From an optimization exercise on the open Yosys and OpenROAD flow, aimed at small area; shortcuts taken in it are not production practice. Function was checked by simulation only, so behaviour that the tests miss may differ from the original. Some runs may be left out. An edit can pass the tests and still lose a function that they never use.

[design/flow/design.v]
module sine_wave (
    input  wire               clk,
    input  wire               rst_n,
    input  wire [31:0]        phase_step,
    input  wire signed [15:0] amplitude,
    output reg  [2:0]         sectors,
    output reg  [15:0]        t1,
    output reg  [15:0]        t2,
    output reg  signed [15:0] va,
    output reg  signed [15:0] vb,
    output reg  signed [15:0] vc
);
    reg  [31:0] phase_acc;
    reg  [2:0]  sector_cur;      
    reg  [2:0]  sectors_temp;
    wire [31:0] acc_next;
    wire [10:0] ka = phase_acc[31:21];
    wire [10:0] kb, kc;
    wire [15:0] ra, rb, rc;
    reg [15:0] x1v, y1v, x2v, y2v;
    wire sw_1;
    wire sw_2;
    wire sw_3;
    wire sw_4;
    wire sw_5;
    wire sw_6;
    wire sw_7;
    wire sw_8;
    wire sw_9;
    wire sw_10;
    wire sw_11;
    wire sw_12;
    wire sw_13;
    wire sw_14;
    wire sw_15;
    wire sw_16;
    wire sw_17;
    wire sw_18;
    wire sw_19;
    wire sw_20;
    wire sw_21;
    wire sw_22;
    wire sw_23;
    wire sw_24;
    wire sw_25;
    wire sw_26;
    wire sw_27;
    wire sw_28;
    wire sw_29;
    wire sw_30;
    wire sw_31;
    wire sw_32;
    wire sw_33;
    wire sw_34;
    wire sw_35;
    wire sw_36;
    wire sw_37;
    wire sw_38;
    wire sw_39;
    wire sw_40;
    wire sw_41;
    wire sw_42;
    wire sw_43;
    wire sw_44;
    wire sw_45;
    wire sw_46;
    wire sw_47;
    wire sw_48;
    wire sw_49;
    wire sw_50;
    wire sw_51;
    wire sw_52;
    wire sw_53;
    wire sw_54;
    wire sw_55;
    wire sw_56;
    wire sw_57;
    wire sw_58;
    wire sw_59;
    wire sw_60;
    wire sw_61;
    wire sw_62;
    wire sw_63;
    wire sw_64;
    wire sw_65;
    wire sw_66;
    wire sw_67;
    wire sw_68;
    wire sw_69;
    wire sw_70;
    wire sw_71;
    wire sw_72;
    wire sw_73;
    wire sw_74;
    wire sw_75;
    wire sw_76;
    wire sw_77;
    wire sw_78;
    wire sw_79;
    wire sw_80;
    wire sw_81;
    wire sw_82;
    wire sw_83;
    wire sw_84;
    wire sw_85;
    wire sw_86;
    wire sw_87;
    wire sw_88;
    wire sw_89;
    wire sw_90;
    wire sw_91;
    wire sw_92;
    wire sw_93;
    wire sw_94;
    wire sw_95;
    wire sw_96;
    wire sw_97;
    wire sw_98;
    wire sw_99;
    wire sw_100;
    wire sw_101;
    wire sw_102;
    wire sw_103;
    wire sw_104;
    wire sw_105;
    wire sw_106;
    wire sw_107;
    wire sw_108;
    wire sw_109;
    wire sw_110;
    wire sw_111;
    wire sw_112;
    wire sw_113;
    wire sw_114;
    wire sw_115;
    wire sw_116;
    wire sw_117;
    wire sw_118;
    wire [16:0] sw_119;
    wire sw_120;
    wire sw_121;
    wire [16:0] sw_122;
    wire sw_123;
    wire sw_124;
    wire [16:0] sw_125;
    wire sw_126;
    wire sw_127;
    wire [16:0] sw_128;
    wire sw_129;
    wire sw_130;
    wire [16:0] sw_131;
    wire sw_132;
    wire sw_133;
    wire [16:0] sw_134;
    wire sw_135;
    wire sw_136;
    wire [16:0] sw_137;
    wire sw_138;
    wire sw_139;
    wire [16:0] sw_140;
    wire sw_141;
    wire sw_142;
    wire sw_143;
    wire sw_144;
    wire sw_145;
    wire sw_146;
    wire sw_147;
    wire sw_148;
    wire sw_149;
    wire sw_150;
    wire sw_151;
    wire sw_152;
    wire sw_153;
    wire sw_154;
    wire sw_155;
    wire sw_156;
    wire sw_157;
    wire sw_158;
    wire sw_159;
    wire sw_160;
    wire sw_161;
    wire sw_162;
    wire sw_163;
    wire sw_164;
    wire sw_165;
    wire sw_166;
    wire sw_167;
    wire sw_168;
    wire sw_169;
    wire sw_170;
    wire sw_171;
    wire sw_172;
    wire sw_173;
    wire sw_174;
    wire sw_175;
    wire sw_176;
    wire sw_177;
    wire sw_178;
    wire sw_179;
    wire sw_180;
    wire sw_181;
    wire sw_182;
    wire sw_183;
    wire sw_184;
    wire sw_185;
    wire sw_186;
    wire sw_187;
    wire sw_188;
    wire sw_189;
    wire sw_190;
    wire sw_191;
    wire sw_192;
    wire sw_193;
    wire sw_194;
    wire sw_195;
    wire sw_196;
    wire sw_197;
    wire sw_198;
    wire sw_199;
    wire sw_200;
    wire sw_201;
    wire sw_202;
    wire sw_203;
    wire sw_204;
    wire sw_205;
    wire sw_206;
    wire sw_207;
    wire sw_208;
    wire sw_209;
    wire sw_210;
    wire sw_211;
    wire sw_212;
    wire sw_213;
    wire sw_214;
    wire sw_215;
    wire sw_216;
    wire sw_217;
    wire sw_218;
    wire sw_219;
    wire sw_220;
    wire sw_221;
    wire sw_222;
    wire sw_223;
    wire sw_224;
    wire sw_225;
    wire sw_226;
    wire sw_227;
    wire sw_228;
    wire sw_229;
    wire sw_230;
    wire sw_231;
    wire sw_232;
    wire sw_233;
    wire sw_234;
    wire sw_235;
    wire sw_236;
    wire sw_237;
    wire sw_238;
    wire sw_239;
    wire sw_240;
    wire sw_241;
    wire sw_242;
    wire sw_243;
    wire sw_244;
    wire sw_245;
    wire sw_246;
    wire sw_247;
    wire sw_248;
    wire sw_249;
    wire sw_250;
    wire sw_251;
    wire sw_252;
    wire sw_253;
    wire sw_254;
    wire sw_255;
    wire sw_256;
    wire sw_257;
    wire sw_258;
    wire sw_259;
    wire sw_260;
    wire sw_261;
    wire sw_262;
    wire sw_263;
    wire sw_264;
    wire sw_265;
    wire sw_266;
    wire sw_267;
    wire sw_268;
    wire sw_269;
    wire sw_270;
    wire sw_271;
    wire sw_272;
    wire sw_273;
    wire sw_274;
    wire sw_275;
    wire sw_276;
    wire sw_277;
    wire sw_278;
    wire sw_279;
    wire sw_280;
    wire sw_281;
    wire sw_282;
    wire sw_283;
    wire sw_284;
    wire sw_285;
    wire sw_286;
    wire sw_287;
    wire sw_288;
    wire sw_289;
    wire sw_290;
    wire sw_291;
    wire sw_292;
    wire sw_293;
    wire sw_294;
    wire sw_295;
    wire sw_296;
    wire sw_297;
    wire sw_298;
    wire sw_299;
    wire sw_300;
    wire sw_301;
    wire sw_302;
    wire sw_303;
    wire sw_304;
    wire sw_305;
    wire sw_306;
    wire sw_307;
    wire sw_308;
    wire sw_309;
    wire sw_310;
    wire sw_311;
    wire sw_312;
    wire sw_313;
    wire sw_314;
    wire sw_315;
    wire sw_316;
    wire sw_317;
    wire sw_318;
    wire sw_319;
    wire sw_320;
    wire sw_321;
    wire sw_322;
    wire sw_323;
    wire sw_324;
    wire sw_325;
    wire sw_326;
    wire sw_327;
    wire sw_328;
    wire sw_329;
    wire sw_330;
    wire sw_331;
    wire sw_332;
    wire sw_333;
    wire sw_334;
    wire sw_335;
    wire sw_336;
    wire sw_337;
    wire sw_338;
    wire sw_339;
    wire sw_340;
    wire sw_341;
    wire sw_342;
    wire sw_343;
    wire sw_344;
    wire sw_345;
    wire sw_346;
    wire sw_347;
    wire sw_348;
    wire sw_349;
    wire sw_350;
    wire sw_351;
    wire sw_352;
    wire sw_353;
    wire sw_354;
    wire sw_355;
    wire sw_356;
    wire sw_357;
    wire sw_358;
    wire sw_359;
    wire sw_360;
    wire sw_361;
    wire sw_362;
    wire sw_363;
    wire sw_364;
    wire sw_365;
    wire [30:0] sw_366;
    wire sw_367;
    wire [16:0] sw_368;
    wire sw_369;
    wire sw_370;
    wire [16:0] sw_371;
    wire sw_372;
    wire sw_373;
    wire [16:0] sw_374;
    wire sw_375;
    wire sw_376;
    wire [16:0] sw_377;
    wire sw_378;
    wire sw_379;
    wire [16:0] sw_380;
    wire sw_381;
    wire sw_382;
    wire [16:0] sw_383;
    wire sw_384;
    wire sw_385;
    wire [16:0] sw_386;
    wire sw_387;
    wire sw_388;
    wire [16:0] sw_389;
    wire sw_390;
    wire sw_391;
    wire sw_392;
    wire sw_393;
    wire sw_394;
    wire sw_395;
    wire sw_396;
    wire sw_397;
    wire sw_398;
    wire sw_399;
    wire sw_400;
    wire sw_401;
    wire sw_402;
    wire sw_403;
    wire sw_404;
    wire sw_405;
    wire sw_406;
    wire sw_407;
    wire sw_408;
    wire sw_409;
    wire sw_410;
    wire sw_411;
    wire sw_412;
    wire sw_413;
    wire sw_414;
    wire sw_415;
    wire sw_416;
    wire sw_417;
    wire sw_418;
    wire sw_419;
    wire sw_420;
    wire sw_421;
    wire sw_422;
    wire sw_423;
    wire sw_424;
    wire sw_425;
    wire sw_426;
    wire sw_427;
    wire sw_428;
    wire sw_429;
    wire sw_430;
    wire sw_431;
    wire sw_432;
    wire sw_433;
    wire sw_434;
    wire sw_435;
    wire sw_436;
    wire sw_437;
    wire sw_438;
    wire sw_439;
    wire sw_440;
    wire sw_441;
    wire sw_442;
    wire sw_443;
    wire sw_444;
    wire sw_445;
    wire sw_446;
    wire sw_447;
    wire sw_448;
    wire sw_449;
    wire sw_450;
    wire sw_451;
    wire sw_452;
    wire sw_453;
    wire sw_454;
    wire sw_455;
    wire sw_456;
    wire sw_457;
    wire sw_458;
    wire sw_459;
    wire sw_460;
    wire sw_461;
    wire sw_462;
    wire sw_463;
    wire sw_464;
    wire sw_465;
    wire sw_466;
    wire sw_467;
    wire sw_468;
    wire sw_469;
    wire sw_470;
    wire sw_471;
    wire sw_472;
    wire sw_473;
    wire sw_474;
    wire sw_475;
    wire sw_476;
    wire sw_477;
    wire sw_478;
    wire sw_479;
    wire sw_480;
    wire sw_481;
    wire sw_482;
    wire sw_483;
    wire sw_484;
    wire sw_485;
    wire sw_486;
    wire sw_487;
    wire sw_488;
    wire sw_489;
    wire sw_490;
    wire sw_491;
    wire sw_492;
    wire sw_493;
    wire sw_494;
    wire sw_495;
    wire sw_496;
    wire sw_497;
    wire sw_498;
    wire sw_499;
    wire sw_500;
    wire sw_501;
    wire sw_502;
    wire sw_503;
    wire sw_504;
    wire sw_505;
    wire sw_506;
    wire sw_507;
    wire sw_508;
    wire sw_509;
    wire sw_510;
    wire sw_511;
    wire sw_512;
    wire sw_513;
    wire sw_514;
    wire sw_515;
    wire sw_516;
    wire sw_517;
    wire sw_518;
    wire sw_519;
    wire sw_520;
    wire sw_521;
    wire sw_522;
    wire sw_523;
    wire sw_524;
    wire sw_525;
    wire sw_526;
    wire sw_527;
    wire sw_528;
    wire sw_529;
    wire sw_530;
    wire sw_531;
    wire sw_532;
    wire sw_533;
    wire sw_534;
    wire sw_535;
    wire sw_536;
    wire sw_537;
    wire sw_538;
    wire sw_539;
    wire sw_540;
    wire sw_541;
    wire sw_542;
    wire sw_543;
    wire sw_544;
    wire sw_545;
    wire sw_546;
    wire sw_547;
    wire sw_548;
    wire sw_549;
    wire sw_550;
    wire sw_551;
    wire sw_552;
    wire sw_553;
    wire sw_554;
    wire sw_555;
    wire sw_556;
    wire sw_557;
    wire sw_558;
    wire sw_559;
    wire sw_560;
    wire sw_561;
    wire sw_562;
    wire sw_563;
    wire sw_564;
    wire sw_565;
    wire sw_566;
    wire sw_567;
    wire sw_568;
    wire sw_569;
    wire sw_570;
    wire sw_571;
    wire sw_572;
    wire sw_573;
    wire sw_574;
    wire sw_575;
    wire sw_576;
    wire sw_577;
    wire sw_578;
    wire sw_579;
    wire sw_580;
    wire sw_581;
    wire sw_582;
    wire sw_583;
    wire sw_584;
    wire sw_585;
    wire sw_586;
    wire sw_587;
    wire sw_588;
    wire sw_589;
    wire sw_590;
    wire sw_591;
    wire sw_592;
    wire sw_593;
    wire sw_594;
    wire sw_595;
    wire sw_596;
    wire sw_597;
    wire sw_598;
    wire sw_599;
    wire sw_600;
    wire sw_601;
    wire sw_602;
    wire sw_603;
    wire sw_604;
    wire sw_605;
    wire sw_606;
    wire sw_607;
    wire sw_608;
    wire sw_609;
    wire sw_610;
    wire sw_611;
    wire sw_612;
    wire sw_613;
    wire sw_614;
    wire [30:0] sw_615;
    wire sw_616;
    wire [16:0] sw_617;
    wire sw_618;
    wire sw_619;
    wire [16:0] sw_620;
    wire sw_621;
    wire sw_622;
    wire [16:0] sw_623;
    wire sw_624;
    wire sw_625;
    wire [16:0] sw_626;
    wire sw_627;
    wire sw_628;
    wire [16:0] sw_629;
    wire sw_630;
    wire sw_631;
    wire [16:0] sw_632;
    wire sw_633;
    wire sw_634;
    wire [16:0] sw_635;
    wire sw_636;
    wire sw_637;
    wire [16:0] sw_638;
    wire sw_639;
    wire sw_640;
    wire sw_641;
    wire sw_642;
    wire sw_643;
    wire sw_644;
    wire sw_645;
    wire sw_646;
    wire sw_647;
    wire sw_648;
    wire sw_649;
    wire sw_650;
    wire sw_651;
    wire sw_652;
    wire sw_653;
    wire sw_654;
    wire sw_655;
    wire sw_656;
    wire sw_657;
    wire sw_658;
    wire sw_659;
    wire sw_660;
    wire sw_661;
    wire sw_662;
    wire sw_663;
    wire sw_664;
    wire sw_665;
    wire sw_666;
    wire sw_667;
    wire sw_668;
    wire sw_669;
    wire sw_670;
    wire sw_671;
    wire sw_672;
    wire sw_673;
    wire sw_674;
    wire sw_675;
    wire sw_676;
    wire sw_677;
    wire sw_678;
    wire sw_679;
    wire sw_680;
    wire sw_681;
    wire sw_682;
    wire sw_683;
    wire sw_684;
    wire sw_685;
    wire sw_686;
    wire sw_687;
    wire sw_688;
    wire sw_689;
    wire sw_690;
    wire sw_691;
    wire sw_692;
    wire sw_693;
    wire sw_694;
    wire sw_695;
    wire sw_696;
    wire sw_697;
    wire sw_698;
    wire sw_699;
    wire sw_700;
    wire sw_701;
    wire sw_702;
    wire sw_703;
    wire sw_704;
    wire sw_705;
    wire sw_706;
    wire sw_707;
    wire sw_708;
    wire sw_709;
    wire sw_710;
    wire sw_711;
    wire sw_712;
    wire sw_713;
    wire sw_714;
    wire sw_715;
    wire sw_716;
    wire sw_717;
    wire sw_718;
    wire sw_719;
    wire sw_720;
    wire sw_721;
    wire sw_722;
    wire sw_723;
    wire sw_724;
    wire sw_725;
    wire sw_726;
    wire sw_727;
    wire sw_728;
    wire sw_729;
    wire sw_730;
    wire sw_731;
    wire sw_732;
    wire sw_733;
    wire sw_734;
    wire sw_735;
    wire sw_736;
    wire sw_737;
    wire sw_738;
    wire sw_739;
    wire sw_740;
    wire sw_741;
    wire sw_742;
    wire sw_743;
    wire sw_744;
    wire sw_745;
    wire sw_746;
    wire sw_747;
    wire sw_748;
    wire sw_749;
    wire sw_750;
    wire sw_751;
    wire sw_752;
    wire sw_753;
    wire sw_754;
    wire sw_755;
    wire sw_756;
    wire sw_757;
    wire sw_758;
    wire sw_759;
    wire sw_760;
    wire sw_761;
    wire sw_762;
    wire sw_763;
    wire sw_764;
    wire sw_765;
    wire sw_766;
    wire sw_767;
    wire sw_768;
    wire sw_769;
    wire sw_770;
    wire sw_771;
    wire sw_772;
    wire sw_773;
    wire sw_774;
    wire sw_775;
    wire sw_776;
    wire sw_777;
    wire sw_778;
    wire sw_779;
    wire sw_780;
    wire sw_781;
    wire sw_782;
    wire sw_783;
    wire sw_784;
    wire sw_785;
    wire sw_786;
    wire sw_787;
    wire sw_788;
    wire sw_789;
    wire sw_790;
    wire sw_791;
    wire sw_792;
    wire sw_793;
    wire sw_794;
    wire sw_795;
    wire sw_796;
    wire sw_797;
    wire sw_798;
    wire sw_799;
    wire sw_800;
    wire sw_801;
    wire sw_802;
    wire sw_803;
    wire sw_804;
    wire sw_805;
    wire sw_806;
    wire sw_807;
    wire sw_808;
    wire sw_809;
    wire sw_810;
    wire sw_811;
    wire sw_812;
    wire sw_813;
    wire sw_814;
    wire sw_815;
    wire sw_816;
    wire sw_817;
    wire sw_818;
    wire sw_819;
    wire sw_820;
    wire sw_821;
    wire sw_822;
    wire sw_823;
    wire sw_824;
    wire sw_825;
    wire sw_826;
    wire sw_827;
    wire sw_828;
    wire sw_829;
    wire sw_830;
    wire sw_831;
    wire sw_832;
    wire sw_833;
    wire sw_834;
    wire sw_835;
    wire sw_836;
    wire sw_837;
    wire sw_838;
    wire sw_839;
    wire sw_840;
    wire sw_841;
    wire sw_842;
    wire sw_843;
    wire sw_844;
    wire sw_845;
    wire sw_846;
    wire sw_847;
    wire sw_848;
    wire sw_849;
    wire sw_850;
    wire sw_851;
    wire sw_852;
    wire sw_853;
    wire sw_854;
    wire sw_855;
    wire sw_856;
    wire sw_857;
    wire sw_858;
    wire sw_859;
    wire sw_860;
    wire sw_861;
    wire sw_862;
    wire sw_863;
    wire [30:0] sw_864;
    wire [15:0] sw_865;
    wire [15:0] sw_866;
    wire sw_867;
    wire sw_868;
    wire sw_869;
    wire sw_870;
    wire sw_871;
    wire sw_872;
    wire sw_873;
    wire sw_874;
    wire sw_875;
    wire sw_876;
    wire sw_877;
    wire sw_878;
    wire sw_879;
    wire sw_880;
    wire sw_881;
    wire sw_882;
    wire sw_883;
    wire sw_884;
    wire sw_885;
    wire sw_886;
    wire sw_887;
    wire sw_888;
    wire sw_889;
    wire sw_890;
    wire sw_891;
    wire sw_892;
    wire sw_893;
    wire sw_894;
    wire sw_895;
    wire sw_896;
    wire sw_897;
    wire sw_898;
    wire sw_899;
    wire sw_900;
    wire sw_901;
    wire sw_902;
    wire sw_903;
    wire sw_904;
    wire sw_905;
    wire sw_906;
    wire sw_907;
    wire sw_908;
    wire sw_909;
    wire sw_910;
    wire sw_911;
    wire sw_912;
    wire sw_913;
    wire sw_914;
    wire sw_915;
    wire sw_916;
    wire sw_917;
    wire sw_918;
    wire sw_919;
    wire sw_920;
    wire sw_921;
    wire sw_922;
    wire sw_923;
    wire sw_924;
    wire sw_925;
    wire sw_926;
    wire sw_927;
    wire sw_928;
    ha_cell u_sw_1 (phase_acc[0], phase_step[0], sw_1, sw_2);
    fa_cell u_sw_3 (phase_acc[1], phase_step[1], sw_2, sw_3, sw_4);
    fa_cell u_sw_5 (phase_acc[2], phase_step[2], sw_4, sw_5, sw_6);
    fa_cell u_sw_7 (phase_acc[3], phase_step[3], sw_6, sw_7, sw_8);
    fa_cell u_sw_9 (phase_acc[4], phase_step[4], sw_8, sw_9, sw_10);
    fa_cell u_sw_11 (phase_acc[5], phase_step[5], sw_10, sw_11, sw_12);
    fa_cell u_sw_13 (phase_acc[6], phase_step[6], sw_12, sw_13, sw_14);
    fa_cell u_sw_15 (phase_acc[7], phase_step[7], sw_14, sw_15, sw_16);
    fa_cell u_sw_17 (phase_acc[8], phase_step[8], sw_16, sw_17, sw_18);
    fa_cell u_sw_19 (phase_acc[9], phase_step[9], sw_18, sw_19, sw_20);
    fa_cell u_sw_21 (phase_acc[10], phase_step[10], sw_20, sw_21, sw_22);
    fa_cell u_sw_23 (phase_acc[11], phase_step[11], sw_22, sw_23, sw_24);
    fa_cell u_sw_25 (phase_acc[12], phase_step[12], sw_24, sw_25, sw_26);
    fa_cell u_sw_27 (phase_acc[13], phase_step[13], sw_26, sw_27, sw_28);
    fa_cell u_sw_29 (phase_acc[14], phase_step[14], sw_28, sw_29, sw_30);
    fa_cell u_sw_31 (phase_acc[15], phase_step[15], sw_30, sw_31, sw_32);
    fa_cell u_sw_33 (phase_acc[16], phase_step[16], sw_32, sw_33, sw_34);
    fa_cell u_sw_35 (phase_acc[17], phase_step[17], sw_34, sw_35, sw_36);
    fa_cell u_sw_37 (phase_acc[18], phase_step[18], sw_36, sw_37, sw_38);
    fa_cell u_sw_39 (phase_acc[19], phase_step[19], sw_38, sw_39, sw_40);
    fa_cell u_sw_41 (phase_acc[20], phase_step[20], sw_40, sw_41, sw_42);
    fa_cell u_sw_43 (phase_acc[21], phase_step[21], sw_42, sw_43, sw_44);
    fa_cell u_sw_45 (phase_acc[22], phase_step[22], sw_44, sw_45, sw_46);
    fa_cell u_sw_47 (phase_acc[23], phase_step[23], sw_46, sw_47, sw_48);
    fa_cell u_sw_49 (phase_acc[24], phase_step[24], sw_48, sw_49, sw_50);
    fa_cell u_sw_51 (phase_acc[25], phase_step[25], sw_50, sw_51, sw_52);
    fa_cell u_sw_53 (phase_acc[26], phase_step[26], sw_52, sw_53, sw_54);
    fa_cell u_sw_55 (phase_acc[27], phase_step[27], sw_54, sw_55, sw_56);
    fa_cell u_sw_57 (phase_acc[28], phase_step[28], sw_56, sw_57, sw_58);
    fa_cell u_sw_59 (phase_acc[29], phase_step[29], sw_58, sw_59, sw_60);
    fa_cell u_sw_61 (phase_acc[30], phase_step[30], sw_60, sw_61, sw_62);
    assign sw_63 = phase_acc[31] ^ phase_step[31] ^ sw_62;
    assign sw_64 = ~phase_acc[21];
    ha_cell u_sw_65 (phase_acc[22], phase_acc[21], sw_65, sw_66);
    assign sw_67 = ~(phase_acc[23] ^ sw_66);
    assign sw_68 = phase_acc[23] | sw_66;
    ha_cell u_sw_69 (phase_acc[24], sw_68, sw_69, sw_70);
    assign sw_71 = ~(phase_acc[25] ^ sw_70);
    assign sw_72 = phase_acc[25] | sw_70;
    ha_cell u_sw_73 (phase_acc[26], sw_72, sw_73, sw_74);
    assign sw_75 = ~(phase_acc[27] ^ sw_74);
    assign sw_76 = phase_acc[27] | sw_74;
    ha_cell u_sw_77 (phase_acc[28], sw_76, sw_77, sw_78);
    assign sw_79 = ~(phase_acc[29] ^ sw_78);
    assign sw_80 = phase_acc[29] | sw_78;
    ha_cell u_sw_81 (phase_acc[30], sw_80, sw_81, sw_82);
    assign sw_83 = ~(phase_acc[31] ^ sw_82);
    assign sw_84 = ~phase_acc[22];
    ha_cell u_sw_85 (phase_acc[23], phase_acc[22], sw_85, sw_86);
    assign sw_87 = ~(phase_acc[24] ^ sw_86);
    assign sw_88 = phase_acc[24] | sw_86;
    ha_cell u_sw_89 (phase_acc[25], sw_88, sw_89, sw_90);
    assign sw_91 = ~(phase_acc[26] ^ sw_90);
    assign sw_92 = phase_acc[26] | sw_90;
    ha_cell u_sw_93 (phase_acc[27], sw_92, sw_93, sw_94);
    assign sw_95 = ~(phase_acc[28] ^ sw_94);
    assign sw_96 = phase_acc[28] | sw_94;
    ha_cell u_sw_97 (phase_acc[29], sw_96, sw_97, sw_98);
    assign sw_99 = ~(phase_acc[30] ^ sw_98);
    assign sw_100 = phase_acc[30] | sw_98;
    assign sw_101 = phase_acc[31] ^ sw_100;
    assign sw_102 = amplitude[0];
    assign sw_103 = amplitude[1] & ~amplitude[0];
    assign sw_104 = amplitude[2] ^ amplitude[1];
    assign sw_105 = (amplitude[3] & ~amplitude[2] & ~amplitude[1]) | (~amplitude[3] & amplitude[2] & amplitude[1]);
    assign sw_106 = amplitude[4] ^ amplitude[3];
    assign sw_107 = (amplitude[5] & ~amplitude[4] & ~amplitude[3]) | (~amplitude[5] & amplitude[4] & amplitude[3]);
    assign sw_108 = amplitude[6] ^ amplitude[5];
    assign sw_109 = (amplitude[7] & ~amplitude[6] & ~amplitude[5]) | (~amplitude[7] & amplitude[6] & amplitude[5]);
    assign sw_110 = amplitude[8] ^ amplitude[7];
    assign sw_111 = (amplitude[9] & ~amplitude[8] & ~amplitude[7]) | (~amplitude[9] & amplitude[8] & amplitude[7]);
    assign sw_112 = amplitude[10] ^ amplitude[9];
    assign sw_113 = (amplitude[11] & ~amplitude[10] & ~amplitude[9]) | (~amplitude[11] & amplitude[10] & amplitude[9]);
    assign sw_114 = amplitude[12] ^ amplitude[11];
    assign sw_115 = (amplitude[13] & ~amplitude[12] & ~amplitude[11]) | (~amplitude[13] & amplitude[12] & amplitude[11]);
    assign sw_116 = amplitude[14] ^ amplitude[13];
    assign sw_117 = (amplitude[15] & ~amplitude[14] & ~amplitude[13]) | (~amplitude[15] & amplitude[14] & amplitude[13]);
    assign sw_118 = amplitude[1] ^ s_a;
    booth_row #(17) u_sw_119 ({17{sw_102}}, {17{sw_103}}, {17{sw_118}}, {mm_a[15], mm_a}, {mm_a, 1'b0}, sw_119);
    assign sw_120 = ~sw_119[16];
    assign sw_121 = amplitude[3] ^ s_a;
    booth_row #(17) u_sw_122 ({17{sw_104}}, {17{sw_105}}, {17{sw_121}}, {mm_a[15], mm_a}, {mm_a, 1'b0}, sw_122);
    assign sw_123 = ~sw_122[16];
    assign sw_124 = amplitude[5] ^ s_a;
    booth_row #(17) u_sw_125 ({17{sw_106}}, {17{sw_107}}, {17{sw_124}}, {mm_a[15], mm_a}, {mm_a, 1'b0}, sw_125);
    assign sw_126 = ~sw_125[16];
    assign sw_127 = amplitude[7] ^ s_a;
    booth_row #(17) u_sw_128 ({17{sw_108}}, {17{sw_109}}, {17{sw_127}}, {mm_a[15], mm_a}, {mm_a, 1'b0}, sw_128);
    assign sw_129 = ~sw_128[16];
    assign sw_130 = amplitude[9] ^ s_a;
    booth_row #(17) u_sw_131 ({17{sw_110}}, {17{sw_111}}, {17{sw_130}}, {mm_a[15], mm_a}, {mm_a, 1'b0}, sw_131);
    assign sw_132 = ~sw_131[16];
    assign sw_133 = amplitude[11] ^ s_a;
    booth_row #(17) u_sw_134 ({17{sw_112}}, {17{sw_113}}, {17{sw_133}}, {mm_a[15], mm_a}, {mm_a, 1'b0}, sw_134);
    assign sw_135 = ~sw_134[16];
    assign sw_136 = amplitude[13] ^ s_a;
    booth_row #(17) u_sw_137 ({17{sw_114}}, {17{sw_115}}, {17{sw_136}}, {mm_a[15], mm_a}, {mm_a, 1'b0}, sw_137);
    assign sw_138 = ~sw_137[16];
    assign sw_139 = amplitude[15] ^ s_a;
    booth_row #(17) u_sw_140 ({17{sw_116}}, {17{sw_117}}, {17{sw_139}}, {mm_a[15], mm_a}, {mm_a, 1'b0}, sw_140);
    assign sw_141 = ~sw_140[16];
    fa_cell u_sw_142 (sw_121, sw_119[2], sw_122[0], sw_142, sw_143);
    fa_cell u_sw_144 (sw_119[3], sw_122[1], sw_143, sw_144, sw_145);
    fa_cell u_sw_146 (sw_124, sw_119[4], sw_122[2], sw_146, sw_147);
    fa_cell u_sw_148 (sw_125[0], sw_146, sw_145, sw_148, sw_149);
    fa_cell u_sw_150 (sw_119[5], sw_122[3], sw_125[1], sw_150, sw_151);
    fa_cell u_sw_152 (sw_147, sw_150, sw_149, sw_152, sw_153);
    fa_cell u_sw_154 (sw_127, sw_119[6], sw_122[4], sw_154, sw_155);
    fa_cell u_sw_156 (sw_125[2], sw_128[0], sw_151, sw_156, sw_157);
    fa_cell u_sw_158 (sw_154, sw_156, sw_153, sw_158, sw_159);
    fa_cell u_sw_160 (sw_119[7], sw_122[5], sw_125[3], sw_160, sw_161);
    fa_cell u_sw_162 (sw_128[1], sw_155, sw_160, sw_162, sw_163);
    fa_cell u_sw_164 (sw_157, sw_162, sw_159, sw_164, sw_165);
    fa_cell u_sw_166 (sw_130, sw_119[8], sw_122[6], sw_166, sw_167);
    fa_cell u_sw_168 (sw_125[4], sw_128[2], sw_131[0], sw_168, sw_169);
    fa_cell u_sw_170 (sw_161, sw_166, sw_168, sw_170, sw_171);
    fa_cell u_sw_172 (sw_163, sw_170, sw_165, sw_172, sw_173);
    fa_cell u_sw_174 (sw_119[9], sw_122[7], sw_125[5], sw_174, sw_175);
    fa_cell u_sw_176 (sw_128[3], sw_131[1], sw_167, sw_176, sw_177);
    fa_cell u_sw_178 (sw_169, sw_174, sw_171, sw_178, sw_179);
    fa_cell u_sw_180 (sw_176, sw_178, sw_173, sw_180, sw_181);
    fa_cell u_sw_182 (sw_133, sw_119[10], sw_122[8], sw_182, sw_183);
    fa_cell u_sw_184 (sw_125[6], sw_128[4], sw_131[2], sw_184, sw_185);
    fa_cell u_sw_186 (sw_134[0], sw_175, sw_182, sw_186, sw_187);
    fa_cell u_sw_188 (sw_184, sw_177, sw_186, sw_188, sw_189);
    fa_cell u_sw_190 (sw_179, sw_188, sw_181, sw_190, sw_191);
    fa_cell u_sw_192 (sw_119[11], sw_122[9], sw_125[7], sw_192, sw_193);
    fa_cell u_sw_194 (sw_128[5], sw_131[3], sw_134[1], sw_194, sw_195);
    fa_cell u_sw_196 (sw_183, sw_185, sw_192, sw_196, sw_197);
    fa_cell u_sw_198 (sw_194, sw_187, sw_196, sw_198, sw_199);
    fa_cell u_sw_200 (sw_189, sw_198, sw_191, sw_200, sw_201);
    fa_cell u_sw_202 (sw_136, sw_119[12], sw_122[10], sw_202, sw_203);
    fa_cell u_sw_204 (sw_125[8], sw_128[6], sw_131[4], sw_204, sw_205);
    fa_cell u_sw_206 (sw_134[2], sw_137[0], sw_193, sw_206, sw_207);
    fa_cell u_sw_208 (sw_195, sw_202, sw_204, sw_208, sw_209);
    fa_cell u_sw_210 (sw_197, sw_206, sw_208, sw_210, sw_211);
    fa_cell u_sw_212 (sw_199, sw_210, sw_201, sw_212, sw_213);
    fa_cell u_sw_214 (sw_119[13], sw_122[11], sw_125[9], sw_214, sw_215);
    fa_cell u_sw_216 (sw_128[7], sw_131[5], sw_134[3], sw_216, sw_217);
    fa_cell u_sw_218 (sw_137[1], sw_203, sw_205, sw_218, sw_219);
    fa_cell u_sw_220 (sw_214, sw_216, sw_207, sw_220, sw_221);
    fa_cell u_sw_222 (sw_209, sw_218, sw_220, sw_222, sw_223);
    fa_cell u_sw_224 (sw_211, sw_222, sw_213, sw_224, sw_225);
    fa_cell u_sw_226 (sw_139, sw_119[14], sw_122[12], sw_226, sw_227);
    fa_cell u_sw_228 (sw_125[10], sw_128[8], sw_131[6], sw_228, sw_229);
    fa_cell u_sw_230 (sw_134[4], sw_137[2], sw_140[0], sw_230, sw_231);
    fa_cell u_sw_232 (sw_215, sw_217, sw_226, sw_232, sw_233);
    fa_cell u_sw_234 (sw_228, sw_230, sw_219, sw_234, sw_235);
    fa_cell u_sw_236 (sw_232, sw_221, sw_234, sw_236, sw_237);
    fa_cell u_sw_238 (sw_223, sw_236, sw_225, sw_238, sw_239);
    fa_cell u_sw_240 (sw_119[15], sw_122[13], sw_125[11], sw_240, sw_241);
    fa_cell u_sw_242 (sw_128[9], sw_131[7], sw_134[5], sw_242, sw_243);
    fa_cell u_sw_244 (sw_137[3], sw_140[1], sw_227, sw_244, sw_245);
    fa_cell u_sw_246 (sw_229, sw_231, sw_240, sw_246, sw_247);
    fa_cell u_sw_248 (sw_242, sw_233, sw_244, sw_248, sw_249);
    fa_cell u_sw_250 (sw_246, sw_235, sw_248, sw_250, sw_251);
    fa_cell u_sw_252 (sw_237, sw_250, sw_239, sw_252, sw_253);
    assign sw_254 = ~(sw_122[14] ^ sw_125[12]);
    assign sw_255 = sw_122[14] | sw_125[12];
    fa_cell u_sw_256 (sw_128[10], sw_131[8], sw_134[6], sw_256, sw_257);
    fa_cell u_sw_258 (sw_137[4], sw_140[2], sw_120, sw_258, sw_259);
    fa_cell u_sw_260 (sw_241, sw_243, sw_254, sw_260, sw_261);
    fa_cell u_sw_262 (sw_256, sw_258, sw_245, sw_262, sw_263);
    fa_cell u_sw_264 (sw_247, sw_260, sw_249, sw_264, sw_265);
    fa_cell u_sw_266 (sw_262, sw_251, sw_264, sw_266, sw_267);
    assign sw_268 = ~(sw_122[15] ^ sw_125[13]);
    assign sw_269 = sw_122[15] | sw_125[13];
    fa_cell u_sw_270 (sw_128[11], sw_131[9], sw_134[7], sw_270, sw_271);
    fa_cell u_sw_272 (sw_137[5], sw_140[3], sw_255, sw_272, sw_273);
    fa_cell u_sw_274 (sw_257, sw_268, sw_270, sw_274, sw_275);
    fa_cell u_sw_276 (sw_259, sw_272, sw_261, sw_276, sw_277);
    fa_cell u_sw_278 (sw_274, sw_263, sw_276, sw_278, sw_279);
    fa_cell u_sw_280 (sw_265, sw_278, sw_267, sw_280, sw_281);
    fa_cell u_sw_282 (sw_125[14], sw_128[12], sw_131[10], sw_282, sw_283);
    fa_cell u_sw_284 (sw_134[8], sw_137[6], sw_140[4], sw_284, sw_285);
    fa_cell u_sw_286 (sw_123, sw_269, sw_271, sw_286, sw_287);
    fa_cell u_sw_288 (sw_282, sw_284, sw_273, sw_288, sw_289);
    fa_cell u_sw_290 (sw_275, sw_286, sw_288, sw_290, sw_291);
    fa_cell u_sw_292 (sw_277, sw_290, sw_279, sw_292, sw_293);
    assign sw_294 = ~(sw_125[15] ^ sw_128[13]);
    assign sw_295 = sw_125[15] | sw_128[13];
    fa_cell u_sw_296 (sw_131[11], sw_134[9], sw_137[7], sw_296, sw_297);
    fa_cell u_sw_298 (sw_140[5], sw_283, sw_285, sw_298, sw_299);
    fa_cell u_sw_300 (sw_294, sw_296, sw_287, sw_300, sw_301);
    fa_cell u_sw_302 (sw_298, sw_289, sw_300, sw_302, sw_303);
    fa_cell u_sw_304 (sw_291, sw_302, sw_293, sw_304, sw_305);
    fa_cell u_sw_306 (sw_128[14], sw_131[12], sw_134[10], sw_306, sw_307);
    fa_cell u_sw_308 (sw_137[8], sw_140[6], sw_126, sw_308, sw_309);
    fa_cell u_sw_310 (sw_295, sw_297, sw_306, sw_310, sw_311);
    fa_cell u_sw_312 (sw_308, sw_299, sw_310, sw_312, sw_313);
    fa_cell u_sw_314 (sw_301, sw_312, sw_303, sw_314, sw_315);
    assign sw_316 = ~(sw_128[15] ^ sw_131[13]);
    assign sw_317 = sw_128[15] | sw_131[13];
    fa_cell u_sw_318 (sw_134[11], sw_137[9], sw_140[7], sw_318, sw_319);
    fa_cell u_sw_320 (sw_307, sw_316, sw_318, sw_320, sw_321);
    fa_cell u_sw_322 (sw_309, sw_311, sw_320, sw_322, sw_323);
    fa_cell u_sw_324 (sw_313, sw_322, sw_315, sw_324, sw_325);
    fa_cell u_sw_326 (sw_131[14], sw_134[12], sw_137[10], sw_326, sw_327);
    fa_cell u_sw_328 (sw_140[8], sw_129, sw_317, sw_328, sw_329);
    fa_cell u_sw_330 (sw_319, sw_326, sw_328, sw_330, sw_331);
    fa_cell u_sw_332 (sw_321, sw_330, sw_323, sw_332, sw_333);
    assign sw_334 = ~(sw_131[15] ^ sw_134[13]);
    assign sw_335 = sw_131[15] | sw_134[13];
    fa_cell u_sw_336 (sw_137[11], sw_140[9], sw_327, sw_336, sw_337);
    fa_cell u_sw_338 (sw_334, sw_329, sw_336, sw_338, sw_339);
    fa_cell u_sw_340 (sw_331, sw_338, sw_333, sw_340, sw_341);
    fa_cell u_sw_342 (sw_134[14], sw_137[12], sw_140[10], sw_342, sw_343);
    fa_cell u_sw_344 (sw_132, sw_335, sw_342, sw_344, sw_345);
    fa_cell u_sw_346 (sw_337, sw_344, sw_339, sw_346, sw_347);
    assign sw_348 = ~(sw_134[15] ^ sw_137[13]);
    assign sw_349 = sw_134[15] | sw_137[13];
    fa_cell u_sw_350 (sw_140[11], sw_343, sw_348, sw_350, sw_351);
    fa_cell u_sw_352 (sw_345, sw_350, sw_347, sw_352, sw_353);
    fa_cell u_sw_354 (sw_137[14], sw_140[12], sw_135, sw_354, sw_355);
    fa_cell u_sw_356 (sw_349, sw_354, sw_351, sw_356, sw_357);
    assign sw_358 = ~(sw_137[15] ^ sw_140[13]);
    assign sw_359 = sw_137[15] | sw_140[13];
    fa_cell u_sw_360 (sw_358, sw_355, sw_357, sw_360, sw_361);
    fa_cell u_sw_362 (sw_140[14], sw_138, sw_359, sw_362, sw_363);
    assign sw_364 = ~(sw_140[15] ^ sw_363);
    assign sw_365 = sw_140[15] | sw_363;
    assign sw_366 = {sw_141, sw_364, sw_361, sw_360, sw_353, sw_352, sw_341, sw_340, sw_325, sw_324, sw_305, sw_304, sw_281, sw_280, sw_253, sw_252, sw_238, sw_224, sw_212, sw_200, sw_190, sw_180, sw_172, sw_164, sw_158, sw_152, sw_148, sw_144, sw_142, sw_119[1], sw_119[0]} + {sw_365, 1'b0, sw_362, 1'b0, sw_356, 1'b0, sw_346, 1'b0, sw_332, 1'b0, sw_314, 1'b0, sw_292, 1'b0, sw_266, 1'b0, 1'b0, 1'b0, 1'b0, 1'b0, 1'b0, 1'b0, 1'b0, 1'b0, 1'b0, 1'b0, 1'b0, 1'b0, 1'b0, 1'b0, sw_118};
    assign sw_367 = amplitude[1] ^ s_b;
    booth_row #(17) u_sw_368 ({17{sw_102}}, {17{sw_103}}, {17{sw_367}}, {mm_b[15], mm_b}, {mm_b, 1'b0}, sw_368);
    assign sw_369 = ~sw_368[16];
    assign sw_370 = amplitude[3] ^ s_b;
    booth_row #(17) u_sw_371 ({17{sw_104}}, {17{sw_105}}, {17{sw_370}}, {mm_b[15], mm_b}, {mm_b, 1'b0}, sw_371);
    assign sw_372 = ~sw_371[16];
    assign sw_373 = amplitude[5] ^ s_b;
    booth_row #(17) u_sw_374 ({17{sw_106}}, {17{sw_107}}, {17{sw_373}}, {mm_b[15], mm_b}, {mm_b, 1'b0}, sw_374);
    assign sw_375 = ~sw_374[16];
    assign sw_376 = amplitude[7] ^ s_b;
    booth_row #(17) u_sw_377 ({17{sw_108}}, {17{sw_109}}, {17{sw_376}}, {mm_b[15], mm_b}, {mm_b, 1'b0}, sw_377);
    assign sw_378 = ~sw_377[16];
    assign sw_379 = amplitude[9] ^ s_b;
    booth_row #(17) u_sw_380 ({17{sw_110}}, {17{sw_111}}, {17{sw_379}}, {mm_b[15], mm_b}, {mm_b, 1'b0}, sw_380);
    assign sw_381 = ~sw_380[16];
    assign sw_382 = amplitude[11] ^ s_b;
    booth_row #(17) u_sw_383 ({17{sw_112}}, {17{sw_113}}, {17{sw_382}}, {mm_b[15], mm_b}, {mm_b, 1'b0}, sw_383);
    assign sw_384 = ~sw_383[16];
    assign sw_385 = amplitude[13] ^ s_b;
    booth_row #(17) u_sw_386 ({17{sw_114}}, {17{sw_115}}, {17{sw_385}}, {mm_b[15], mm_b}, {mm_b, 1'b0}, sw_386);
    assign sw_387 = ~sw_386[16];
    assign sw_388 = amplitude[15] ^ s_b;
    booth_row #(17) u_sw_389 ({17{sw_116}}, {17{sw_117}}, {17{sw_388}}, {mm_b[15], mm_b}, {mm_b, 1'b0}, sw_389);
    assign sw_390 = ~sw_389[16];
    fa_cell u_sw_391 (sw_370, sw_368[2], sw_371[0], sw_391, sw_392);
    fa_cell u_sw_393 (sw_368[3], sw_371[1], sw_392, sw_393, sw_394);
    fa_cell u_sw_395 (sw_373, sw_368[4], sw_371[2], sw_395, sw_396);
    fa_cell u_sw_397 (sw_374[0], sw_395, sw_394, sw_397, sw_398);
    fa_cell u_sw_399 (sw_368[5], sw_371[3], sw_374[1], sw_399, sw_400);
    fa_cell u_sw_401 (sw_396, sw_399, sw_398, sw_401, sw_402);
    fa_cell u_sw_403 (sw_376, sw_368[6], sw_371[4], sw_403, sw_404);
    fa_cell u_sw_405 (sw_374[2], sw_377[0], sw_400, sw_405, sw_406);
    fa_cell u_sw_407 (sw_403, sw_405, sw_402, sw_407, sw_408);
    fa_cell u_sw_409 (sw_368[7], sw_371[5], sw_374[3], sw_409, sw_410);
    fa_cell u_sw_411 (sw_377[1], sw_404, sw_409, sw_411, sw_412);
    fa_cell u_sw_413 (sw_406, sw_411, sw_408, sw_413, sw_414);
    fa_cell u_sw_415 (sw_379, sw_368[8], sw_371[6], sw_415, sw_416);
    fa_cell u_sw_417 (sw_374[4], sw_377[2], sw_380[0], sw_417, sw_418);
    fa_cell u_sw_419 (sw_410, sw_415, sw_417, sw_419, sw_420);
    fa_cell u_sw_421 (sw_412, sw_419, sw_414, sw_421, sw_422);
    fa_cell u_sw_423 (sw_368[9], sw_371[7], sw_374[5], sw_423, sw_424);
    fa_cell u_sw_425 (sw_377[3], sw_380[1], sw_416, sw_425, sw_426);
    fa_cell u_sw_427 (sw_418, sw_423, sw_420, sw_427, sw_428);
    fa_cell u_sw_429 (sw_425, sw_427, sw_422, sw_429, sw_430);
    fa_cell u_sw_431 (sw_382, sw_368[10], sw_371[8], sw_431, sw_432);
    fa_cell u_sw_433 (sw_374[6], sw_377[4], sw_380[2], sw_433, sw_434);
    fa_cell u_sw_435 (sw_383[0], sw_424, sw_431, sw_435, sw_436);
    fa_cell u_sw_437 (sw_433, sw_426, sw_435, sw_437, sw_438);
    fa_cell u_sw_439 (sw_428, sw_437, sw_430, sw_439, sw_440);
    fa_cell u_sw_441 (sw_368[11], sw_371[9], sw_374[7], sw_441, sw_442);
    fa_cell u_sw_443 (sw_377[5], sw_380[3], sw_383[1], sw_443, sw_444);
    fa_cell u_sw_445 (sw_432, sw_434, sw_441, sw_445, sw_446);
    fa_cell u_sw_447 (sw_443, sw_436, sw_445, sw_447, sw_448);
    fa_cell u_sw_449 (sw_438, sw_447, sw_440, sw_449, sw_450);
    fa_cell u_sw_451 (sw_385, sw_368[12], sw_371[10], sw_451, sw_452);
    fa_cell u_sw_453 (sw_374[8], sw_377[6], sw_380[4], sw_453, sw_454);
    fa_cell u_sw_455 (sw_383[2], sw_386[0], sw_442, sw_455, sw_456);
    fa_cell u_sw_457 (sw_444, sw_451, sw_453, sw_457, sw_458);
    fa_cell u_sw_459 (sw_446, sw_455, sw_457, sw_459, sw_460);
    fa_cell u_sw_461 (sw_448, sw_459, sw_450, sw_461, sw_462);
    fa_cell u_sw_463 (sw_368[13], sw_371[11], sw_374[9], sw_463, sw_464);
    fa_cell u_sw_465 (sw_377[7], sw_380[5], sw_383[3], sw_465, sw_466);
    fa_cell u_sw_467 (sw_386[1], sw_452, sw_454, sw_467, sw_468);
    fa_cell u_sw_469 (sw_463, sw_465, sw_456, sw_469, sw_470);
    fa_cell u_sw_471 (sw_458, sw_467, sw_469, sw_471, sw_472);
    fa_cell u_sw_473 (sw_460, sw_471, sw_462, sw_473, sw_474);
    fa_cell u_sw_475 (sw_388, sw_368[14], sw_371[12], sw_475, sw_476);
    fa_cell u_sw_477 (sw_374[10], sw_377[8], sw_380[6], sw_477, sw_478);
    fa_cell u_sw_479 (sw_383[4], sw_386[2], sw_389[0], sw_479, sw_480);
    fa_cell u_sw_481 (sw_464, sw_466, sw_475, sw_481, sw_482);
    fa_cell u_sw_483 (sw_477, sw_479, sw_468, sw_483, sw_484);
    fa_cell u_sw_485 (sw_481, sw_470, sw_483, sw_485, sw_486);
    fa_cell u_sw_487 (sw_472, sw_485, sw_474, sw_487, sw_488);
    fa_cell u_sw_489 (sw_368[15], sw_371[13], sw_374[11], sw_489, sw_490);
    fa_cell u_sw_491 (sw_377[9], sw_380[7], sw_383[5], sw_491, sw_492);
    fa_cell u_sw_493 (sw_386[3], sw_389[1], sw_476, sw_493, sw_494);
    fa_cell u_sw_495 (sw_478, sw_480, sw_489, sw_495, sw_496);
    fa_cell u_sw_497 (sw_491, sw_482, sw_493, sw_497, sw_498);
    fa_cell u_sw_499 (sw_495, sw_484, sw_497, sw_499, sw_500);
    fa_cell u_sw_501 (sw_486, sw_499, sw_488, sw_501, sw_502);
    assign sw_503 = ~(sw_371[14] ^ sw_374[12]);
    assign sw_504 = sw_371[14] | sw_374[12];
    fa_cell u_sw_505 (sw_377[10], sw_380[8], sw_383[6], sw_505, sw_506);
    fa_cell u_sw_507 (sw_386[4], sw_389[2], sw_369, sw_507, sw_508);
    fa_cell u_sw_509 (sw_490, sw_492, sw_503, sw_509, sw_510);
    fa_cell u_sw_511 (sw_505, sw_507, sw_494, sw_511, sw_512);
    fa_cell u_sw_513 (sw_496, sw_509, sw_498, sw_513, sw_514);
    fa_cell u_sw_515 (sw_511, sw_500, sw_513, sw_515, sw_516);
    assign sw_517 = ~(sw_371[15] ^ sw_374[13]);
    assign sw_518 = sw_371[15] | sw_374[13];
    fa_cell u_sw_519 (sw_377[11], sw_380[9], sw_383[7], sw_519, sw_520);
    fa_cell u_sw_521 (sw_386[5], sw_389[3], sw_504, sw_521, sw_522);
    fa_cell u_sw_523 (sw_506, sw_517, sw_519, sw_523, sw_524);
    fa_cell u_sw_525 (sw_508, sw_521, sw_510, sw_525, sw_526);
    fa_cell u_sw_527 (sw_523, sw_512, sw_525, sw_527, sw_528);
    fa_cell u_sw_529 (sw_514, sw_527, sw_516, sw_529, sw_530);
    fa_cell u_sw_531 (sw_374[14], sw_377[12], sw_380[10], sw_531, sw_532);
    fa_cell u_sw_533 (sw_383[8], sw_386[6], sw_389[4], sw_533, sw_534);
    fa_cell u_sw_535 (sw_372, sw_518, sw_520, sw_535, sw_536);
    fa_cell u_sw_537 (sw_531, sw_533, sw_522, sw_537, sw_538);
    fa_cell u_sw_539 (sw_524, sw_535, sw_537, sw_539, sw_540);
    fa_cell u_sw_541 (sw_526, sw_539, sw_528, sw_541, sw_542);
    assign sw_543 = ~(sw_374[15] ^ sw_377[13]);
    assign sw_544 = sw_374[15] | sw_377[13];
    fa_cell u_sw_545 (sw_380[11], sw_383[9], sw_386[7], sw_545, sw_546);
    fa_cell u_sw_547 (sw_389[5], sw_532, sw_534, sw_547, sw_548);
    fa_cell u_sw_549 (sw_543, sw_545, sw_536, sw_549, sw_550);
    fa_cell u_sw_551 (sw_547, sw_538, sw_549, sw_551, sw_552);
    fa_cell u_sw_553 (sw_540, sw_551, sw_542, sw_553, sw_554);
    fa_cell u_sw_555 (sw_377[14], sw_380[12], sw_383[10], sw_555, sw_556);
    fa_cell u_sw_557 (sw_386[8], sw_389[6], sw_375, sw_557, sw_558);
    fa_cell u_sw_559 (sw_544, sw_546, sw_555, sw_559, sw_560);
    fa_cell u_sw_561 (sw_557, sw_548, sw_559, sw_561, sw_562);
    fa_cell u_sw_563 (sw_550, sw_561, sw_552, sw_563, sw_564);
    assign sw_565 = ~(sw_377[15] ^ sw_380[13]);
    assign sw_566 = sw_377[15] | sw_380[13];
    fa_cell u_sw_567 (sw_383[11], sw_386[9], sw_389[7], sw_567, sw_568);
    fa_cell u_sw_569 (sw_556, sw_565, sw_567, sw_569, sw_570);
    fa_cell u_sw_571 (sw_558, sw_560, sw_569, sw_571, sw_572);
    fa_cell u_sw_573 (sw_562, sw_571, sw_564, sw_573, sw_574);
    fa_cell u_sw_575 (sw_380[14], sw_383[12], sw_386[10], sw_575, sw_576);
    fa_cell u_sw_577 (sw_389[8], sw_378, sw_566, sw_577, sw_578);
    fa_cell u_sw_579 (sw_568, sw_575, sw_577, sw_579, sw_580);
    fa_cell u_sw_581 (sw_570, sw_579, sw_572, sw_581, sw_582);
    assign sw_583 = ~(sw_380[15] ^ sw_383[13]);
    assign sw_584 = sw_380[15] | sw_383[13];
    fa_cell u_sw_585 (sw_386[11], sw_389[9], sw_576, sw_585, sw_586);
    fa_cell u_sw_587 (sw_583, sw_578, sw_585, sw_587, sw_588);
    fa_cell u_sw_589 (sw_580, sw_587, sw_582, sw_589, sw_590);
    fa_cell u_sw_591 (sw_383[14], sw_386[12], sw_389[10], sw_591, sw_592);
    fa_cell u_sw_593 (sw_381, sw_584, sw_591, sw_593, sw_594);
    fa_cell u_sw_595 (sw_586, sw_593, sw_588, sw_595, sw_596);
    assign sw_597 = ~(sw_383[15] ^ sw_386[13]);
    assign sw_598 = sw_383[15] | sw_386[13];
    fa_cell u_sw_599 (sw_389[11], sw_592, sw_597, sw_599, sw_600);
    fa_cell u_sw_601 (sw_594, sw_599, sw_596, sw_601, sw_602);
    fa_cell u_sw_603 (sw_386[14], sw_389[12], sw_384, sw_603, sw_604);
    fa_cell u_sw_605 (sw_598, sw_603, sw_600, sw_605, sw_606);
    assign sw_607 = ~(sw_386[15] ^ sw_389[13]);
    assign sw_608 = sw_386[15] | sw_389[13];
    fa_cell u_sw_609 (sw_607, sw_604, sw_606, sw_609, sw_610);
    fa_cell u_sw_611 (sw_389[14], sw_387, sw_608, sw_611, sw_612);
    assign sw_613 = ~(sw_389[15] ^ sw_612);
    assign sw_614 = sw_389[15] | sw_612;
    assign sw_615 = {sw_390, sw_613, sw_610, sw_609, sw_602, sw_601, sw_590, sw_589, sw_574, sw_573, sw_554, sw_553, sw_530, sw_529, sw_502, sw_501, sw_487, sw_473, sw_461, sw_449, sw_439, sw_429, sw_421, sw_413, sw_407, sw_401, sw_397, sw_393, sw_391, sw_368[1], sw_368[0]} + {sw_614, 1'b0, sw_611, 1'b0, sw_605, 1'b0, sw_595, 1'b0, sw_581, 1'b0, sw_563, 1'b0, sw_541, 1'b0, sw_515, 1'b0, 1'b0, 1'b0, 1'b0, 1'b0, 1'b0, 1'b0, 1'b0, 1'b0, 1'b0, 1'b0, 1'b0, 1'b0, 1'b0, 1'b0, sw_367};
    assign sw_616 = amplitude[1] ^ s_c;
    booth_row #(17) u_sw_617 ({17{sw_102}}, {17{sw_103}}, {17{sw_616}}, {mm_c[15], mm_c}, {mm_c, 1'b0}, sw_617);
    assign sw_618 = ~sw_617[16];
    assign sw_619 = amplitude[3] ^ s_c;
    booth_row #(17) u_sw_620 ({17{sw_104}}, {17{sw_105}}, {17{sw_619}}, {mm_c[15], mm_c}, {mm_c, 1'b0}, sw_620);
    assign sw_621 = ~sw_620[16];
    assign sw_622 = amplitude[5] ^ s_c;
    booth_row #(17) u_sw_623 ({17{sw_106}}, {17{sw_107}}, {17{sw_622}}, {mm_c[15], mm_c}, {mm_c, 1'b0}, sw_623);
    assign sw_624 = ~sw_623[16];
    assign sw_625 = amplitude[7] ^ s_c;
    booth_row #(17) u_sw_626 ({17{sw_108}}, {17{sw_109}}, {17{sw_625}}, {mm_c[15], mm_c}, {mm_c, 1'b0}, sw_626);
    assign sw_627 = ~sw_626[16];
    assign sw_628 = amplitude[9] ^ s_c;
    booth_row #(17) u_sw_629 ({17{sw_110}}, {17{sw_111}}, {17{sw_628}}, {mm_c[15], mm_c}, {mm_c, 1'b0}, sw_629);
    assign sw_630 = ~sw_629[16];
    assign sw_631 = amplitude[11] ^ s_c;
    booth_row #(17) u_sw_632 ({17{sw_112}}, {17{sw_113}}, {17{sw_631}}, {mm_c[15], mm_c}, {mm_c, 1'b0}, sw_632);
    assign sw_633 = ~sw_632[16];
    assign sw_634 = amplitude[13] ^ s_c;
    booth_row #(17) u_sw_635 ({17{sw_114}}, {17{sw_115}}, {17{sw_634}}, {mm_c[15], mm_c}, {mm_c, 1'b0}, sw_635);
    assign sw_636 = ~sw_635[16];
    assign sw_637 = amplitude[15] ^ s_c;
    booth_row #(17) u_sw_638 ({17{sw_116}}, {17{sw_117}}, {17{sw_637}}, {mm_c[15], mm_c}, {mm_c, 1'b0}, sw_638);
    assign sw_639 = ~sw_638[16];
    fa_cell u_sw_640 (sw_619, sw_617[2], sw_620[0], sw_640, sw_641);
    fa_cell u_sw_642 (sw_617[3], sw_620[1], sw_641, sw_642, sw_643);
    fa_cell u_sw_644 (sw_622, sw_617[4], sw_620[2], sw_644, sw_645);
    fa_cell u_sw_646 (sw_623[0], sw_644, sw_643, sw_646, sw_647);
    fa_cell u_sw_648 (sw_617[5], sw_620[3], sw_623[1], sw_648, sw_649);
    fa_cell u_sw_650 (sw_645, sw_648, sw_647, sw_650, sw_651);
    fa_cell u_sw_652 (sw_625, sw_617[6], sw_620[4], sw_652, sw_653);
    fa_cell u_sw_654 (sw_623[2], sw_626[0], sw_649, sw_654, sw_655);
    fa_cell u_sw_656 (sw_652, sw_654, sw_651, sw_656, sw_657);
    fa_cell u_sw_658 (sw_617[7], sw_620[5], sw_623[3], sw_658, sw_659);
    fa_cell u_sw_660 (sw_626[1], sw_653, sw_658, sw_660, sw_661);
    fa_cell u_sw_662 (sw_655, sw_660, sw_657, sw_662, sw_663);
    fa_cell u_sw_664 (sw_628, sw_617[8], sw_620[6], sw_664, sw_665);
    fa_cell u_sw_666 (sw_623[4], sw_626[2], sw_629[0], sw_666, sw_667);
    fa_cell u_sw_668 (sw_659, sw_664, sw_666, sw_668, sw_669);
    fa_cell u_sw_670 (sw_661, sw_668, sw_663, sw_670, sw_671);
    fa_cell u_sw_672 (sw_617[9], sw_620[7], sw_623[5], sw_672, sw_673);
    fa_cell u_sw_674 (sw_626[3], sw_629[1], sw_665, sw_674, sw_675);
    fa_cell u_sw_676 (sw_667, sw_672, sw_669, sw_676, sw_677);
    fa_cell u_sw_678 (sw_674, sw_676, sw_671, sw_678, sw_679);
    fa_cell u_sw_680 (sw_631, sw_617[10], sw_620[8], sw_680, sw_681);
    fa_cell u_sw_682 (sw_623[6], sw_626[4], sw_629[2], sw_682, sw_683);
    fa_cell u_sw_684 (sw_632[0], sw_673, sw_680, sw_684, sw_685);
    fa_cell u_sw_686 (sw_682, sw_675, sw_684, sw_686, sw_687);
    fa_cell u_sw_688 (sw_677, sw_686, sw_679, sw_688, sw_689);
    fa_cell u_sw_690 (sw_617[11], sw_620[9], sw_623[7], sw_690, sw_691);
    fa_cell u_sw_692 (sw_626[5], sw_629[3], sw_632[1], sw_692, sw_693);
    fa_cell u_sw_694 (sw_681, sw_683, sw_690, sw_694, sw_695);
    fa_cell u_sw_696 (sw_692, sw_685, sw_694, sw_696, sw_697);
    fa_cell u_sw_698 (sw_687, sw_696, sw_689, sw_698, sw_699);
    fa_cell u_sw_700 (sw_634, sw_617[12], sw_620[10], sw_700, sw_701);
    fa_cell u_sw_702 (sw_623[8], sw_626[6], sw_629[4], sw_702, sw_703);
    fa_cell u_sw_704 (sw_632[2], sw_635[0], sw_691, sw_704, sw_705);
    fa_cell u_sw_706 (sw_693, sw_700, sw_702, sw_706, sw_707);
    fa_cell u_sw_708 (sw_695, sw_704, sw_706, sw_708, sw_709);
    fa_cell u_sw_710 (sw_697, sw_708, sw_699, sw_710, sw_711);
    fa_cell u_sw_712 (sw_617[13], sw_620[11], sw_623[9], sw_712, sw_713);
    fa_cell u_sw_714 (sw_626[7], sw_629[5], sw_632[3], sw_714, sw_715);
    fa_cell u_sw_716 (sw_635[1], sw_701, sw_703, sw_716, sw_717);
    fa_cell u_sw_718 (sw_712, sw_714, sw_705, sw_718, sw_719);
    fa_cell u_sw_720 (sw_707, sw_716, sw_718, sw_720, sw_721);
    fa_cell u_sw_722 (sw_709, sw_720, sw_711, sw_722, sw_723);
    fa_cell u_sw_724 (sw_637, sw_617[14], sw_620[12], sw_724, sw_725);
    fa_cell u_sw_726 (sw_623[10], sw_626[8], sw_629[6], sw_726, sw_727);
    fa_cell u_sw_728 (sw_632[4], sw_635[2], sw_638[0], sw_728, sw_729);
    fa_cell u_sw_730 (sw_713, sw_715, sw_724, sw_730, sw_731);
    fa_cell u_sw_732 (sw_726, sw_728, sw_717, sw_732, sw_733);
    fa_cell u_sw_734 (sw_730, sw_719, sw_732, sw_734, sw_735);
    fa_cell u_sw_736 (sw_721, sw_734, sw_723, sw_736, sw_737);
    fa_cell u_sw_738 (sw_617[15], sw_620[13], sw_623[11], sw_738, sw_739);
    fa_cell u_sw_740 (sw_626[9], sw_629[7], sw_632[5], sw_740, sw_741);
    fa_cell u_sw_742 (sw_635[3], sw_638[1], sw_725, sw_742, sw_743);
    fa_cell u_sw_744 (sw_727, sw_729, sw_738, sw_744, sw_745);
    fa_cell u_sw_746 (sw_740, sw_731, sw_742, sw_746, sw_747);
    fa_cell u_sw_748 (sw_744, sw_733, sw_746, sw_748, sw_749);
    fa_cell u_sw_750 (sw_735, sw_748, sw_737, sw_750, sw_751);
    assign sw_752 = ~(sw_620[14] ^ sw_623[12]);
    assign sw_753 = sw_620[14] | sw_623[12];
    fa_cell u_sw_754 (sw_626[10], sw_629[8], sw_632[6], sw_754, sw_755);
    fa_cell u_sw_756 (sw_635[4], sw_638[2], sw_618, sw_756, sw_757);
    fa_cell u_sw_758 (sw_739, sw_741, sw_752, sw_758, sw_759);
    fa_cell u_sw_760 (sw_754, sw_756, sw_743, sw_760, sw_761);
    fa_cell u_sw_762 (sw_745, sw_758, sw_747, sw_762, sw_763);
    fa_cell u_sw_764 (sw_760, sw_749, sw_762, sw_764, sw_765);
    assign sw_766 = ~(sw_620[15] ^ sw_623[13]);
    assign sw_767 = sw_620[15] | sw_623[13];
    fa_cell u_sw_768 (sw_626[11], sw_629[9], sw_632[7], sw_768, sw_769);
    fa_cell u_sw_770 (sw_635[5], sw_638[3], sw_753, sw_770, sw_771);
    fa_cell u_sw_772 (sw_755, sw_766, sw_768, sw_772, sw_773);
    fa_cell u_sw_774 (sw_757, sw_770, sw_759, sw_774, sw_775);
    fa_cell u_sw_776 (sw_772, sw_761, sw_774, sw_776, sw_777);
    fa_cell u_sw_778 (sw_763, sw_776, sw_765, sw_778, sw_779);
    fa_cell u_sw_780 (sw_623[14], sw_626[12], sw_629[10], sw_780, sw_781);
    fa_cell u_sw_782 (sw_632[8], sw_635[6], sw_638[4], sw_782, sw_783);
    fa_cell u_sw_784 (sw_621, sw_767, sw_769, sw_784, sw_785);
    fa_cell u_sw_786 (sw_780, sw_782, sw_771, sw_786, sw_787);
    fa_cell u_sw_788 (sw_773, sw_784, sw_786, sw_788, sw_789);
    fa_cell u_sw_790 (sw_775, sw_788, sw_777, sw_790, sw_791);
    assign sw_792 = ~(sw_623[15] ^ sw_626[13]);
    assign sw_793 = sw_623[15] | sw_626[13];
    fa_cell u_sw_794 (sw_629[11], sw_632[9], sw_635[7], sw_794, sw_795);
    fa_cell u_sw_796 (sw_638[5], sw_781, sw_783, sw_796, sw_797);
    fa_cell u_sw_798 (sw_792, sw_794, sw_785, sw_798, sw_799);
    fa_cell u_sw_800 (sw_796, sw_787, sw_798, sw_800, sw_801);
    fa_cell u_sw_802 (sw_789, sw_800, sw_791, sw_802, sw_803);
    fa_cell u_sw_804 (sw_626[14], sw_629[12], sw_632[10], sw_804, sw_805);
    fa_cell u_sw_806 (sw_635[8], sw_638[6], sw_624, sw_806, sw_807);
    fa_cell u_sw_808 (sw_793, sw_795, sw_804, sw_808, sw_809);
    fa_cell u_sw_810 (sw_806, sw_797, sw_808, sw_810, sw_811);
    fa_cell u_sw_812 (sw_799, sw_810, sw_801, sw_812, sw_813);
    assign sw_814 = ~(sw_626[15] ^ sw_629[13]);
    assign sw_815 = sw_626[15] | sw_629[13];
    fa_cell u_sw_816 (sw_632[11], sw_635[9], sw_638[7], sw_816, sw_817);
    fa_cell u_sw_818 (sw_805, sw_814, sw_816, sw_818, sw_819);
    fa_cell u_sw_820 (sw_807, sw_809, sw_818, sw_820, sw_821);
    fa_cell u_sw_822 (sw_811, sw_820, sw_813, sw_822, sw_823);
    fa_cell u_sw_824 (sw_629[14], sw_632[12], sw_635[10], sw_824, sw_825);
    fa_cell u_sw_826 (sw_638[8], sw_627, sw_815, sw_826, sw_827);
    fa_cell u_sw_828 (sw_817, sw_824, sw_826, sw_828, sw_829);
    fa_cell u_sw_830 (sw_819, sw_828, sw_821, sw_830, sw_831);
    assign sw_832 = ~(sw_629[15] ^ sw_632[13]);
    assign sw_833 = sw_629[15] | sw_632[13];
    fa_cell u_sw_834 (sw_635[11], sw_638[9], sw_825, sw_834, sw_835);
    fa_cell u_sw_836 (sw_832, sw_827, sw_834, sw_836, sw_837);
    fa_cell u_sw_838 (sw_829, sw_836, sw_831, sw_838, sw_839);
    fa_cell u_sw_840 (sw_632[14], sw_635[12], sw_638[10], sw_840, sw_841);
    fa_cell u_sw_842 (sw_630, sw_833, sw_840, sw_842, sw_843);
    fa_cell u_sw_844 (sw_835, sw_842, sw_837, sw_844, sw_845);
    assign sw_846 = ~(sw_632[15] ^ sw_635[13]);
    assign sw_847 = sw_632[15] | sw_635[13];
    fa_cell u_sw_848 (sw_638[11], sw_841, sw_846, sw_848, sw_849);
    fa_cell u_sw_850 (sw_843, sw_848, sw_845, sw_850, sw_851);
    fa_cell u_sw_852 (sw_635[14], sw_638[12], sw_633, sw_852, sw_853);
    fa_cell u_sw_854 (sw_847, sw_852, sw_849, sw_854, sw_855);
    assign sw_856 = ~(sw_635[15] ^ sw_638[13]);
    assign sw_857 = sw_635[15] | sw_638[13];
    fa_cell u_sw_858 (sw_856, sw_853, sw_855, sw_858, sw_859);
    fa_cell u_sw_860 (sw_638[14], sw_636, sw_857, sw_860, sw_861);
    assign sw_862 = ~(sw_638[15] ^ sw_861);
    assign sw_863 = sw_638[15] | sw_861;
    assign sw_864 = {sw_639, sw_862, sw_859, sw_858, sw_851, sw_850, sw_839, sw_838, sw_823, sw_822, sw_803, sw_802, sw_779, sw_778, sw_751, sw_750, sw_736, sw_722, sw_710, sw_698, sw_688, sw_678, sw_670, sw_662, sw_656, sw_650, sw_646, sw_642, sw_640, sw_617[1], sw_617[0]} + {sw_863, 1'b0, sw_860, 1'b0, sw_854, 1'b0, sw_844, 1'b0, sw_830, 1'b0, sw_812, 1'b0, sw_790, 1'b0, sw_764, 1'b0, 1'b0, 1'b0, 1'b0, 1'b0, 1'b0, 1'b0, 1'b0, 1'b0, 1'b0, 1'b0, 1'b0, 1'b0, 1'b0, 1'b0, sw_616};
    assign sw_865 = ~y1v;
    assign sw_866 = ~y2v;
    assign sw_867 = ~(x1v[0] ^ sw_865[0]);
    assign sw_868 = x1v[0] | sw_865[0];
    fa_cell u_sw_869 (x1v[1], sw_865[1], sw_868, sw_869, sw_870);
    fa_cell u_sw_871 (x1v[2], sw_865[2], sw_870, sw_871, sw_872);
    fa_cell u_sw_873 (x1v[3], sw_865[3], sw_872, sw_873, sw_874);
    fa_cell u_sw_875 (x1v[4], sw_865[4], sw_874, sw_875, sw_876);
    fa_cell u_sw_877 (x1v[5], sw_865[5], sw_876, sw_877, sw_878);
    fa_cell u_sw_879 (x1v[6], sw_865[6], sw_878, sw_879, sw_880);
    fa_cell u_sw_881 (x1v[7], sw_865[7], sw_880, sw_881, sw_882);
    fa_cell u_sw_883 (x1v[8], sw_865[8], sw_882, sw_883, sw_884);
    fa_cell u_sw_885 (x1v[9], sw_865[9], sw_884, sw_885, sw_886);
    fa_cell u_sw_887 (x1v[10], sw_865[10], sw_886, sw_887, sw_888);
    fa_cell u_sw_889 (x1v[11], sw_865[11], sw_888, sw_889, sw_890);
    fa_cell u_sw_891 (x1v[12], sw_865[12], sw_890, sw_891, sw_892);
    fa_cell u_sw_893 (x1v[13], sw_865[13], sw_892, sw_893, sw_894);
    fa_cell u_sw_895 (x1v[14], sw_865[14], sw_894, sw_895, sw_896);
    assign sw_897 = x1v[15] ^ sw_865[15] ^ sw_896;
    assign sw_898 = ~(x2v[0] ^ sw_866[0]);
    assign sw_899 = x2v[0] | sw_866[0];
    fa_cell u_sw_900 (x2v[1], sw_866[1], sw_899, sw_900, sw_901);
    fa_cell u_sw_902 (x2v[2], sw_866[2], sw_901, sw_902, sw_903);
    fa_cell u_sw_904 (x2v[3], sw_866[3], sw_903, sw_904, sw_905);
    fa_cell u_sw_906 (x2v[4], sw_866[4], sw_905, sw_906, sw_907);
    fa_cell u_sw_908 (x2v[5], sw_866[5], sw_907, sw_908, sw_909);
    fa_cell u_sw_910 (x2v[6], sw_866[6], sw_909, sw_910, sw_911);
    fa_cell u_sw_912 (x2v[7], sw_866[7], sw_911, sw_912, sw_913);
    fa_cell u_sw_914 (x2v[8], sw_866[8], sw_913, sw_914, sw_915);
    fa_cell u_sw_916 (x2v[9], sw_866[9], sw_915, sw_916, sw_917);
    fa_cell u_sw_918 (x2v[10], sw_866[10], sw_917, sw_918, sw_919);
    fa_cell u_sw_920 (x2v[11], sw_866[11], sw_919, sw_920, sw_921);
    fa_cell u_sw_922 (x2v[12], sw_866[12], sw_921, sw_922, sw_923);
    fa_cell u_sw_924 (x2v[13], sw_866[13], sw_923, sw_924, sw_925);
    fa_cell u_sw_926 (x2v[14], sw_866[14], sw_925, sw_926, sw_927);
    assign sw_928 = x2v[15] ^ sw_866[15] ^ sw_927;
    assign acc_next = {sw_63, sw_61, sw_59, sw_57, sw_55, sw_53, sw_51, sw_49, sw_47, sw_45, sw_43, sw_41, sw_39, sw_37, sw_35, sw_33, sw_31, sw_29, sw_27, sw_25, sw_23, sw_21, sw_19, sw_17, sw_15, sw_13, sw_11, sw_9, sw_7, sw_5, sw_3, sw_1};
    assign kb = {sw_83, sw_81, sw_79, sw_77, sw_75, sw_73, sw_71, sw_69, sw_67, sw_65, sw_64};
    assign kc = {sw_101, sw_99, sw_97, sw_95, sw_93, sw_91, sw_89, sw_87, sw_85, sw_84, phase_acc[21]};
    wire [8:0] j_a = ka[8:0] ^ {9{ka[9]}};
    wire [8:0] j_b = kb[8:0] ^ {9{kb[9]}};
    wire [8:0] j_c = kc[8:0] ^ {9{kc[9]}};
    wire s_a = ka[9] ^ ka[10];
    wire s_b = kb[9] ^ kb[10];
    wire s_c = kc[9] ^ kc[10];
    wire e_a = (ka == 11'd682) | (ka == 11'd1365);
    wire e_b = (kb == 11'd682) | (kb == 11'd1365);
    wire e_c = (kc == 11'd682) | (kc == 11'd1365);
    wire [9:0] u = ka[9:0];
    wire g0  = (u == 10'd0) | (u >= 10'd853);
    wire g1  = (u != 10'd0) & (u < 10'd171);
    wire g2  = (u >= 10'd171) & (u < 10'd342);
    wire g3  = (u >= 10'd342) & (u < 10'd512);
    wire g4  = (u >= 10'd512) & (u < 10'd683);
    wire g5  = (u >= 10'd683) & (u < 10'd853);
    wire [8:0] i0 = (g0 | g1) ? j_a : (g4 | g5) ? j_b : j_c;
    wire [8:0] i1 = (g2 | g5) ? j_a : (g0 | g3) ? j_b : j_c;
    wire [8:0] i2 = (g3 | g4) ? j_a : (g1 | g2) ? j_b : j_c;
    wire [7:0] x0 = i0[7:0];
    wire [7:0] x1 = i1[7:0];
    wire [7:0] x2 = ~i2[7:0];
    reg [14:0] r0;
    always @(*) begin
        case (x0)
            8'd0: r0 = 15'd32767;
            8'd1: r0 = 15'd32767;
            8'd2: r0 = 15'd32766;
            8'd3: r0 = 15'd32766;
            8'd4: r0 = 15'd32765;
            8'd5: r0 = 15'd32763;
            8'd6: r0 = 15'd32761;
            8'd7: r0 = 15'd32759;
            8'd8: r0 = 15'd32757;
            8'd9: r0 = 15'd32754;
            8'd10: r0 = 15'd32752;
            8'd11: r0 = 15'd32748;
            8'd12: r0 = 15'd32745;
            8'd13: r0 = 15'd32741;
            8'd14: r0 = 15'd32737;
            8'd15: r0 = 15'd32732;
            8'd16: r0 = 15'd32727;
            8'd17: r0 = 15'd32722;
            8'd18: r0 = 15'd32717;
            8'd19: r0 = 15'd32711;
            8'd20: r0 = 15'd32705;
            8'd21: r0 = 15'd32699;
            8'd22: r0 = 15'd32692;
            8'd23: r0 = 15'd32685;
            8'd24: r0 = 15'd32678;
            8'd25: r0 = 15'd32670;
            8'd26: r0 = 15'd32663;
            8'd27: r0 = 15'd32654;
            8'd28: r0 = 15'd32646;
            8'd29: r0 = 15'd32637;
            8'd30: r0 = 15'd32628;
            8'd31: r0 = 15'd32619;
            8'd32: r0 = 15'd32609;
            8'd33: r0 = 15'd32599;
            8'd34: r0 = 15'd32589;
            8'd35: r0 = 15'd32578;
            8'd36: r0 = 15'd32567;
            8'd37: r0 = 15'd32556;
            8'd38: r0 = 15'd32544;
            8'd39: r0 = 15'd32532;
            8'd40: r0 = 15'd32520;
            8'd41: r0 = 15'd32508;
            8'd42: r0 = 15'd32495;
            8'd43: r0 = 15'd32482;
            8'd44: r0 = 15'd32468;
            8'd45: r0 = 15'd32455;
            8'd46: r0 = 15'd32441;
            8'd47: r0 = 15'd32426;
            8'd48: r0 = 15'd32412;
            8'd49: r0 = 15'd32397;
            8'd50: r0 = 15'd32381;
            8'd51: r0 = 15'd32366;
            8'd52: r0 = 15'd32350;
            8'd53: r0 = 15'd32334;
            8'd54: r0 = 15'd32317;
            8'd55: r0 = 15'd32301;
            8'd56: r0 = 15'd32284;
            8'd57: r0 = 15'd32266;
            8'd58: r0 = 15'd32249;
            8'd59: r0 = 15'd32231;
            8'd60: r0 = 15'd32212;
            8'd61: r0 = 15'd32194;
            8'd62: r0 = 15'd32175;
            8'd63: r0 = 15'd32156;
            8'd64: r0 = 15'd32136;
            8'd65: r0 = 15'd32116;
            8'd66: r0 = 15'd32096;
            8'd67: r0 = 15'd32076;
            8'd68: r0 = 15'd32055;
            8'd69: r0 = 15'd32034;
            8'd70: r0 = 15'd32013;
            8'd71: r0 = 15'd31991;
            8'd72: r0 = 15'd31969;
            8'd73: r0 = 15'd31947;
            8'd74: r0 = 15'd31925;
            8'd75: r0 = 15'd31902;
            8'd76: r0 = 15'd31879;
            8'd77: r0 = 15'd31855;
            8'd78: r0 = 15'd31831;
            8'd79: r0 = 15'd31807;
            8'd80: r0 = 15'd31783;
            8'd81: r0 = 15'd31758;
            8'd82: r0 = 15'd31734;
            8'd83: r0 = 15'd31708;
            8'd84: r0 = 15'd31683;
            8'd85: r0 = 15'd31657;
            8'd86: r0 = 15'd31631;
            8'd87: r0 = 15'd31604;
            8'd88: r0 = 15'd31578;
            8'd89: r0 = 15'd31551;
            8'd90: r0 = 15'd31523;
            8'd91: r0 = 15'd31496;
            8'd92: r0 = 15'd31468;
            8'd93: r0 = 15'd31440;
            8'd94: r0 = 15'd31411;
            8'd95: r0 = 15'd31382;
            8'd96: r0 = 15'd31353;
            8'd97: r0 = 15'd31324;
            8'd98: r0 = 15'd31294;
            8'd99: r0 = 15'd31264;
            8'd100: r0 = 15'd31234;
            8'd101: r0 = 15'd31203;
            8'd102: r0 = 15'd31173;
            8'd103: r0 = 15'd31141;
            8'd104: r0 = 15'd31110;
            8'd105: r0 = 15'd31078;
            8'd106: r0 = 15'd31046;
            8'd107: r0 = 15'd31014;
            8'd108: r0 = 15'd30981;
            8'd109: r0 = 15'd30948;
            8'd110: r0 = 15'd30915;
            8'd111: r0 = 15'd30882;
            8'd112: r0 = 15'd30848;
            8'd113: r0 = 15'd30814;
            8'd114: r0 = 15'd30779;
            8'd115: r0 = 15'd30745;
            8'd116: r0 = 15'd30710;
            8'd117: r0 = 15'd30675;
            8'd118: r0 = 15'd30639;
            8'd119: r0 = 15'd30603;
            8'd120: r0 = 15'd30567;
            8'd121: r0 = 15'd30531;
            8'd122: r0 = 15'd30494;
            8'd123: r0 = 15'd30457;
            8'd124: r0 = 15'd30420;
            8'd125: r0 = 15'd30382;
            8'd126: r0 = 15'd30344;
            8'd127: r0 = 15'd30306;
            8'd128: r0 = 15'd30268;
            8'd129: r0 = 15'd30229;
            8'd130: r0 = 15'd30190;
            8'd131: r0 = 15'd30151;
            8'd132: r0 = 15'd30111;
            8'd133: r0 = 15'd30072;
            8'd134: r0 = 15'd30032;
            8'd135: r0 = 15'd29991;
            8'd136: r0 = 15'd29950;
            8'd137: r0 = 15'd29910;
            8'd138: r0 = 15'd29868;
            8'd139: r0 = 15'd29827;
            8'd140: r0 = 15'd29785;
            8'd141: r0 = 15'd29743;
            8'd142: r0 = 15'd29701;
            8'd143: r0 = 15'd29658;
            8'd144: r0 = 15'd29615;
            8'd145: r0 = 15'd29572;
            8'd146: r0 = 15'd29528;
            8'd147: r0 = 15'd29485;
            8'd148: r0 = 15'd29440;
            8'd149: r0 = 15'd29396;
            8'd150: r0 = 15'd29352;
            8'd151: r0 = 15'd29307;
            8'd152: r0 = 15'd29262;
            8'd153: r0 = 15'd29216;
            8'd154: r0 = 15'd29170;
            8'd155: r0 = 15'd29124;
            8'd156: r0 = 15'd29078;
            8'd157: r0 = 15'd29032;
            8'd158: r0 = 15'd28985;
            8'd159: r0 = 15'd28938;
            8'd160: r0 = 15'd28890;
            8'd161: r0 = 15'd28843;
            8'd162: r0 = 15'd28795;
            8'd163: r0 = 15'd28747;
            8'd164: r0 = 15'd28698;
            8'd165: r0 = 15'd28650;
            8'd166: r0 = 15'd28601;
            8'd167: r0 = 15'd28552;
            8'd168: r0 = 15'd28502;
            8'd169: r0 = 15'd28452;
            8'd170: r0 = 15'd28402;
            default: r0 = 15'd0;
        endcase
    end
    reg [14:0] r1;
    always @(*) begin
        case (x1)
            8'd0: r1 = 15'd23152;
            8'd1: r1 = 15'd23081;
            8'd2: r1 = 15'd23009;
            8'd3: r1 = 15'd22937;
            8'd4: r1 = 15'd22865;
            8'd5: r1 = 15'd22793;
            8'd6: r1 = 15'd22721;
            8'd7: r1 = 15'd22648;
            8'd8: r1 = 15'd22575;
            8'd9: r1 = 15'd22502;
            8'd10: r1 = 15'd22429;
            8'd11: r1 = 15'd22356;
            8'd12: r1 = 15'd22282;
            8'd13: r1 = 15'd22208;
            8'd14: r1 = 15'd22134;
            8'd15: r1 = 15'd22060;
            8'd16: r1 = 15'd21985;
            8'd17: r1 = 15'd21910;
            8'd18: r1 = 15'd21836;
            8'd19: r1 = 15'd21760;
            8'd20: r1 = 15'd21685;
            8'd21: r1 = 15'd21610;
            8'd22: r1 = 15'd21534;
            8'd23: r1 = 15'd21458;
            8'd24: r1 = 15'd21382;
            8'd25: r1 = 15'd21305;
            8'd26: r1 = 15'd21229;
            8'd27: r1 = 15'd21152;
            8'd28: r1 = 15'd21075;
            8'd29: r1 = 15'd20998;
            8'd30: r1 = 15'd20921;
            8'd31: r1 = 15'd20843;
            8'd32: r1 = 15'd20765;
            8'd33: r1 = 15'd20687;
            8'd34: r1 = 15'd20609;
            8'd35: r1 = 15'd20531;
            8'd36: r1 = 15'd20452;
            8'd37: r1 = 15'd20374;
            8'd38: r1 = 15'd20295;
            8'd39: r1 = 15'd20216;
            8'd40: r1 = 15'd20136;
            8'd41: r1 = 15'd20057;
            8'd42: r1 = 15'd19977;
            8'd43: r1 = 15'd19897;
            8'd44: r1 = 15'd19817;
            8'd45: r1 = 15'd19737;
            8'd46: r1 = 15'd19657;
            8'd47: r1 = 15'd19576;
            8'd48: r1 = 15'd19495;
            8'd49: r1 = 15'd19414;
            8'd50: r1 = 15'd19333;
            8'd51: r1 = 15'd19252;
            8'd52: r1 = 15'd19170;
            8'd53: r1 = 15'd19089;
            8'd54: r1 = 15'd19007;
            8'd55: r1 = 15'd18925;
            8'd56: r1 = 15'd18842;
            8'd57: r1 = 15'd18760;
            8'd58: r1 = 15'd18677;
            8'd59: r1 = 15'd18595;
            8'd60: r1 = 15'd18512;
            8'd61: r1 = 15'd18429;
            8'd62: r1 = 15'd18345;
            8'd63: r1 = 15'd18262;
            8'd64: r1 = 15'd18178;
            8'd65: r1 = 15'd18094;
            8'd66: r1 = 15'd18010;
            8'd67: r1 = 15'd17926;
            8'd68: r1 = 15'd17842;
            8'd69: r1 = 15'd17757;
            8'd70: r1 = 15'd17673;
            8'd71: r1 = 15'd17588;
            8'd72: r1 = 15'd17503;
            8'd73: r1 = 15'd17418;
            8'd74: r1 = 15'd17333;
            8'd75: r1 = 15'd17247;
            8'd76: r1 = 15'd17161;
            8'd77: r1 = 15'd17076;
            8'd78: r1 = 15'd16990;
            8'd79: r1 = 15'd16904;
            8'd80: r1 = 15'd16817;
            8'd81: r1 = 15'd16731;
            8'd82: r1 = 15'd16644;
            8'd83: r1 = 15'd16557;
            8'd84: r1 = 15'd16471;
            8'd85: r1 = 15'd16384;
            8'd86: r1 = 15'd0;
            8'd87: r1 = 15'd0;
            8'd88: r1 = 15'd0;
            8'd89: r1 = 15'd0;
            8'd90: r1 = 15'd0;
            8'd91: r1 = 15'd0;
            8'd92: r1 = 15'd0;
            8'd93: r1 = 15'd0;
            8'd94: r1 = 15'd0;
            8'd95: r1 = 15'd0;
            8'd96: r1 = 15'd0;
            8'd97: r1 = 15'd0;
            8'd98: r1 = 15'd0;
            8'd99: r1 = 15'd0;
            8'd100: r1 = 15'd0;
            8'd101: r1 = 15'd0;
            8'd102: r1 = 15'd0;
            8'd103: r1 = 15'd0;
            8'd104: r1 = 15'd0;
            8'd105: r1 = 15'd0;
            8'd106: r1 = 15'd0;
            8'd107: r1 = 15'd0;
            8'd108: r1 = 15'd0;
            8'd109: r1 = 15'd0;
            8'd110: r1 = 15'd0;
            8'd111: r1 = 15'd0;
            8'd112: r1 = 15'd0;
            8'd113: r1 = 15'd0;
            8'd114: r1 = 15'd0;
            8'd115: r1 = 15'd0;
            8'd116: r1 = 15'd0;
            8'd117: r1 = 15'd0;
            8'd118: r1 = 15'd0;
            8'd119: r1 = 15'd0;
            8'd120: r1 = 15'd0;
            8'd121: r1 = 15'd0;
            8'd122: r1 = 15'd0;
            8'd123: r1 = 15'd0;
            8'd124: r1 = 15'd0;
            8'd125: r1 = 15'd0;
            8'd126: r1 = 15'd0;
            8'd127: r1 = 15'd0;
            8'd128: r1 = 15'd0;
            8'd129: r1 = 15'd0;
            8'd130: r1 = 15'd0;
            8'd131: r1 = 15'd0;
            8'd132: r1 = 15'd0;
            8'd133: r1 = 15'd0;
            8'd134: r1 = 15'd0;
            8'd135: r1 = 15'd0;
            8'd136: r1 = 15'd0;
            8'd137: r1 = 15'd0;
            8'd138: r1 = 15'd0;
            8'd139: r1 = 15'd0;
            8'd140: r1 = 15'd0;
            8'd141: r1 = 15'd0;
            8'd142: r1 = 15'd0;
            8'd143: r1 = 15'd0;
            8'd144: r1 = 15'd0;
            8'd145: r1 = 15'd0;
            8'd146: r1 = 15'd0;
            8'd147: r1 = 15'd0;
            8'd148: r1 = 15'd0;
            8'd149: r1 = 15'd0;
            8'd150: r1 = 15'd0;
            8'd151: r1 = 15'd0;
            8'd152: r1 = 15'd0;
            8'd153: r1 = 15'd0;
            8'd154: r1 = 15'd0;
            8'd155: r1 = 15'd0;
            8'd156: r1 = 15'd0;
            8'd157: r1 = 15'd0;
            8'd158: r1 = 15'd0;
            8'd159: r1 = 15'd0;
            8'd160: r1 = 15'd0;
            8'd161: r1 = 15'd0;
            8'd162: r1 = 15'd0;
            8'd163: r1 = 15'd0;
            8'd164: r1 = 15'd0;
            8'd165: r1 = 15'd0;
            8'd166: r1 = 15'd0;
            8'd167: r1 = 15'd0;
            8'd168: r1 = 15'd0;
            8'd169: r1 = 15'd0;
            8'd170: r1 = 15'd28402;
            8'd171: r1 = 15'd28352;
            8'd172: r1 = 15'd28301;
            8'd173: r1 = 15'd28250;
            8'd174: r1 = 15'd28199;
            8'd175: r1 = 15'd28148;
            8'd176: r1 = 15'd28096;
            8'd177: r1 = 15'd28044;
            8'd178: r1 = 15'd27992;
            8'd179: r1 = 15'd27940;
            8'd180: r1 = 15'd27887;
            8'd181: r1 = 15'd27834;
            8'd182: r1 = 15'd27781;
            8'd183: r1 = 15'd27727;
            8'd184: r1 = 15'd27674;
            8'd185: r1 = 15'd27620;
            8'd186: r1 = 15'd27565;
            8'd187: r1 = 15'd27511;
            8'd188: r1 = 15'd27456;
            8'd189: r1 = 15'd27401;
            8'd190: r1 = 15'd27346;
            8'd191: r1 = 15'd27290;
            8'd192: r1 = 15'd27234;
            8'd193: r1 = 15'd27178;
            8'd194: r1 = 15'd27122;
            8'd195: r1 = 15'd27065;
            8'd196: r1 = 15'd27008;
            8'd197: r1 = 15'd26951;
            8'd198: r1 = 15'd26894;
            8'd199: r1 = 15'd26836;
            8'd200: r1 = 15'd26778;
            8'd201: r1 = 15'd26720;
            8'd202: r1 = 15'd26662;
            8'd203: r1 = 15'd26603;
            8'd204: r1 = 15'd26545;
            8'd205: r1 = 15'd26485;
            8'd206: r1 = 15'd26426;
            8'd207: r1 = 15'd26366;
            8'd208: r1 = 15'd26307;
            8'd209: r1 = 15'd26246;
            8'd210: r1 = 15'd26186;
            8'd211: r1 = 15'd26125;
            8'd212: r1 = 15'd26065;
            8'd213: r1 = 15'd26003;
            8'd214: r1 = 15'd25942;
            8'd215: r1 = 15'd25881;
            8'd216: r1 = 15'd25819;
            8'd217: r1 = 15'd25757;
            8'd218: r1 = 15'd25694;
            8'd219: r1 = 15'd25632;
            8'd220: r1 = 15'd25569;
            8'd221: r1 = 15'd25506;
            8'd222: r1 = 15'd25443;
            8'd223: r1 = 15'd25379;
            8'd224: r1 = 15'd25315;
            8'd225: r1 = 15'd25251;
            8'd226: r1 = 15'd25187;
            8'd227: r1 = 15'd25123;
            8'd228: r1 = 15'd25058;
            8'd229: r1 = 15'd24993;
            8'd230: r1 = 15'd24928;
            8'd231: r1 = 15'd24862;
            8'd232: r1 = 15'd24797;
            8'd233: r1 = 15'd24731;
            8'd234: r1 = 15'd24665;
            8'd235: r1 = 15'd24598;
            8'd236: r1 = 15'd24532;
            8'd237: r1 = 15'd24465;
            8'd238: r1 = 15'd24398;
            8'd239: r1 = 15'd24330;
            8'd240: r1 = 15'd24263;
            8'd241: r1 = 15'd24195;
            8'd242: r1 = 15'd24127;
            8'd243: r1 = 15'd24059;
            8'd244: r1 = 15'd23991;
            8'd245: r1 = 15'd23922;
            8'd246: r1 = 15'd23853;
            8'd247: r1 = 15'd23784;
            8'd248: r1 = 15'd23715;
            8'd249: r1 = 15'd23645;
            8'd250: r1 = 15'd23575;
            8'd251: r1 = 15'd23505;
            8'd252: r1 = 15'd23435;
            8'd253: r1 = 15'd23365;
            8'd254: r1 = 15'd23294;
            8'd255: r1 = 15'd23223;
            default: r1 = 15'd0;
        endcase
    end
    reg [14:0] r2;
    always @(*) begin
        case (x2)
            8'd0: r2 = 15'd50;
            8'd1: r2 = 15'd151;
            8'd2: r2 = 15'd252;
            8'd3: r2 = 15'd352;
            8'd4: r2 = 15'd453;
            8'd5: r2 = 15'd553;
            8'd6: r2 = 15'd654;
            8'd7: r2 = 15'd755;
            8'd8: r2 = 15'd855;
            8'd9: r2 = 15'd956;
            8'd10: r2 = 15'd1056;
            8'd11: r2 = 15'd1157;
            8'd12: r2 = 15'd1258;
            8'd13: r2 = 15'd1358;
            8'd14: r2 = 15'd1459;
            8'd15: r2 = 15'd1559;
            8'd16: r2 = 15'd1660;
            8'd17: r2 = 15'd1760;
            8'd18: r2 = 15'd1861;
            8'd19: r2 = 15'd1961;
            8'd20: r2 = 15'd2061;
            8'd21: r2 = 15'd2162;
            8'd22: r2 = 15'd2262;
            8'd23: r2 = 15'd2363;
            8'd24: r2 = 15'd2463;
            8'd25: r2 = 15'd2563;
            8'd26: r2 = 15'd2664;
            8'd27: r2 = 15'd2764;
            8'd28: r2 = 15'd2864;
            8'd29: r2 = 15'd2964;
            8'd30: r2 = 15'd3065;
            8'd31: r2 = 15'd3165;
            8'd32: r2 = 15'd3265;
            8'd33: r2 = 15'd3365;
            8'd34: r2 = 15'd3465;
            8'd35: r2 = 15'd3565;
            8'd36: r2 = 15'd3665;
            8'd37: r2 = 15'd3765;
            8'd38: r2 = 15'd3865;
            8'd39: r2 = 15'd3965;
            8'd40: r2 = 15'd4065;
            8'd41: r2 = 15'd4165;
            8'd42: r2 = 15'd4264;
            8'd43: r2 = 15'd4364;
            8'd44: r2 = 15'd4464;
            8'd45: r2 = 15'd4564;
            8'd46: r2 = 15'd4663;
            8'd47: r2 = 15'd4763;
            8'd48: r2 = 15'd4862;
            8'd49: r2 = 15'd4962;
            8'd50: r2 = 15'd5061;
            8'd51: r2 = 15'd5161;
            8'd52: r2 = 15'd5260;
            8'd53: r2 = 15'd5359;
            8'd54: r2 = 15'd5459;
            8'd55: r2 = 15'd5558;
            8'd56: r2 = 15'd5657;
            8'd57: r2 = 15'd5756;
            8'd58: r2 = 15'd5855;
            8'd59: r2 = 15'd5954;
            8'd60: r2 = 15'd6053;
            8'd61: r2 = 15'd6152;
            8'd62: r2 = 15'd6251;
            8'd63: r2 = 15'd6349;
            8'd64: r2 = 15'd6448;
            8'd65: r2 = 15'd6547;
            8'd66: r2 = 15'd6645;
            8'd67: r2 = 15'd6744;
            8'd68: r2 = 15'd6842;
            8'd69: r2 = 15'd6941;
            8'd70: r2 = 15'd7039;
            8'd71: r2 = 15'd7137;
            8'd72: r2 = 15'd7235;
            8'd73: r2 = 15'd7333;
            8'd74: r2 = 15'd7431;
            8'd75: r2 = 15'd7529;
            8'd76: r2 = 15'd7627;
            8'd77: r2 = 15'd7725;
            8'd78: r2 = 15'd7823;
            8'd79: r2 = 15'd7921;
            8'd80: r2 = 15'd8018;
            8'd81: r2 = 15'd8116;
            8'd82: r2 = 15'd8213;
            8'd83: r2 = 15'd8311;
            8'd84: r2 = 15'd8408;
            8'd85: r2 = 15'd8505;
            8'd86: r2 = 15'd8602;
            8'd87: r2 = 15'd8699;
            8'd88: r2 = 15'd8796;
            8'd89: r2 = 15'd8893;
            8'd90: r2 = 15'd8990;
            8'd91: r2 = 15'd9087;
            8'd92: r2 = 15'd9183;
            8'd93: r2 = 15'd9280;
            8'd94: r2 = 15'd9376;
            8'd95: r2 = 15'd9473;
            8'd96: r2 = 15'd9569;
            8'd97: r2 = 15'd9665;
            8'd98: r2 = 15'd9761;
            8'd99: r2 = 15'd9857;
            8'd100: r2 = 15'd9953;
            8'd101: r2 = 15'd10049;
            8'd102: r2 = 15'd10145;
            8'd103: r2 = 15'd10240;
            8'd104: r2 = 15'd10336;
            8'd105: r2 = 15'd10431;
            8'd106: r2 = 15'd10527;
            8'd107: r2 = 15'd10622;
            8'd108: r2 = 15'd10717;
            8'd109: r2 = 15'd10812;
            8'd110: r2 = 15'd10907;
            8'd111: r2 = 15'd11002;
            8'd112: r2 = 15'd11097;
            8'd113: r2 = 15'd11191;
            8'd114: r2 = 15'd11286;
            8'd115: r2 = 15'd11380;
            8'd116: r2 = 15'd11474;
            8'd117: r2 = 15'd11569;
            8'd118: r2 = 15'd11663;
            8'd119: r2 = 15'd11757;
            8'd120: r2 = 15'd11851;
            8'd121: r2 = 15'd11944;
            8'd122: r2 = 15'd12038;
            8'd123: r2 = 15'd12132;
            8'd124: r2 = 15'd12225;
            8'd125: r2 = 15'd12318;
            8'd126: r2 = 15'd12411;
            8'd127: r2 = 15'd12505;
            8'd128: r2 = 15'd12597;
            8'd129: r2 = 15'd12690;
            8'd130: r2 = 15'd12783;
            8'd131: r2 = 15'd12876;
            8'd132: r2 = 15'd12968;
            8'd133: r2 = 15'd13060;
            8'd134: r2 = 15'd13153;
            8'd135: r2 = 15'd13245;
            8'd136: r2 = 15'd13337;
            8'd137: r2 = 15'd13429;
            8'd138: r2 = 15'd13520;
            8'd139: r2 = 15'd13612;
            8'd140: r2 = 15'd13703;
            8'd141: r2 = 15'd13795;
            8'd142: r2 = 15'd13886;
            8'd143: r2 = 15'd13977;
            8'd144: r2 = 15'd14068;
            8'd145: r2 = 15'd14159;
            8'd146: r2 = 15'd14249;
            8'd147: r2 = 15'd14340;
            8'd148: r2 = 15'd14430;
            8'd149: r2 = 15'd14521;
            8'd150: r2 = 15'd14611;
            8'd151: r2 = 15'd14701;
            8'd152: r2 = 15'd14791;
            8'd153: r2 = 15'd14880;
            8'd154: r2 = 15'd14970;
            8'd155: r2 = 15'd15059;
            8'd156: r2 = 15'd15149;
            8'd157: r2 = 15'd15238;
            8'd158: r2 = 15'd15327;
            8'd159: r2 = 15'd15416;
            8'd160: r2 = 15'd15504;
            8'd161: r2 = 15'd15593;
            8'd162: r2 = 15'd15681;
            8'd163: r2 = 15'd15770;
            8'd164: r2 = 15'd15858;
            8'd165: r2 = 15'd15946;
            8'd166: r2 = 15'd16034;
            8'd167: r2 = 15'd16121;
            8'd168: r2 = 15'd16209;
            8'd169: r2 = 15'd16296;
            8'd170: r2 = 15'd16384;
            default: r2 = 15'd0;
        endcase
    end
    wire [14:0] q_a = (g0 | g1) ? r0 : (g2 | g5) ? r1 : r2;
    wire [14:0] q_b = (g4 | g5) ? r0 : (g0 | g3) ? r1 : r2;
    wire [14:0] q_c = (g2 | g3) ? r0 : (g1 | g4) ? r1 : r2;
    wire [14:0] m_a = e_a ? 15'd16383 : q_a;
    wire [14:0] m_b = e_b ? 15'd16383 : q_b;
    wire [14:0] m_c = e_c ? 15'd16383 : q_c;
    wire [15:0] mm_a = {1'b0, m_a};
    wire [15:0] mm_b = {1'b0, m_b};
    wire [15:0] mm_c = {1'b0, m_c};
    assign ra = {sw_366[30], sw_366[29], sw_366[28], sw_366[27], sw_366[26], sw_366[25], sw_366[24], sw_366[23], sw_366[22], sw_366[21], sw_366[20], sw_366[19], sw_366[18], sw_366[17], sw_366[16], sw_366[15]};
    assign rb = {sw_615[30], sw_615[29], sw_615[28], sw_615[27], sw_615[26], sw_615[25], sw_615[24], sw_615[23], sw_615[22], sw_615[21], sw_615[20], sw_615[19], sw_615[18], sw_615[17], sw_615[16], sw_615[15]};
    assign rc = {sw_864[30], sw_864[29], sw_864[28], sw_864[27], sw_864[26], sw_864[25], sw_864[24], sw_864[23], sw_864[22], sw_864[21], sw_864[20], sw_864[19], sw_864[18], sw_864[17], sw_864[16], sw_864[15]};
    wire [2:0] sector_next = (ka < 11'd344)  ? 3'd1 :
                             (ka < 11'd684)  ? 3'd2 :
                             (ka < 11'd1024) ? 3'd3 :
                             (ka < 11'd1364) ? 3'd4 :
                             (ka < 11'd1704) ? 3'd5 : 3'd6;
    always @(*) begin
        case (sector_cur)
            3'd1:    begin x1v = va; y1v = vb; x2v = vb; y2v = vc; end
            3'd2:    begin x1v = va; y1v = vc; x2v = vb; y2v = va; end
            3'd3:    begin x1v = vb; y1v = vc; x2v = vc; y2v = va; end
            3'd4:    begin x1v = vb; y1v = va; x2v = vc; y2v = vb; end
            3'd5:    begin x1v = vc; y1v = va; x2v = va; y2v = vb; end
            default: begin x1v = vc; y1v = vb; x2v = va; y2v = vc; end
        endcase
    end
    wire [15:0] d1 = {sw_897, sw_895, sw_893, sw_891, sw_889, sw_887, sw_885, sw_883, sw_881, sw_879, sw_877, sw_875, sw_873, sw_871, sw_869, sw_867};
    wire [15:0] d2 = {sw_928, sw_926, sw_924, sw_922, sw_920, sw_918, sw_916, sw_914, sw_912, sw_910, sw_908, sw_906, sw_904, sw_902, sw_900, sw_898};
    always @(posedge clk or negedge rst_n) begin
        if (!rst_n) begin
            phase_acc    <= 32'd0;
            va           <= 16'sd0;
            vb           <= 16'sd0;
            vc           <= 16'sd0;
            sector_cur   <= 3'd1;
            sectors_temp <= 3'd1;
            sectors      <= 3'd1;
            t1           <= 16'd0;
            t2           <= 16'd0;
        end else begin
            phase_acc    <= acc_next;
            va           <= ra;
            vb           <= rb;
            vc           <= rc;
            sector_cur   <= sector_next;
            sectors_temp <= sector_cur;
            sectors      <= sectors_temp;
            t1           <= d1[15] ? 16'd0 : {1'b0, d1[14:0]};
            t2           <= d2[15] ? 16'd0 : {1'b0, d2[14:0]};
        end
    end
endmodule
module sv_out (
    input  wire               clk,
    input  wire               rst_n,
    input  wire [15:0]        t1_in,       
    input  wire [15:0]        t2_in,
    input  wire [2:0]         sector_in,
    input  wire signed [15:0] t_period_cnt,
    output reg                pwm_a,
    output reg                pwm_b,
    output reg                pwm_c
);
    reg  [15:0] cnt;
    reg  [14:0] t1_latched;      
    reg  [14:0] t2_latched;
    reg  [2:0]  sector_latched;
    reg  [1:0]  seg;             
    wire [15:0] t1_ext = {1'b0, t1_latched};
    wire [15:0] t2_ext = {1'b0, t2_latched};
    wire so_1;
    wire so_2;
    wire so_3;
    wire so_4;
    wire so_5;
    wire so_6;
    wire so_7;
    wire so_8;
    wire so_9;
    wire so_10;
    wire so_11;
    wire so_12;
    wire so_13;
    wire so_14;
    wire so_15;
    wire so_16;
    wire [16:0] so_17;
    wire so_18;
    wire [16:0] so_19;
    wire so_20;
    wire [16:0] so_21;
    wire so_22;
    wire [16:0] so_23;
    wire so_24;
    wire [16:0] so_25;
    wire so_26;
    wire [16:0] so_27;
    wire so_28;
    wire [16:0] so_29;
    wire so_30;
    wire [16:0] so_31;
    wire so_32;
    wire so_33;
    wire so_34;
    wire so_35;
    wire so_36;
    wire so_37;
    wire so_38;
    wire so_39;
    wire so_40;
    wire so_41;
    wire so_42;
    wire so_43;
    wire so_44;
    wire so_45;
    wire so_46;
    wire so_47;
    wire so_48;
    wire so_49;
    wire so_50;
    wire so_51;
    wire so_52;
    wire so_53;
    wire so_54;
    wire so_55;
    wire so_56;
    wire so_57;
    wire so_58;
    wire so_59;
    wire so_60;
    wire so_61;
    wire so_62;
    wire so_63;
    wire so_64;
    wire so_65;
    wire so_66;
    wire so_67;
    wire so_68;
    wire so_69;
    wire so_70;
    wire so_71;
    wire so_72;
    wire so_73;
    wire so_74;
    wire so_75;
    wire so_76;
    wire so_77;
    wire so_78;
    wire so_79;
    wire so_80;
    wire so_81;
    wire so_82;
    wire so_83;
    wire so_84;
    wire so_85;
    wire so_86;
    wire so_87;
    wire so_88;
    wire so_89;
    wire so_90;
    wire so_91;
    wire so_92;
    wire so_93;
    wire so_94;
    wire so_95;
    wire so_96;
    wire so_97;
    wire so_98;
    wire so_99;
    wire so_100;
    wire so_101;
    wire so_102;
    wire so_103;
    wire so_104;
    wire so_105;
    wire so_106;
    wire so_107;
    wire so_108;
    wire so_109;
    wire so_110;
    wire so_111;
    wire so_112;
    wire so_113;
    wire so_114;
    wire so_115;
    wire so_116;
    wire so_117;
    wire so_118;
    wire so_119;
    wire so_120;
    wire so_121;
    wire so_122;
    wire so_123;
    wire so_124;
    wire so_125;
    wire so_126;
    wire so_127;
    wire so_128;
    wire so_129;
    wire so_130;
    wire so_131;
    wire so_132;
    wire so_133;
    wire so_134;
    wire so_135;
    wire so_136;
    wire so_137;
    wire so_138;
    wire so_139;
    wire so_140;
    wire so_141;
    wire so_142;
    wire so_143;
    wire so_144;
    wire so_145;
    wire so_146;
    wire so_147;
    wire so_148;
    wire so_149;
    wire so_150;
    wire so_151;
    wire so_152;
    wire so_153;
    wire so_154;
    wire so_155;
    wire so_156;
    wire so_157;
    wire so_158;
    wire so_159;
    wire so_160;
    wire so_161;
    wire so_162;
    wire so_163;
    wire so_164;
    wire so_165;
    wire so_166;
    wire so_167;
    wire so_168;
    wire so_169;
    wire so_170;
    wire so_171;
    wire so_172;
    wire so_173;
    wire so_174;
    wire so_175;
    wire so_176;
    wire so_177;
    wire so_178;
    wire so_179;
    wire so_180;
    wire so_181;
    wire so_182;
    wire so_183;
    wire so_184;
    wire so_185;
    wire so_186;
    wire so_187;
    wire so_188;
    wire so_189;
    wire so_190;
    wire so_191;
    wire so_192;
    wire so_193;
    wire so_194;
    wire so_195;
    wire so_196;
    wire so_197;
    wire so_198;
    wire so_199;
    wire so_200;
    wire so_201;
    wire so_202;
    wire so_203;
    wire so_204;
    wire so_205;
    wire so_206;
    wire so_207;
    wire so_208;
    wire so_209;
    wire so_210;
    wire so_211;
    wire so_212;
    wire so_213;
    wire so_214;
    wire so_215;
    wire so_216;
    wire so_217;
    wire so_218;
    wire so_219;
    wire so_220;
    wire so_221;
    wire so_222;
    wire so_223;
    wire so_224;
    wire so_225;
    wire so_226;
    wire so_227;
    wire so_228;
    wire so_229;
    wire so_230;
    wire so_231;
    wire so_232;
    wire so_233;
    wire so_234;
    wire so_235;
    wire so_236;
    wire so_237;
    wire so_238;
    wire so_239;
    wire so_240;
    wire so_241;
    wire so_242;
    wire so_243;
    wire so_244;
    wire so_245;
    wire so_246;
    wire so_247;
    wire so_248;
    wire so_249;
    wire so_250;
    wire so_251;
    wire so_252;
    wire so_253;
    wire so_254;
    wire so_255;
    wire so_256;
    wire [30:0] so_257;
    wire [16:0] so_258;
    wire so_259;
    wire [16:0] so_260;
    wire so_261;
    wire [16:0] so_262;
    wire so_263;
    wire [16:0] so_264;
    wire so_265;
    wire [16:0] so_266;
    wire so_267;
    wire [16:0] so_268;
    wire so_269;
    wire [16:0] so_270;
    wire so_271;
    wire [16:0] so_272;
    wire so_273;
    wire so_274;
    wire so_275;
    wire so_276;
    wire so_277;
    wire so_278;
    wire so_279;
    wire so_280;
    wire so_281;
    wire so_282;
    wire so_283;
    wire so_284;
    wire so_285;
    wire so_286;
    wire so_287;
    wire so_288;
    wire so_289;
    wire so_290;
    wire so_291;
    wire so_292;
    wire so_293;
    wire so_294;
    wire so_295;
    wire so_296;
    wire so_297;
    wire so_298;
    wire so_299;
    wire so_300;
    wire so_301;
    wire so_302;
    wire so_303;
    wire so_304;
    wire so_305;
    wire so_306;
    wire so_307;
    wire so_308;
    wire so_309;
    wire so_310;
    wire so_311;
    wire so_312;
    wire so_313;
    wire so_314;
    wire so_315;
    wire so_316;
    wire so_317;
    wire so_318;
    wire so_319;
    wire so_320;
    wire so_321;
    wire so_322;
    wire so_323;
    wire so_324;
    wire so_325;
    wire so_326;
    wire so_327;
    wire so_328;
    wire so_329;
    wire so_330;
    wire so_331;
    wire so_332;
    wire so_333;
    wire so_334;
    wire so_335;
    wire so_336;
    wire so_337;
    wire so_338;
    wire so_339;
    wire so_340;
    wire so_341;
    wire so_342;
    wire so_343;
    wire so_344;
    wire so_345;
    wire so_346;
    wire so_347;
    wire so_348;
    wire so_349;
    wire so_350;
    wire so_351;
    wire so_352;
    wire so_353;
    wire so_354;
    wire so_355;
    wire so_356;
    wire so_357;
    wire so_358;
    wire so_359;
    wire so_360;
    wire so_361;
    wire so_362;
    wire so_363;
    wire so_364;
    wire so_365;
    wire so_366;
    wire so_367;
    wire so_368;
    wire so_369;
    wire so_370;
    wire so_371;
    wire so_372;
    wire so_373;
    wire so_374;
    wire so_375;
    wire so_376;
    wire so_377;
    wire so_378;
    wire so_379;
    wire so_380;
    wire so_381;
    wire so_382;
    wire so_383;
    wire so_384;
    wire so_385;
    wire so_386;
    wire so_387;
    wire so_388;
    wire so_389;
    wire so_390;
    wire so_391;
    wire so_392;
    wire so_393;
    wire so_394;
    wire so_395;
    wire so_396;
    wire so_397;
    wire so_398;
    wire so_399;
    wire so_400;
    wire so_401;
    wire so_402;
    wire so_403;
    wire so_404;
    wire so_405;
    wire so_406;
    wire so_407;
    wire so_408;
    wire so_409;
    wire so_410;
    wire so_411;
    wire so_412;
    wire so_413;
    wire so_414;
    wire so_415;
    wire so_416;
    wire so_417;
    wire so_418;
    wire so_419;
    wire so_420;
    wire so_421;
    wire so_422;
    wire so_423;
    wire so_424;
    wire so_425;
    wire so_426;
    wire so_427;
    wire so_428;
    wire so_429;
    wire so_430;
    wire so_431;
    wire so_432;
    wire so_433;
    wire so_434;
    wire so_435;
    wire so_436;
    wire so_437;
    wire so_438;
    wire so_439;
    wire so_440;
    wire so_441;
    wire so_442;
    wire so_443;
    wire so_444;
    wire so_445;
    wire so_446;
    wire so_447;
    wire so_448;
    wire so_449;
    wire so_450;
    wire so_451;
    wire so_452;
    wire so_453;
    wire so_454;
    wire so_455;
    wire so_456;
    wire so_457;
    wire so_458;
    wire so_459;
    wire so_460;
    wire so_461;
    wire so_462;
    wire so_463;
    wire so_464;
    wire so_465;
    wire so_466;
    wire so_467;
    wire so_468;
    wire so_469;
    wire so_470;
    wire so_471;
    wire so_472;
    wire so_473;
    wire so_474;
    wire so_475;
    wire so_476;
    wire so_477;
    wire so_478;
    wire so_479;
    wire so_480;
    wire so_481;
    wire so_482;
    wire so_483;
    wire so_484;
    wire so_485;
    wire so_486;
    wire so_487;
    wire so_488;
    wire so_489;
    wire so_490;
    wire so_491;
    wire so_492;
    wire so_493;
    wire so_494;
    wire so_495;
    wire so_496;
    wire so_497;
    wire [30:0] so_498;
    assign so_1 = t_period_cnt[0];
    assign so_2 = t_period_cnt[1] & ~t_period_cnt[0];
    assign so_3 = t_period_cnt[2] ^ t_period_cnt[1];
    assign so_4 = (t_period_cnt[3] & ~t_period_cnt[2] & ~t_period_cnt[1]) | (~t_period_cnt[3] & t_period_cnt[2] & t_period_cnt[1]);
    assign so_5 = t_period_cnt[4] ^ t_period_cnt[3];
    assign so_6 = (t_period_cnt[5] & ~t_period_cnt[4] & ~t_period_cnt[3]) | (~t_period_cnt[5] & t_period_cnt[4] & t_period_cnt[3]);
    assign so_7 = t_period_cnt[6] ^ t_period_cnt[5];
    assign so_8 = (t_period_cnt[7] & ~t_period_cnt[6] & ~t_period_cnt[5]) | (~t_period_cnt[7] & t_period_cnt[6] & t_period_cnt[5]);
    assign so_9 = t_period_cnt[8] ^ t_period_cnt[7];
    assign so_10 = (t_period_cnt[9] & ~t_period_cnt[8] & ~t_period_cnt[7]) | (~t_period_cnt[9] & t_period_cnt[8] & t_period_cnt[7]);
    assign so_11 = t_period_cnt[10] ^ t_period_cnt[9];
    assign so_12 = (t_period_cnt[11] & ~t_period_cnt[10] & ~t_period_cnt[9]) | (~t_period_cnt[11] & t_period_cnt[10] & t_period_cnt[9]);
    assign so_13 = t_period_cnt[12] ^ t_period_cnt[11];
    assign so_14 = (t_period_cnt[13] & ~t_period_cnt[12] & ~t_period_cnt[11]) | (~t_period_cnt[13] & t_period_cnt[12] & t_period_cnt[11]);
    assign so_15 = t_period_cnt[14] ^ t_period_cnt[13];
    assign so_16 = (t_period_cnt[15] & ~t_period_cnt[14] & ~t_period_cnt[13]) | (~t_period_cnt[15] & t_period_cnt[14] & t_period_cnt[13]);
    booth_row #(17) u_so_17 ({17{so_1}}, {17{so_2}}, {17{t_period_cnt[1]}}, {t1_ext[15], t1_ext}, {t1_ext, 1'b0}, so_17);
    assign so_18 = ~so_17[16];
    booth_row #(17) u_so_19 ({17{so_3}}, {17{so_4}}, {17{t_period_cnt[3]}}, {t1_ext[15], t1_ext}, {t1_ext, 1'b0}, so_19);
    assign so_20 = ~so_19[16];
    booth_row #(17) u_so_21 ({17{so_5}}, {17{so_6}}, {17{t_period_cnt[5]}}, {t1_ext[15], t1_ext}, {t1_ext, 1'b0}, so_21);
    assign so_22 = ~so_21[16];
    booth_row #(17) u_so_23 ({17{so_7}}, {17{so_8}}, {17{t_period_cnt[7]}}, {t1_ext[15], t1_ext}, {t1_ext, 1'b0}, so_23);
    assign so_24 = ~so_23[16];
    booth_row #(17) u_so_25 ({17{so_9}}, {17{so_10}}, {17{t_period_cnt[9]}}, {t1_ext[15], t1_ext}, {t1_ext, 1'b0}, so_25);
    assign so_26 = ~so_25[16];
    booth_row #(17) u_so_27 ({17{so_11}}, {17{so_12}}, {17{t_period_cnt[11]}}, {t1_ext[15], t1_ext}, {t1_ext, 1'b0}, so_27);
    assign so_28 = ~so_27[16];
    booth_row #(17) u_so_29 ({17{so_13}}, {17{so_14}}, {17{t_period_cnt[13]}}, {t1_ext[15], t1_ext}, {t1_ext, 1'b0}, so_29);
    assign so_30 = ~so_29[16];
    booth_row #(17) u_so_31 ({17{so_15}}, {17{so_16}}, {17{t_period_cnt[15]}}, {t1_ext[15], t1_ext}, {t1_ext, 1'b0}, so_31);
    assign so_32 = ~so_31[16];
    fa_cell u_so_33 (t_period_cnt[3], so_17[2], so_19[0], so_33, so_34);
    fa_cell u_so_35 (so_17[3], so_19[1], so_34, so_35, so_36);
    fa_cell u_so_37 (t_period_cnt[5], so_17[4], so_19[2], so_37, so_38);
    fa_cell u_so_39 (so_21[0], so_37, so_36, so_39, so_40);
    fa_cell u_so_41 (so_17[5], so_19[3], so_21[1], so_41, so_42);
    fa_cell u_so_43 (so_38, so_41, so_40, so_43, so_44);
    fa_cell u_so_45 (t_period_cnt[7], so_17[6], so_19[4], so_45, so_46);
    fa_cell u_so_47 (so_21[2], so_23[0], so_42, so_47, so_48);
    fa_cell u_so_49 (so_45, so_47, so_44, so_49, so_50);
    fa_cell u_so_51 (so_17[7], so_19[5], so_21[3], so_51, so_52);
    fa_cell u_so_53 (so_23[1], so_46, so_51, so_53, so_54);
    fa_cell u_so_55 (so_48, so_53, so_50, so_55, so_56);
    fa_cell u_so_57 (t_period_cnt[9], so_17[8], so_19[6], so_57, so_58);
    fa_cell u_so_59 (so_21[4], so_23[2], so_25[0], so_59, so_60);
    fa_cell u_so_61 (so_52, so_57, so_59, so_61, so_62);
    fa_cell u_so_63 (so_54, so_61, so_56, so_63, so_64);
    fa_cell u_so_65 (so_17[9], so_19[7], so_21[5], so_65, so_66);
    fa_cell u_so_67 (so_23[3], so_25[1], so_58, so_67, so_68);
    fa_cell u_so_69 (so_60, so_65, so_62, so_69, so_70);
    fa_cell u_so_71 (so_67, so_69, so_64, so_71, so_72);
    fa_cell u_so_73 (t_period_cnt[11], so_17[10], so_19[8], so_73, so_74);
    fa_cell u_so_75 (so_21[6], so_23[4], so_25[2], so_75, so_76);
    fa_cell u_so_77 (so_27[0], so_66, so_73, so_77, so_78);
    fa_cell u_so_79 (so_75, so_68, so_77, so_79, so_80);
    fa_cell u_so_81 (so_70, so_79, so_72, so_81, so_82);
    fa_cell u_so_83 (so_17[11], so_19[9], so_21[7], so_83, so_84);
    fa_cell u_so_85 (so_23[5], so_25[3], so_27[1], so_85, so_86);
    fa_cell u_so_87 (so_74, so_76, so_83, so_87, so_88);
    fa_cell u_so_89 (so_85, so_78, so_87, so_89, so_90);
    fa_cell u_so_91 (so_80, so_89, so_82, so_91, so_92);
    fa_cell u_so_93 (t_period_cnt[13], so_17[12], so_19[10], so_93, so_94);
    fa_cell u_so_95 (so_21[8], so_23[6], so_25[4], so_95, so_96);
    fa_cell u_so_97 (so_27[2], so_29[0], so_84, so_97, so_98);
    fa_cell u_so_99 (so_86, so_93, so_95, so_99, so_100);
    fa_cell u_so_101 (so_88, so_97, so_99, so_101, so_102);
    fa_cell u_so_103 (so_90, so_101, so_92, so_103, so_104);
    fa_cell u_so_105 (so_17[13], so_19[11], so_21[9], so_105, so_106);
    fa_cell u_so_107 (so_23[7], so_25[5], so_27[3], so_107, so_108);
    fa_cell u_so_109 (so_29[1], so_94, so_96, so_109, so_110);
    fa_cell u_so_111 (so_105, so_107, so_98, so_111, so_112);
    fa_cell u_so_113 (so_100, so_109, so_111, so_113, so_114);
    fa_cell u_so_115 (so_102, so_113, so_104, so_115, so_116);
    fa_cell u_so_117 (t_period_cnt[15], so_17[14], so_19[12], so_117, so_118);
    fa_cell u_so_119 (so_21[10], so_23[8], so_25[6], so_119, so_120);
    fa_cell u_so_121 (so_27[4], so_29[2], so_31[0], so_121, so_122);
    fa_cell u_so_123 (so_106, so_108, so_117, so_123, so_124);
    fa_cell u_so_125 (so_119, so_121, so_110, so_125, so_126);
    fa_cell u_so_127 (so_123, so_112, so_125, so_127, so_128);
    fa_cell u_so_129 (so_114, so_127, so_116, so_129, so_130);
    fa_cell u_so_131 (so_17[15], so_19[13], so_21[11], so_131, so_132);
    fa_cell u_so_133 (so_23[9], so_25[7], so_27[5], so_133, so_134);
    fa_cell u_so_135 (so_29[3], so_31[1], so_118, so_135, so_136);
    fa_cell u_so_137 (so_120, so_122, so_131, so_137, so_138);
    fa_cell u_so_139 (so_133, so_124, so_135, so_139, so_140);
    fa_cell u_so_141 (so_137, so_126, so_139, so_141, so_142);
    fa_cell u_so_143 (so_128, so_141, so_130, so_143, so_144);
    assign so_145 = ~(so_19[14] ^ so_21[12]);
    assign so_146 = so_19[14] | so_21[12];
    fa_cell u_so_147 (so_23[10], so_25[8], so_27[6], so_147, so_148);
    fa_cell u_so_149 (so_29[4], so_31[2], so_18, so_149, so_150);
    fa_cell u_so_151 (so_132, so_134, so_145, so_151, so_152);
    fa_cell u_so_153 (so_147, so_149, so_136, so_153, so_154);
    fa_cell u_so_155 (so_138, so_151, so_140, so_155, so_156);
    fa_cell u_so_157 (so_153, so_142, so_155, so_157, so_158);
    assign so_159 = ~(so_19[15] ^ so_21[13]);
    assign so_160 = so_19[15] | so_21[13];
    fa_cell u_so_161 (so_23[11], so_25[9], so_27[7], so_161, so_162);
    fa_cell u_so_163 (so_29[5], so_31[3], so_146, so_163, so_164);
    fa_cell u_so_165 (so_148, so_159, so_161, so_165, so_166);
    fa_cell u_so_167 (so_150, so_163, so_152, so_167, so_168);
    fa_cell u_so_169 (so_165, so_154, so_167, so_169, so_170);
    fa_cell u_so_171 (so_156, so_169, so_158, so_171, so_172);
    fa_cell u_so_173 (so_21[14], so_23[12], so_25[10], so_173, so_174);
    fa_cell u_so_175 (so_27[8], so_29[6], so_31[4], so_175, so_176);
    fa_cell u_so_177 (so_20, so_160, so_162, so_177, so_178);
    fa_cell u_so_179 (so_173, so_175, so_164, so_179, so_180);
    fa_cell u_so_181 (so_166, so_177, so_179, so_181, so_182);
    fa_cell u_so_183 (so_168, so_181, so_170, so_183, so_184);
    assign so_185 = ~(so_21[15] ^ so_23[13]);
    assign so_186 = so_21[15] | so_23[13];
    fa_cell u_so_187 (so_25[11], so_27[9], so_29[7], so_187, so_188);
    fa_cell u_so_189 (so_31[5], so_174, so_176, so_189, so_190);
    fa_cell u_so_191 (so_185, so_187, so_178, so_191, so_192);
    fa_cell u_so_193 (so_189, so_180, so_191, so_193, so_194);
    fa_cell u_so_195 (so_182, so_193, so_184, so_195, so_196);
    fa_cell u_so_197 (so_23[14], so_25[12], so_27[10], so_197, so_198);
    fa_cell u_so_199 (so_29[8], so_31[6], so_22, so_199, so_200);
    fa_cell u_so_201 (so_186, so_188, so_197, so_201, so_202);
    fa_cell u_so_203 (so_199, so_190, so_201, so_203, so_204);
    fa_cell u_so_205 (so_192, so_203, so_194, so_205, so_206);
    assign so_207 = ~(so_23[15] ^ so_25[13]);
    assign so_208 = so_23[15] | so_25[13];
    fa_cell u_so_209 (so_27[11], so_29[9], so_31[7], so_209, so_210);
    fa_cell u_so_211 (so_198, so_207, so_209, so_211, so_212);
    fa_cell u_so_213 (so_200, so_202, so_211, so_213, so_214);
    fa_cell u_so_215 (so_204, so_213, so_206, so_215, so_216);
    fa_cell u_so_217 (so_25[14], so_27[12], so_29[10], so_217, so_218);
    fa_cell u_so_219 (so_31[8], so_24, so_208, so_219, so_220);
    fa_cell u_so_221 (so_210, so_217, so_219, so_221, so_222);
    fa_cell u_so_223 (so_212, so_221, so_214, so_223, so_224);
    assign so_225 = ~(so_25[15] ^ so_27[13]);
    assign so_226 = so_25[15] | so_27[13];
    fa_cell u_so_227 (so_29[11], so_31[9], so_218, so_227, so_228);
    fa_cell u_so_229 (so_225, so_220, so_227, so_229, so_230);
    fa_cell u_so_231 (so_222, so_229, so_224, so_231, so_232);
    fa_cell u_so_233 (so_27[14], so_29[12], so_31[10], so_233, so_234);
    fa_cell u_so_235 (so_26, so_226, so_233, so_235, so_236);
    fa_cell u_so_237 (so_228, so_235, so_230, so_237, so_238);
    assign so_239 = ~(so_27[15] ^ so_29[13]);
    assign so_240 = so_27[15] | so_29[13];
    fa_cell u_so_241 (so_31[11], so_234, so_239, so_241, so_242);
    fa_cell u_so_243 (so_236, so_241, so_238, so_243, so_244);
    fa_cell u_so_245 (so_29[14], so_31[12], so_28, so_245, so_246);
    fa_cell u_so_247 (so_240, so_245, so_242, so_247, so_248);
    assign so_249 = ~(so_29[15] ^ so_31[13]);
    assign so_250 = so_29[15] | so_31[13];
    fa_cell u_so_251 (so_249, so_246, so_248, so_251, so_252);
    fa_cell u_so_253 (so_31[14], so_30, so_250, so_253, so_254);
    assign so_255 = ~(so_31[15] ^ so_254);
    assign so_256 = so_31[15] | so_254;
    assign so_257 = {so_32, so_255, so_252, so_251, so_244, so_243, so_232, so_231, so_216, so_215, so_196, so_195, so_172, so_171, so_144, so_143, so_129, so_115, so_103, so_91, so_81, so_71, so_63, so_55, so_49, so_43, so_39, so_35, so_33, so_17[1], so_17[0]} + {so_256, 1'b0, so_253, 1'b0, so_247, 1'b0, so_237, 1'b0, so_223, 1'b0, so_205, 1'b0, so_183, 1'b0, so_157, 1'b0, 1'b0, 1'b0, 1'b0, 1'b0, 1'b0, 1'b0, 1'b0, 1'b0, 1'b0, 1'b0, 1'b0, 1'b0, 1'b0, 1'b0, t_period_cnt[1]};
    booth_row #(17) u_so_258 ({17{so_1}}, {17{so_2}}, {17{t_period_cnt[1]}}, {t2_ext[15], t2_ext}, {t2_ext, 1'b0}, so_258);
    assign so_259 = ~so_258[16];
    booth_row #(17) u_so_260 ({17{so_3}}, {17{so_4}}, {17{t_period_cnt[3]}}, {t2_ext[15], t2_ext}, {t2_ext, 1'b0}, so_260);
    assign so_261 = ~so_260[16];
    booth_row #(17) u_so_262 ({17{so_5}}, {17{so_6}}, {17{t_period_cnt[5]}}, {t2_ext[15], t2_ext}, {t2_ext, 1'b0}, so_262);
    assign so_263 = ~so_262[16];
    booth_row #(17) u_so_264 ({17{so_7}}, {17{so_8}}, {17{t_period_cnt[7]}}, {t2_ext[15], t2_ext}, {t2_ext, 1'b0}, so_264);
    assign so_265 = ~so_264[16];
    booth_row #(17) u_so_266 ({17{so_9}}, {17{so_10}}, {17{t_period_cnt[9]}}, {t2_ext[15], t2_ext}, {t2_ext, 1'b0}, so_266);
    assign so_267 = ~so_266[16];
    booth_row #(17) u_so_268 ({17{so_11}}, {17{so_12}}, {17{t_period_cnt[11]}}, {t2_ext[15], t2_ext}, {t2_ext, 1'b0}, so_268);
    assign so_269 = ~so_268[16];
    booth_row #(17) u_so_270 ({17{so_13}}, {17{so_14}}, {17{t_period_cnt[13]}}, {t2_ext[15], t2_ext}, {t2_ext, 1'b0}, so_270);
    assign so_271 = ~so_270[16];
    booth_row #(17) u_so_272 ({17{so_15}}, {17{so_16}}, {17{t_period_cnt[15]}}, {t2_ext[15], t2_ext}, {t2_ext, 1'b0}, so_272);
    assign so_273 = ~so_272[16];
    fa_cell u_so_274 (t_period_cnt[3], so_258[2], so_260[0], so_274, so_275);
    fa_cell u_so_276 (so_258[3], so_260[1], so_275, so_276, so_277);
    fa_cell u_so_278 (t_period_cnt[5], so_258[4], so_260[2], so_278, so_279);
    fa_cell u_so_280 (so_262[0], so_278, so_277, so_280, so_281);
    fa_cell u_so_282 (so_258[5], so_260[3], so_262[1], so_282, so_283);
    fa_cell u_so_284 (so_279, so_282, so_281, so_284, so_285);
    fa_cell u_so_286 (t_period_cnt[7], so_258[6], so_260[4], so_286, so_287);
    fa_cell u_so_288 (so_262[2], so_264[0], so_283, so_288, so_289);
    fa_cell u_so_290 (so_286, so_288, so_285, so_290, so_291);
    fa_cell u_so_292 (so_258[7], so_260[5], so_262[3], so_292, so_293);
    fa_cell u_so_294 (so_264[1], so_287, so_292, so_294, so_295);
    fa_cell u_so_296 (so_289, so_294, so_291, so_296, so_297);
    fa_cell u_so_298 (t_period_cnt[9], so_258[8], so_260[6], so_298, so_299);
    fa_cell u_so_300 (so_262[4], so_264[2], so_266[0], so_300, so_301);
    fa_cell u_so_302 (so_293, so_298, so_300, so_302, so_303);
    fa_cell u_so_304 (so_295, so_302, so_297, so_304, so_305);
    fa_cell u_so_306 (so_258[9], so_260[7], so_262[5], so_306, so_307);
    fa_cell u_so_308 (so_264[3], so_266[1], so_299, so_308, so_309);
    fa_cell u_so_310 (so_301, so_306, so_303, so_310, so_311);
    fa_cell u_so_312 (so_308, so_310, so_305, so_312, so_313);
    fa_cell u_so_314 (t_period_cnt[11], so_258[10], so_260[8], so_314, so_315);
    fa_cell u_so_316 (so_262[6], so_264[4], so_266[2], so_316, so_317);
    fa_cell u_so_318 (so_268[0], so_307, so_314, so_318, so_319);
    fa_cell u_so_320 (so_316, so_309, so_318, so_320, so_321);
    fa_cell u_so_322 (so_311, so_320, so_313, so_322, so_323);
    fa_cell u_so_324 (so_258[11], so_260[9], so_262[7], so_324, so_325);
    fa_cell u_so_326 (so_264[5], so_266[3], so_268[1], so_326, so_327);
    fa_cell u_so_328 (so_315, so_317, so_324, so_328, so_329);
    fa_cell u_so_330 (so_326, so_319, so_328, so_330, so_331);
    fa_cell u_so_332 (so_321, so_330, so_323, so_332, so_333);
    fa_cell u_so_334 (t_period_cnt[13], so_258[12], so_260[10], so_334, so_335);
    fa_cell u_so_336 (so_262[8], so_264[6], so_266[4], so_336, so_337);
    fa_cell u_so_338 (so_268[2], so_270[0], so_325, so_338, so_339);
    fa_cell u_so_340 (so_327, so_334, so_336, so_340, so_341);
    fa_cell u_so_342 (so_329, so_338, so_340, so_342, so_343);
    fa_cell u_so_344 (so_331, so_342, so_333, so_344, so_345);
    fa_cell u_so_346 (so_258[13], so_260[11], so_262[9], so_346, so_347);
    fa_cell u_so_348 (so_264[7], so_266[5], so_268[3], so_348, so_349);
    fa_cell u_so_350 (so_270[1], so_335, so_337, so_350, so_351);
    fa_cell u_so_352 (so_346, so_348, so_339, so_352, so_353);
    fa_cell u_so_354 (so_341, so_350, so_352, so_354, so_355);
    fa_cell u_so_356 (so_343, so_354, so_345, so_356, so_357);
    fa_cell u_so_358 (t_period_cnt[15], so_258[14], so_260[12], so_358, so_359);
    fa_cell u_so_360 (so_262[10], so_264[8], so_266[6], so_360, so_361);
    fa_cell u_so_362 (so_268[4], so_270[2], so_272[0], so_362, so_363);
    fa_cell u_so_364 (so_347, so_349, so_358, so_364, so_365);
    fa_cell u_so_366 (so_360, so_362, so_351, so_366, so_367);
    fa_cell u_so_368 (so_364, so_353, so_366, so_368, so_369);
    fa_cell u_so_370 (so_355, so_368, so_357, so_370, so_371);
    fa_cell u_so_372 (so_258[15], so_260[13], so_262[11], so_372, so_373);
    fa_cell u_so_374 (so_264[9], so_266[7], so_268[5], so_374, so_375);
    fa_cell u_so_376 (so_270[3], so_272[1], so_359, so_376, so_377);
    fa_cell u_so_378 (so_361, so_363, so_372, so_378, so_379);
    fa_cell u_so_380 (so_374, so_365, so_376, so_380, so_381);
    fa_cell u_so_382 (so_378, so_367, so_380, so_382, so_383);
    fa_cell u_so_384 (so_369, so_382, so_371, so_384, so_385);
    assign so_386 = ~(so_260[14] ^ so_262[12]);
    assign so_387 = so_260[14] | so_262[12];
    fa_cell u_so_388 (so_264[10], so_266[8], so_268[6], so_388, so_389);
    fa_cell u_so_390 (so_270[4], so_272[2], so_259, so_390, so_391);
    fa_cell u_so_392 (so_373, so_375, so_386, so_392, so_393);
    fa_cell u_so_394 (so_388, so_390, so_377, so_394, so_395);
    fa_cell u_so_396 (so_379, so_392, so_381, so_396, so_397);
    fa_cell u_so_398 (so_394, so_383, so_396, so_398, so_399);
    assign so_400 = ~(so_260[15] ^ so_262[13]);
    assign so_401 = so_260[15] | so_262[13];
    fa_cell u_so_402 (so_264[11], so_266[9], so_268[7], so_402, so_403);
    fa_cell u_so_404 (so_270[5], so_272[3], so_387, so_404, so_405);
    fa_cell u_so_406 (so_389, so_400, so_402, so_406, so_407);
    fa_cell u_so_408 (so_391, so_404, so_393, so_408, so_409);
    fa_cell u_so_410 (so_406, so_395, so_408, so_410, so_411);
    fa_cell u_so_412 (so_397, so_410, so_399, so_412, so_413);
    fa_cell u_so_414 (so_262[14], so_264[12], so_266[10], so_414, so_415);
    fa_cell u_so_416 (so_268[8], so_270[6], so_272[4], so_416, so_417);
    fa_cell u_so_418 (so_261, so_401, so_403, so_418, so_419);
    fa_cell u_so_420 (so_414, so_416, so_405, so_420, so_421);
    fa_cell u_so_422 (so_407, so_418, so_420, so_422, so_423);
    fa_cell u_so_424 (so_409, so_422, so_411, so_424, so_425);
    assign so_426 = ~(so_262[15] ^ so_264[13]);
    assign so_427 = so_262[15] | so_264[13];
    fa_cell u_so_428 (so_266[11], so_268[9], so_270[7], so_428, so_429);
    fa_cell u_so_430 (so_272[5], so_415, so_417, so_430, so_431);
    fa_cell u_so_432 (so_426, so_428, so_419, so_432, so_433);
    fa_cell u_so_434 (so_430, so_421, so_432, so_434, so_435);
    fa_cell u_so_436 (so_423, so_434, so_425, so_436, so_437);
    fa_cell u_so_438 (so_264[14], so_266[12], so_268[10], so_438, so_439);
    fa_cell u_so_440 (so_270[8], so_272[6], so_263, so_440, so_441);
    fa_cell u_so_442 (so_427, so_429, so_438, so_442, so_443);
    fa_cell u_so_444 (so_440, so_431, so_442, so_444, so_445);
    fa_cell u_so_446 (so_433, so_444, so_435, so_446, so_447);
    assign so_448 = ~(so_264[15] ^ so_266[13]);
    assign so_449 = so_264[15] | so_266[13];
    fa_cell u_so_450 (so_268[11], so_270[9], so_272[7], so_450, so_451);
    fa_cell u_so_452 (so_439, so_448, so_450, so_452, so_453);
    fa_cell u_so_454 (so_441, so_443, so_452, so_454, so_455);
    fa_cell u_so_456 (so_445, so_454, so_447, so_456, so_457);
    fa_cell u_so_458 (so_266[14], so_268[12], so_270[10], so_458, so_459);
    fa_cell u_so_460 (so_272[8], so_265, so_449, so_460, so_461);
    fa_cell u_so_462 (so_451, so_458, so_460, so_462, so_463);
    fa_cell u_so_464 (so_453, so_462, so_455, so_464, so_465);
    assign so_466 = ~(so_266[15] ^ so_268[13]);
    assign so_467 = so_266[15] | so_268[13];
    fa_cell u_so_468 (so_270[11], so_272[9], so_459, so_468, so_469);
    fa_cell u_so_470 (so_466, so_461, so_468, so_470, so_471);
    fa_cell u_so_472 (so_463, so_470, so_465, so_472, so_473);
    fa_cell u_so_474 (so_268[14], so_270[12], so_272[10], so_474, so_475);
    fa_cell u_so_476 (so_267, so_467, so_474, so_476, so_477);
    fa_cell u_so_478 (so_469, so_476, so_471, so_478, so_479);
    assign so_480 = ~(so_268[15] ^ so_270[13]);
    assign so_481 = so_268[15] | so_270[13];
    fa_cell u_so_482 (so_272[11], so_475, so_480, so_482, so_483);
    fa_cell u_so_484 (so_477, so_482, so_479, so_484, so_485);
    fa_cell u_so_486 (so_270[14], so_272[12], so_269, so_486, so_487);
    fa_cell u_so_488 (so_481, so_486, so_483, so_488, so_489);
    assign so_490 = ~(so_270[15] ^ so_272[13]);
    assign so_491 = so_270[15] | so_272[13];
    fa_cell u_so_492 (so_490, so_487, so_489, so_492, so_493);
    fa_cell u_so_494 (so_272[14], so_271, so_491, so_494, so_495);
    assign so_496 = ~(so_272[15] ^ so_495);
    assign so_497 = so_272[15] | so_495;
    assign so_498 = {so_273, so_496, so_493, so_492, so_485, so_484, so_473, so_472, so_457, so_456, so_437, so_436, so_413, so_412, so_385, so_384, so_370, so_356, so_344, so_332, so_322, so_312, so_304, so_296, so_290, so_284, so_280, so_276, so_274, so_258[1], so_258[0]} + {so_497, 1'b0, so_494, 1'b0, so_488, 1'b0, so_478, 1'b0, so_464, 1'b0, so_446, 1'b0, so_424, 1'b0, so_398, 1'b0, 1'b0, 1'b0, 1'b0, 1'b0, 1'b0, 1'b0, 1'b0, 1'b0, 1'b0, 1'b0, 1'b0, 1'b0, 1'b0, 1'b0, t_period_cnt[1]};
    wire signed [15:0] t1_cnt = so_257[30:15];
    wire signed [15:0] t2_cnt = so_498[30:15];
    wire signed [15:0] t_sum = t1_cnt + t2_cnt;
    wire signed [15:0] t_zero_period = (t_sum > t_period_cnt) ? 16'sd0 : (t_period_cnt - t_sum);
    wire [15:0] h1 = t1_cnt >> 1;
    wire [15:0] h2 = t2_cnt >> 1;
    wire [15:0] s12 = h1 + h2;
    wire [15:0] s122 = s12 + h2;
    wire [15:0] s1122 = s122 + h1;
    wire [15:0] ta = t_zero_period >> 2;
    wire [15:0] z3 = ta + (t_zero_period >> 1);
    wire [15:0] tb = ta + h1;
    wire [15:0] tc = ta + s12;
    wire [15:0] td = z3 + s12;
    wire [15:0] te = z3 + s122;
    wire [15:0] tf = z3 + s1122;
    wire [1:0] seg_next = (cnt < ta) ? 2'd0 : (cnt < tb) ? 2'd1 : (cnt < tc) ? 2'd2 :
                          (cnt < td) ? 2'd3 : (cnt < te) ? 2'd2 : (cnt < tf) ? 2'd1 : 2'd0;
    reg [2:0] pat_t1, pat_t2;
    always @(*) begin
        case (sector_latched)
            3'd1: begin pat_t1 = 3'b100; pat_t2 = 3'b110; end
            3'd2: begin pat_t1 = 3'b110; pat_t2 = 3'b010; end
            3'd3: begin pat_t1 = 3'b010; pat_t2 = 3'b011; end
            3'd4: begin pat_t1 = 3'b011; pat_t2 = 3'b001; end
            3'd5: begin pat_t1 = 3'b001; pat_t2 = 3'b101; end
            3'd6: begin pat_t1 = 3'b101; pat_t2 = 3'b100; end
            default: begin pat_t1 = 3'b000; pat_t2 = 3'b000; end
        endcase
    end
    always @(posedge clk or negedge rst_n) begin
        if (!rst_n) begin
            cnt <= 16'd0;
            t1_latched <= 15'd0;
            t2_latched <= 15'd0;
            sector_latched <= 3'd1;
            seg <= 2'd0;
            {pwm_a, pwm_b, pwm_c} <= 3'b000;
        end else begin
            cnt <= (cnt >= t_period_cnt) ? 16'd0 : cnt + 16'd1;
            if (cnt == 16'd0) begin
                t1_latched <= t1_in[14:0];
                t2_latched <= t2_in[14:0];
                sector_latched <= sector_in;
            end
            seg <= seg_next;
            case (seg)
                2'd0: {pwm_a, pwm_b, pwm_c} <= 3'b000;
                2'd1: {pwm_a, pwm_b, pwm_c} <= pat_t1;
                2'd2: {pwm_a, pwm_b, pwm_c} <= pat_t2;
                default: {pwm_a, pwm_b, pwm_c} <= 3'b111;
            endcase
        end
    end
endmodule
module svpwm_top (
    input  wire               clk,
    input  wire               rst_n,
    input  wire [31:0]        phase_step,
    input  wire signed [15:0] amplitude,
    input  wire signed [15:0] t_period_cnt,
    output wire [2:0]         sectors,
    output wire [15:0]        t1,
    output wire [15:0]        t2,
    output wire signed [15:0] va,
    output wire signed [15:0] vb,
    output wire signed [15:0] vc,
    output wire               pwm_a,
    output wire               pwm_b,
    output wire               pwm_c
);
    sine_wave u_sine (
        .clk        (clk),
        .rst_n      (rst_n),
        .phase_step (phase_step),
        .amplitude  (amplitude),
        .sectors    (sectors),
        .t1         (t1),
        .t2         (t2),
        .va         (va),
        .vb         (vb),
        .vc         (vc)
    );
    sv_out u_pwm (
        .clk          (clk),
        .rst_n        (rst_n),
        .t1_in        (t1),
        .t2_in        (t2),
        .sector_in    (sectors),
        .t_period_cnt (t_period_cnt),
        .pwm_a        (pwm_a),
        .pwm_b        (pwm_b),
        .pwm_c        (pwm_c)
    );
endmodule
module fa_cell (input wire a, input wire b, input wire c, output wire s, output wire co);
    assign s  = a ^ b ^ c;
    assign co = ~((~a & ~b) | (~a & ~c) | (~b & ~c));
endmodule
module ha_cell (input wire a, input wire b, output wire s, output wire co);
    assign s  = a ^ b;
    assign co = a & b;
endmodule
module fa_row #(parameter W = 1) (
    input  wire [W-1:0] a,
    input  wire [W-1:0] b,
    input  wire [W-1:0] c,
    output wire [W-1:0] s,
    output wire [W-1:0] co
);
    assign s  = a ^ b ^ c;
    assign co = ~((~a & ~b) | (~a & ~c) | (~b & ~c));
endmodule
module booth_row #(parameter W = 1) (
    input  wire [W-1:0] one,
    input  wire [W-1:0] two,
    input  wire [W-1:0] neg,
    input  wire [W-1:0] a1,
    input  wire [W-1:0] a2,
    output wire [W-1:0] p
);
    assign p = ((one & a1) | (two & a2)) ^ neg;
endmodule
module ha_row #(parameter W = 1) (
    input  wire [W-1:0] a,
    input  wire [W-1:0] b,
    output wire [W-1:0] s,
    output wire [W-1:0] co
);
    assign s  = a ^ b;
    assign co = a & b;
endmodule
[design/flow/run.sh]
#!/bin/bash
# synth_recipe.tcl (not shown) runs the flow's synth.tcl, then flattens the netlist and writes it again
# the make line also repeats each setting of config.mk as NAME=value (left out here)
make -C /OpenROAD-flow-scripts/flow DESIGN_CONFIG=/design/flow/config.mk WORK_HOME=/design/flow/orfs CLKGATE_MAP_FILE= SYNTH_SCRIPT=/design/flow/synth_recipe.tcl finish
[design/flow/config.mk]
export PLATFORM = sky130hd
export DESIGN_NAME = svpwm_top
export DESIGN_NICKNAME = svpwm_top
export VERILOG_FILES = /design/flow/design.v
export SDC_FILE = /design/flow/constraint.sdc
export NUM_CORES = 4
export LEC_CHECK = 0
export CAP_MARGIN = 40
export CORE_MARGIN = 2
export CORE_UTILIZATION = 45
export SLEW_MARGIN = 20
export SYNTH_HIERARCHICAL = 1
export SYNTH_MEMORY_MAX_BITS = 65536
[design/flow/constraint.sdc]
create_clock -name core_clock -period 25.0 [get_ports {clk}]
set_input_delay 5.0000 -clock core_clock [delete_from_list [all_inputs] [get_ports {clk}]]
set_output_delay 5.0000 -clock core_clock [all_outputs]
set_load 0.01 [all_outputs]
Fig. 1: run 1, M2 wires
Drawn at 1 px/um.
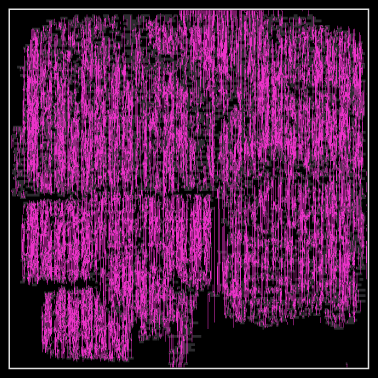
longest straight run: 130 um
share of all routed wire: 48%
wire length on this layer: 96.2 mm

Fig. 2: run 1, the metal 1 layer
Drawn at 1.5 px/um. Supply wires on this layer in grey.
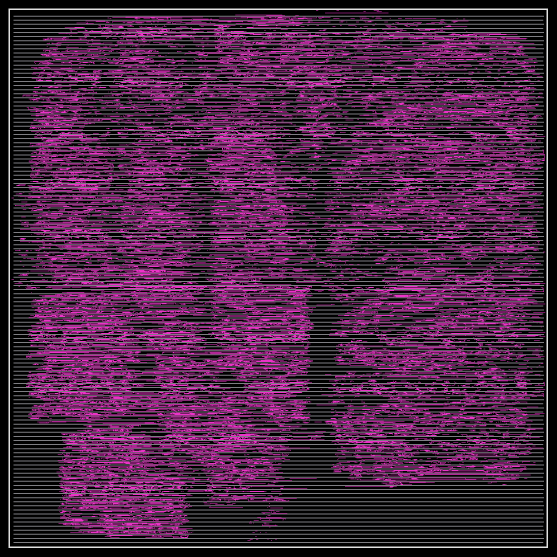
longest straight run: 104 um
wire length on this layer: 83.8 mm
Post-Route WL: 200000 um
M1 GR Usage: 0.409
DR vias: 50500

Fig. 3: run 1, signal routing as the flow saved it
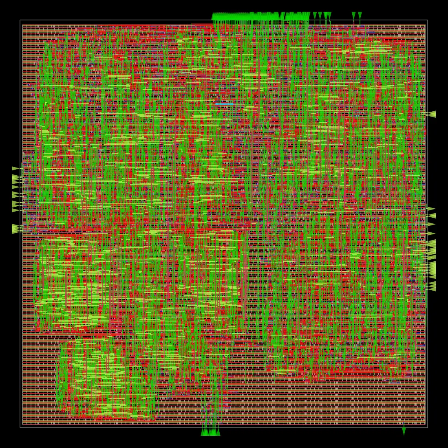
metal2 WL: 96200 um
WL per Instance: 25.0 um

==> out/results.txt, run 1 <==
DRT antenna net count = 0
Post-synth EDFFs = 0
Hold Fails Final Rpt = 0
min-delay worst type = reg -> reg
clk sinks = 173
fmax = 0.0437 GHz
Die Wd = 358 um
# rows = 129
Worst Path Arrival = 23.28 ns
# setup viols final = 0
global-route wire length before repair = 309000 um
Critical Path End Type = flop
most common cell after layout, fill and taps aside = xnor2_1
total CTS buffers = 17
critical path class = in -> reg
pin count of the biggest net entering global routing = 79
later-pin clock latency in the skew report = 0.49 ns
CP max-delay cell = clkdlybuf4s50_1
post-synthesis register bit count = 173
antenna violations before repair = 2
Post-DP HPWL = 148000 um
Worst path max stage delay = 0.68 ns
largest family of logic cells by synthesized area = compound AO/OA/AOI/OAI gates
setup tns final = 0 ns
post-cts resize count = 0
Netlist Area Pre-Place = 56300 um^2
P&R area growth vs syn = 11.8%
GRT Residual Overflow = 0
GRT Util Overall = 0.307
deepest clock path buffer count = 2
drc violations = 0
Mapped Cells = 6025
max_cap viols = 0
outcome = finished clean
post-synthesis simple-gate area fraction = 0.0946
mux cell area share after synthesis = 0.0110
Unique masters post-synth = 116
CTS Hold Bufs = 0
minimum clock period = 22.91 ns
most used cell, CP = fa_1
DIE AREA = 128000 um^2
CP Max Fanout = 28
Synth Area in Adders = 0.300
## run 1: Yosys stat by module (local to each module, per instance), a selection
module | copies in the design | cells inside
fa_cell | 578 | 1
ha_cell | 10 | 1
sine_wave | 1 | 2603
sv_out | 1 | 1474
## run 1: path summary, 6_finish.rpt
check                      cells past startpoint  slack [ns]                        startpoint                       endpoint
max                                           68        2.09                   t_period_cnt[2]         u_pwm.seg[0]$_DFF_PN0_
min                                            0        0.36  u_sine.sectors_temp[0]$_DFF_PN1_    u_sine.sectors[0]$_DFF_PN1_
max in group asynchronous                      4       19.18                             rst_n    u_sine.sectors[0]$_DFF_PN1_
max reg2reg                                   65        7.15   u_pwm.t1_latched[2]$_DFFE_PN0N_         u_pwm.seg[0]$_DFF_PN0_
min in group asynchronous                      1        4.39                             rst_n  u_sine.phase_acc[1]$_DFF_PN0_
min reg2reg                                    0        0.36  u_sine.sectors_temp[0]$_DFF_PN1_    u_sine.sectors[0]$_DFF_PN1_
## run 1: registers in the layout (all words and copies together), names as in the netlist, 2 cells and up
register	count
u_sine.phase_acc	32
u_pwm.t1_latched	15
u_sine.sectors_temp	3
u_pwm.seg	2
u_sine.vc	16
u_sine.t2	15
u_sine.vb	16
u_sine.t1	15
u_pwm.cnt	16
u_pwm.sector_latched	3
u_sine.sectors	3
u_sine.sector_cur	3
u_pwm.t2_latched	15
u_sine.va	16
## run 1: layer usage
metal,part of all wire,vias up,global-route usage,wire [um]
met5,0.000065,-,0,13
met4,0.038,2,0.118,7570
met3,0.062,395,0.0322,12500
met2,0.48,2216,0.513,96200
met1,0.42,25400,0.409,83800
li1,-,22500,-,-
## run 1: critical path, delay by kind of cell
kind	cells	cell delay, ns
buffers and inverters	6	1.83
AOI/OAI and AO/OA	25	5.23
and+or+nand+nor	8	1.37
adders and majority gates	21	8.09
xor gates and xnor gates	8	1.73
## run 1: cells in the mapped netlist (all sizes together) (23+ instances only)
cell type | instances | area share
fa | 597 | 0.21
a211oi | 66 | 0.0089
o21ai | 253 | 0.023
o221ai | 24 | 0.0037
buf | 118 | 0.011
a21o | 109 | 0.015
xnor2 | 863 | 0.13
and2 | 57 | 0.0064
o31ai | 36 | 0.0052
o211ai | 75 | 0.010
xor2 | 136 | 0.022
a221oi | 30 | 0.0049
inv | 373 | 0.025
nand2 | 388 | 0.026
o21bai | 37 | 0.0049
o22ai | 31 | 0.0036
a22oi | 750 | 0.16
mux2 | 37 | 0.0074
dfrtp | 169 | 0.075
nand3 | 92 | 0.0083
clkbuf | 124 | 0.0083
nor3 | 88 | 0.0082
ha | 396 | 0.088
a31oi | 104 | 0.012
a21oi | 301 | 0.027
nor2 | 295 | 0.020
and3 | 23 | 0.0026
nand2b | 38 | 0.0042
nor4 | 31 | 0.0039
nand4 | 47 | 0.0053
## run 1: cell families (layout without fill, tap and decap cells)
| group | count (synthesis) | after routing |
|---|---|---|
| compound gates | 2044 | 2044 |
| simple gates | 1138 | 1138 |
| xor+xnor | 1001 | 1001 |
| fa+ha+maj | 994 | 994 |
| buf+inv | 616 | 814 |
| flops | 173 | 173 |
| mux | 57 | 57 |
| other cells | 2 | 162 |
## run 1: cell type report
cell class                      count  area, um^2  share of cell area
Clock buffer                       17         425             0.00675
Clock inverter                     15         181             0.00288
Inverter                          374        1410              0.0223
Multi-Input combinational cell   5396       50900               0.809
Sequential cell                   173        4330              0.0688
Tap cell                         1637        2050              0.0325
Timing Repair Buffer              408        3660              0.0582
## run 1: metrics by stage
stage          instances  utilization  worst slack (ns)  instance area, um^2
6_report            8020        0.508              2.09                63000
4_1_cts             8010        0.507              2.25                62800
3_5_place_dp        7978        0.502              1.74                62200
3_3_place_gp        7943        0.498              1.98                61800
5_1_grt             8020        0.508             0.975                63000
2_1_floorplan       6185            -              2.46                56900
==> run 1 -> run 2 <==
--- a/design/flow/design.v
+++ b/design/flow/design.v
@@ -2704,6 +2704,53 @@
     wire so_496;
     wire so_497;
     wire [30:0] so_498;
+    wire so_499;
+    wire so_500;
+    wire so_501;
+    wire so_502;
+    wire so_503;
+    wire so_504;
+    wire so_505;
+    wire so_506;
+    wire so_507;
+    wire so_508;
+    wire so_509;
+    wire so_510;
+    wire so_511;
+    wire so_512;
+    wire so_513;
+    wire so_514;
+    wire so_515;
+    wire so_516;
+    wire so_517;
+    wire so_518;
+    wire so_519;
+    wire so_520;
+    wire so_521;
+    wire so_522;
+    wire so_523;
+    wire so_524;
+    wire so_525;
+    wire so_526;
+    wire so_527;
+    wire so_528;
+    wire so_529;
+    wire so_530;
+    wire so_531;
+    wire so_532;
+    wire so_533;
+    wire so_534;
+    wire so_535;
+    wire so_536;
+    wire so_537;
+    wire so_538;
+    wire so_539;
+    wire so_540;
+    wire so_541;
+    wire so_542;
+    wire so_543;
+    wire so_544;
+    wire so_545;
     assign so_1 = t_period_cnt[0];
     assign so_2 = t_period_cnt[1] & ~t_period_cnt[0];
     assign so_3 = t_period_cnt[2] ^ t_period_cnt[1];
@@ -2994,6 +3041,39 @@
     assign so_496 = ~(so_272[15] ^ so_495);
     assign so_497 = so_272[15] | so_495;
     assign so_498 = {so_273, so_496, so_493, so_492, so_485, so_484, so_473, so_472, so_457, so_456, so_437, so_436, so_413, so_412, so_385, so_384, so_370, so_356, so_344, so_332, so_322, so_312, so_304, so_296, so_290, so_284, so_280, so_276, so_274, so_258[1], so_258[0]} + {so_497, 1'b0, so_494, 1'b0, so_488, 1'b0, so_478, 1'b0, so_464, 1'b0, so_446, 1'b0, so_424, 1'b0, so_398, 1'b0, 1'b0, 1'b0, 1'b0, 1'b0, 1'b0, 1'b0, 1'b0, 1'b0, 1'b0, 1'b0, 1'b0, 1'b0, 1'b0, 1'b0, t_period_cnt[1]};
+    assign so_499 = ~cnt[0];
+    ha_cell u_so_500 (cnt[1], cnt[0], so_500, so_501);
+    ha_cell u_so_502 (cnt[2], so_501, so_502, so_503);
+    ha_cell u_so_504 (cnt[3], so_503, so_504, so_505);
+    ha_cell u_so_506 (cnt[4], so_505, so_506, so_507);
+    ha_cell u_so_508 (cnt[5], so_507, so_508, so_509);
+    ha_cell u_so_510 (cnt[6], so_509, so_510, so_511);
+    ha_cell u_so_512 (cnt[7], so_511, so_512, so_513);
+    ha_cell u_so_514 (cnt[8], so_513, so_514, so_515);
+    ha_cell u_so_516 (cnt[9], so_515, so_516, so_517);
+    ha_cell u_so_518 (cnt[10], so_517, so_518, so_519);
+    ha_cell u_so_520 (cnt[11], so_519, so_520, so_521);
+    ha_cell u_so_522 (cnt[12], so_521, so_522, so_523);
+    ha_cell u_so_524 (cnt[13], so_523, so_524, so_525);
+    ha_cell u_so_526 (cnt[14], so_525, so_526, so_527);
+    assign so_528 = cnt[15] ^ so_527;
+    assign so_529 = ~cnt[0] & t_period_cnt[0];
+    assign so_530 = ~((cnt[1] & ~t_period_cnt[1]) | (cnt[1] & ~so_529) | (~t_period_cnt[1] & ~so_529));
+    assign so_531 = ~((cnt[2] & ~t_period_cnt[2]) | (cnt[2] & ~so_530) | (~t_period_cnt[2] & ~so_530));
+    assign so_532 = ~((cnt[3] & ~t_period_cnt[3]) | (cnt[3] & ~so_531) | (~t_period_cnt[3] & ~so_531));
+    assign so_533 = ~((cnt[4] & ~t_period_cnt[4]) | (cnt[4] & ~so_532) | (~t_period_cnt[4] & ~so_532));
+    assign so_534 = ~((cnt[5] & ~t_period_cnt[5]) | (cnt[5] & ~so_533) | (~t_period_cnt[5] & ~so_533));
+    assign so_535 = ~((cnt[6] & ~t_period_cnt[6]) | (cnt[6] & ~so_534) | (~t_period_cnt[6] & ~so_534));
+    assign so_536 = ~((cnt[7] & ~t_period_cnt[7]) | (cnt[7] & ~so_535) | (~t_period_cnt[7] & ~so_535));
+    assign so_537 = ~((cnt[8] & ~t_period_cnt[8]) | (cnt[8] & ~so_536) | (~t_period_cnt[8] & ~so_536));
+    assign so_538 = ~((cnt[9] & ~t_period_cnt[9]) | (cnt[9] & ~so_537) | (~t_period_cnt[9] & ~so_537));
+    assign so_539 = ~((cnt[10] & ~t_period_cnt[10]) | (cnt[10] & ~so_538) | (~t_period_cnt[10] & ~so_538));
+    assign so_540 = ~((cnt[11] & ~t_period_cnt[11]) | (cnt[11] & ~so_539) | (~t_period_cnt[11] & ~so_539));
+    assign so_541 = ~((cnt[12] & ~t_period_cnt[12]) | (cnt[12] & ~so_540) | (~t_period_cnt[12] & ~so_540));
+    assign so_542 = ~((cnt[13] & ~t_period_cnt[13]) | (cnt[13] & ~so_541) | (~t_period_cnt[13] & ~so_541));
+    assign so_543 = ~((cnt[14] & ~t_period_cnt[14]) | (cnt[14] & ~so_542) | (~t_period_cnt[14] & ~so_542));
+    assign so_544 = ~((cnt[15] & ~t_period_cnt[15]) | (cnt[15] & ~so_543) | (~t_period_cnt[15] & ~so_543));
+    assign so_545 = ~so_544;
     wire signed [15:0] t1_cnt = so_257[30:15];
     wire signed [15:0] t2_cnt = so_498[30:15];
     wire signed [15:0] t_sum = t1_cnt + t2_cnt;
@@ -3002,7 +3082,7 @@
     wire [15:0] h2 = t2_cnt >> 1;
     wire [15:0] s12 = h1 + h2;
     wire [15:0] s122 = s12 + h2;
-    wire [15:0] s1122 = s122 + h1;
+    wire [15:0] s1122 = {s12[14:0], 1'b0};    
     wire [15:0] ta = t_zero_period >> 2;
     wire [15:0] z3 = ta + (t_zero_period >> 1);
     wire [15:0] tb = ta + h1;
@@ -3033,7 +3113,7 @@
             seg <= 2'd0;
             {pwm_a, pwm_b, pwm_c} <= 3'b000;
         end else begin
-            cnt <= (cnt >= t_period_cnt) ? 16'd0 : cnt + 16'd1;
+            cnt <= so_545 ? 16'd0 : {so_528, so_526, so_524, so_522, so_520, so_518, so_516, so_514, so_512, so_510, so_508, so_506, so_504, so_502, so_500, so_499};
             if (cnt == 16'd0) begin
                 t1_latched <= t1_in[14:0];
                 t2_latched <= t2_in[14:0];
--- a/design/flow/config.mk
+++ b/design/flow/config.mk
@@ -7,7 +7,7 @@
 export LEC_CHECK = 0
 export CAP_MARGIN = 40
 export CORE_MARGIN = 2
-export CORE_UTILIZATION = 45
+export CORE_UTILIZATION = 60
 export SLEW_MARGIN = 20
 export SYNTH_HIERARCHICAL = 1
 export SYNTH_MEMORY_MAX_BITS = 65536
==> run 2 against run 1 <==
Compared with the run above:
- worst setup slack lost 0.93 ns
- largest cell class unchanged
- synthesized area grew 1.2%
- worst hold slack got worse by 0.0022 ns
- sequential share of layout area is essentially flat
- die area shrank 24%
- critical endpoint unchanged
- first-iteration DRC count grew 17%
- flip-flop and latch count is the same
- routed wire length increased by 0.58%
- global-route usage up 9.8 points
==> out/results.txt, run 2 <==
outcome = finished clean
Netlist Area Pre-Place = 57000 um^2
most common cell after layout, fill and taps aside = xnor2_1
Worst Path Arrival = 24.24 ns
CP Max Fanout = 18
antenna violations before repair = 2
P&R area growth vs syn = 10.6%
GRT Util Overall = 0.405
RR Endpoint = u_pwm.seg[0]$_DFF_PN0_
fin area = 63000 um^2
Hold Fails Final Rpt = 0
Nets = 7452
Mapped Cells = 6100
post-synthesis register bit count = 173
Critical Path End Type = flop
DR vias = 52800
Die Wd = 312 um
CP max-delay cell = fa_1
# rows = 113
WL per Instance = 26.2 um
cell taking the most area after synthesis = fa_1
WP buf/inv = 6
max_cap viols = 0
Post-Route WL = 201000 um
Post-DP HPWL = 146000 um
critical path class = in -> reg
setup tns final = 0 ns
pin count of the biggest net entering global routing = 91
most used cell, CP = fa_1
min-delay worst type = reg -> reg
Largest Register = u_sine.phase_acc
drc violations = 0
total CTS buffers = 17
most instantiated cells after synthesis = 820 x xnor2_1, 681 x a22oi_2, 599 x fa_1
placed cells = 7641
deepest clock path buffer count = 2
max reg flops = 32
global-route wire length before repair = 312000 um
Critical R2R Launch = u_pwm.t1_latched[2]$_DFFE_PN0N_
dpl cell area = 62100 um^2
later-pin clock latency in the skew report = 0.48 ns
fmax = 0.0419 GHz
DRT antenna net count = 0
max-slew violations = 0
Post-synth EDFFs = 0
Synth top area share = 0.210
# setup viols final = 0
WHS Endpoint = u_sine.sectors[2]$_DFF_PN0_
r2r setup slk = 5.99 ns
GRT Residual Overflow = 0
dominant cells by area after synthesis = fa_1 21%, a22oi_2 15%, xnor2_1 13%, ha_1 8.2%, dfrtp_1 7.4%
minimum clock period = 23.84 ns
count leader, synth = xnor2_1
clk sinks = 173
R2R cell count = 70
Unique masters post-synth = 128
Top delay family on crit path = adder cells
Worst path max stage delay = 0.53 ns
Hold Path Cell Cnt = 0
==> run 2: repair_timing <==
action                                  CTS  global route
endpoints found under the setup margin    0             2
hold buffers                              0             0
gates resized for setup                   0             4
==> run 2: kinds of logic (layout without fill, tap and decap cells) <==
family,count (synthesis),after routing,share of synthesized area
DFF,173,173,0.0761
muxes,56,56,0.0107
buffers and inverters,620,785,0.0444
adders and majority gates,978,978,0.294
other,2,162,0.000132
AOI/OAI and AO/OA,2093,2093,0.319
xor gates and xnor gates,953,953,0.149
and+or+nand+nor,1225,1225,0.107
==> run 2: layer usage <==
layer,GRT usage,part of all wire
met1,0.530,0.39
met2,0.657,0.47
met3,0.0584,0.085
met4,0.204,0.056
met5,0,0.000055
==> run 2: how the worst max path moves through the flow <==
stage	to	slack, ns	depth (start not counted)	from
final	u_pwm.seg[0]$_DFF_PN0_	1.16	71	t_period_cnt[1]
after global routing	u_pwm.seg[0]$_DFF_PN0_	0.06	73	t_period_cnt[1]
after CTS	u_pwm.seg[0]$_DFF_PN0_	1.06	71	t_period_cnt[2]
after detailed placement	u_pwm.seg[0]$_DFF_PN0_	0.66	72	t_period_cnt[2]
after global placement	u_pwm.seg[0]$_DFF_PN0_	1.01	71	t_period_cnt[2]
after floorplan	u_pwm.seg[0]$_DFF_PN0_	0.47	72	t_period_cnt[3]
==> run 2: metrics by stage <==
stage          worst slack (ns)  utilization
2_1_floorplan             0.466            -
3_3_place_gp               1.01        0.653
3_5_place_dp              0.660        0.657
4_1_cts                    1.06        0.663
5_1_grt                  0.0644        0.666
6_report                   1.16        0.666
==> run 2: cell type report <==
| class | instances | area, um^2 | area share |
|---|---|---|---|
| inverters | 353 | 1330 | 0.0210 |
| flip-flops and latches | 173 | 4330 | 0.0688 |
| clock buffers | 17 | 425 | 0.00675 |
| repair buffers | 400 | 3650 | 0.0579 |
| well taps | 1265 | 1580 | 0.0251 |
| multi-input cells | 5467 | 51500 | 0.818 |
| clock inverters | 15 | 169 | 0.00268 |
==> run 2: modules after synthesis, one instance, submodules excluded, excerpt <==
module,cells,copies in the design
ha_cell,1,24
sine_wave,2713,1
fa_cell,1,578
sv_out,1425,1
Fig. 4: run 2, pin placement
Drawn at 1.5 px/um. Pins as bars across the die edge, other pins in grey.
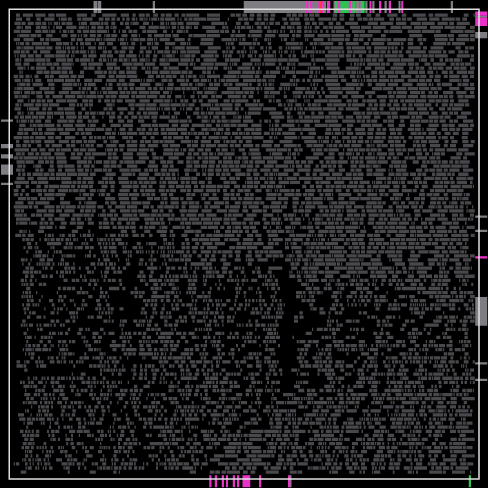
legend:
  magenta:
    port: `phase_step`
    pins: 32
    direction: input
    edge: 13 south, 12 north, 7 east
  green:
    port: `t1`
    pins: 16
    direction: output
    edge: 15 north, 1 south
  red:
    port: `pwm_a`
    pins: 1
    direction: output
    edge: north
all pins by edge: 97 north, 29 east, 15 south, 11 west

Fig. 5: run 2, sequential cells coloured by instance or generate block
Drawn at 1 px/um. Other cells in grey.
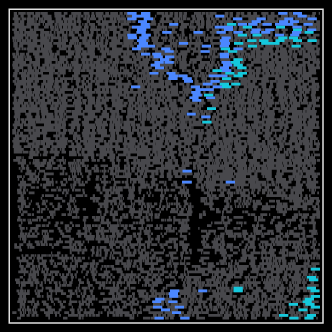
legend:
  blue:
    scope: `u_sine`
    sequential_cells: 119
  cyan:
    scope: `u_pwm`
    sequential_cells: 54
Util after Layout: 0.666
DIE AREA: 97400 um^2
Final Non-Filler Cells: 7690

==> run 2 -> run 3 <==
==> design/flow/flow/run.sh (new file) <==
#!/bin/bash
# Layout flow: the standard flow, with one extra step after the floorplan
# that maps every logic cell to the smallest drive strength of its function
# (synthesis picks larger ones than the relaxed clock needs). The placement,
# clock-tree and routing steps that follow size up again wherever timing,
# slew or capacitance need it. Each step's full output goes to its own log.
set -euo pipefail
bash standard.sh synth > synth.log 2>&1
bash standard.sh floorplan > floorplan.log 2>&1
R=orfs/results/${FLOW_PLATFORM}/svpwm_top/base
openroad -no_init -exit -threads ${NUM_CORES:-4} flow/downsize.tcl > downsize.log 2>&1
bash standard.sh finish > finish.log 2>&1
==> design/flow/flow/downsize.tcl (new file) <==
# Swap each logic cell of the floorplan to the drive-strength variant of
# smallest area with the same function and pins. Flip-flops keep their type
# (only the drive strength changes); buffers, clock cells, tie, tap and fill
# cells are left alone.
set results "orfs/results/$::env(FLOW_PLATFORM)/svpwm_top/base"
read_db $results/2_floorplan.odb
set db [ord::get_db]
set block [ord::get_db_block]
set swapped 0
set saved 0
foreach inst [$block getInsts] {
  set master [$inst getMaster]
  set name [$master getName]
  if {![regexp {^(sky130_fd_sc_hd__[a-z0-9]+)_([0-9]+)$} $name -> base size]} { continue }
  if {[regexp {buf|clk|conb|tap|fill|decap|diode|dly} $base]} { continue }
  set best $master
  set best_area [expr {[$master getWidth] * [$master getHeight]}]
  foreach s {0 1 2} {
    if {$s >= $size} { break }
    set m [$db findMaster "${base}_$s"]
    if {$m == "NULL"} { continue }
    set a [expr {[$m getWidth] * [$m getHeight]}]
    if {$a < $best_area} { set best $m; set best_area $a }
  }
  if {$best != $master} {
    set saved [expr {$saved + [$master getWidth] * [$master getHeight] - $best_area}]
    $inst swapMaster $best
    incr swapped
  }
}
puts "downsize: swapped $swapped instances, saved [expr {$saved / 1e6}] um^2"
write_db $results/2_floorplan.odb
==> design/flow/standard.sh (new file) <==
#!/bin/bash
# synth_recipe.tcl (not shown) runs the flow's synth.tcl, then flattens the netlist and writes it again
# the make line also repeats each setting of config.mk as NAME=value (left out here)
make -C /OpenROAD-flow-scripts/flow DESIGN_CONFIG=/design/flow/config.mk WORK_HOME=/design/flow/orfs CLKGATE_MAP_FILE= SYNTH_SCRIPT=/design/flow/synth_recipe.tcl "${@:-finish}"
removed: design/flow/run.sh
Fig. 6: run 3, signal routing as the flow saved it
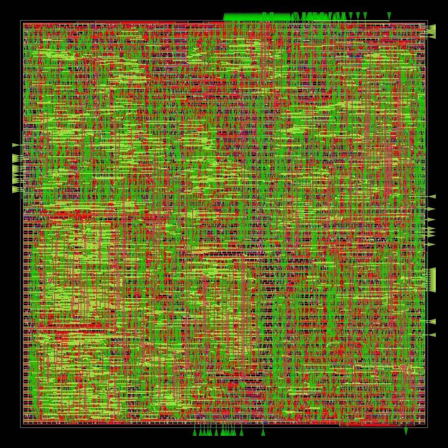
Post-Route WL: 199000 um
metal2 WL: 91900 um
WL met3: 18500 um

==> run 3 against run 2 <==
Compared with the run above:
- die area unchanged
- synthesized area unchanged
- still clean
- routed wire length down 1.2%
- maximum frequency up 0.44%
- worst setup slack better by 0.10 ns
==> out/results.txt, run 3 <==
outcome = finished clean
pin count of the biggest net entering global routing = 68
Nets = 7442
WL per Instance = 25.9 um
deepest clock path buffer count = 2
most used cell, CP = fa_1
Worst Setup Slack, final = 1.26 ns
Post-synth EDFFs = 0
global-route wire length before repair = 307000 um
total CTS buffers = 17
DRT antenna net count = 0
Worst Path Arrival = 24.16 ns
# setup viols final = 0
dominant cells by area after synthesis = fa_1 21%, a22oi_2 15%, xnor2_1 13%, ha_1 8.2%, dfrtp_1 7.4%
max_cap viols = 0
Setup WS pre-CTS = 0.784 ns
Hold Fails Final Rpt = 0
post-synthesis register bit count = 173
cell taking the most area after synthesis = fa_1
Post-DP HPWL = 142000 um
critical path class = in -> reg
DIE AREA = 97400 um^2
Largest Register = u_sine.phase_acc
drc violations = 0
minimum clock period = 23.74 ns
Fig. 7: run 3, sequential cells coloured by instance or generate block
Drawn at 1 px/um. Other cells in grey.
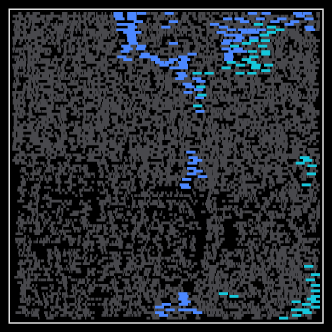
legend:
  cyan:
    scope: `u_pwm`
    sequential_cells: 54
  blue:
    scope: `u_sine`
    sequential_cells: 119
Util after Layout: 0.621
Final Non-Filler Cells: 7680

[run 3: cell types whose count changed in the layout (fill, tap and decap cells not counted), sizes merged]
cell,previous run,this run
inv,358,354
dlymetal6s2s,1,0
clkinv,9,13
bufinv,0,1
clkdlybuf4s50,137,139
clkbuf,21,20
buf,258,248
clkinvlp,1,0
[run 3: path summary, 6_finish.rpt]
kind	cells after the start	to	start
hold / removal	0	u_sine.sectors[2]$_DFF_PN0_	u_sine.sectors_temp[2]$_DFF_PN0_
hold reg to reg	0	u_sine.sectors[2]$_DFF_PN0_	u_sine.sectors_temp[2]$_DFF_PN0_
setup / recovery	73	u_pwm.seg[0]$_DFF_PN0_	t_period_cnt[2]
setup reg to reg	71	u_pwm.seg[0]$_DFF_PN0_	u_pwm.t1_latched[1]$_DFFE_PN0N_
max in group asynchronous	4	u_sine.phase_acc[2]$_DFF_PN0_	rst_n
min in group asynchronous	1	u_sine.phase_acc[20]$_DFF_PN0_	rst_n
[run 3: critical path: cells and delay by family]
kind | cells | cell delay [ns]
compound gates | 29 | 5.91
xor+xnor | 7 | 1.26
fa+ha+maj | 21 | 8.48
mux | 1 | 0.14
buf+inv | 5 | 1.18
simple gates | 10 | 2.11
[run 3: logic make-up (layout without fill, tap and decap cells)]
logic type               count (synthesis)  after routing  synth area share
AO/OA/AOI/OAI                         2093           2093             0.319
XOR/XNOR                               953            953             0.149
adder cells (fa/ha/maj)                978            978             0.294
buffers and inverters                  620            775            0.0444
flip-flops                             173            173            0.0761
multiplexers                            56             56            0.0107
other                                    2            162          0.000132
AND/OR/NAND/NOR                       1225           1225             0.107
[run 3: through the flow]
stage,utilization
finish,0.621
global route,0.621
CTS,0.619
detailed placement,0.613
global placement,0.610
floorplan,-
[run 3: Yosys stat by module (local to each module, per instance), a selection]
module	cells	cell area, um^2
fa_cell	1	20.0
ha_cell	1	12.5
sine_wave	2713	19000
sv_out	1425	11700
[run 3: cell type report]
type | count | area [um^2]
Clock buffer | 17 | 425
Multi-Input combinational cell | 5467 | 47500
Clock inverter | 15 | 223
Sequential cell | 173 | 4330
Tap cell | 1265 | 1580
Timing Repair Buffer | 390 | 3390
Inverter | 353 | 1330
Fill cell | 8344 | 35900
[run 3: routing by layer]
layer	track usage	share of wire	routed length (um)
met2	0.639	0.46	91900
met4	0.207	0.056	11100
met1	0.516	0.39	77500
met5	0	0	0
met3	0.0647	0.093	18500
[run 3: what timing repair did]
item,CTS,global route
hold buffers,0,0
setup endpoints to repair,0,2
resized for setup,0,4
setup buffers,0,0
==> run 4: too many edits to list; what changed since run 3 <==
design/flow/design.v: 3208 -> 3288 lines; modules unchanged: 6
  sine_wave: edited, 2190 -> 2238 lines
  sv_out: edited, 941 -> 973 lines
--- a/design/flow/flow/run.sh
+++ b/design/flow/flow/run.sh
@@ -9,4 +9,4 @@
 bash standard.sh floorplan > floorplan.log 2>&1
 R=orfs/results/${FLOW_PLATFORM}/svpwm_top/base
-openroad -no_init -exit -threads ${NUM_CORES:-4} flow/downsize.tcl > downsize.log 2>&1
+DOWNSIZE_MARGIN=2.0 openroad -no_init -exit -threads ${NUM_CORES:-4} flow/downsize.tcl > downsize.log 2>&1
 bash standard.sh finish > finish.log 2>&1
--- a/design/flow/flow/downsize.tcl
+++ b/design/flow/flow/downsize.tcl
@@ -2,7 +2,11 @@
 # smallest area with the same function and pins. Flip-flops keep their type
 # (only the drive strength changes); buffers, clock cells, tie, tap and fill
-# cells are left alone.
+# cells are left alone. Then size up again wherever the (wire-less) timing
+# has less than the margin below, so that the later steps start with slack.
 set results "orfs/results/$::env(FLOW_PLATFORM)/svpwm_top/base"
+read_liberty $::env(FLOW_HOME)/platforms/$::env(FLOW_PLATFORM)/lib/sky130_fd_sc_hd__tt_025C_1v80.lib
 read_db $results/2_floorplan.odb
+read_sdc $results/2_floorplan.sdc
+source $::env(FLOW_HOME)/platforms/$::env(FLOW_PLATFORM)/setRC.tcl
 set db [ord::get_db]
 set block [ord::get_db_block]
@@ -30,3 +34,6 @@
 }
 puts "downsize: swapped $swapped instances, saved [expr {$saved / 1e6}] um^2"
+report_worst_slack -max
+repair_timing -setup -setup_margin $::env(DOWNSIZE_MARGIN) -sequence "sizeup,swap" -skip_last_gasp
+report_worst_slack -max
 write_db $results/2_floorplan.odb
Fig. 8: run 4, pin placement
Drawn at 1.5 px/um. Pins as bars across the die edge, other pins in grey.
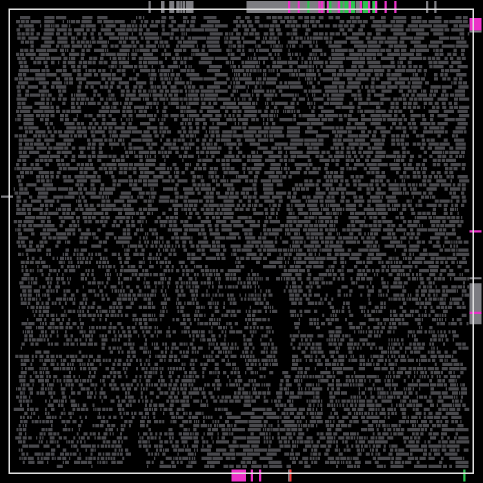
legend:
  red:
    port: `pwm_a`
    pins: 1
    direction: output
    edge: south
  magenta:
    port: `phase_step`
    pins: 32
    direction: input
    edge: 12 north, 12 south, 8 east
  green:
    port: `t1`
    pins: 16
    direction: output
    edge: 15 north, 1 south
all pins by edge: 107 north, 29 east, 15 south, 1 west

Fig. 9: run 4, sequential cells coloured by instance or generate block
Drawn at 1 px/um. Other cells in grey.
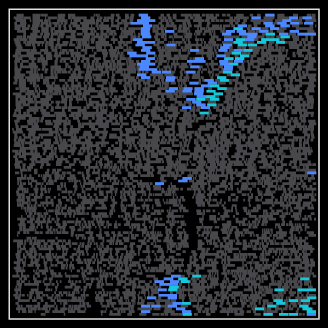
legend:
  blue:
    scope: `u_sine`
    sequential_cells: 119
  cyan:
    scope: `u_pwm`
    sequential_cells: 54

==> run 4 against run 3 <==
Compared with the run above:
- final cell count shrank 4.2%
- worst hold slack improved by 0.0040 ns
- largest cell class unchanged
- critical endpoint unchanged
==> out/results.txt, run 4 <==
Post-Route WL = 191000 um
drc violations = 0
critical path class = in -> reg
fmax = 0.0426 GHz
count leader, synth = xnor2_1
Worst path max stage delay = 0.68 ns
most instantiated cells after synthesis = 794 x xnor2_1, 602 x fa_1, 600 x a22oi_2
r2r setup slk = 6.07 ns
Worst Path Arrival = 23.83 ns
RR Endpoint = u_pwm.seg[0]$_DFF_PN0_
Synth top area share = 0.217
Post-DP HPWL = 136000 um
max-slew violations = 0
clk sinks = 173
Hold Startpoint = u_sine.sectors_temp[0]$_DFF_PN1_
Unique masters post-synth = 123
Critical Path End Type = flop
Mapped Cells = 5940
min-delay worst type = reg -> reg
outcome = finished clean
Post CTS Setup Buffer Count = 0
CP max-delay cell = o31ai_1
DR vias = 50500
max_cap viols = 0
area of the multi-input gates = 46200 um^2
max reg flops = 32
later-pin clock latency in the skew report = 0.48 ns
Critical R2R Launch = u_pwm.t1_latched[2]$_DFFE_PN0N_
GRT Residual Overflow = 0
Hold Path Cell Cnt = 0
global-route wire length before repair = 295000 um
WL per Instance = 25.9 um
Fill cells = 8164
minimum clock period = 23.47 ns
GRT Util Overall = 0.395
Post-synth EDFFs = 0
most used cell, CP = fa_1
Largest Register = u_sine.phase_acc
post-synthesis register bit count = 173
# setup viols final = 0
Hold Fails Final Rpt = 0
DRT antenna net count = 0
Reg area = 4330 um^2
# IOs = 152
# rows = 111
P&R area growth vs syn = 2.62%
setup tns final = 0 ns
R2R cell count = 64
pin count of the biggest net entering global routing = 76
Die Wd = 308 um
-- run 4: cell types whose count changed after synthesis, moves of 15 or more --
| cell | before | now |
|---|---|---|
| nand3_1 | 87 | 118 |
| and2_1 | 48 | 66 |
| and3_1 | 51 | 33 |
| ha_1 | 375 | 390 |
| mux2i_1 | 15 | 32 |
| nand2b_1 | 58 | 38 |
| inv_1 | 341 | 315 |
| xnor2_1 | 820 | 794 |
| buf_2 | 99 | 83 |
| a22oi_2 | 681 | 600 |
| a21o_1 | 57 | 81 |
| nor2_1 | 286 | 257 |
-- run 4: worst max path at each step --
stage | from | depth (start not counted) | to
global placement | t_period_cnt[0] | 67 | u_pwm.seg[1]$_DFF_PN0_
detailed placement | t_period_cnt[2] | 69 | u_pwm.seg[0]$_DFF_PN0_
finish | t_period_cnt[0] | 66 | u_pwm.seg[0]$_DFF_PN0_
global route | t_period_cnt[2] | 72 | u_pwm.seg[0]$_DFF_PN0_
floorplan | t_period_cnt[2] | 73 | u_pwm.seg[1]$_DFF_PN0_
CTS | t_period_cnt[2] | 69 | u_pwm.seg[0]$_DFF_PN0_
-- run 4: timing repair --
action | CTS | global route
endpoints found under the hold margin | 0 | 0
endpoints found under the setup margin | 0 | 2
gates resized for setup | 0 | 4
hold buffers | 0 | 0
-- run 4: cells by family (layout without fill, tap and decap cells) --
kind of cell,after synthesis,count (layout),synth area share
AND/OR/NAND/NOR,1165,1165,0.101
buffers and inverters,586,719,0.0434
XOR/XNOR,914,914,0.146
multiplexers,74,74,0.0145
adder cells (fa/ha/maj),998,998,0.306
AO/OA/AOI/OAI,2028,2028,0.312
other,2,43,0.000135
flip-flops,173,173,0.0780
-- run 4: metal layers --
| metal | up-vias | track usage | wire length (um) |
|---|---|---|---|
| met5 | - | 0 | 45 |
| met1 | 24700 | 0.522 | 75500 |
| li1 | 22100 | - | - |
| met4 | 8 | 0.205 | 10600 |
| met3 | 595 | 0.0642 | 18000 |
| met2 | 3077 | 0.623 | 86600 |
-- run 4: Yosys stat by module, one instance, submodules excluded, excerpt --
module / cells / copies in the design / flops+latches / area (um^2)
fa_cell: 1 / 578 / 0 / 20.0
ha_cell: 1 / 24 / 0 / 12.5
sine_wave: 2709 / 1 / 119 / 19300
sv_out: 1429 / 1 / 54 / 11600
-- run 4: cell type report --
type | instances | share of cell area
inverters | 327 | 0.0216
clock inverters | 15 | 0.00292
diodes | 1 | 0.0000439
repair buffers | 360 | 0.0547
multi-input cells | 5221 | 0.810
well taps | 1243 | 0.0273
clock buffers | 17 | 0.00746
flip-flops and latches | 173 | 0.0760
-- run 4: stage by stage --
stage	hold slack, ns	setup WS, ns	std cells	utilization	area (um^2)
after global routing	0.364	0.119	7357	0.621	57000
after CTS	0.357	1.39	7343	0.620	56900
after floorplan	0.331	1.13	5980	-	55700
after global placement	0.334	0.947	7298	0.612	56100
final	0.356	1.53	7357	0.621	57000
after detailed placement	0.340	1.01	7311	0.613	56300
-- run 4: critical path, delay by kind of cell --
family / cells / cell delay [ns]
fa+ha+maj: 20 / 7.89
compound gates: 25 / 5.74
xor+xnor: 8 / 2.05
buf+inv: 5 / 1.74
simple gates: 8 / 1.37

## port drivers added, routing unchanged
The results above use ideal ports. As a check the final layouts listed here were re-extracted and re-timed, cells and wires unchanged.
Step 1 assumes that a clkbuf_16 drives the clock port and a buf_2 every other input.
Step 2 moves the port delays by t, midway between the first and last clock arrival at a register: inputs arrive t later, outputs are due t later. That takes back most of the time a late clock gives input paths.
Slacks: ideal ports / drivers / drivers and shift; pairs: ideal ports / drivers.
run	t (ns)	setup WS [ns]	worst setup path at the end	worst data-port slew with drivers (ns)
run 1	0.547	2.092 / 2.128 / 1.581	input to register	0.08
run 2	0.538	1.159 / 1.200 / 0.662	input to register	0.05
run 3	0.557	1.263 / 1.299 / 0.742	input to register	0.05
run 4	0.537	1.535 / 1.563 / 1.026	input to register	0.09
After both steps setup and hold are still met in every run listed. The setup slack of run 3, which loses most, moves by +0.036 ns with the drivers and by -0.521 ns with both steps.
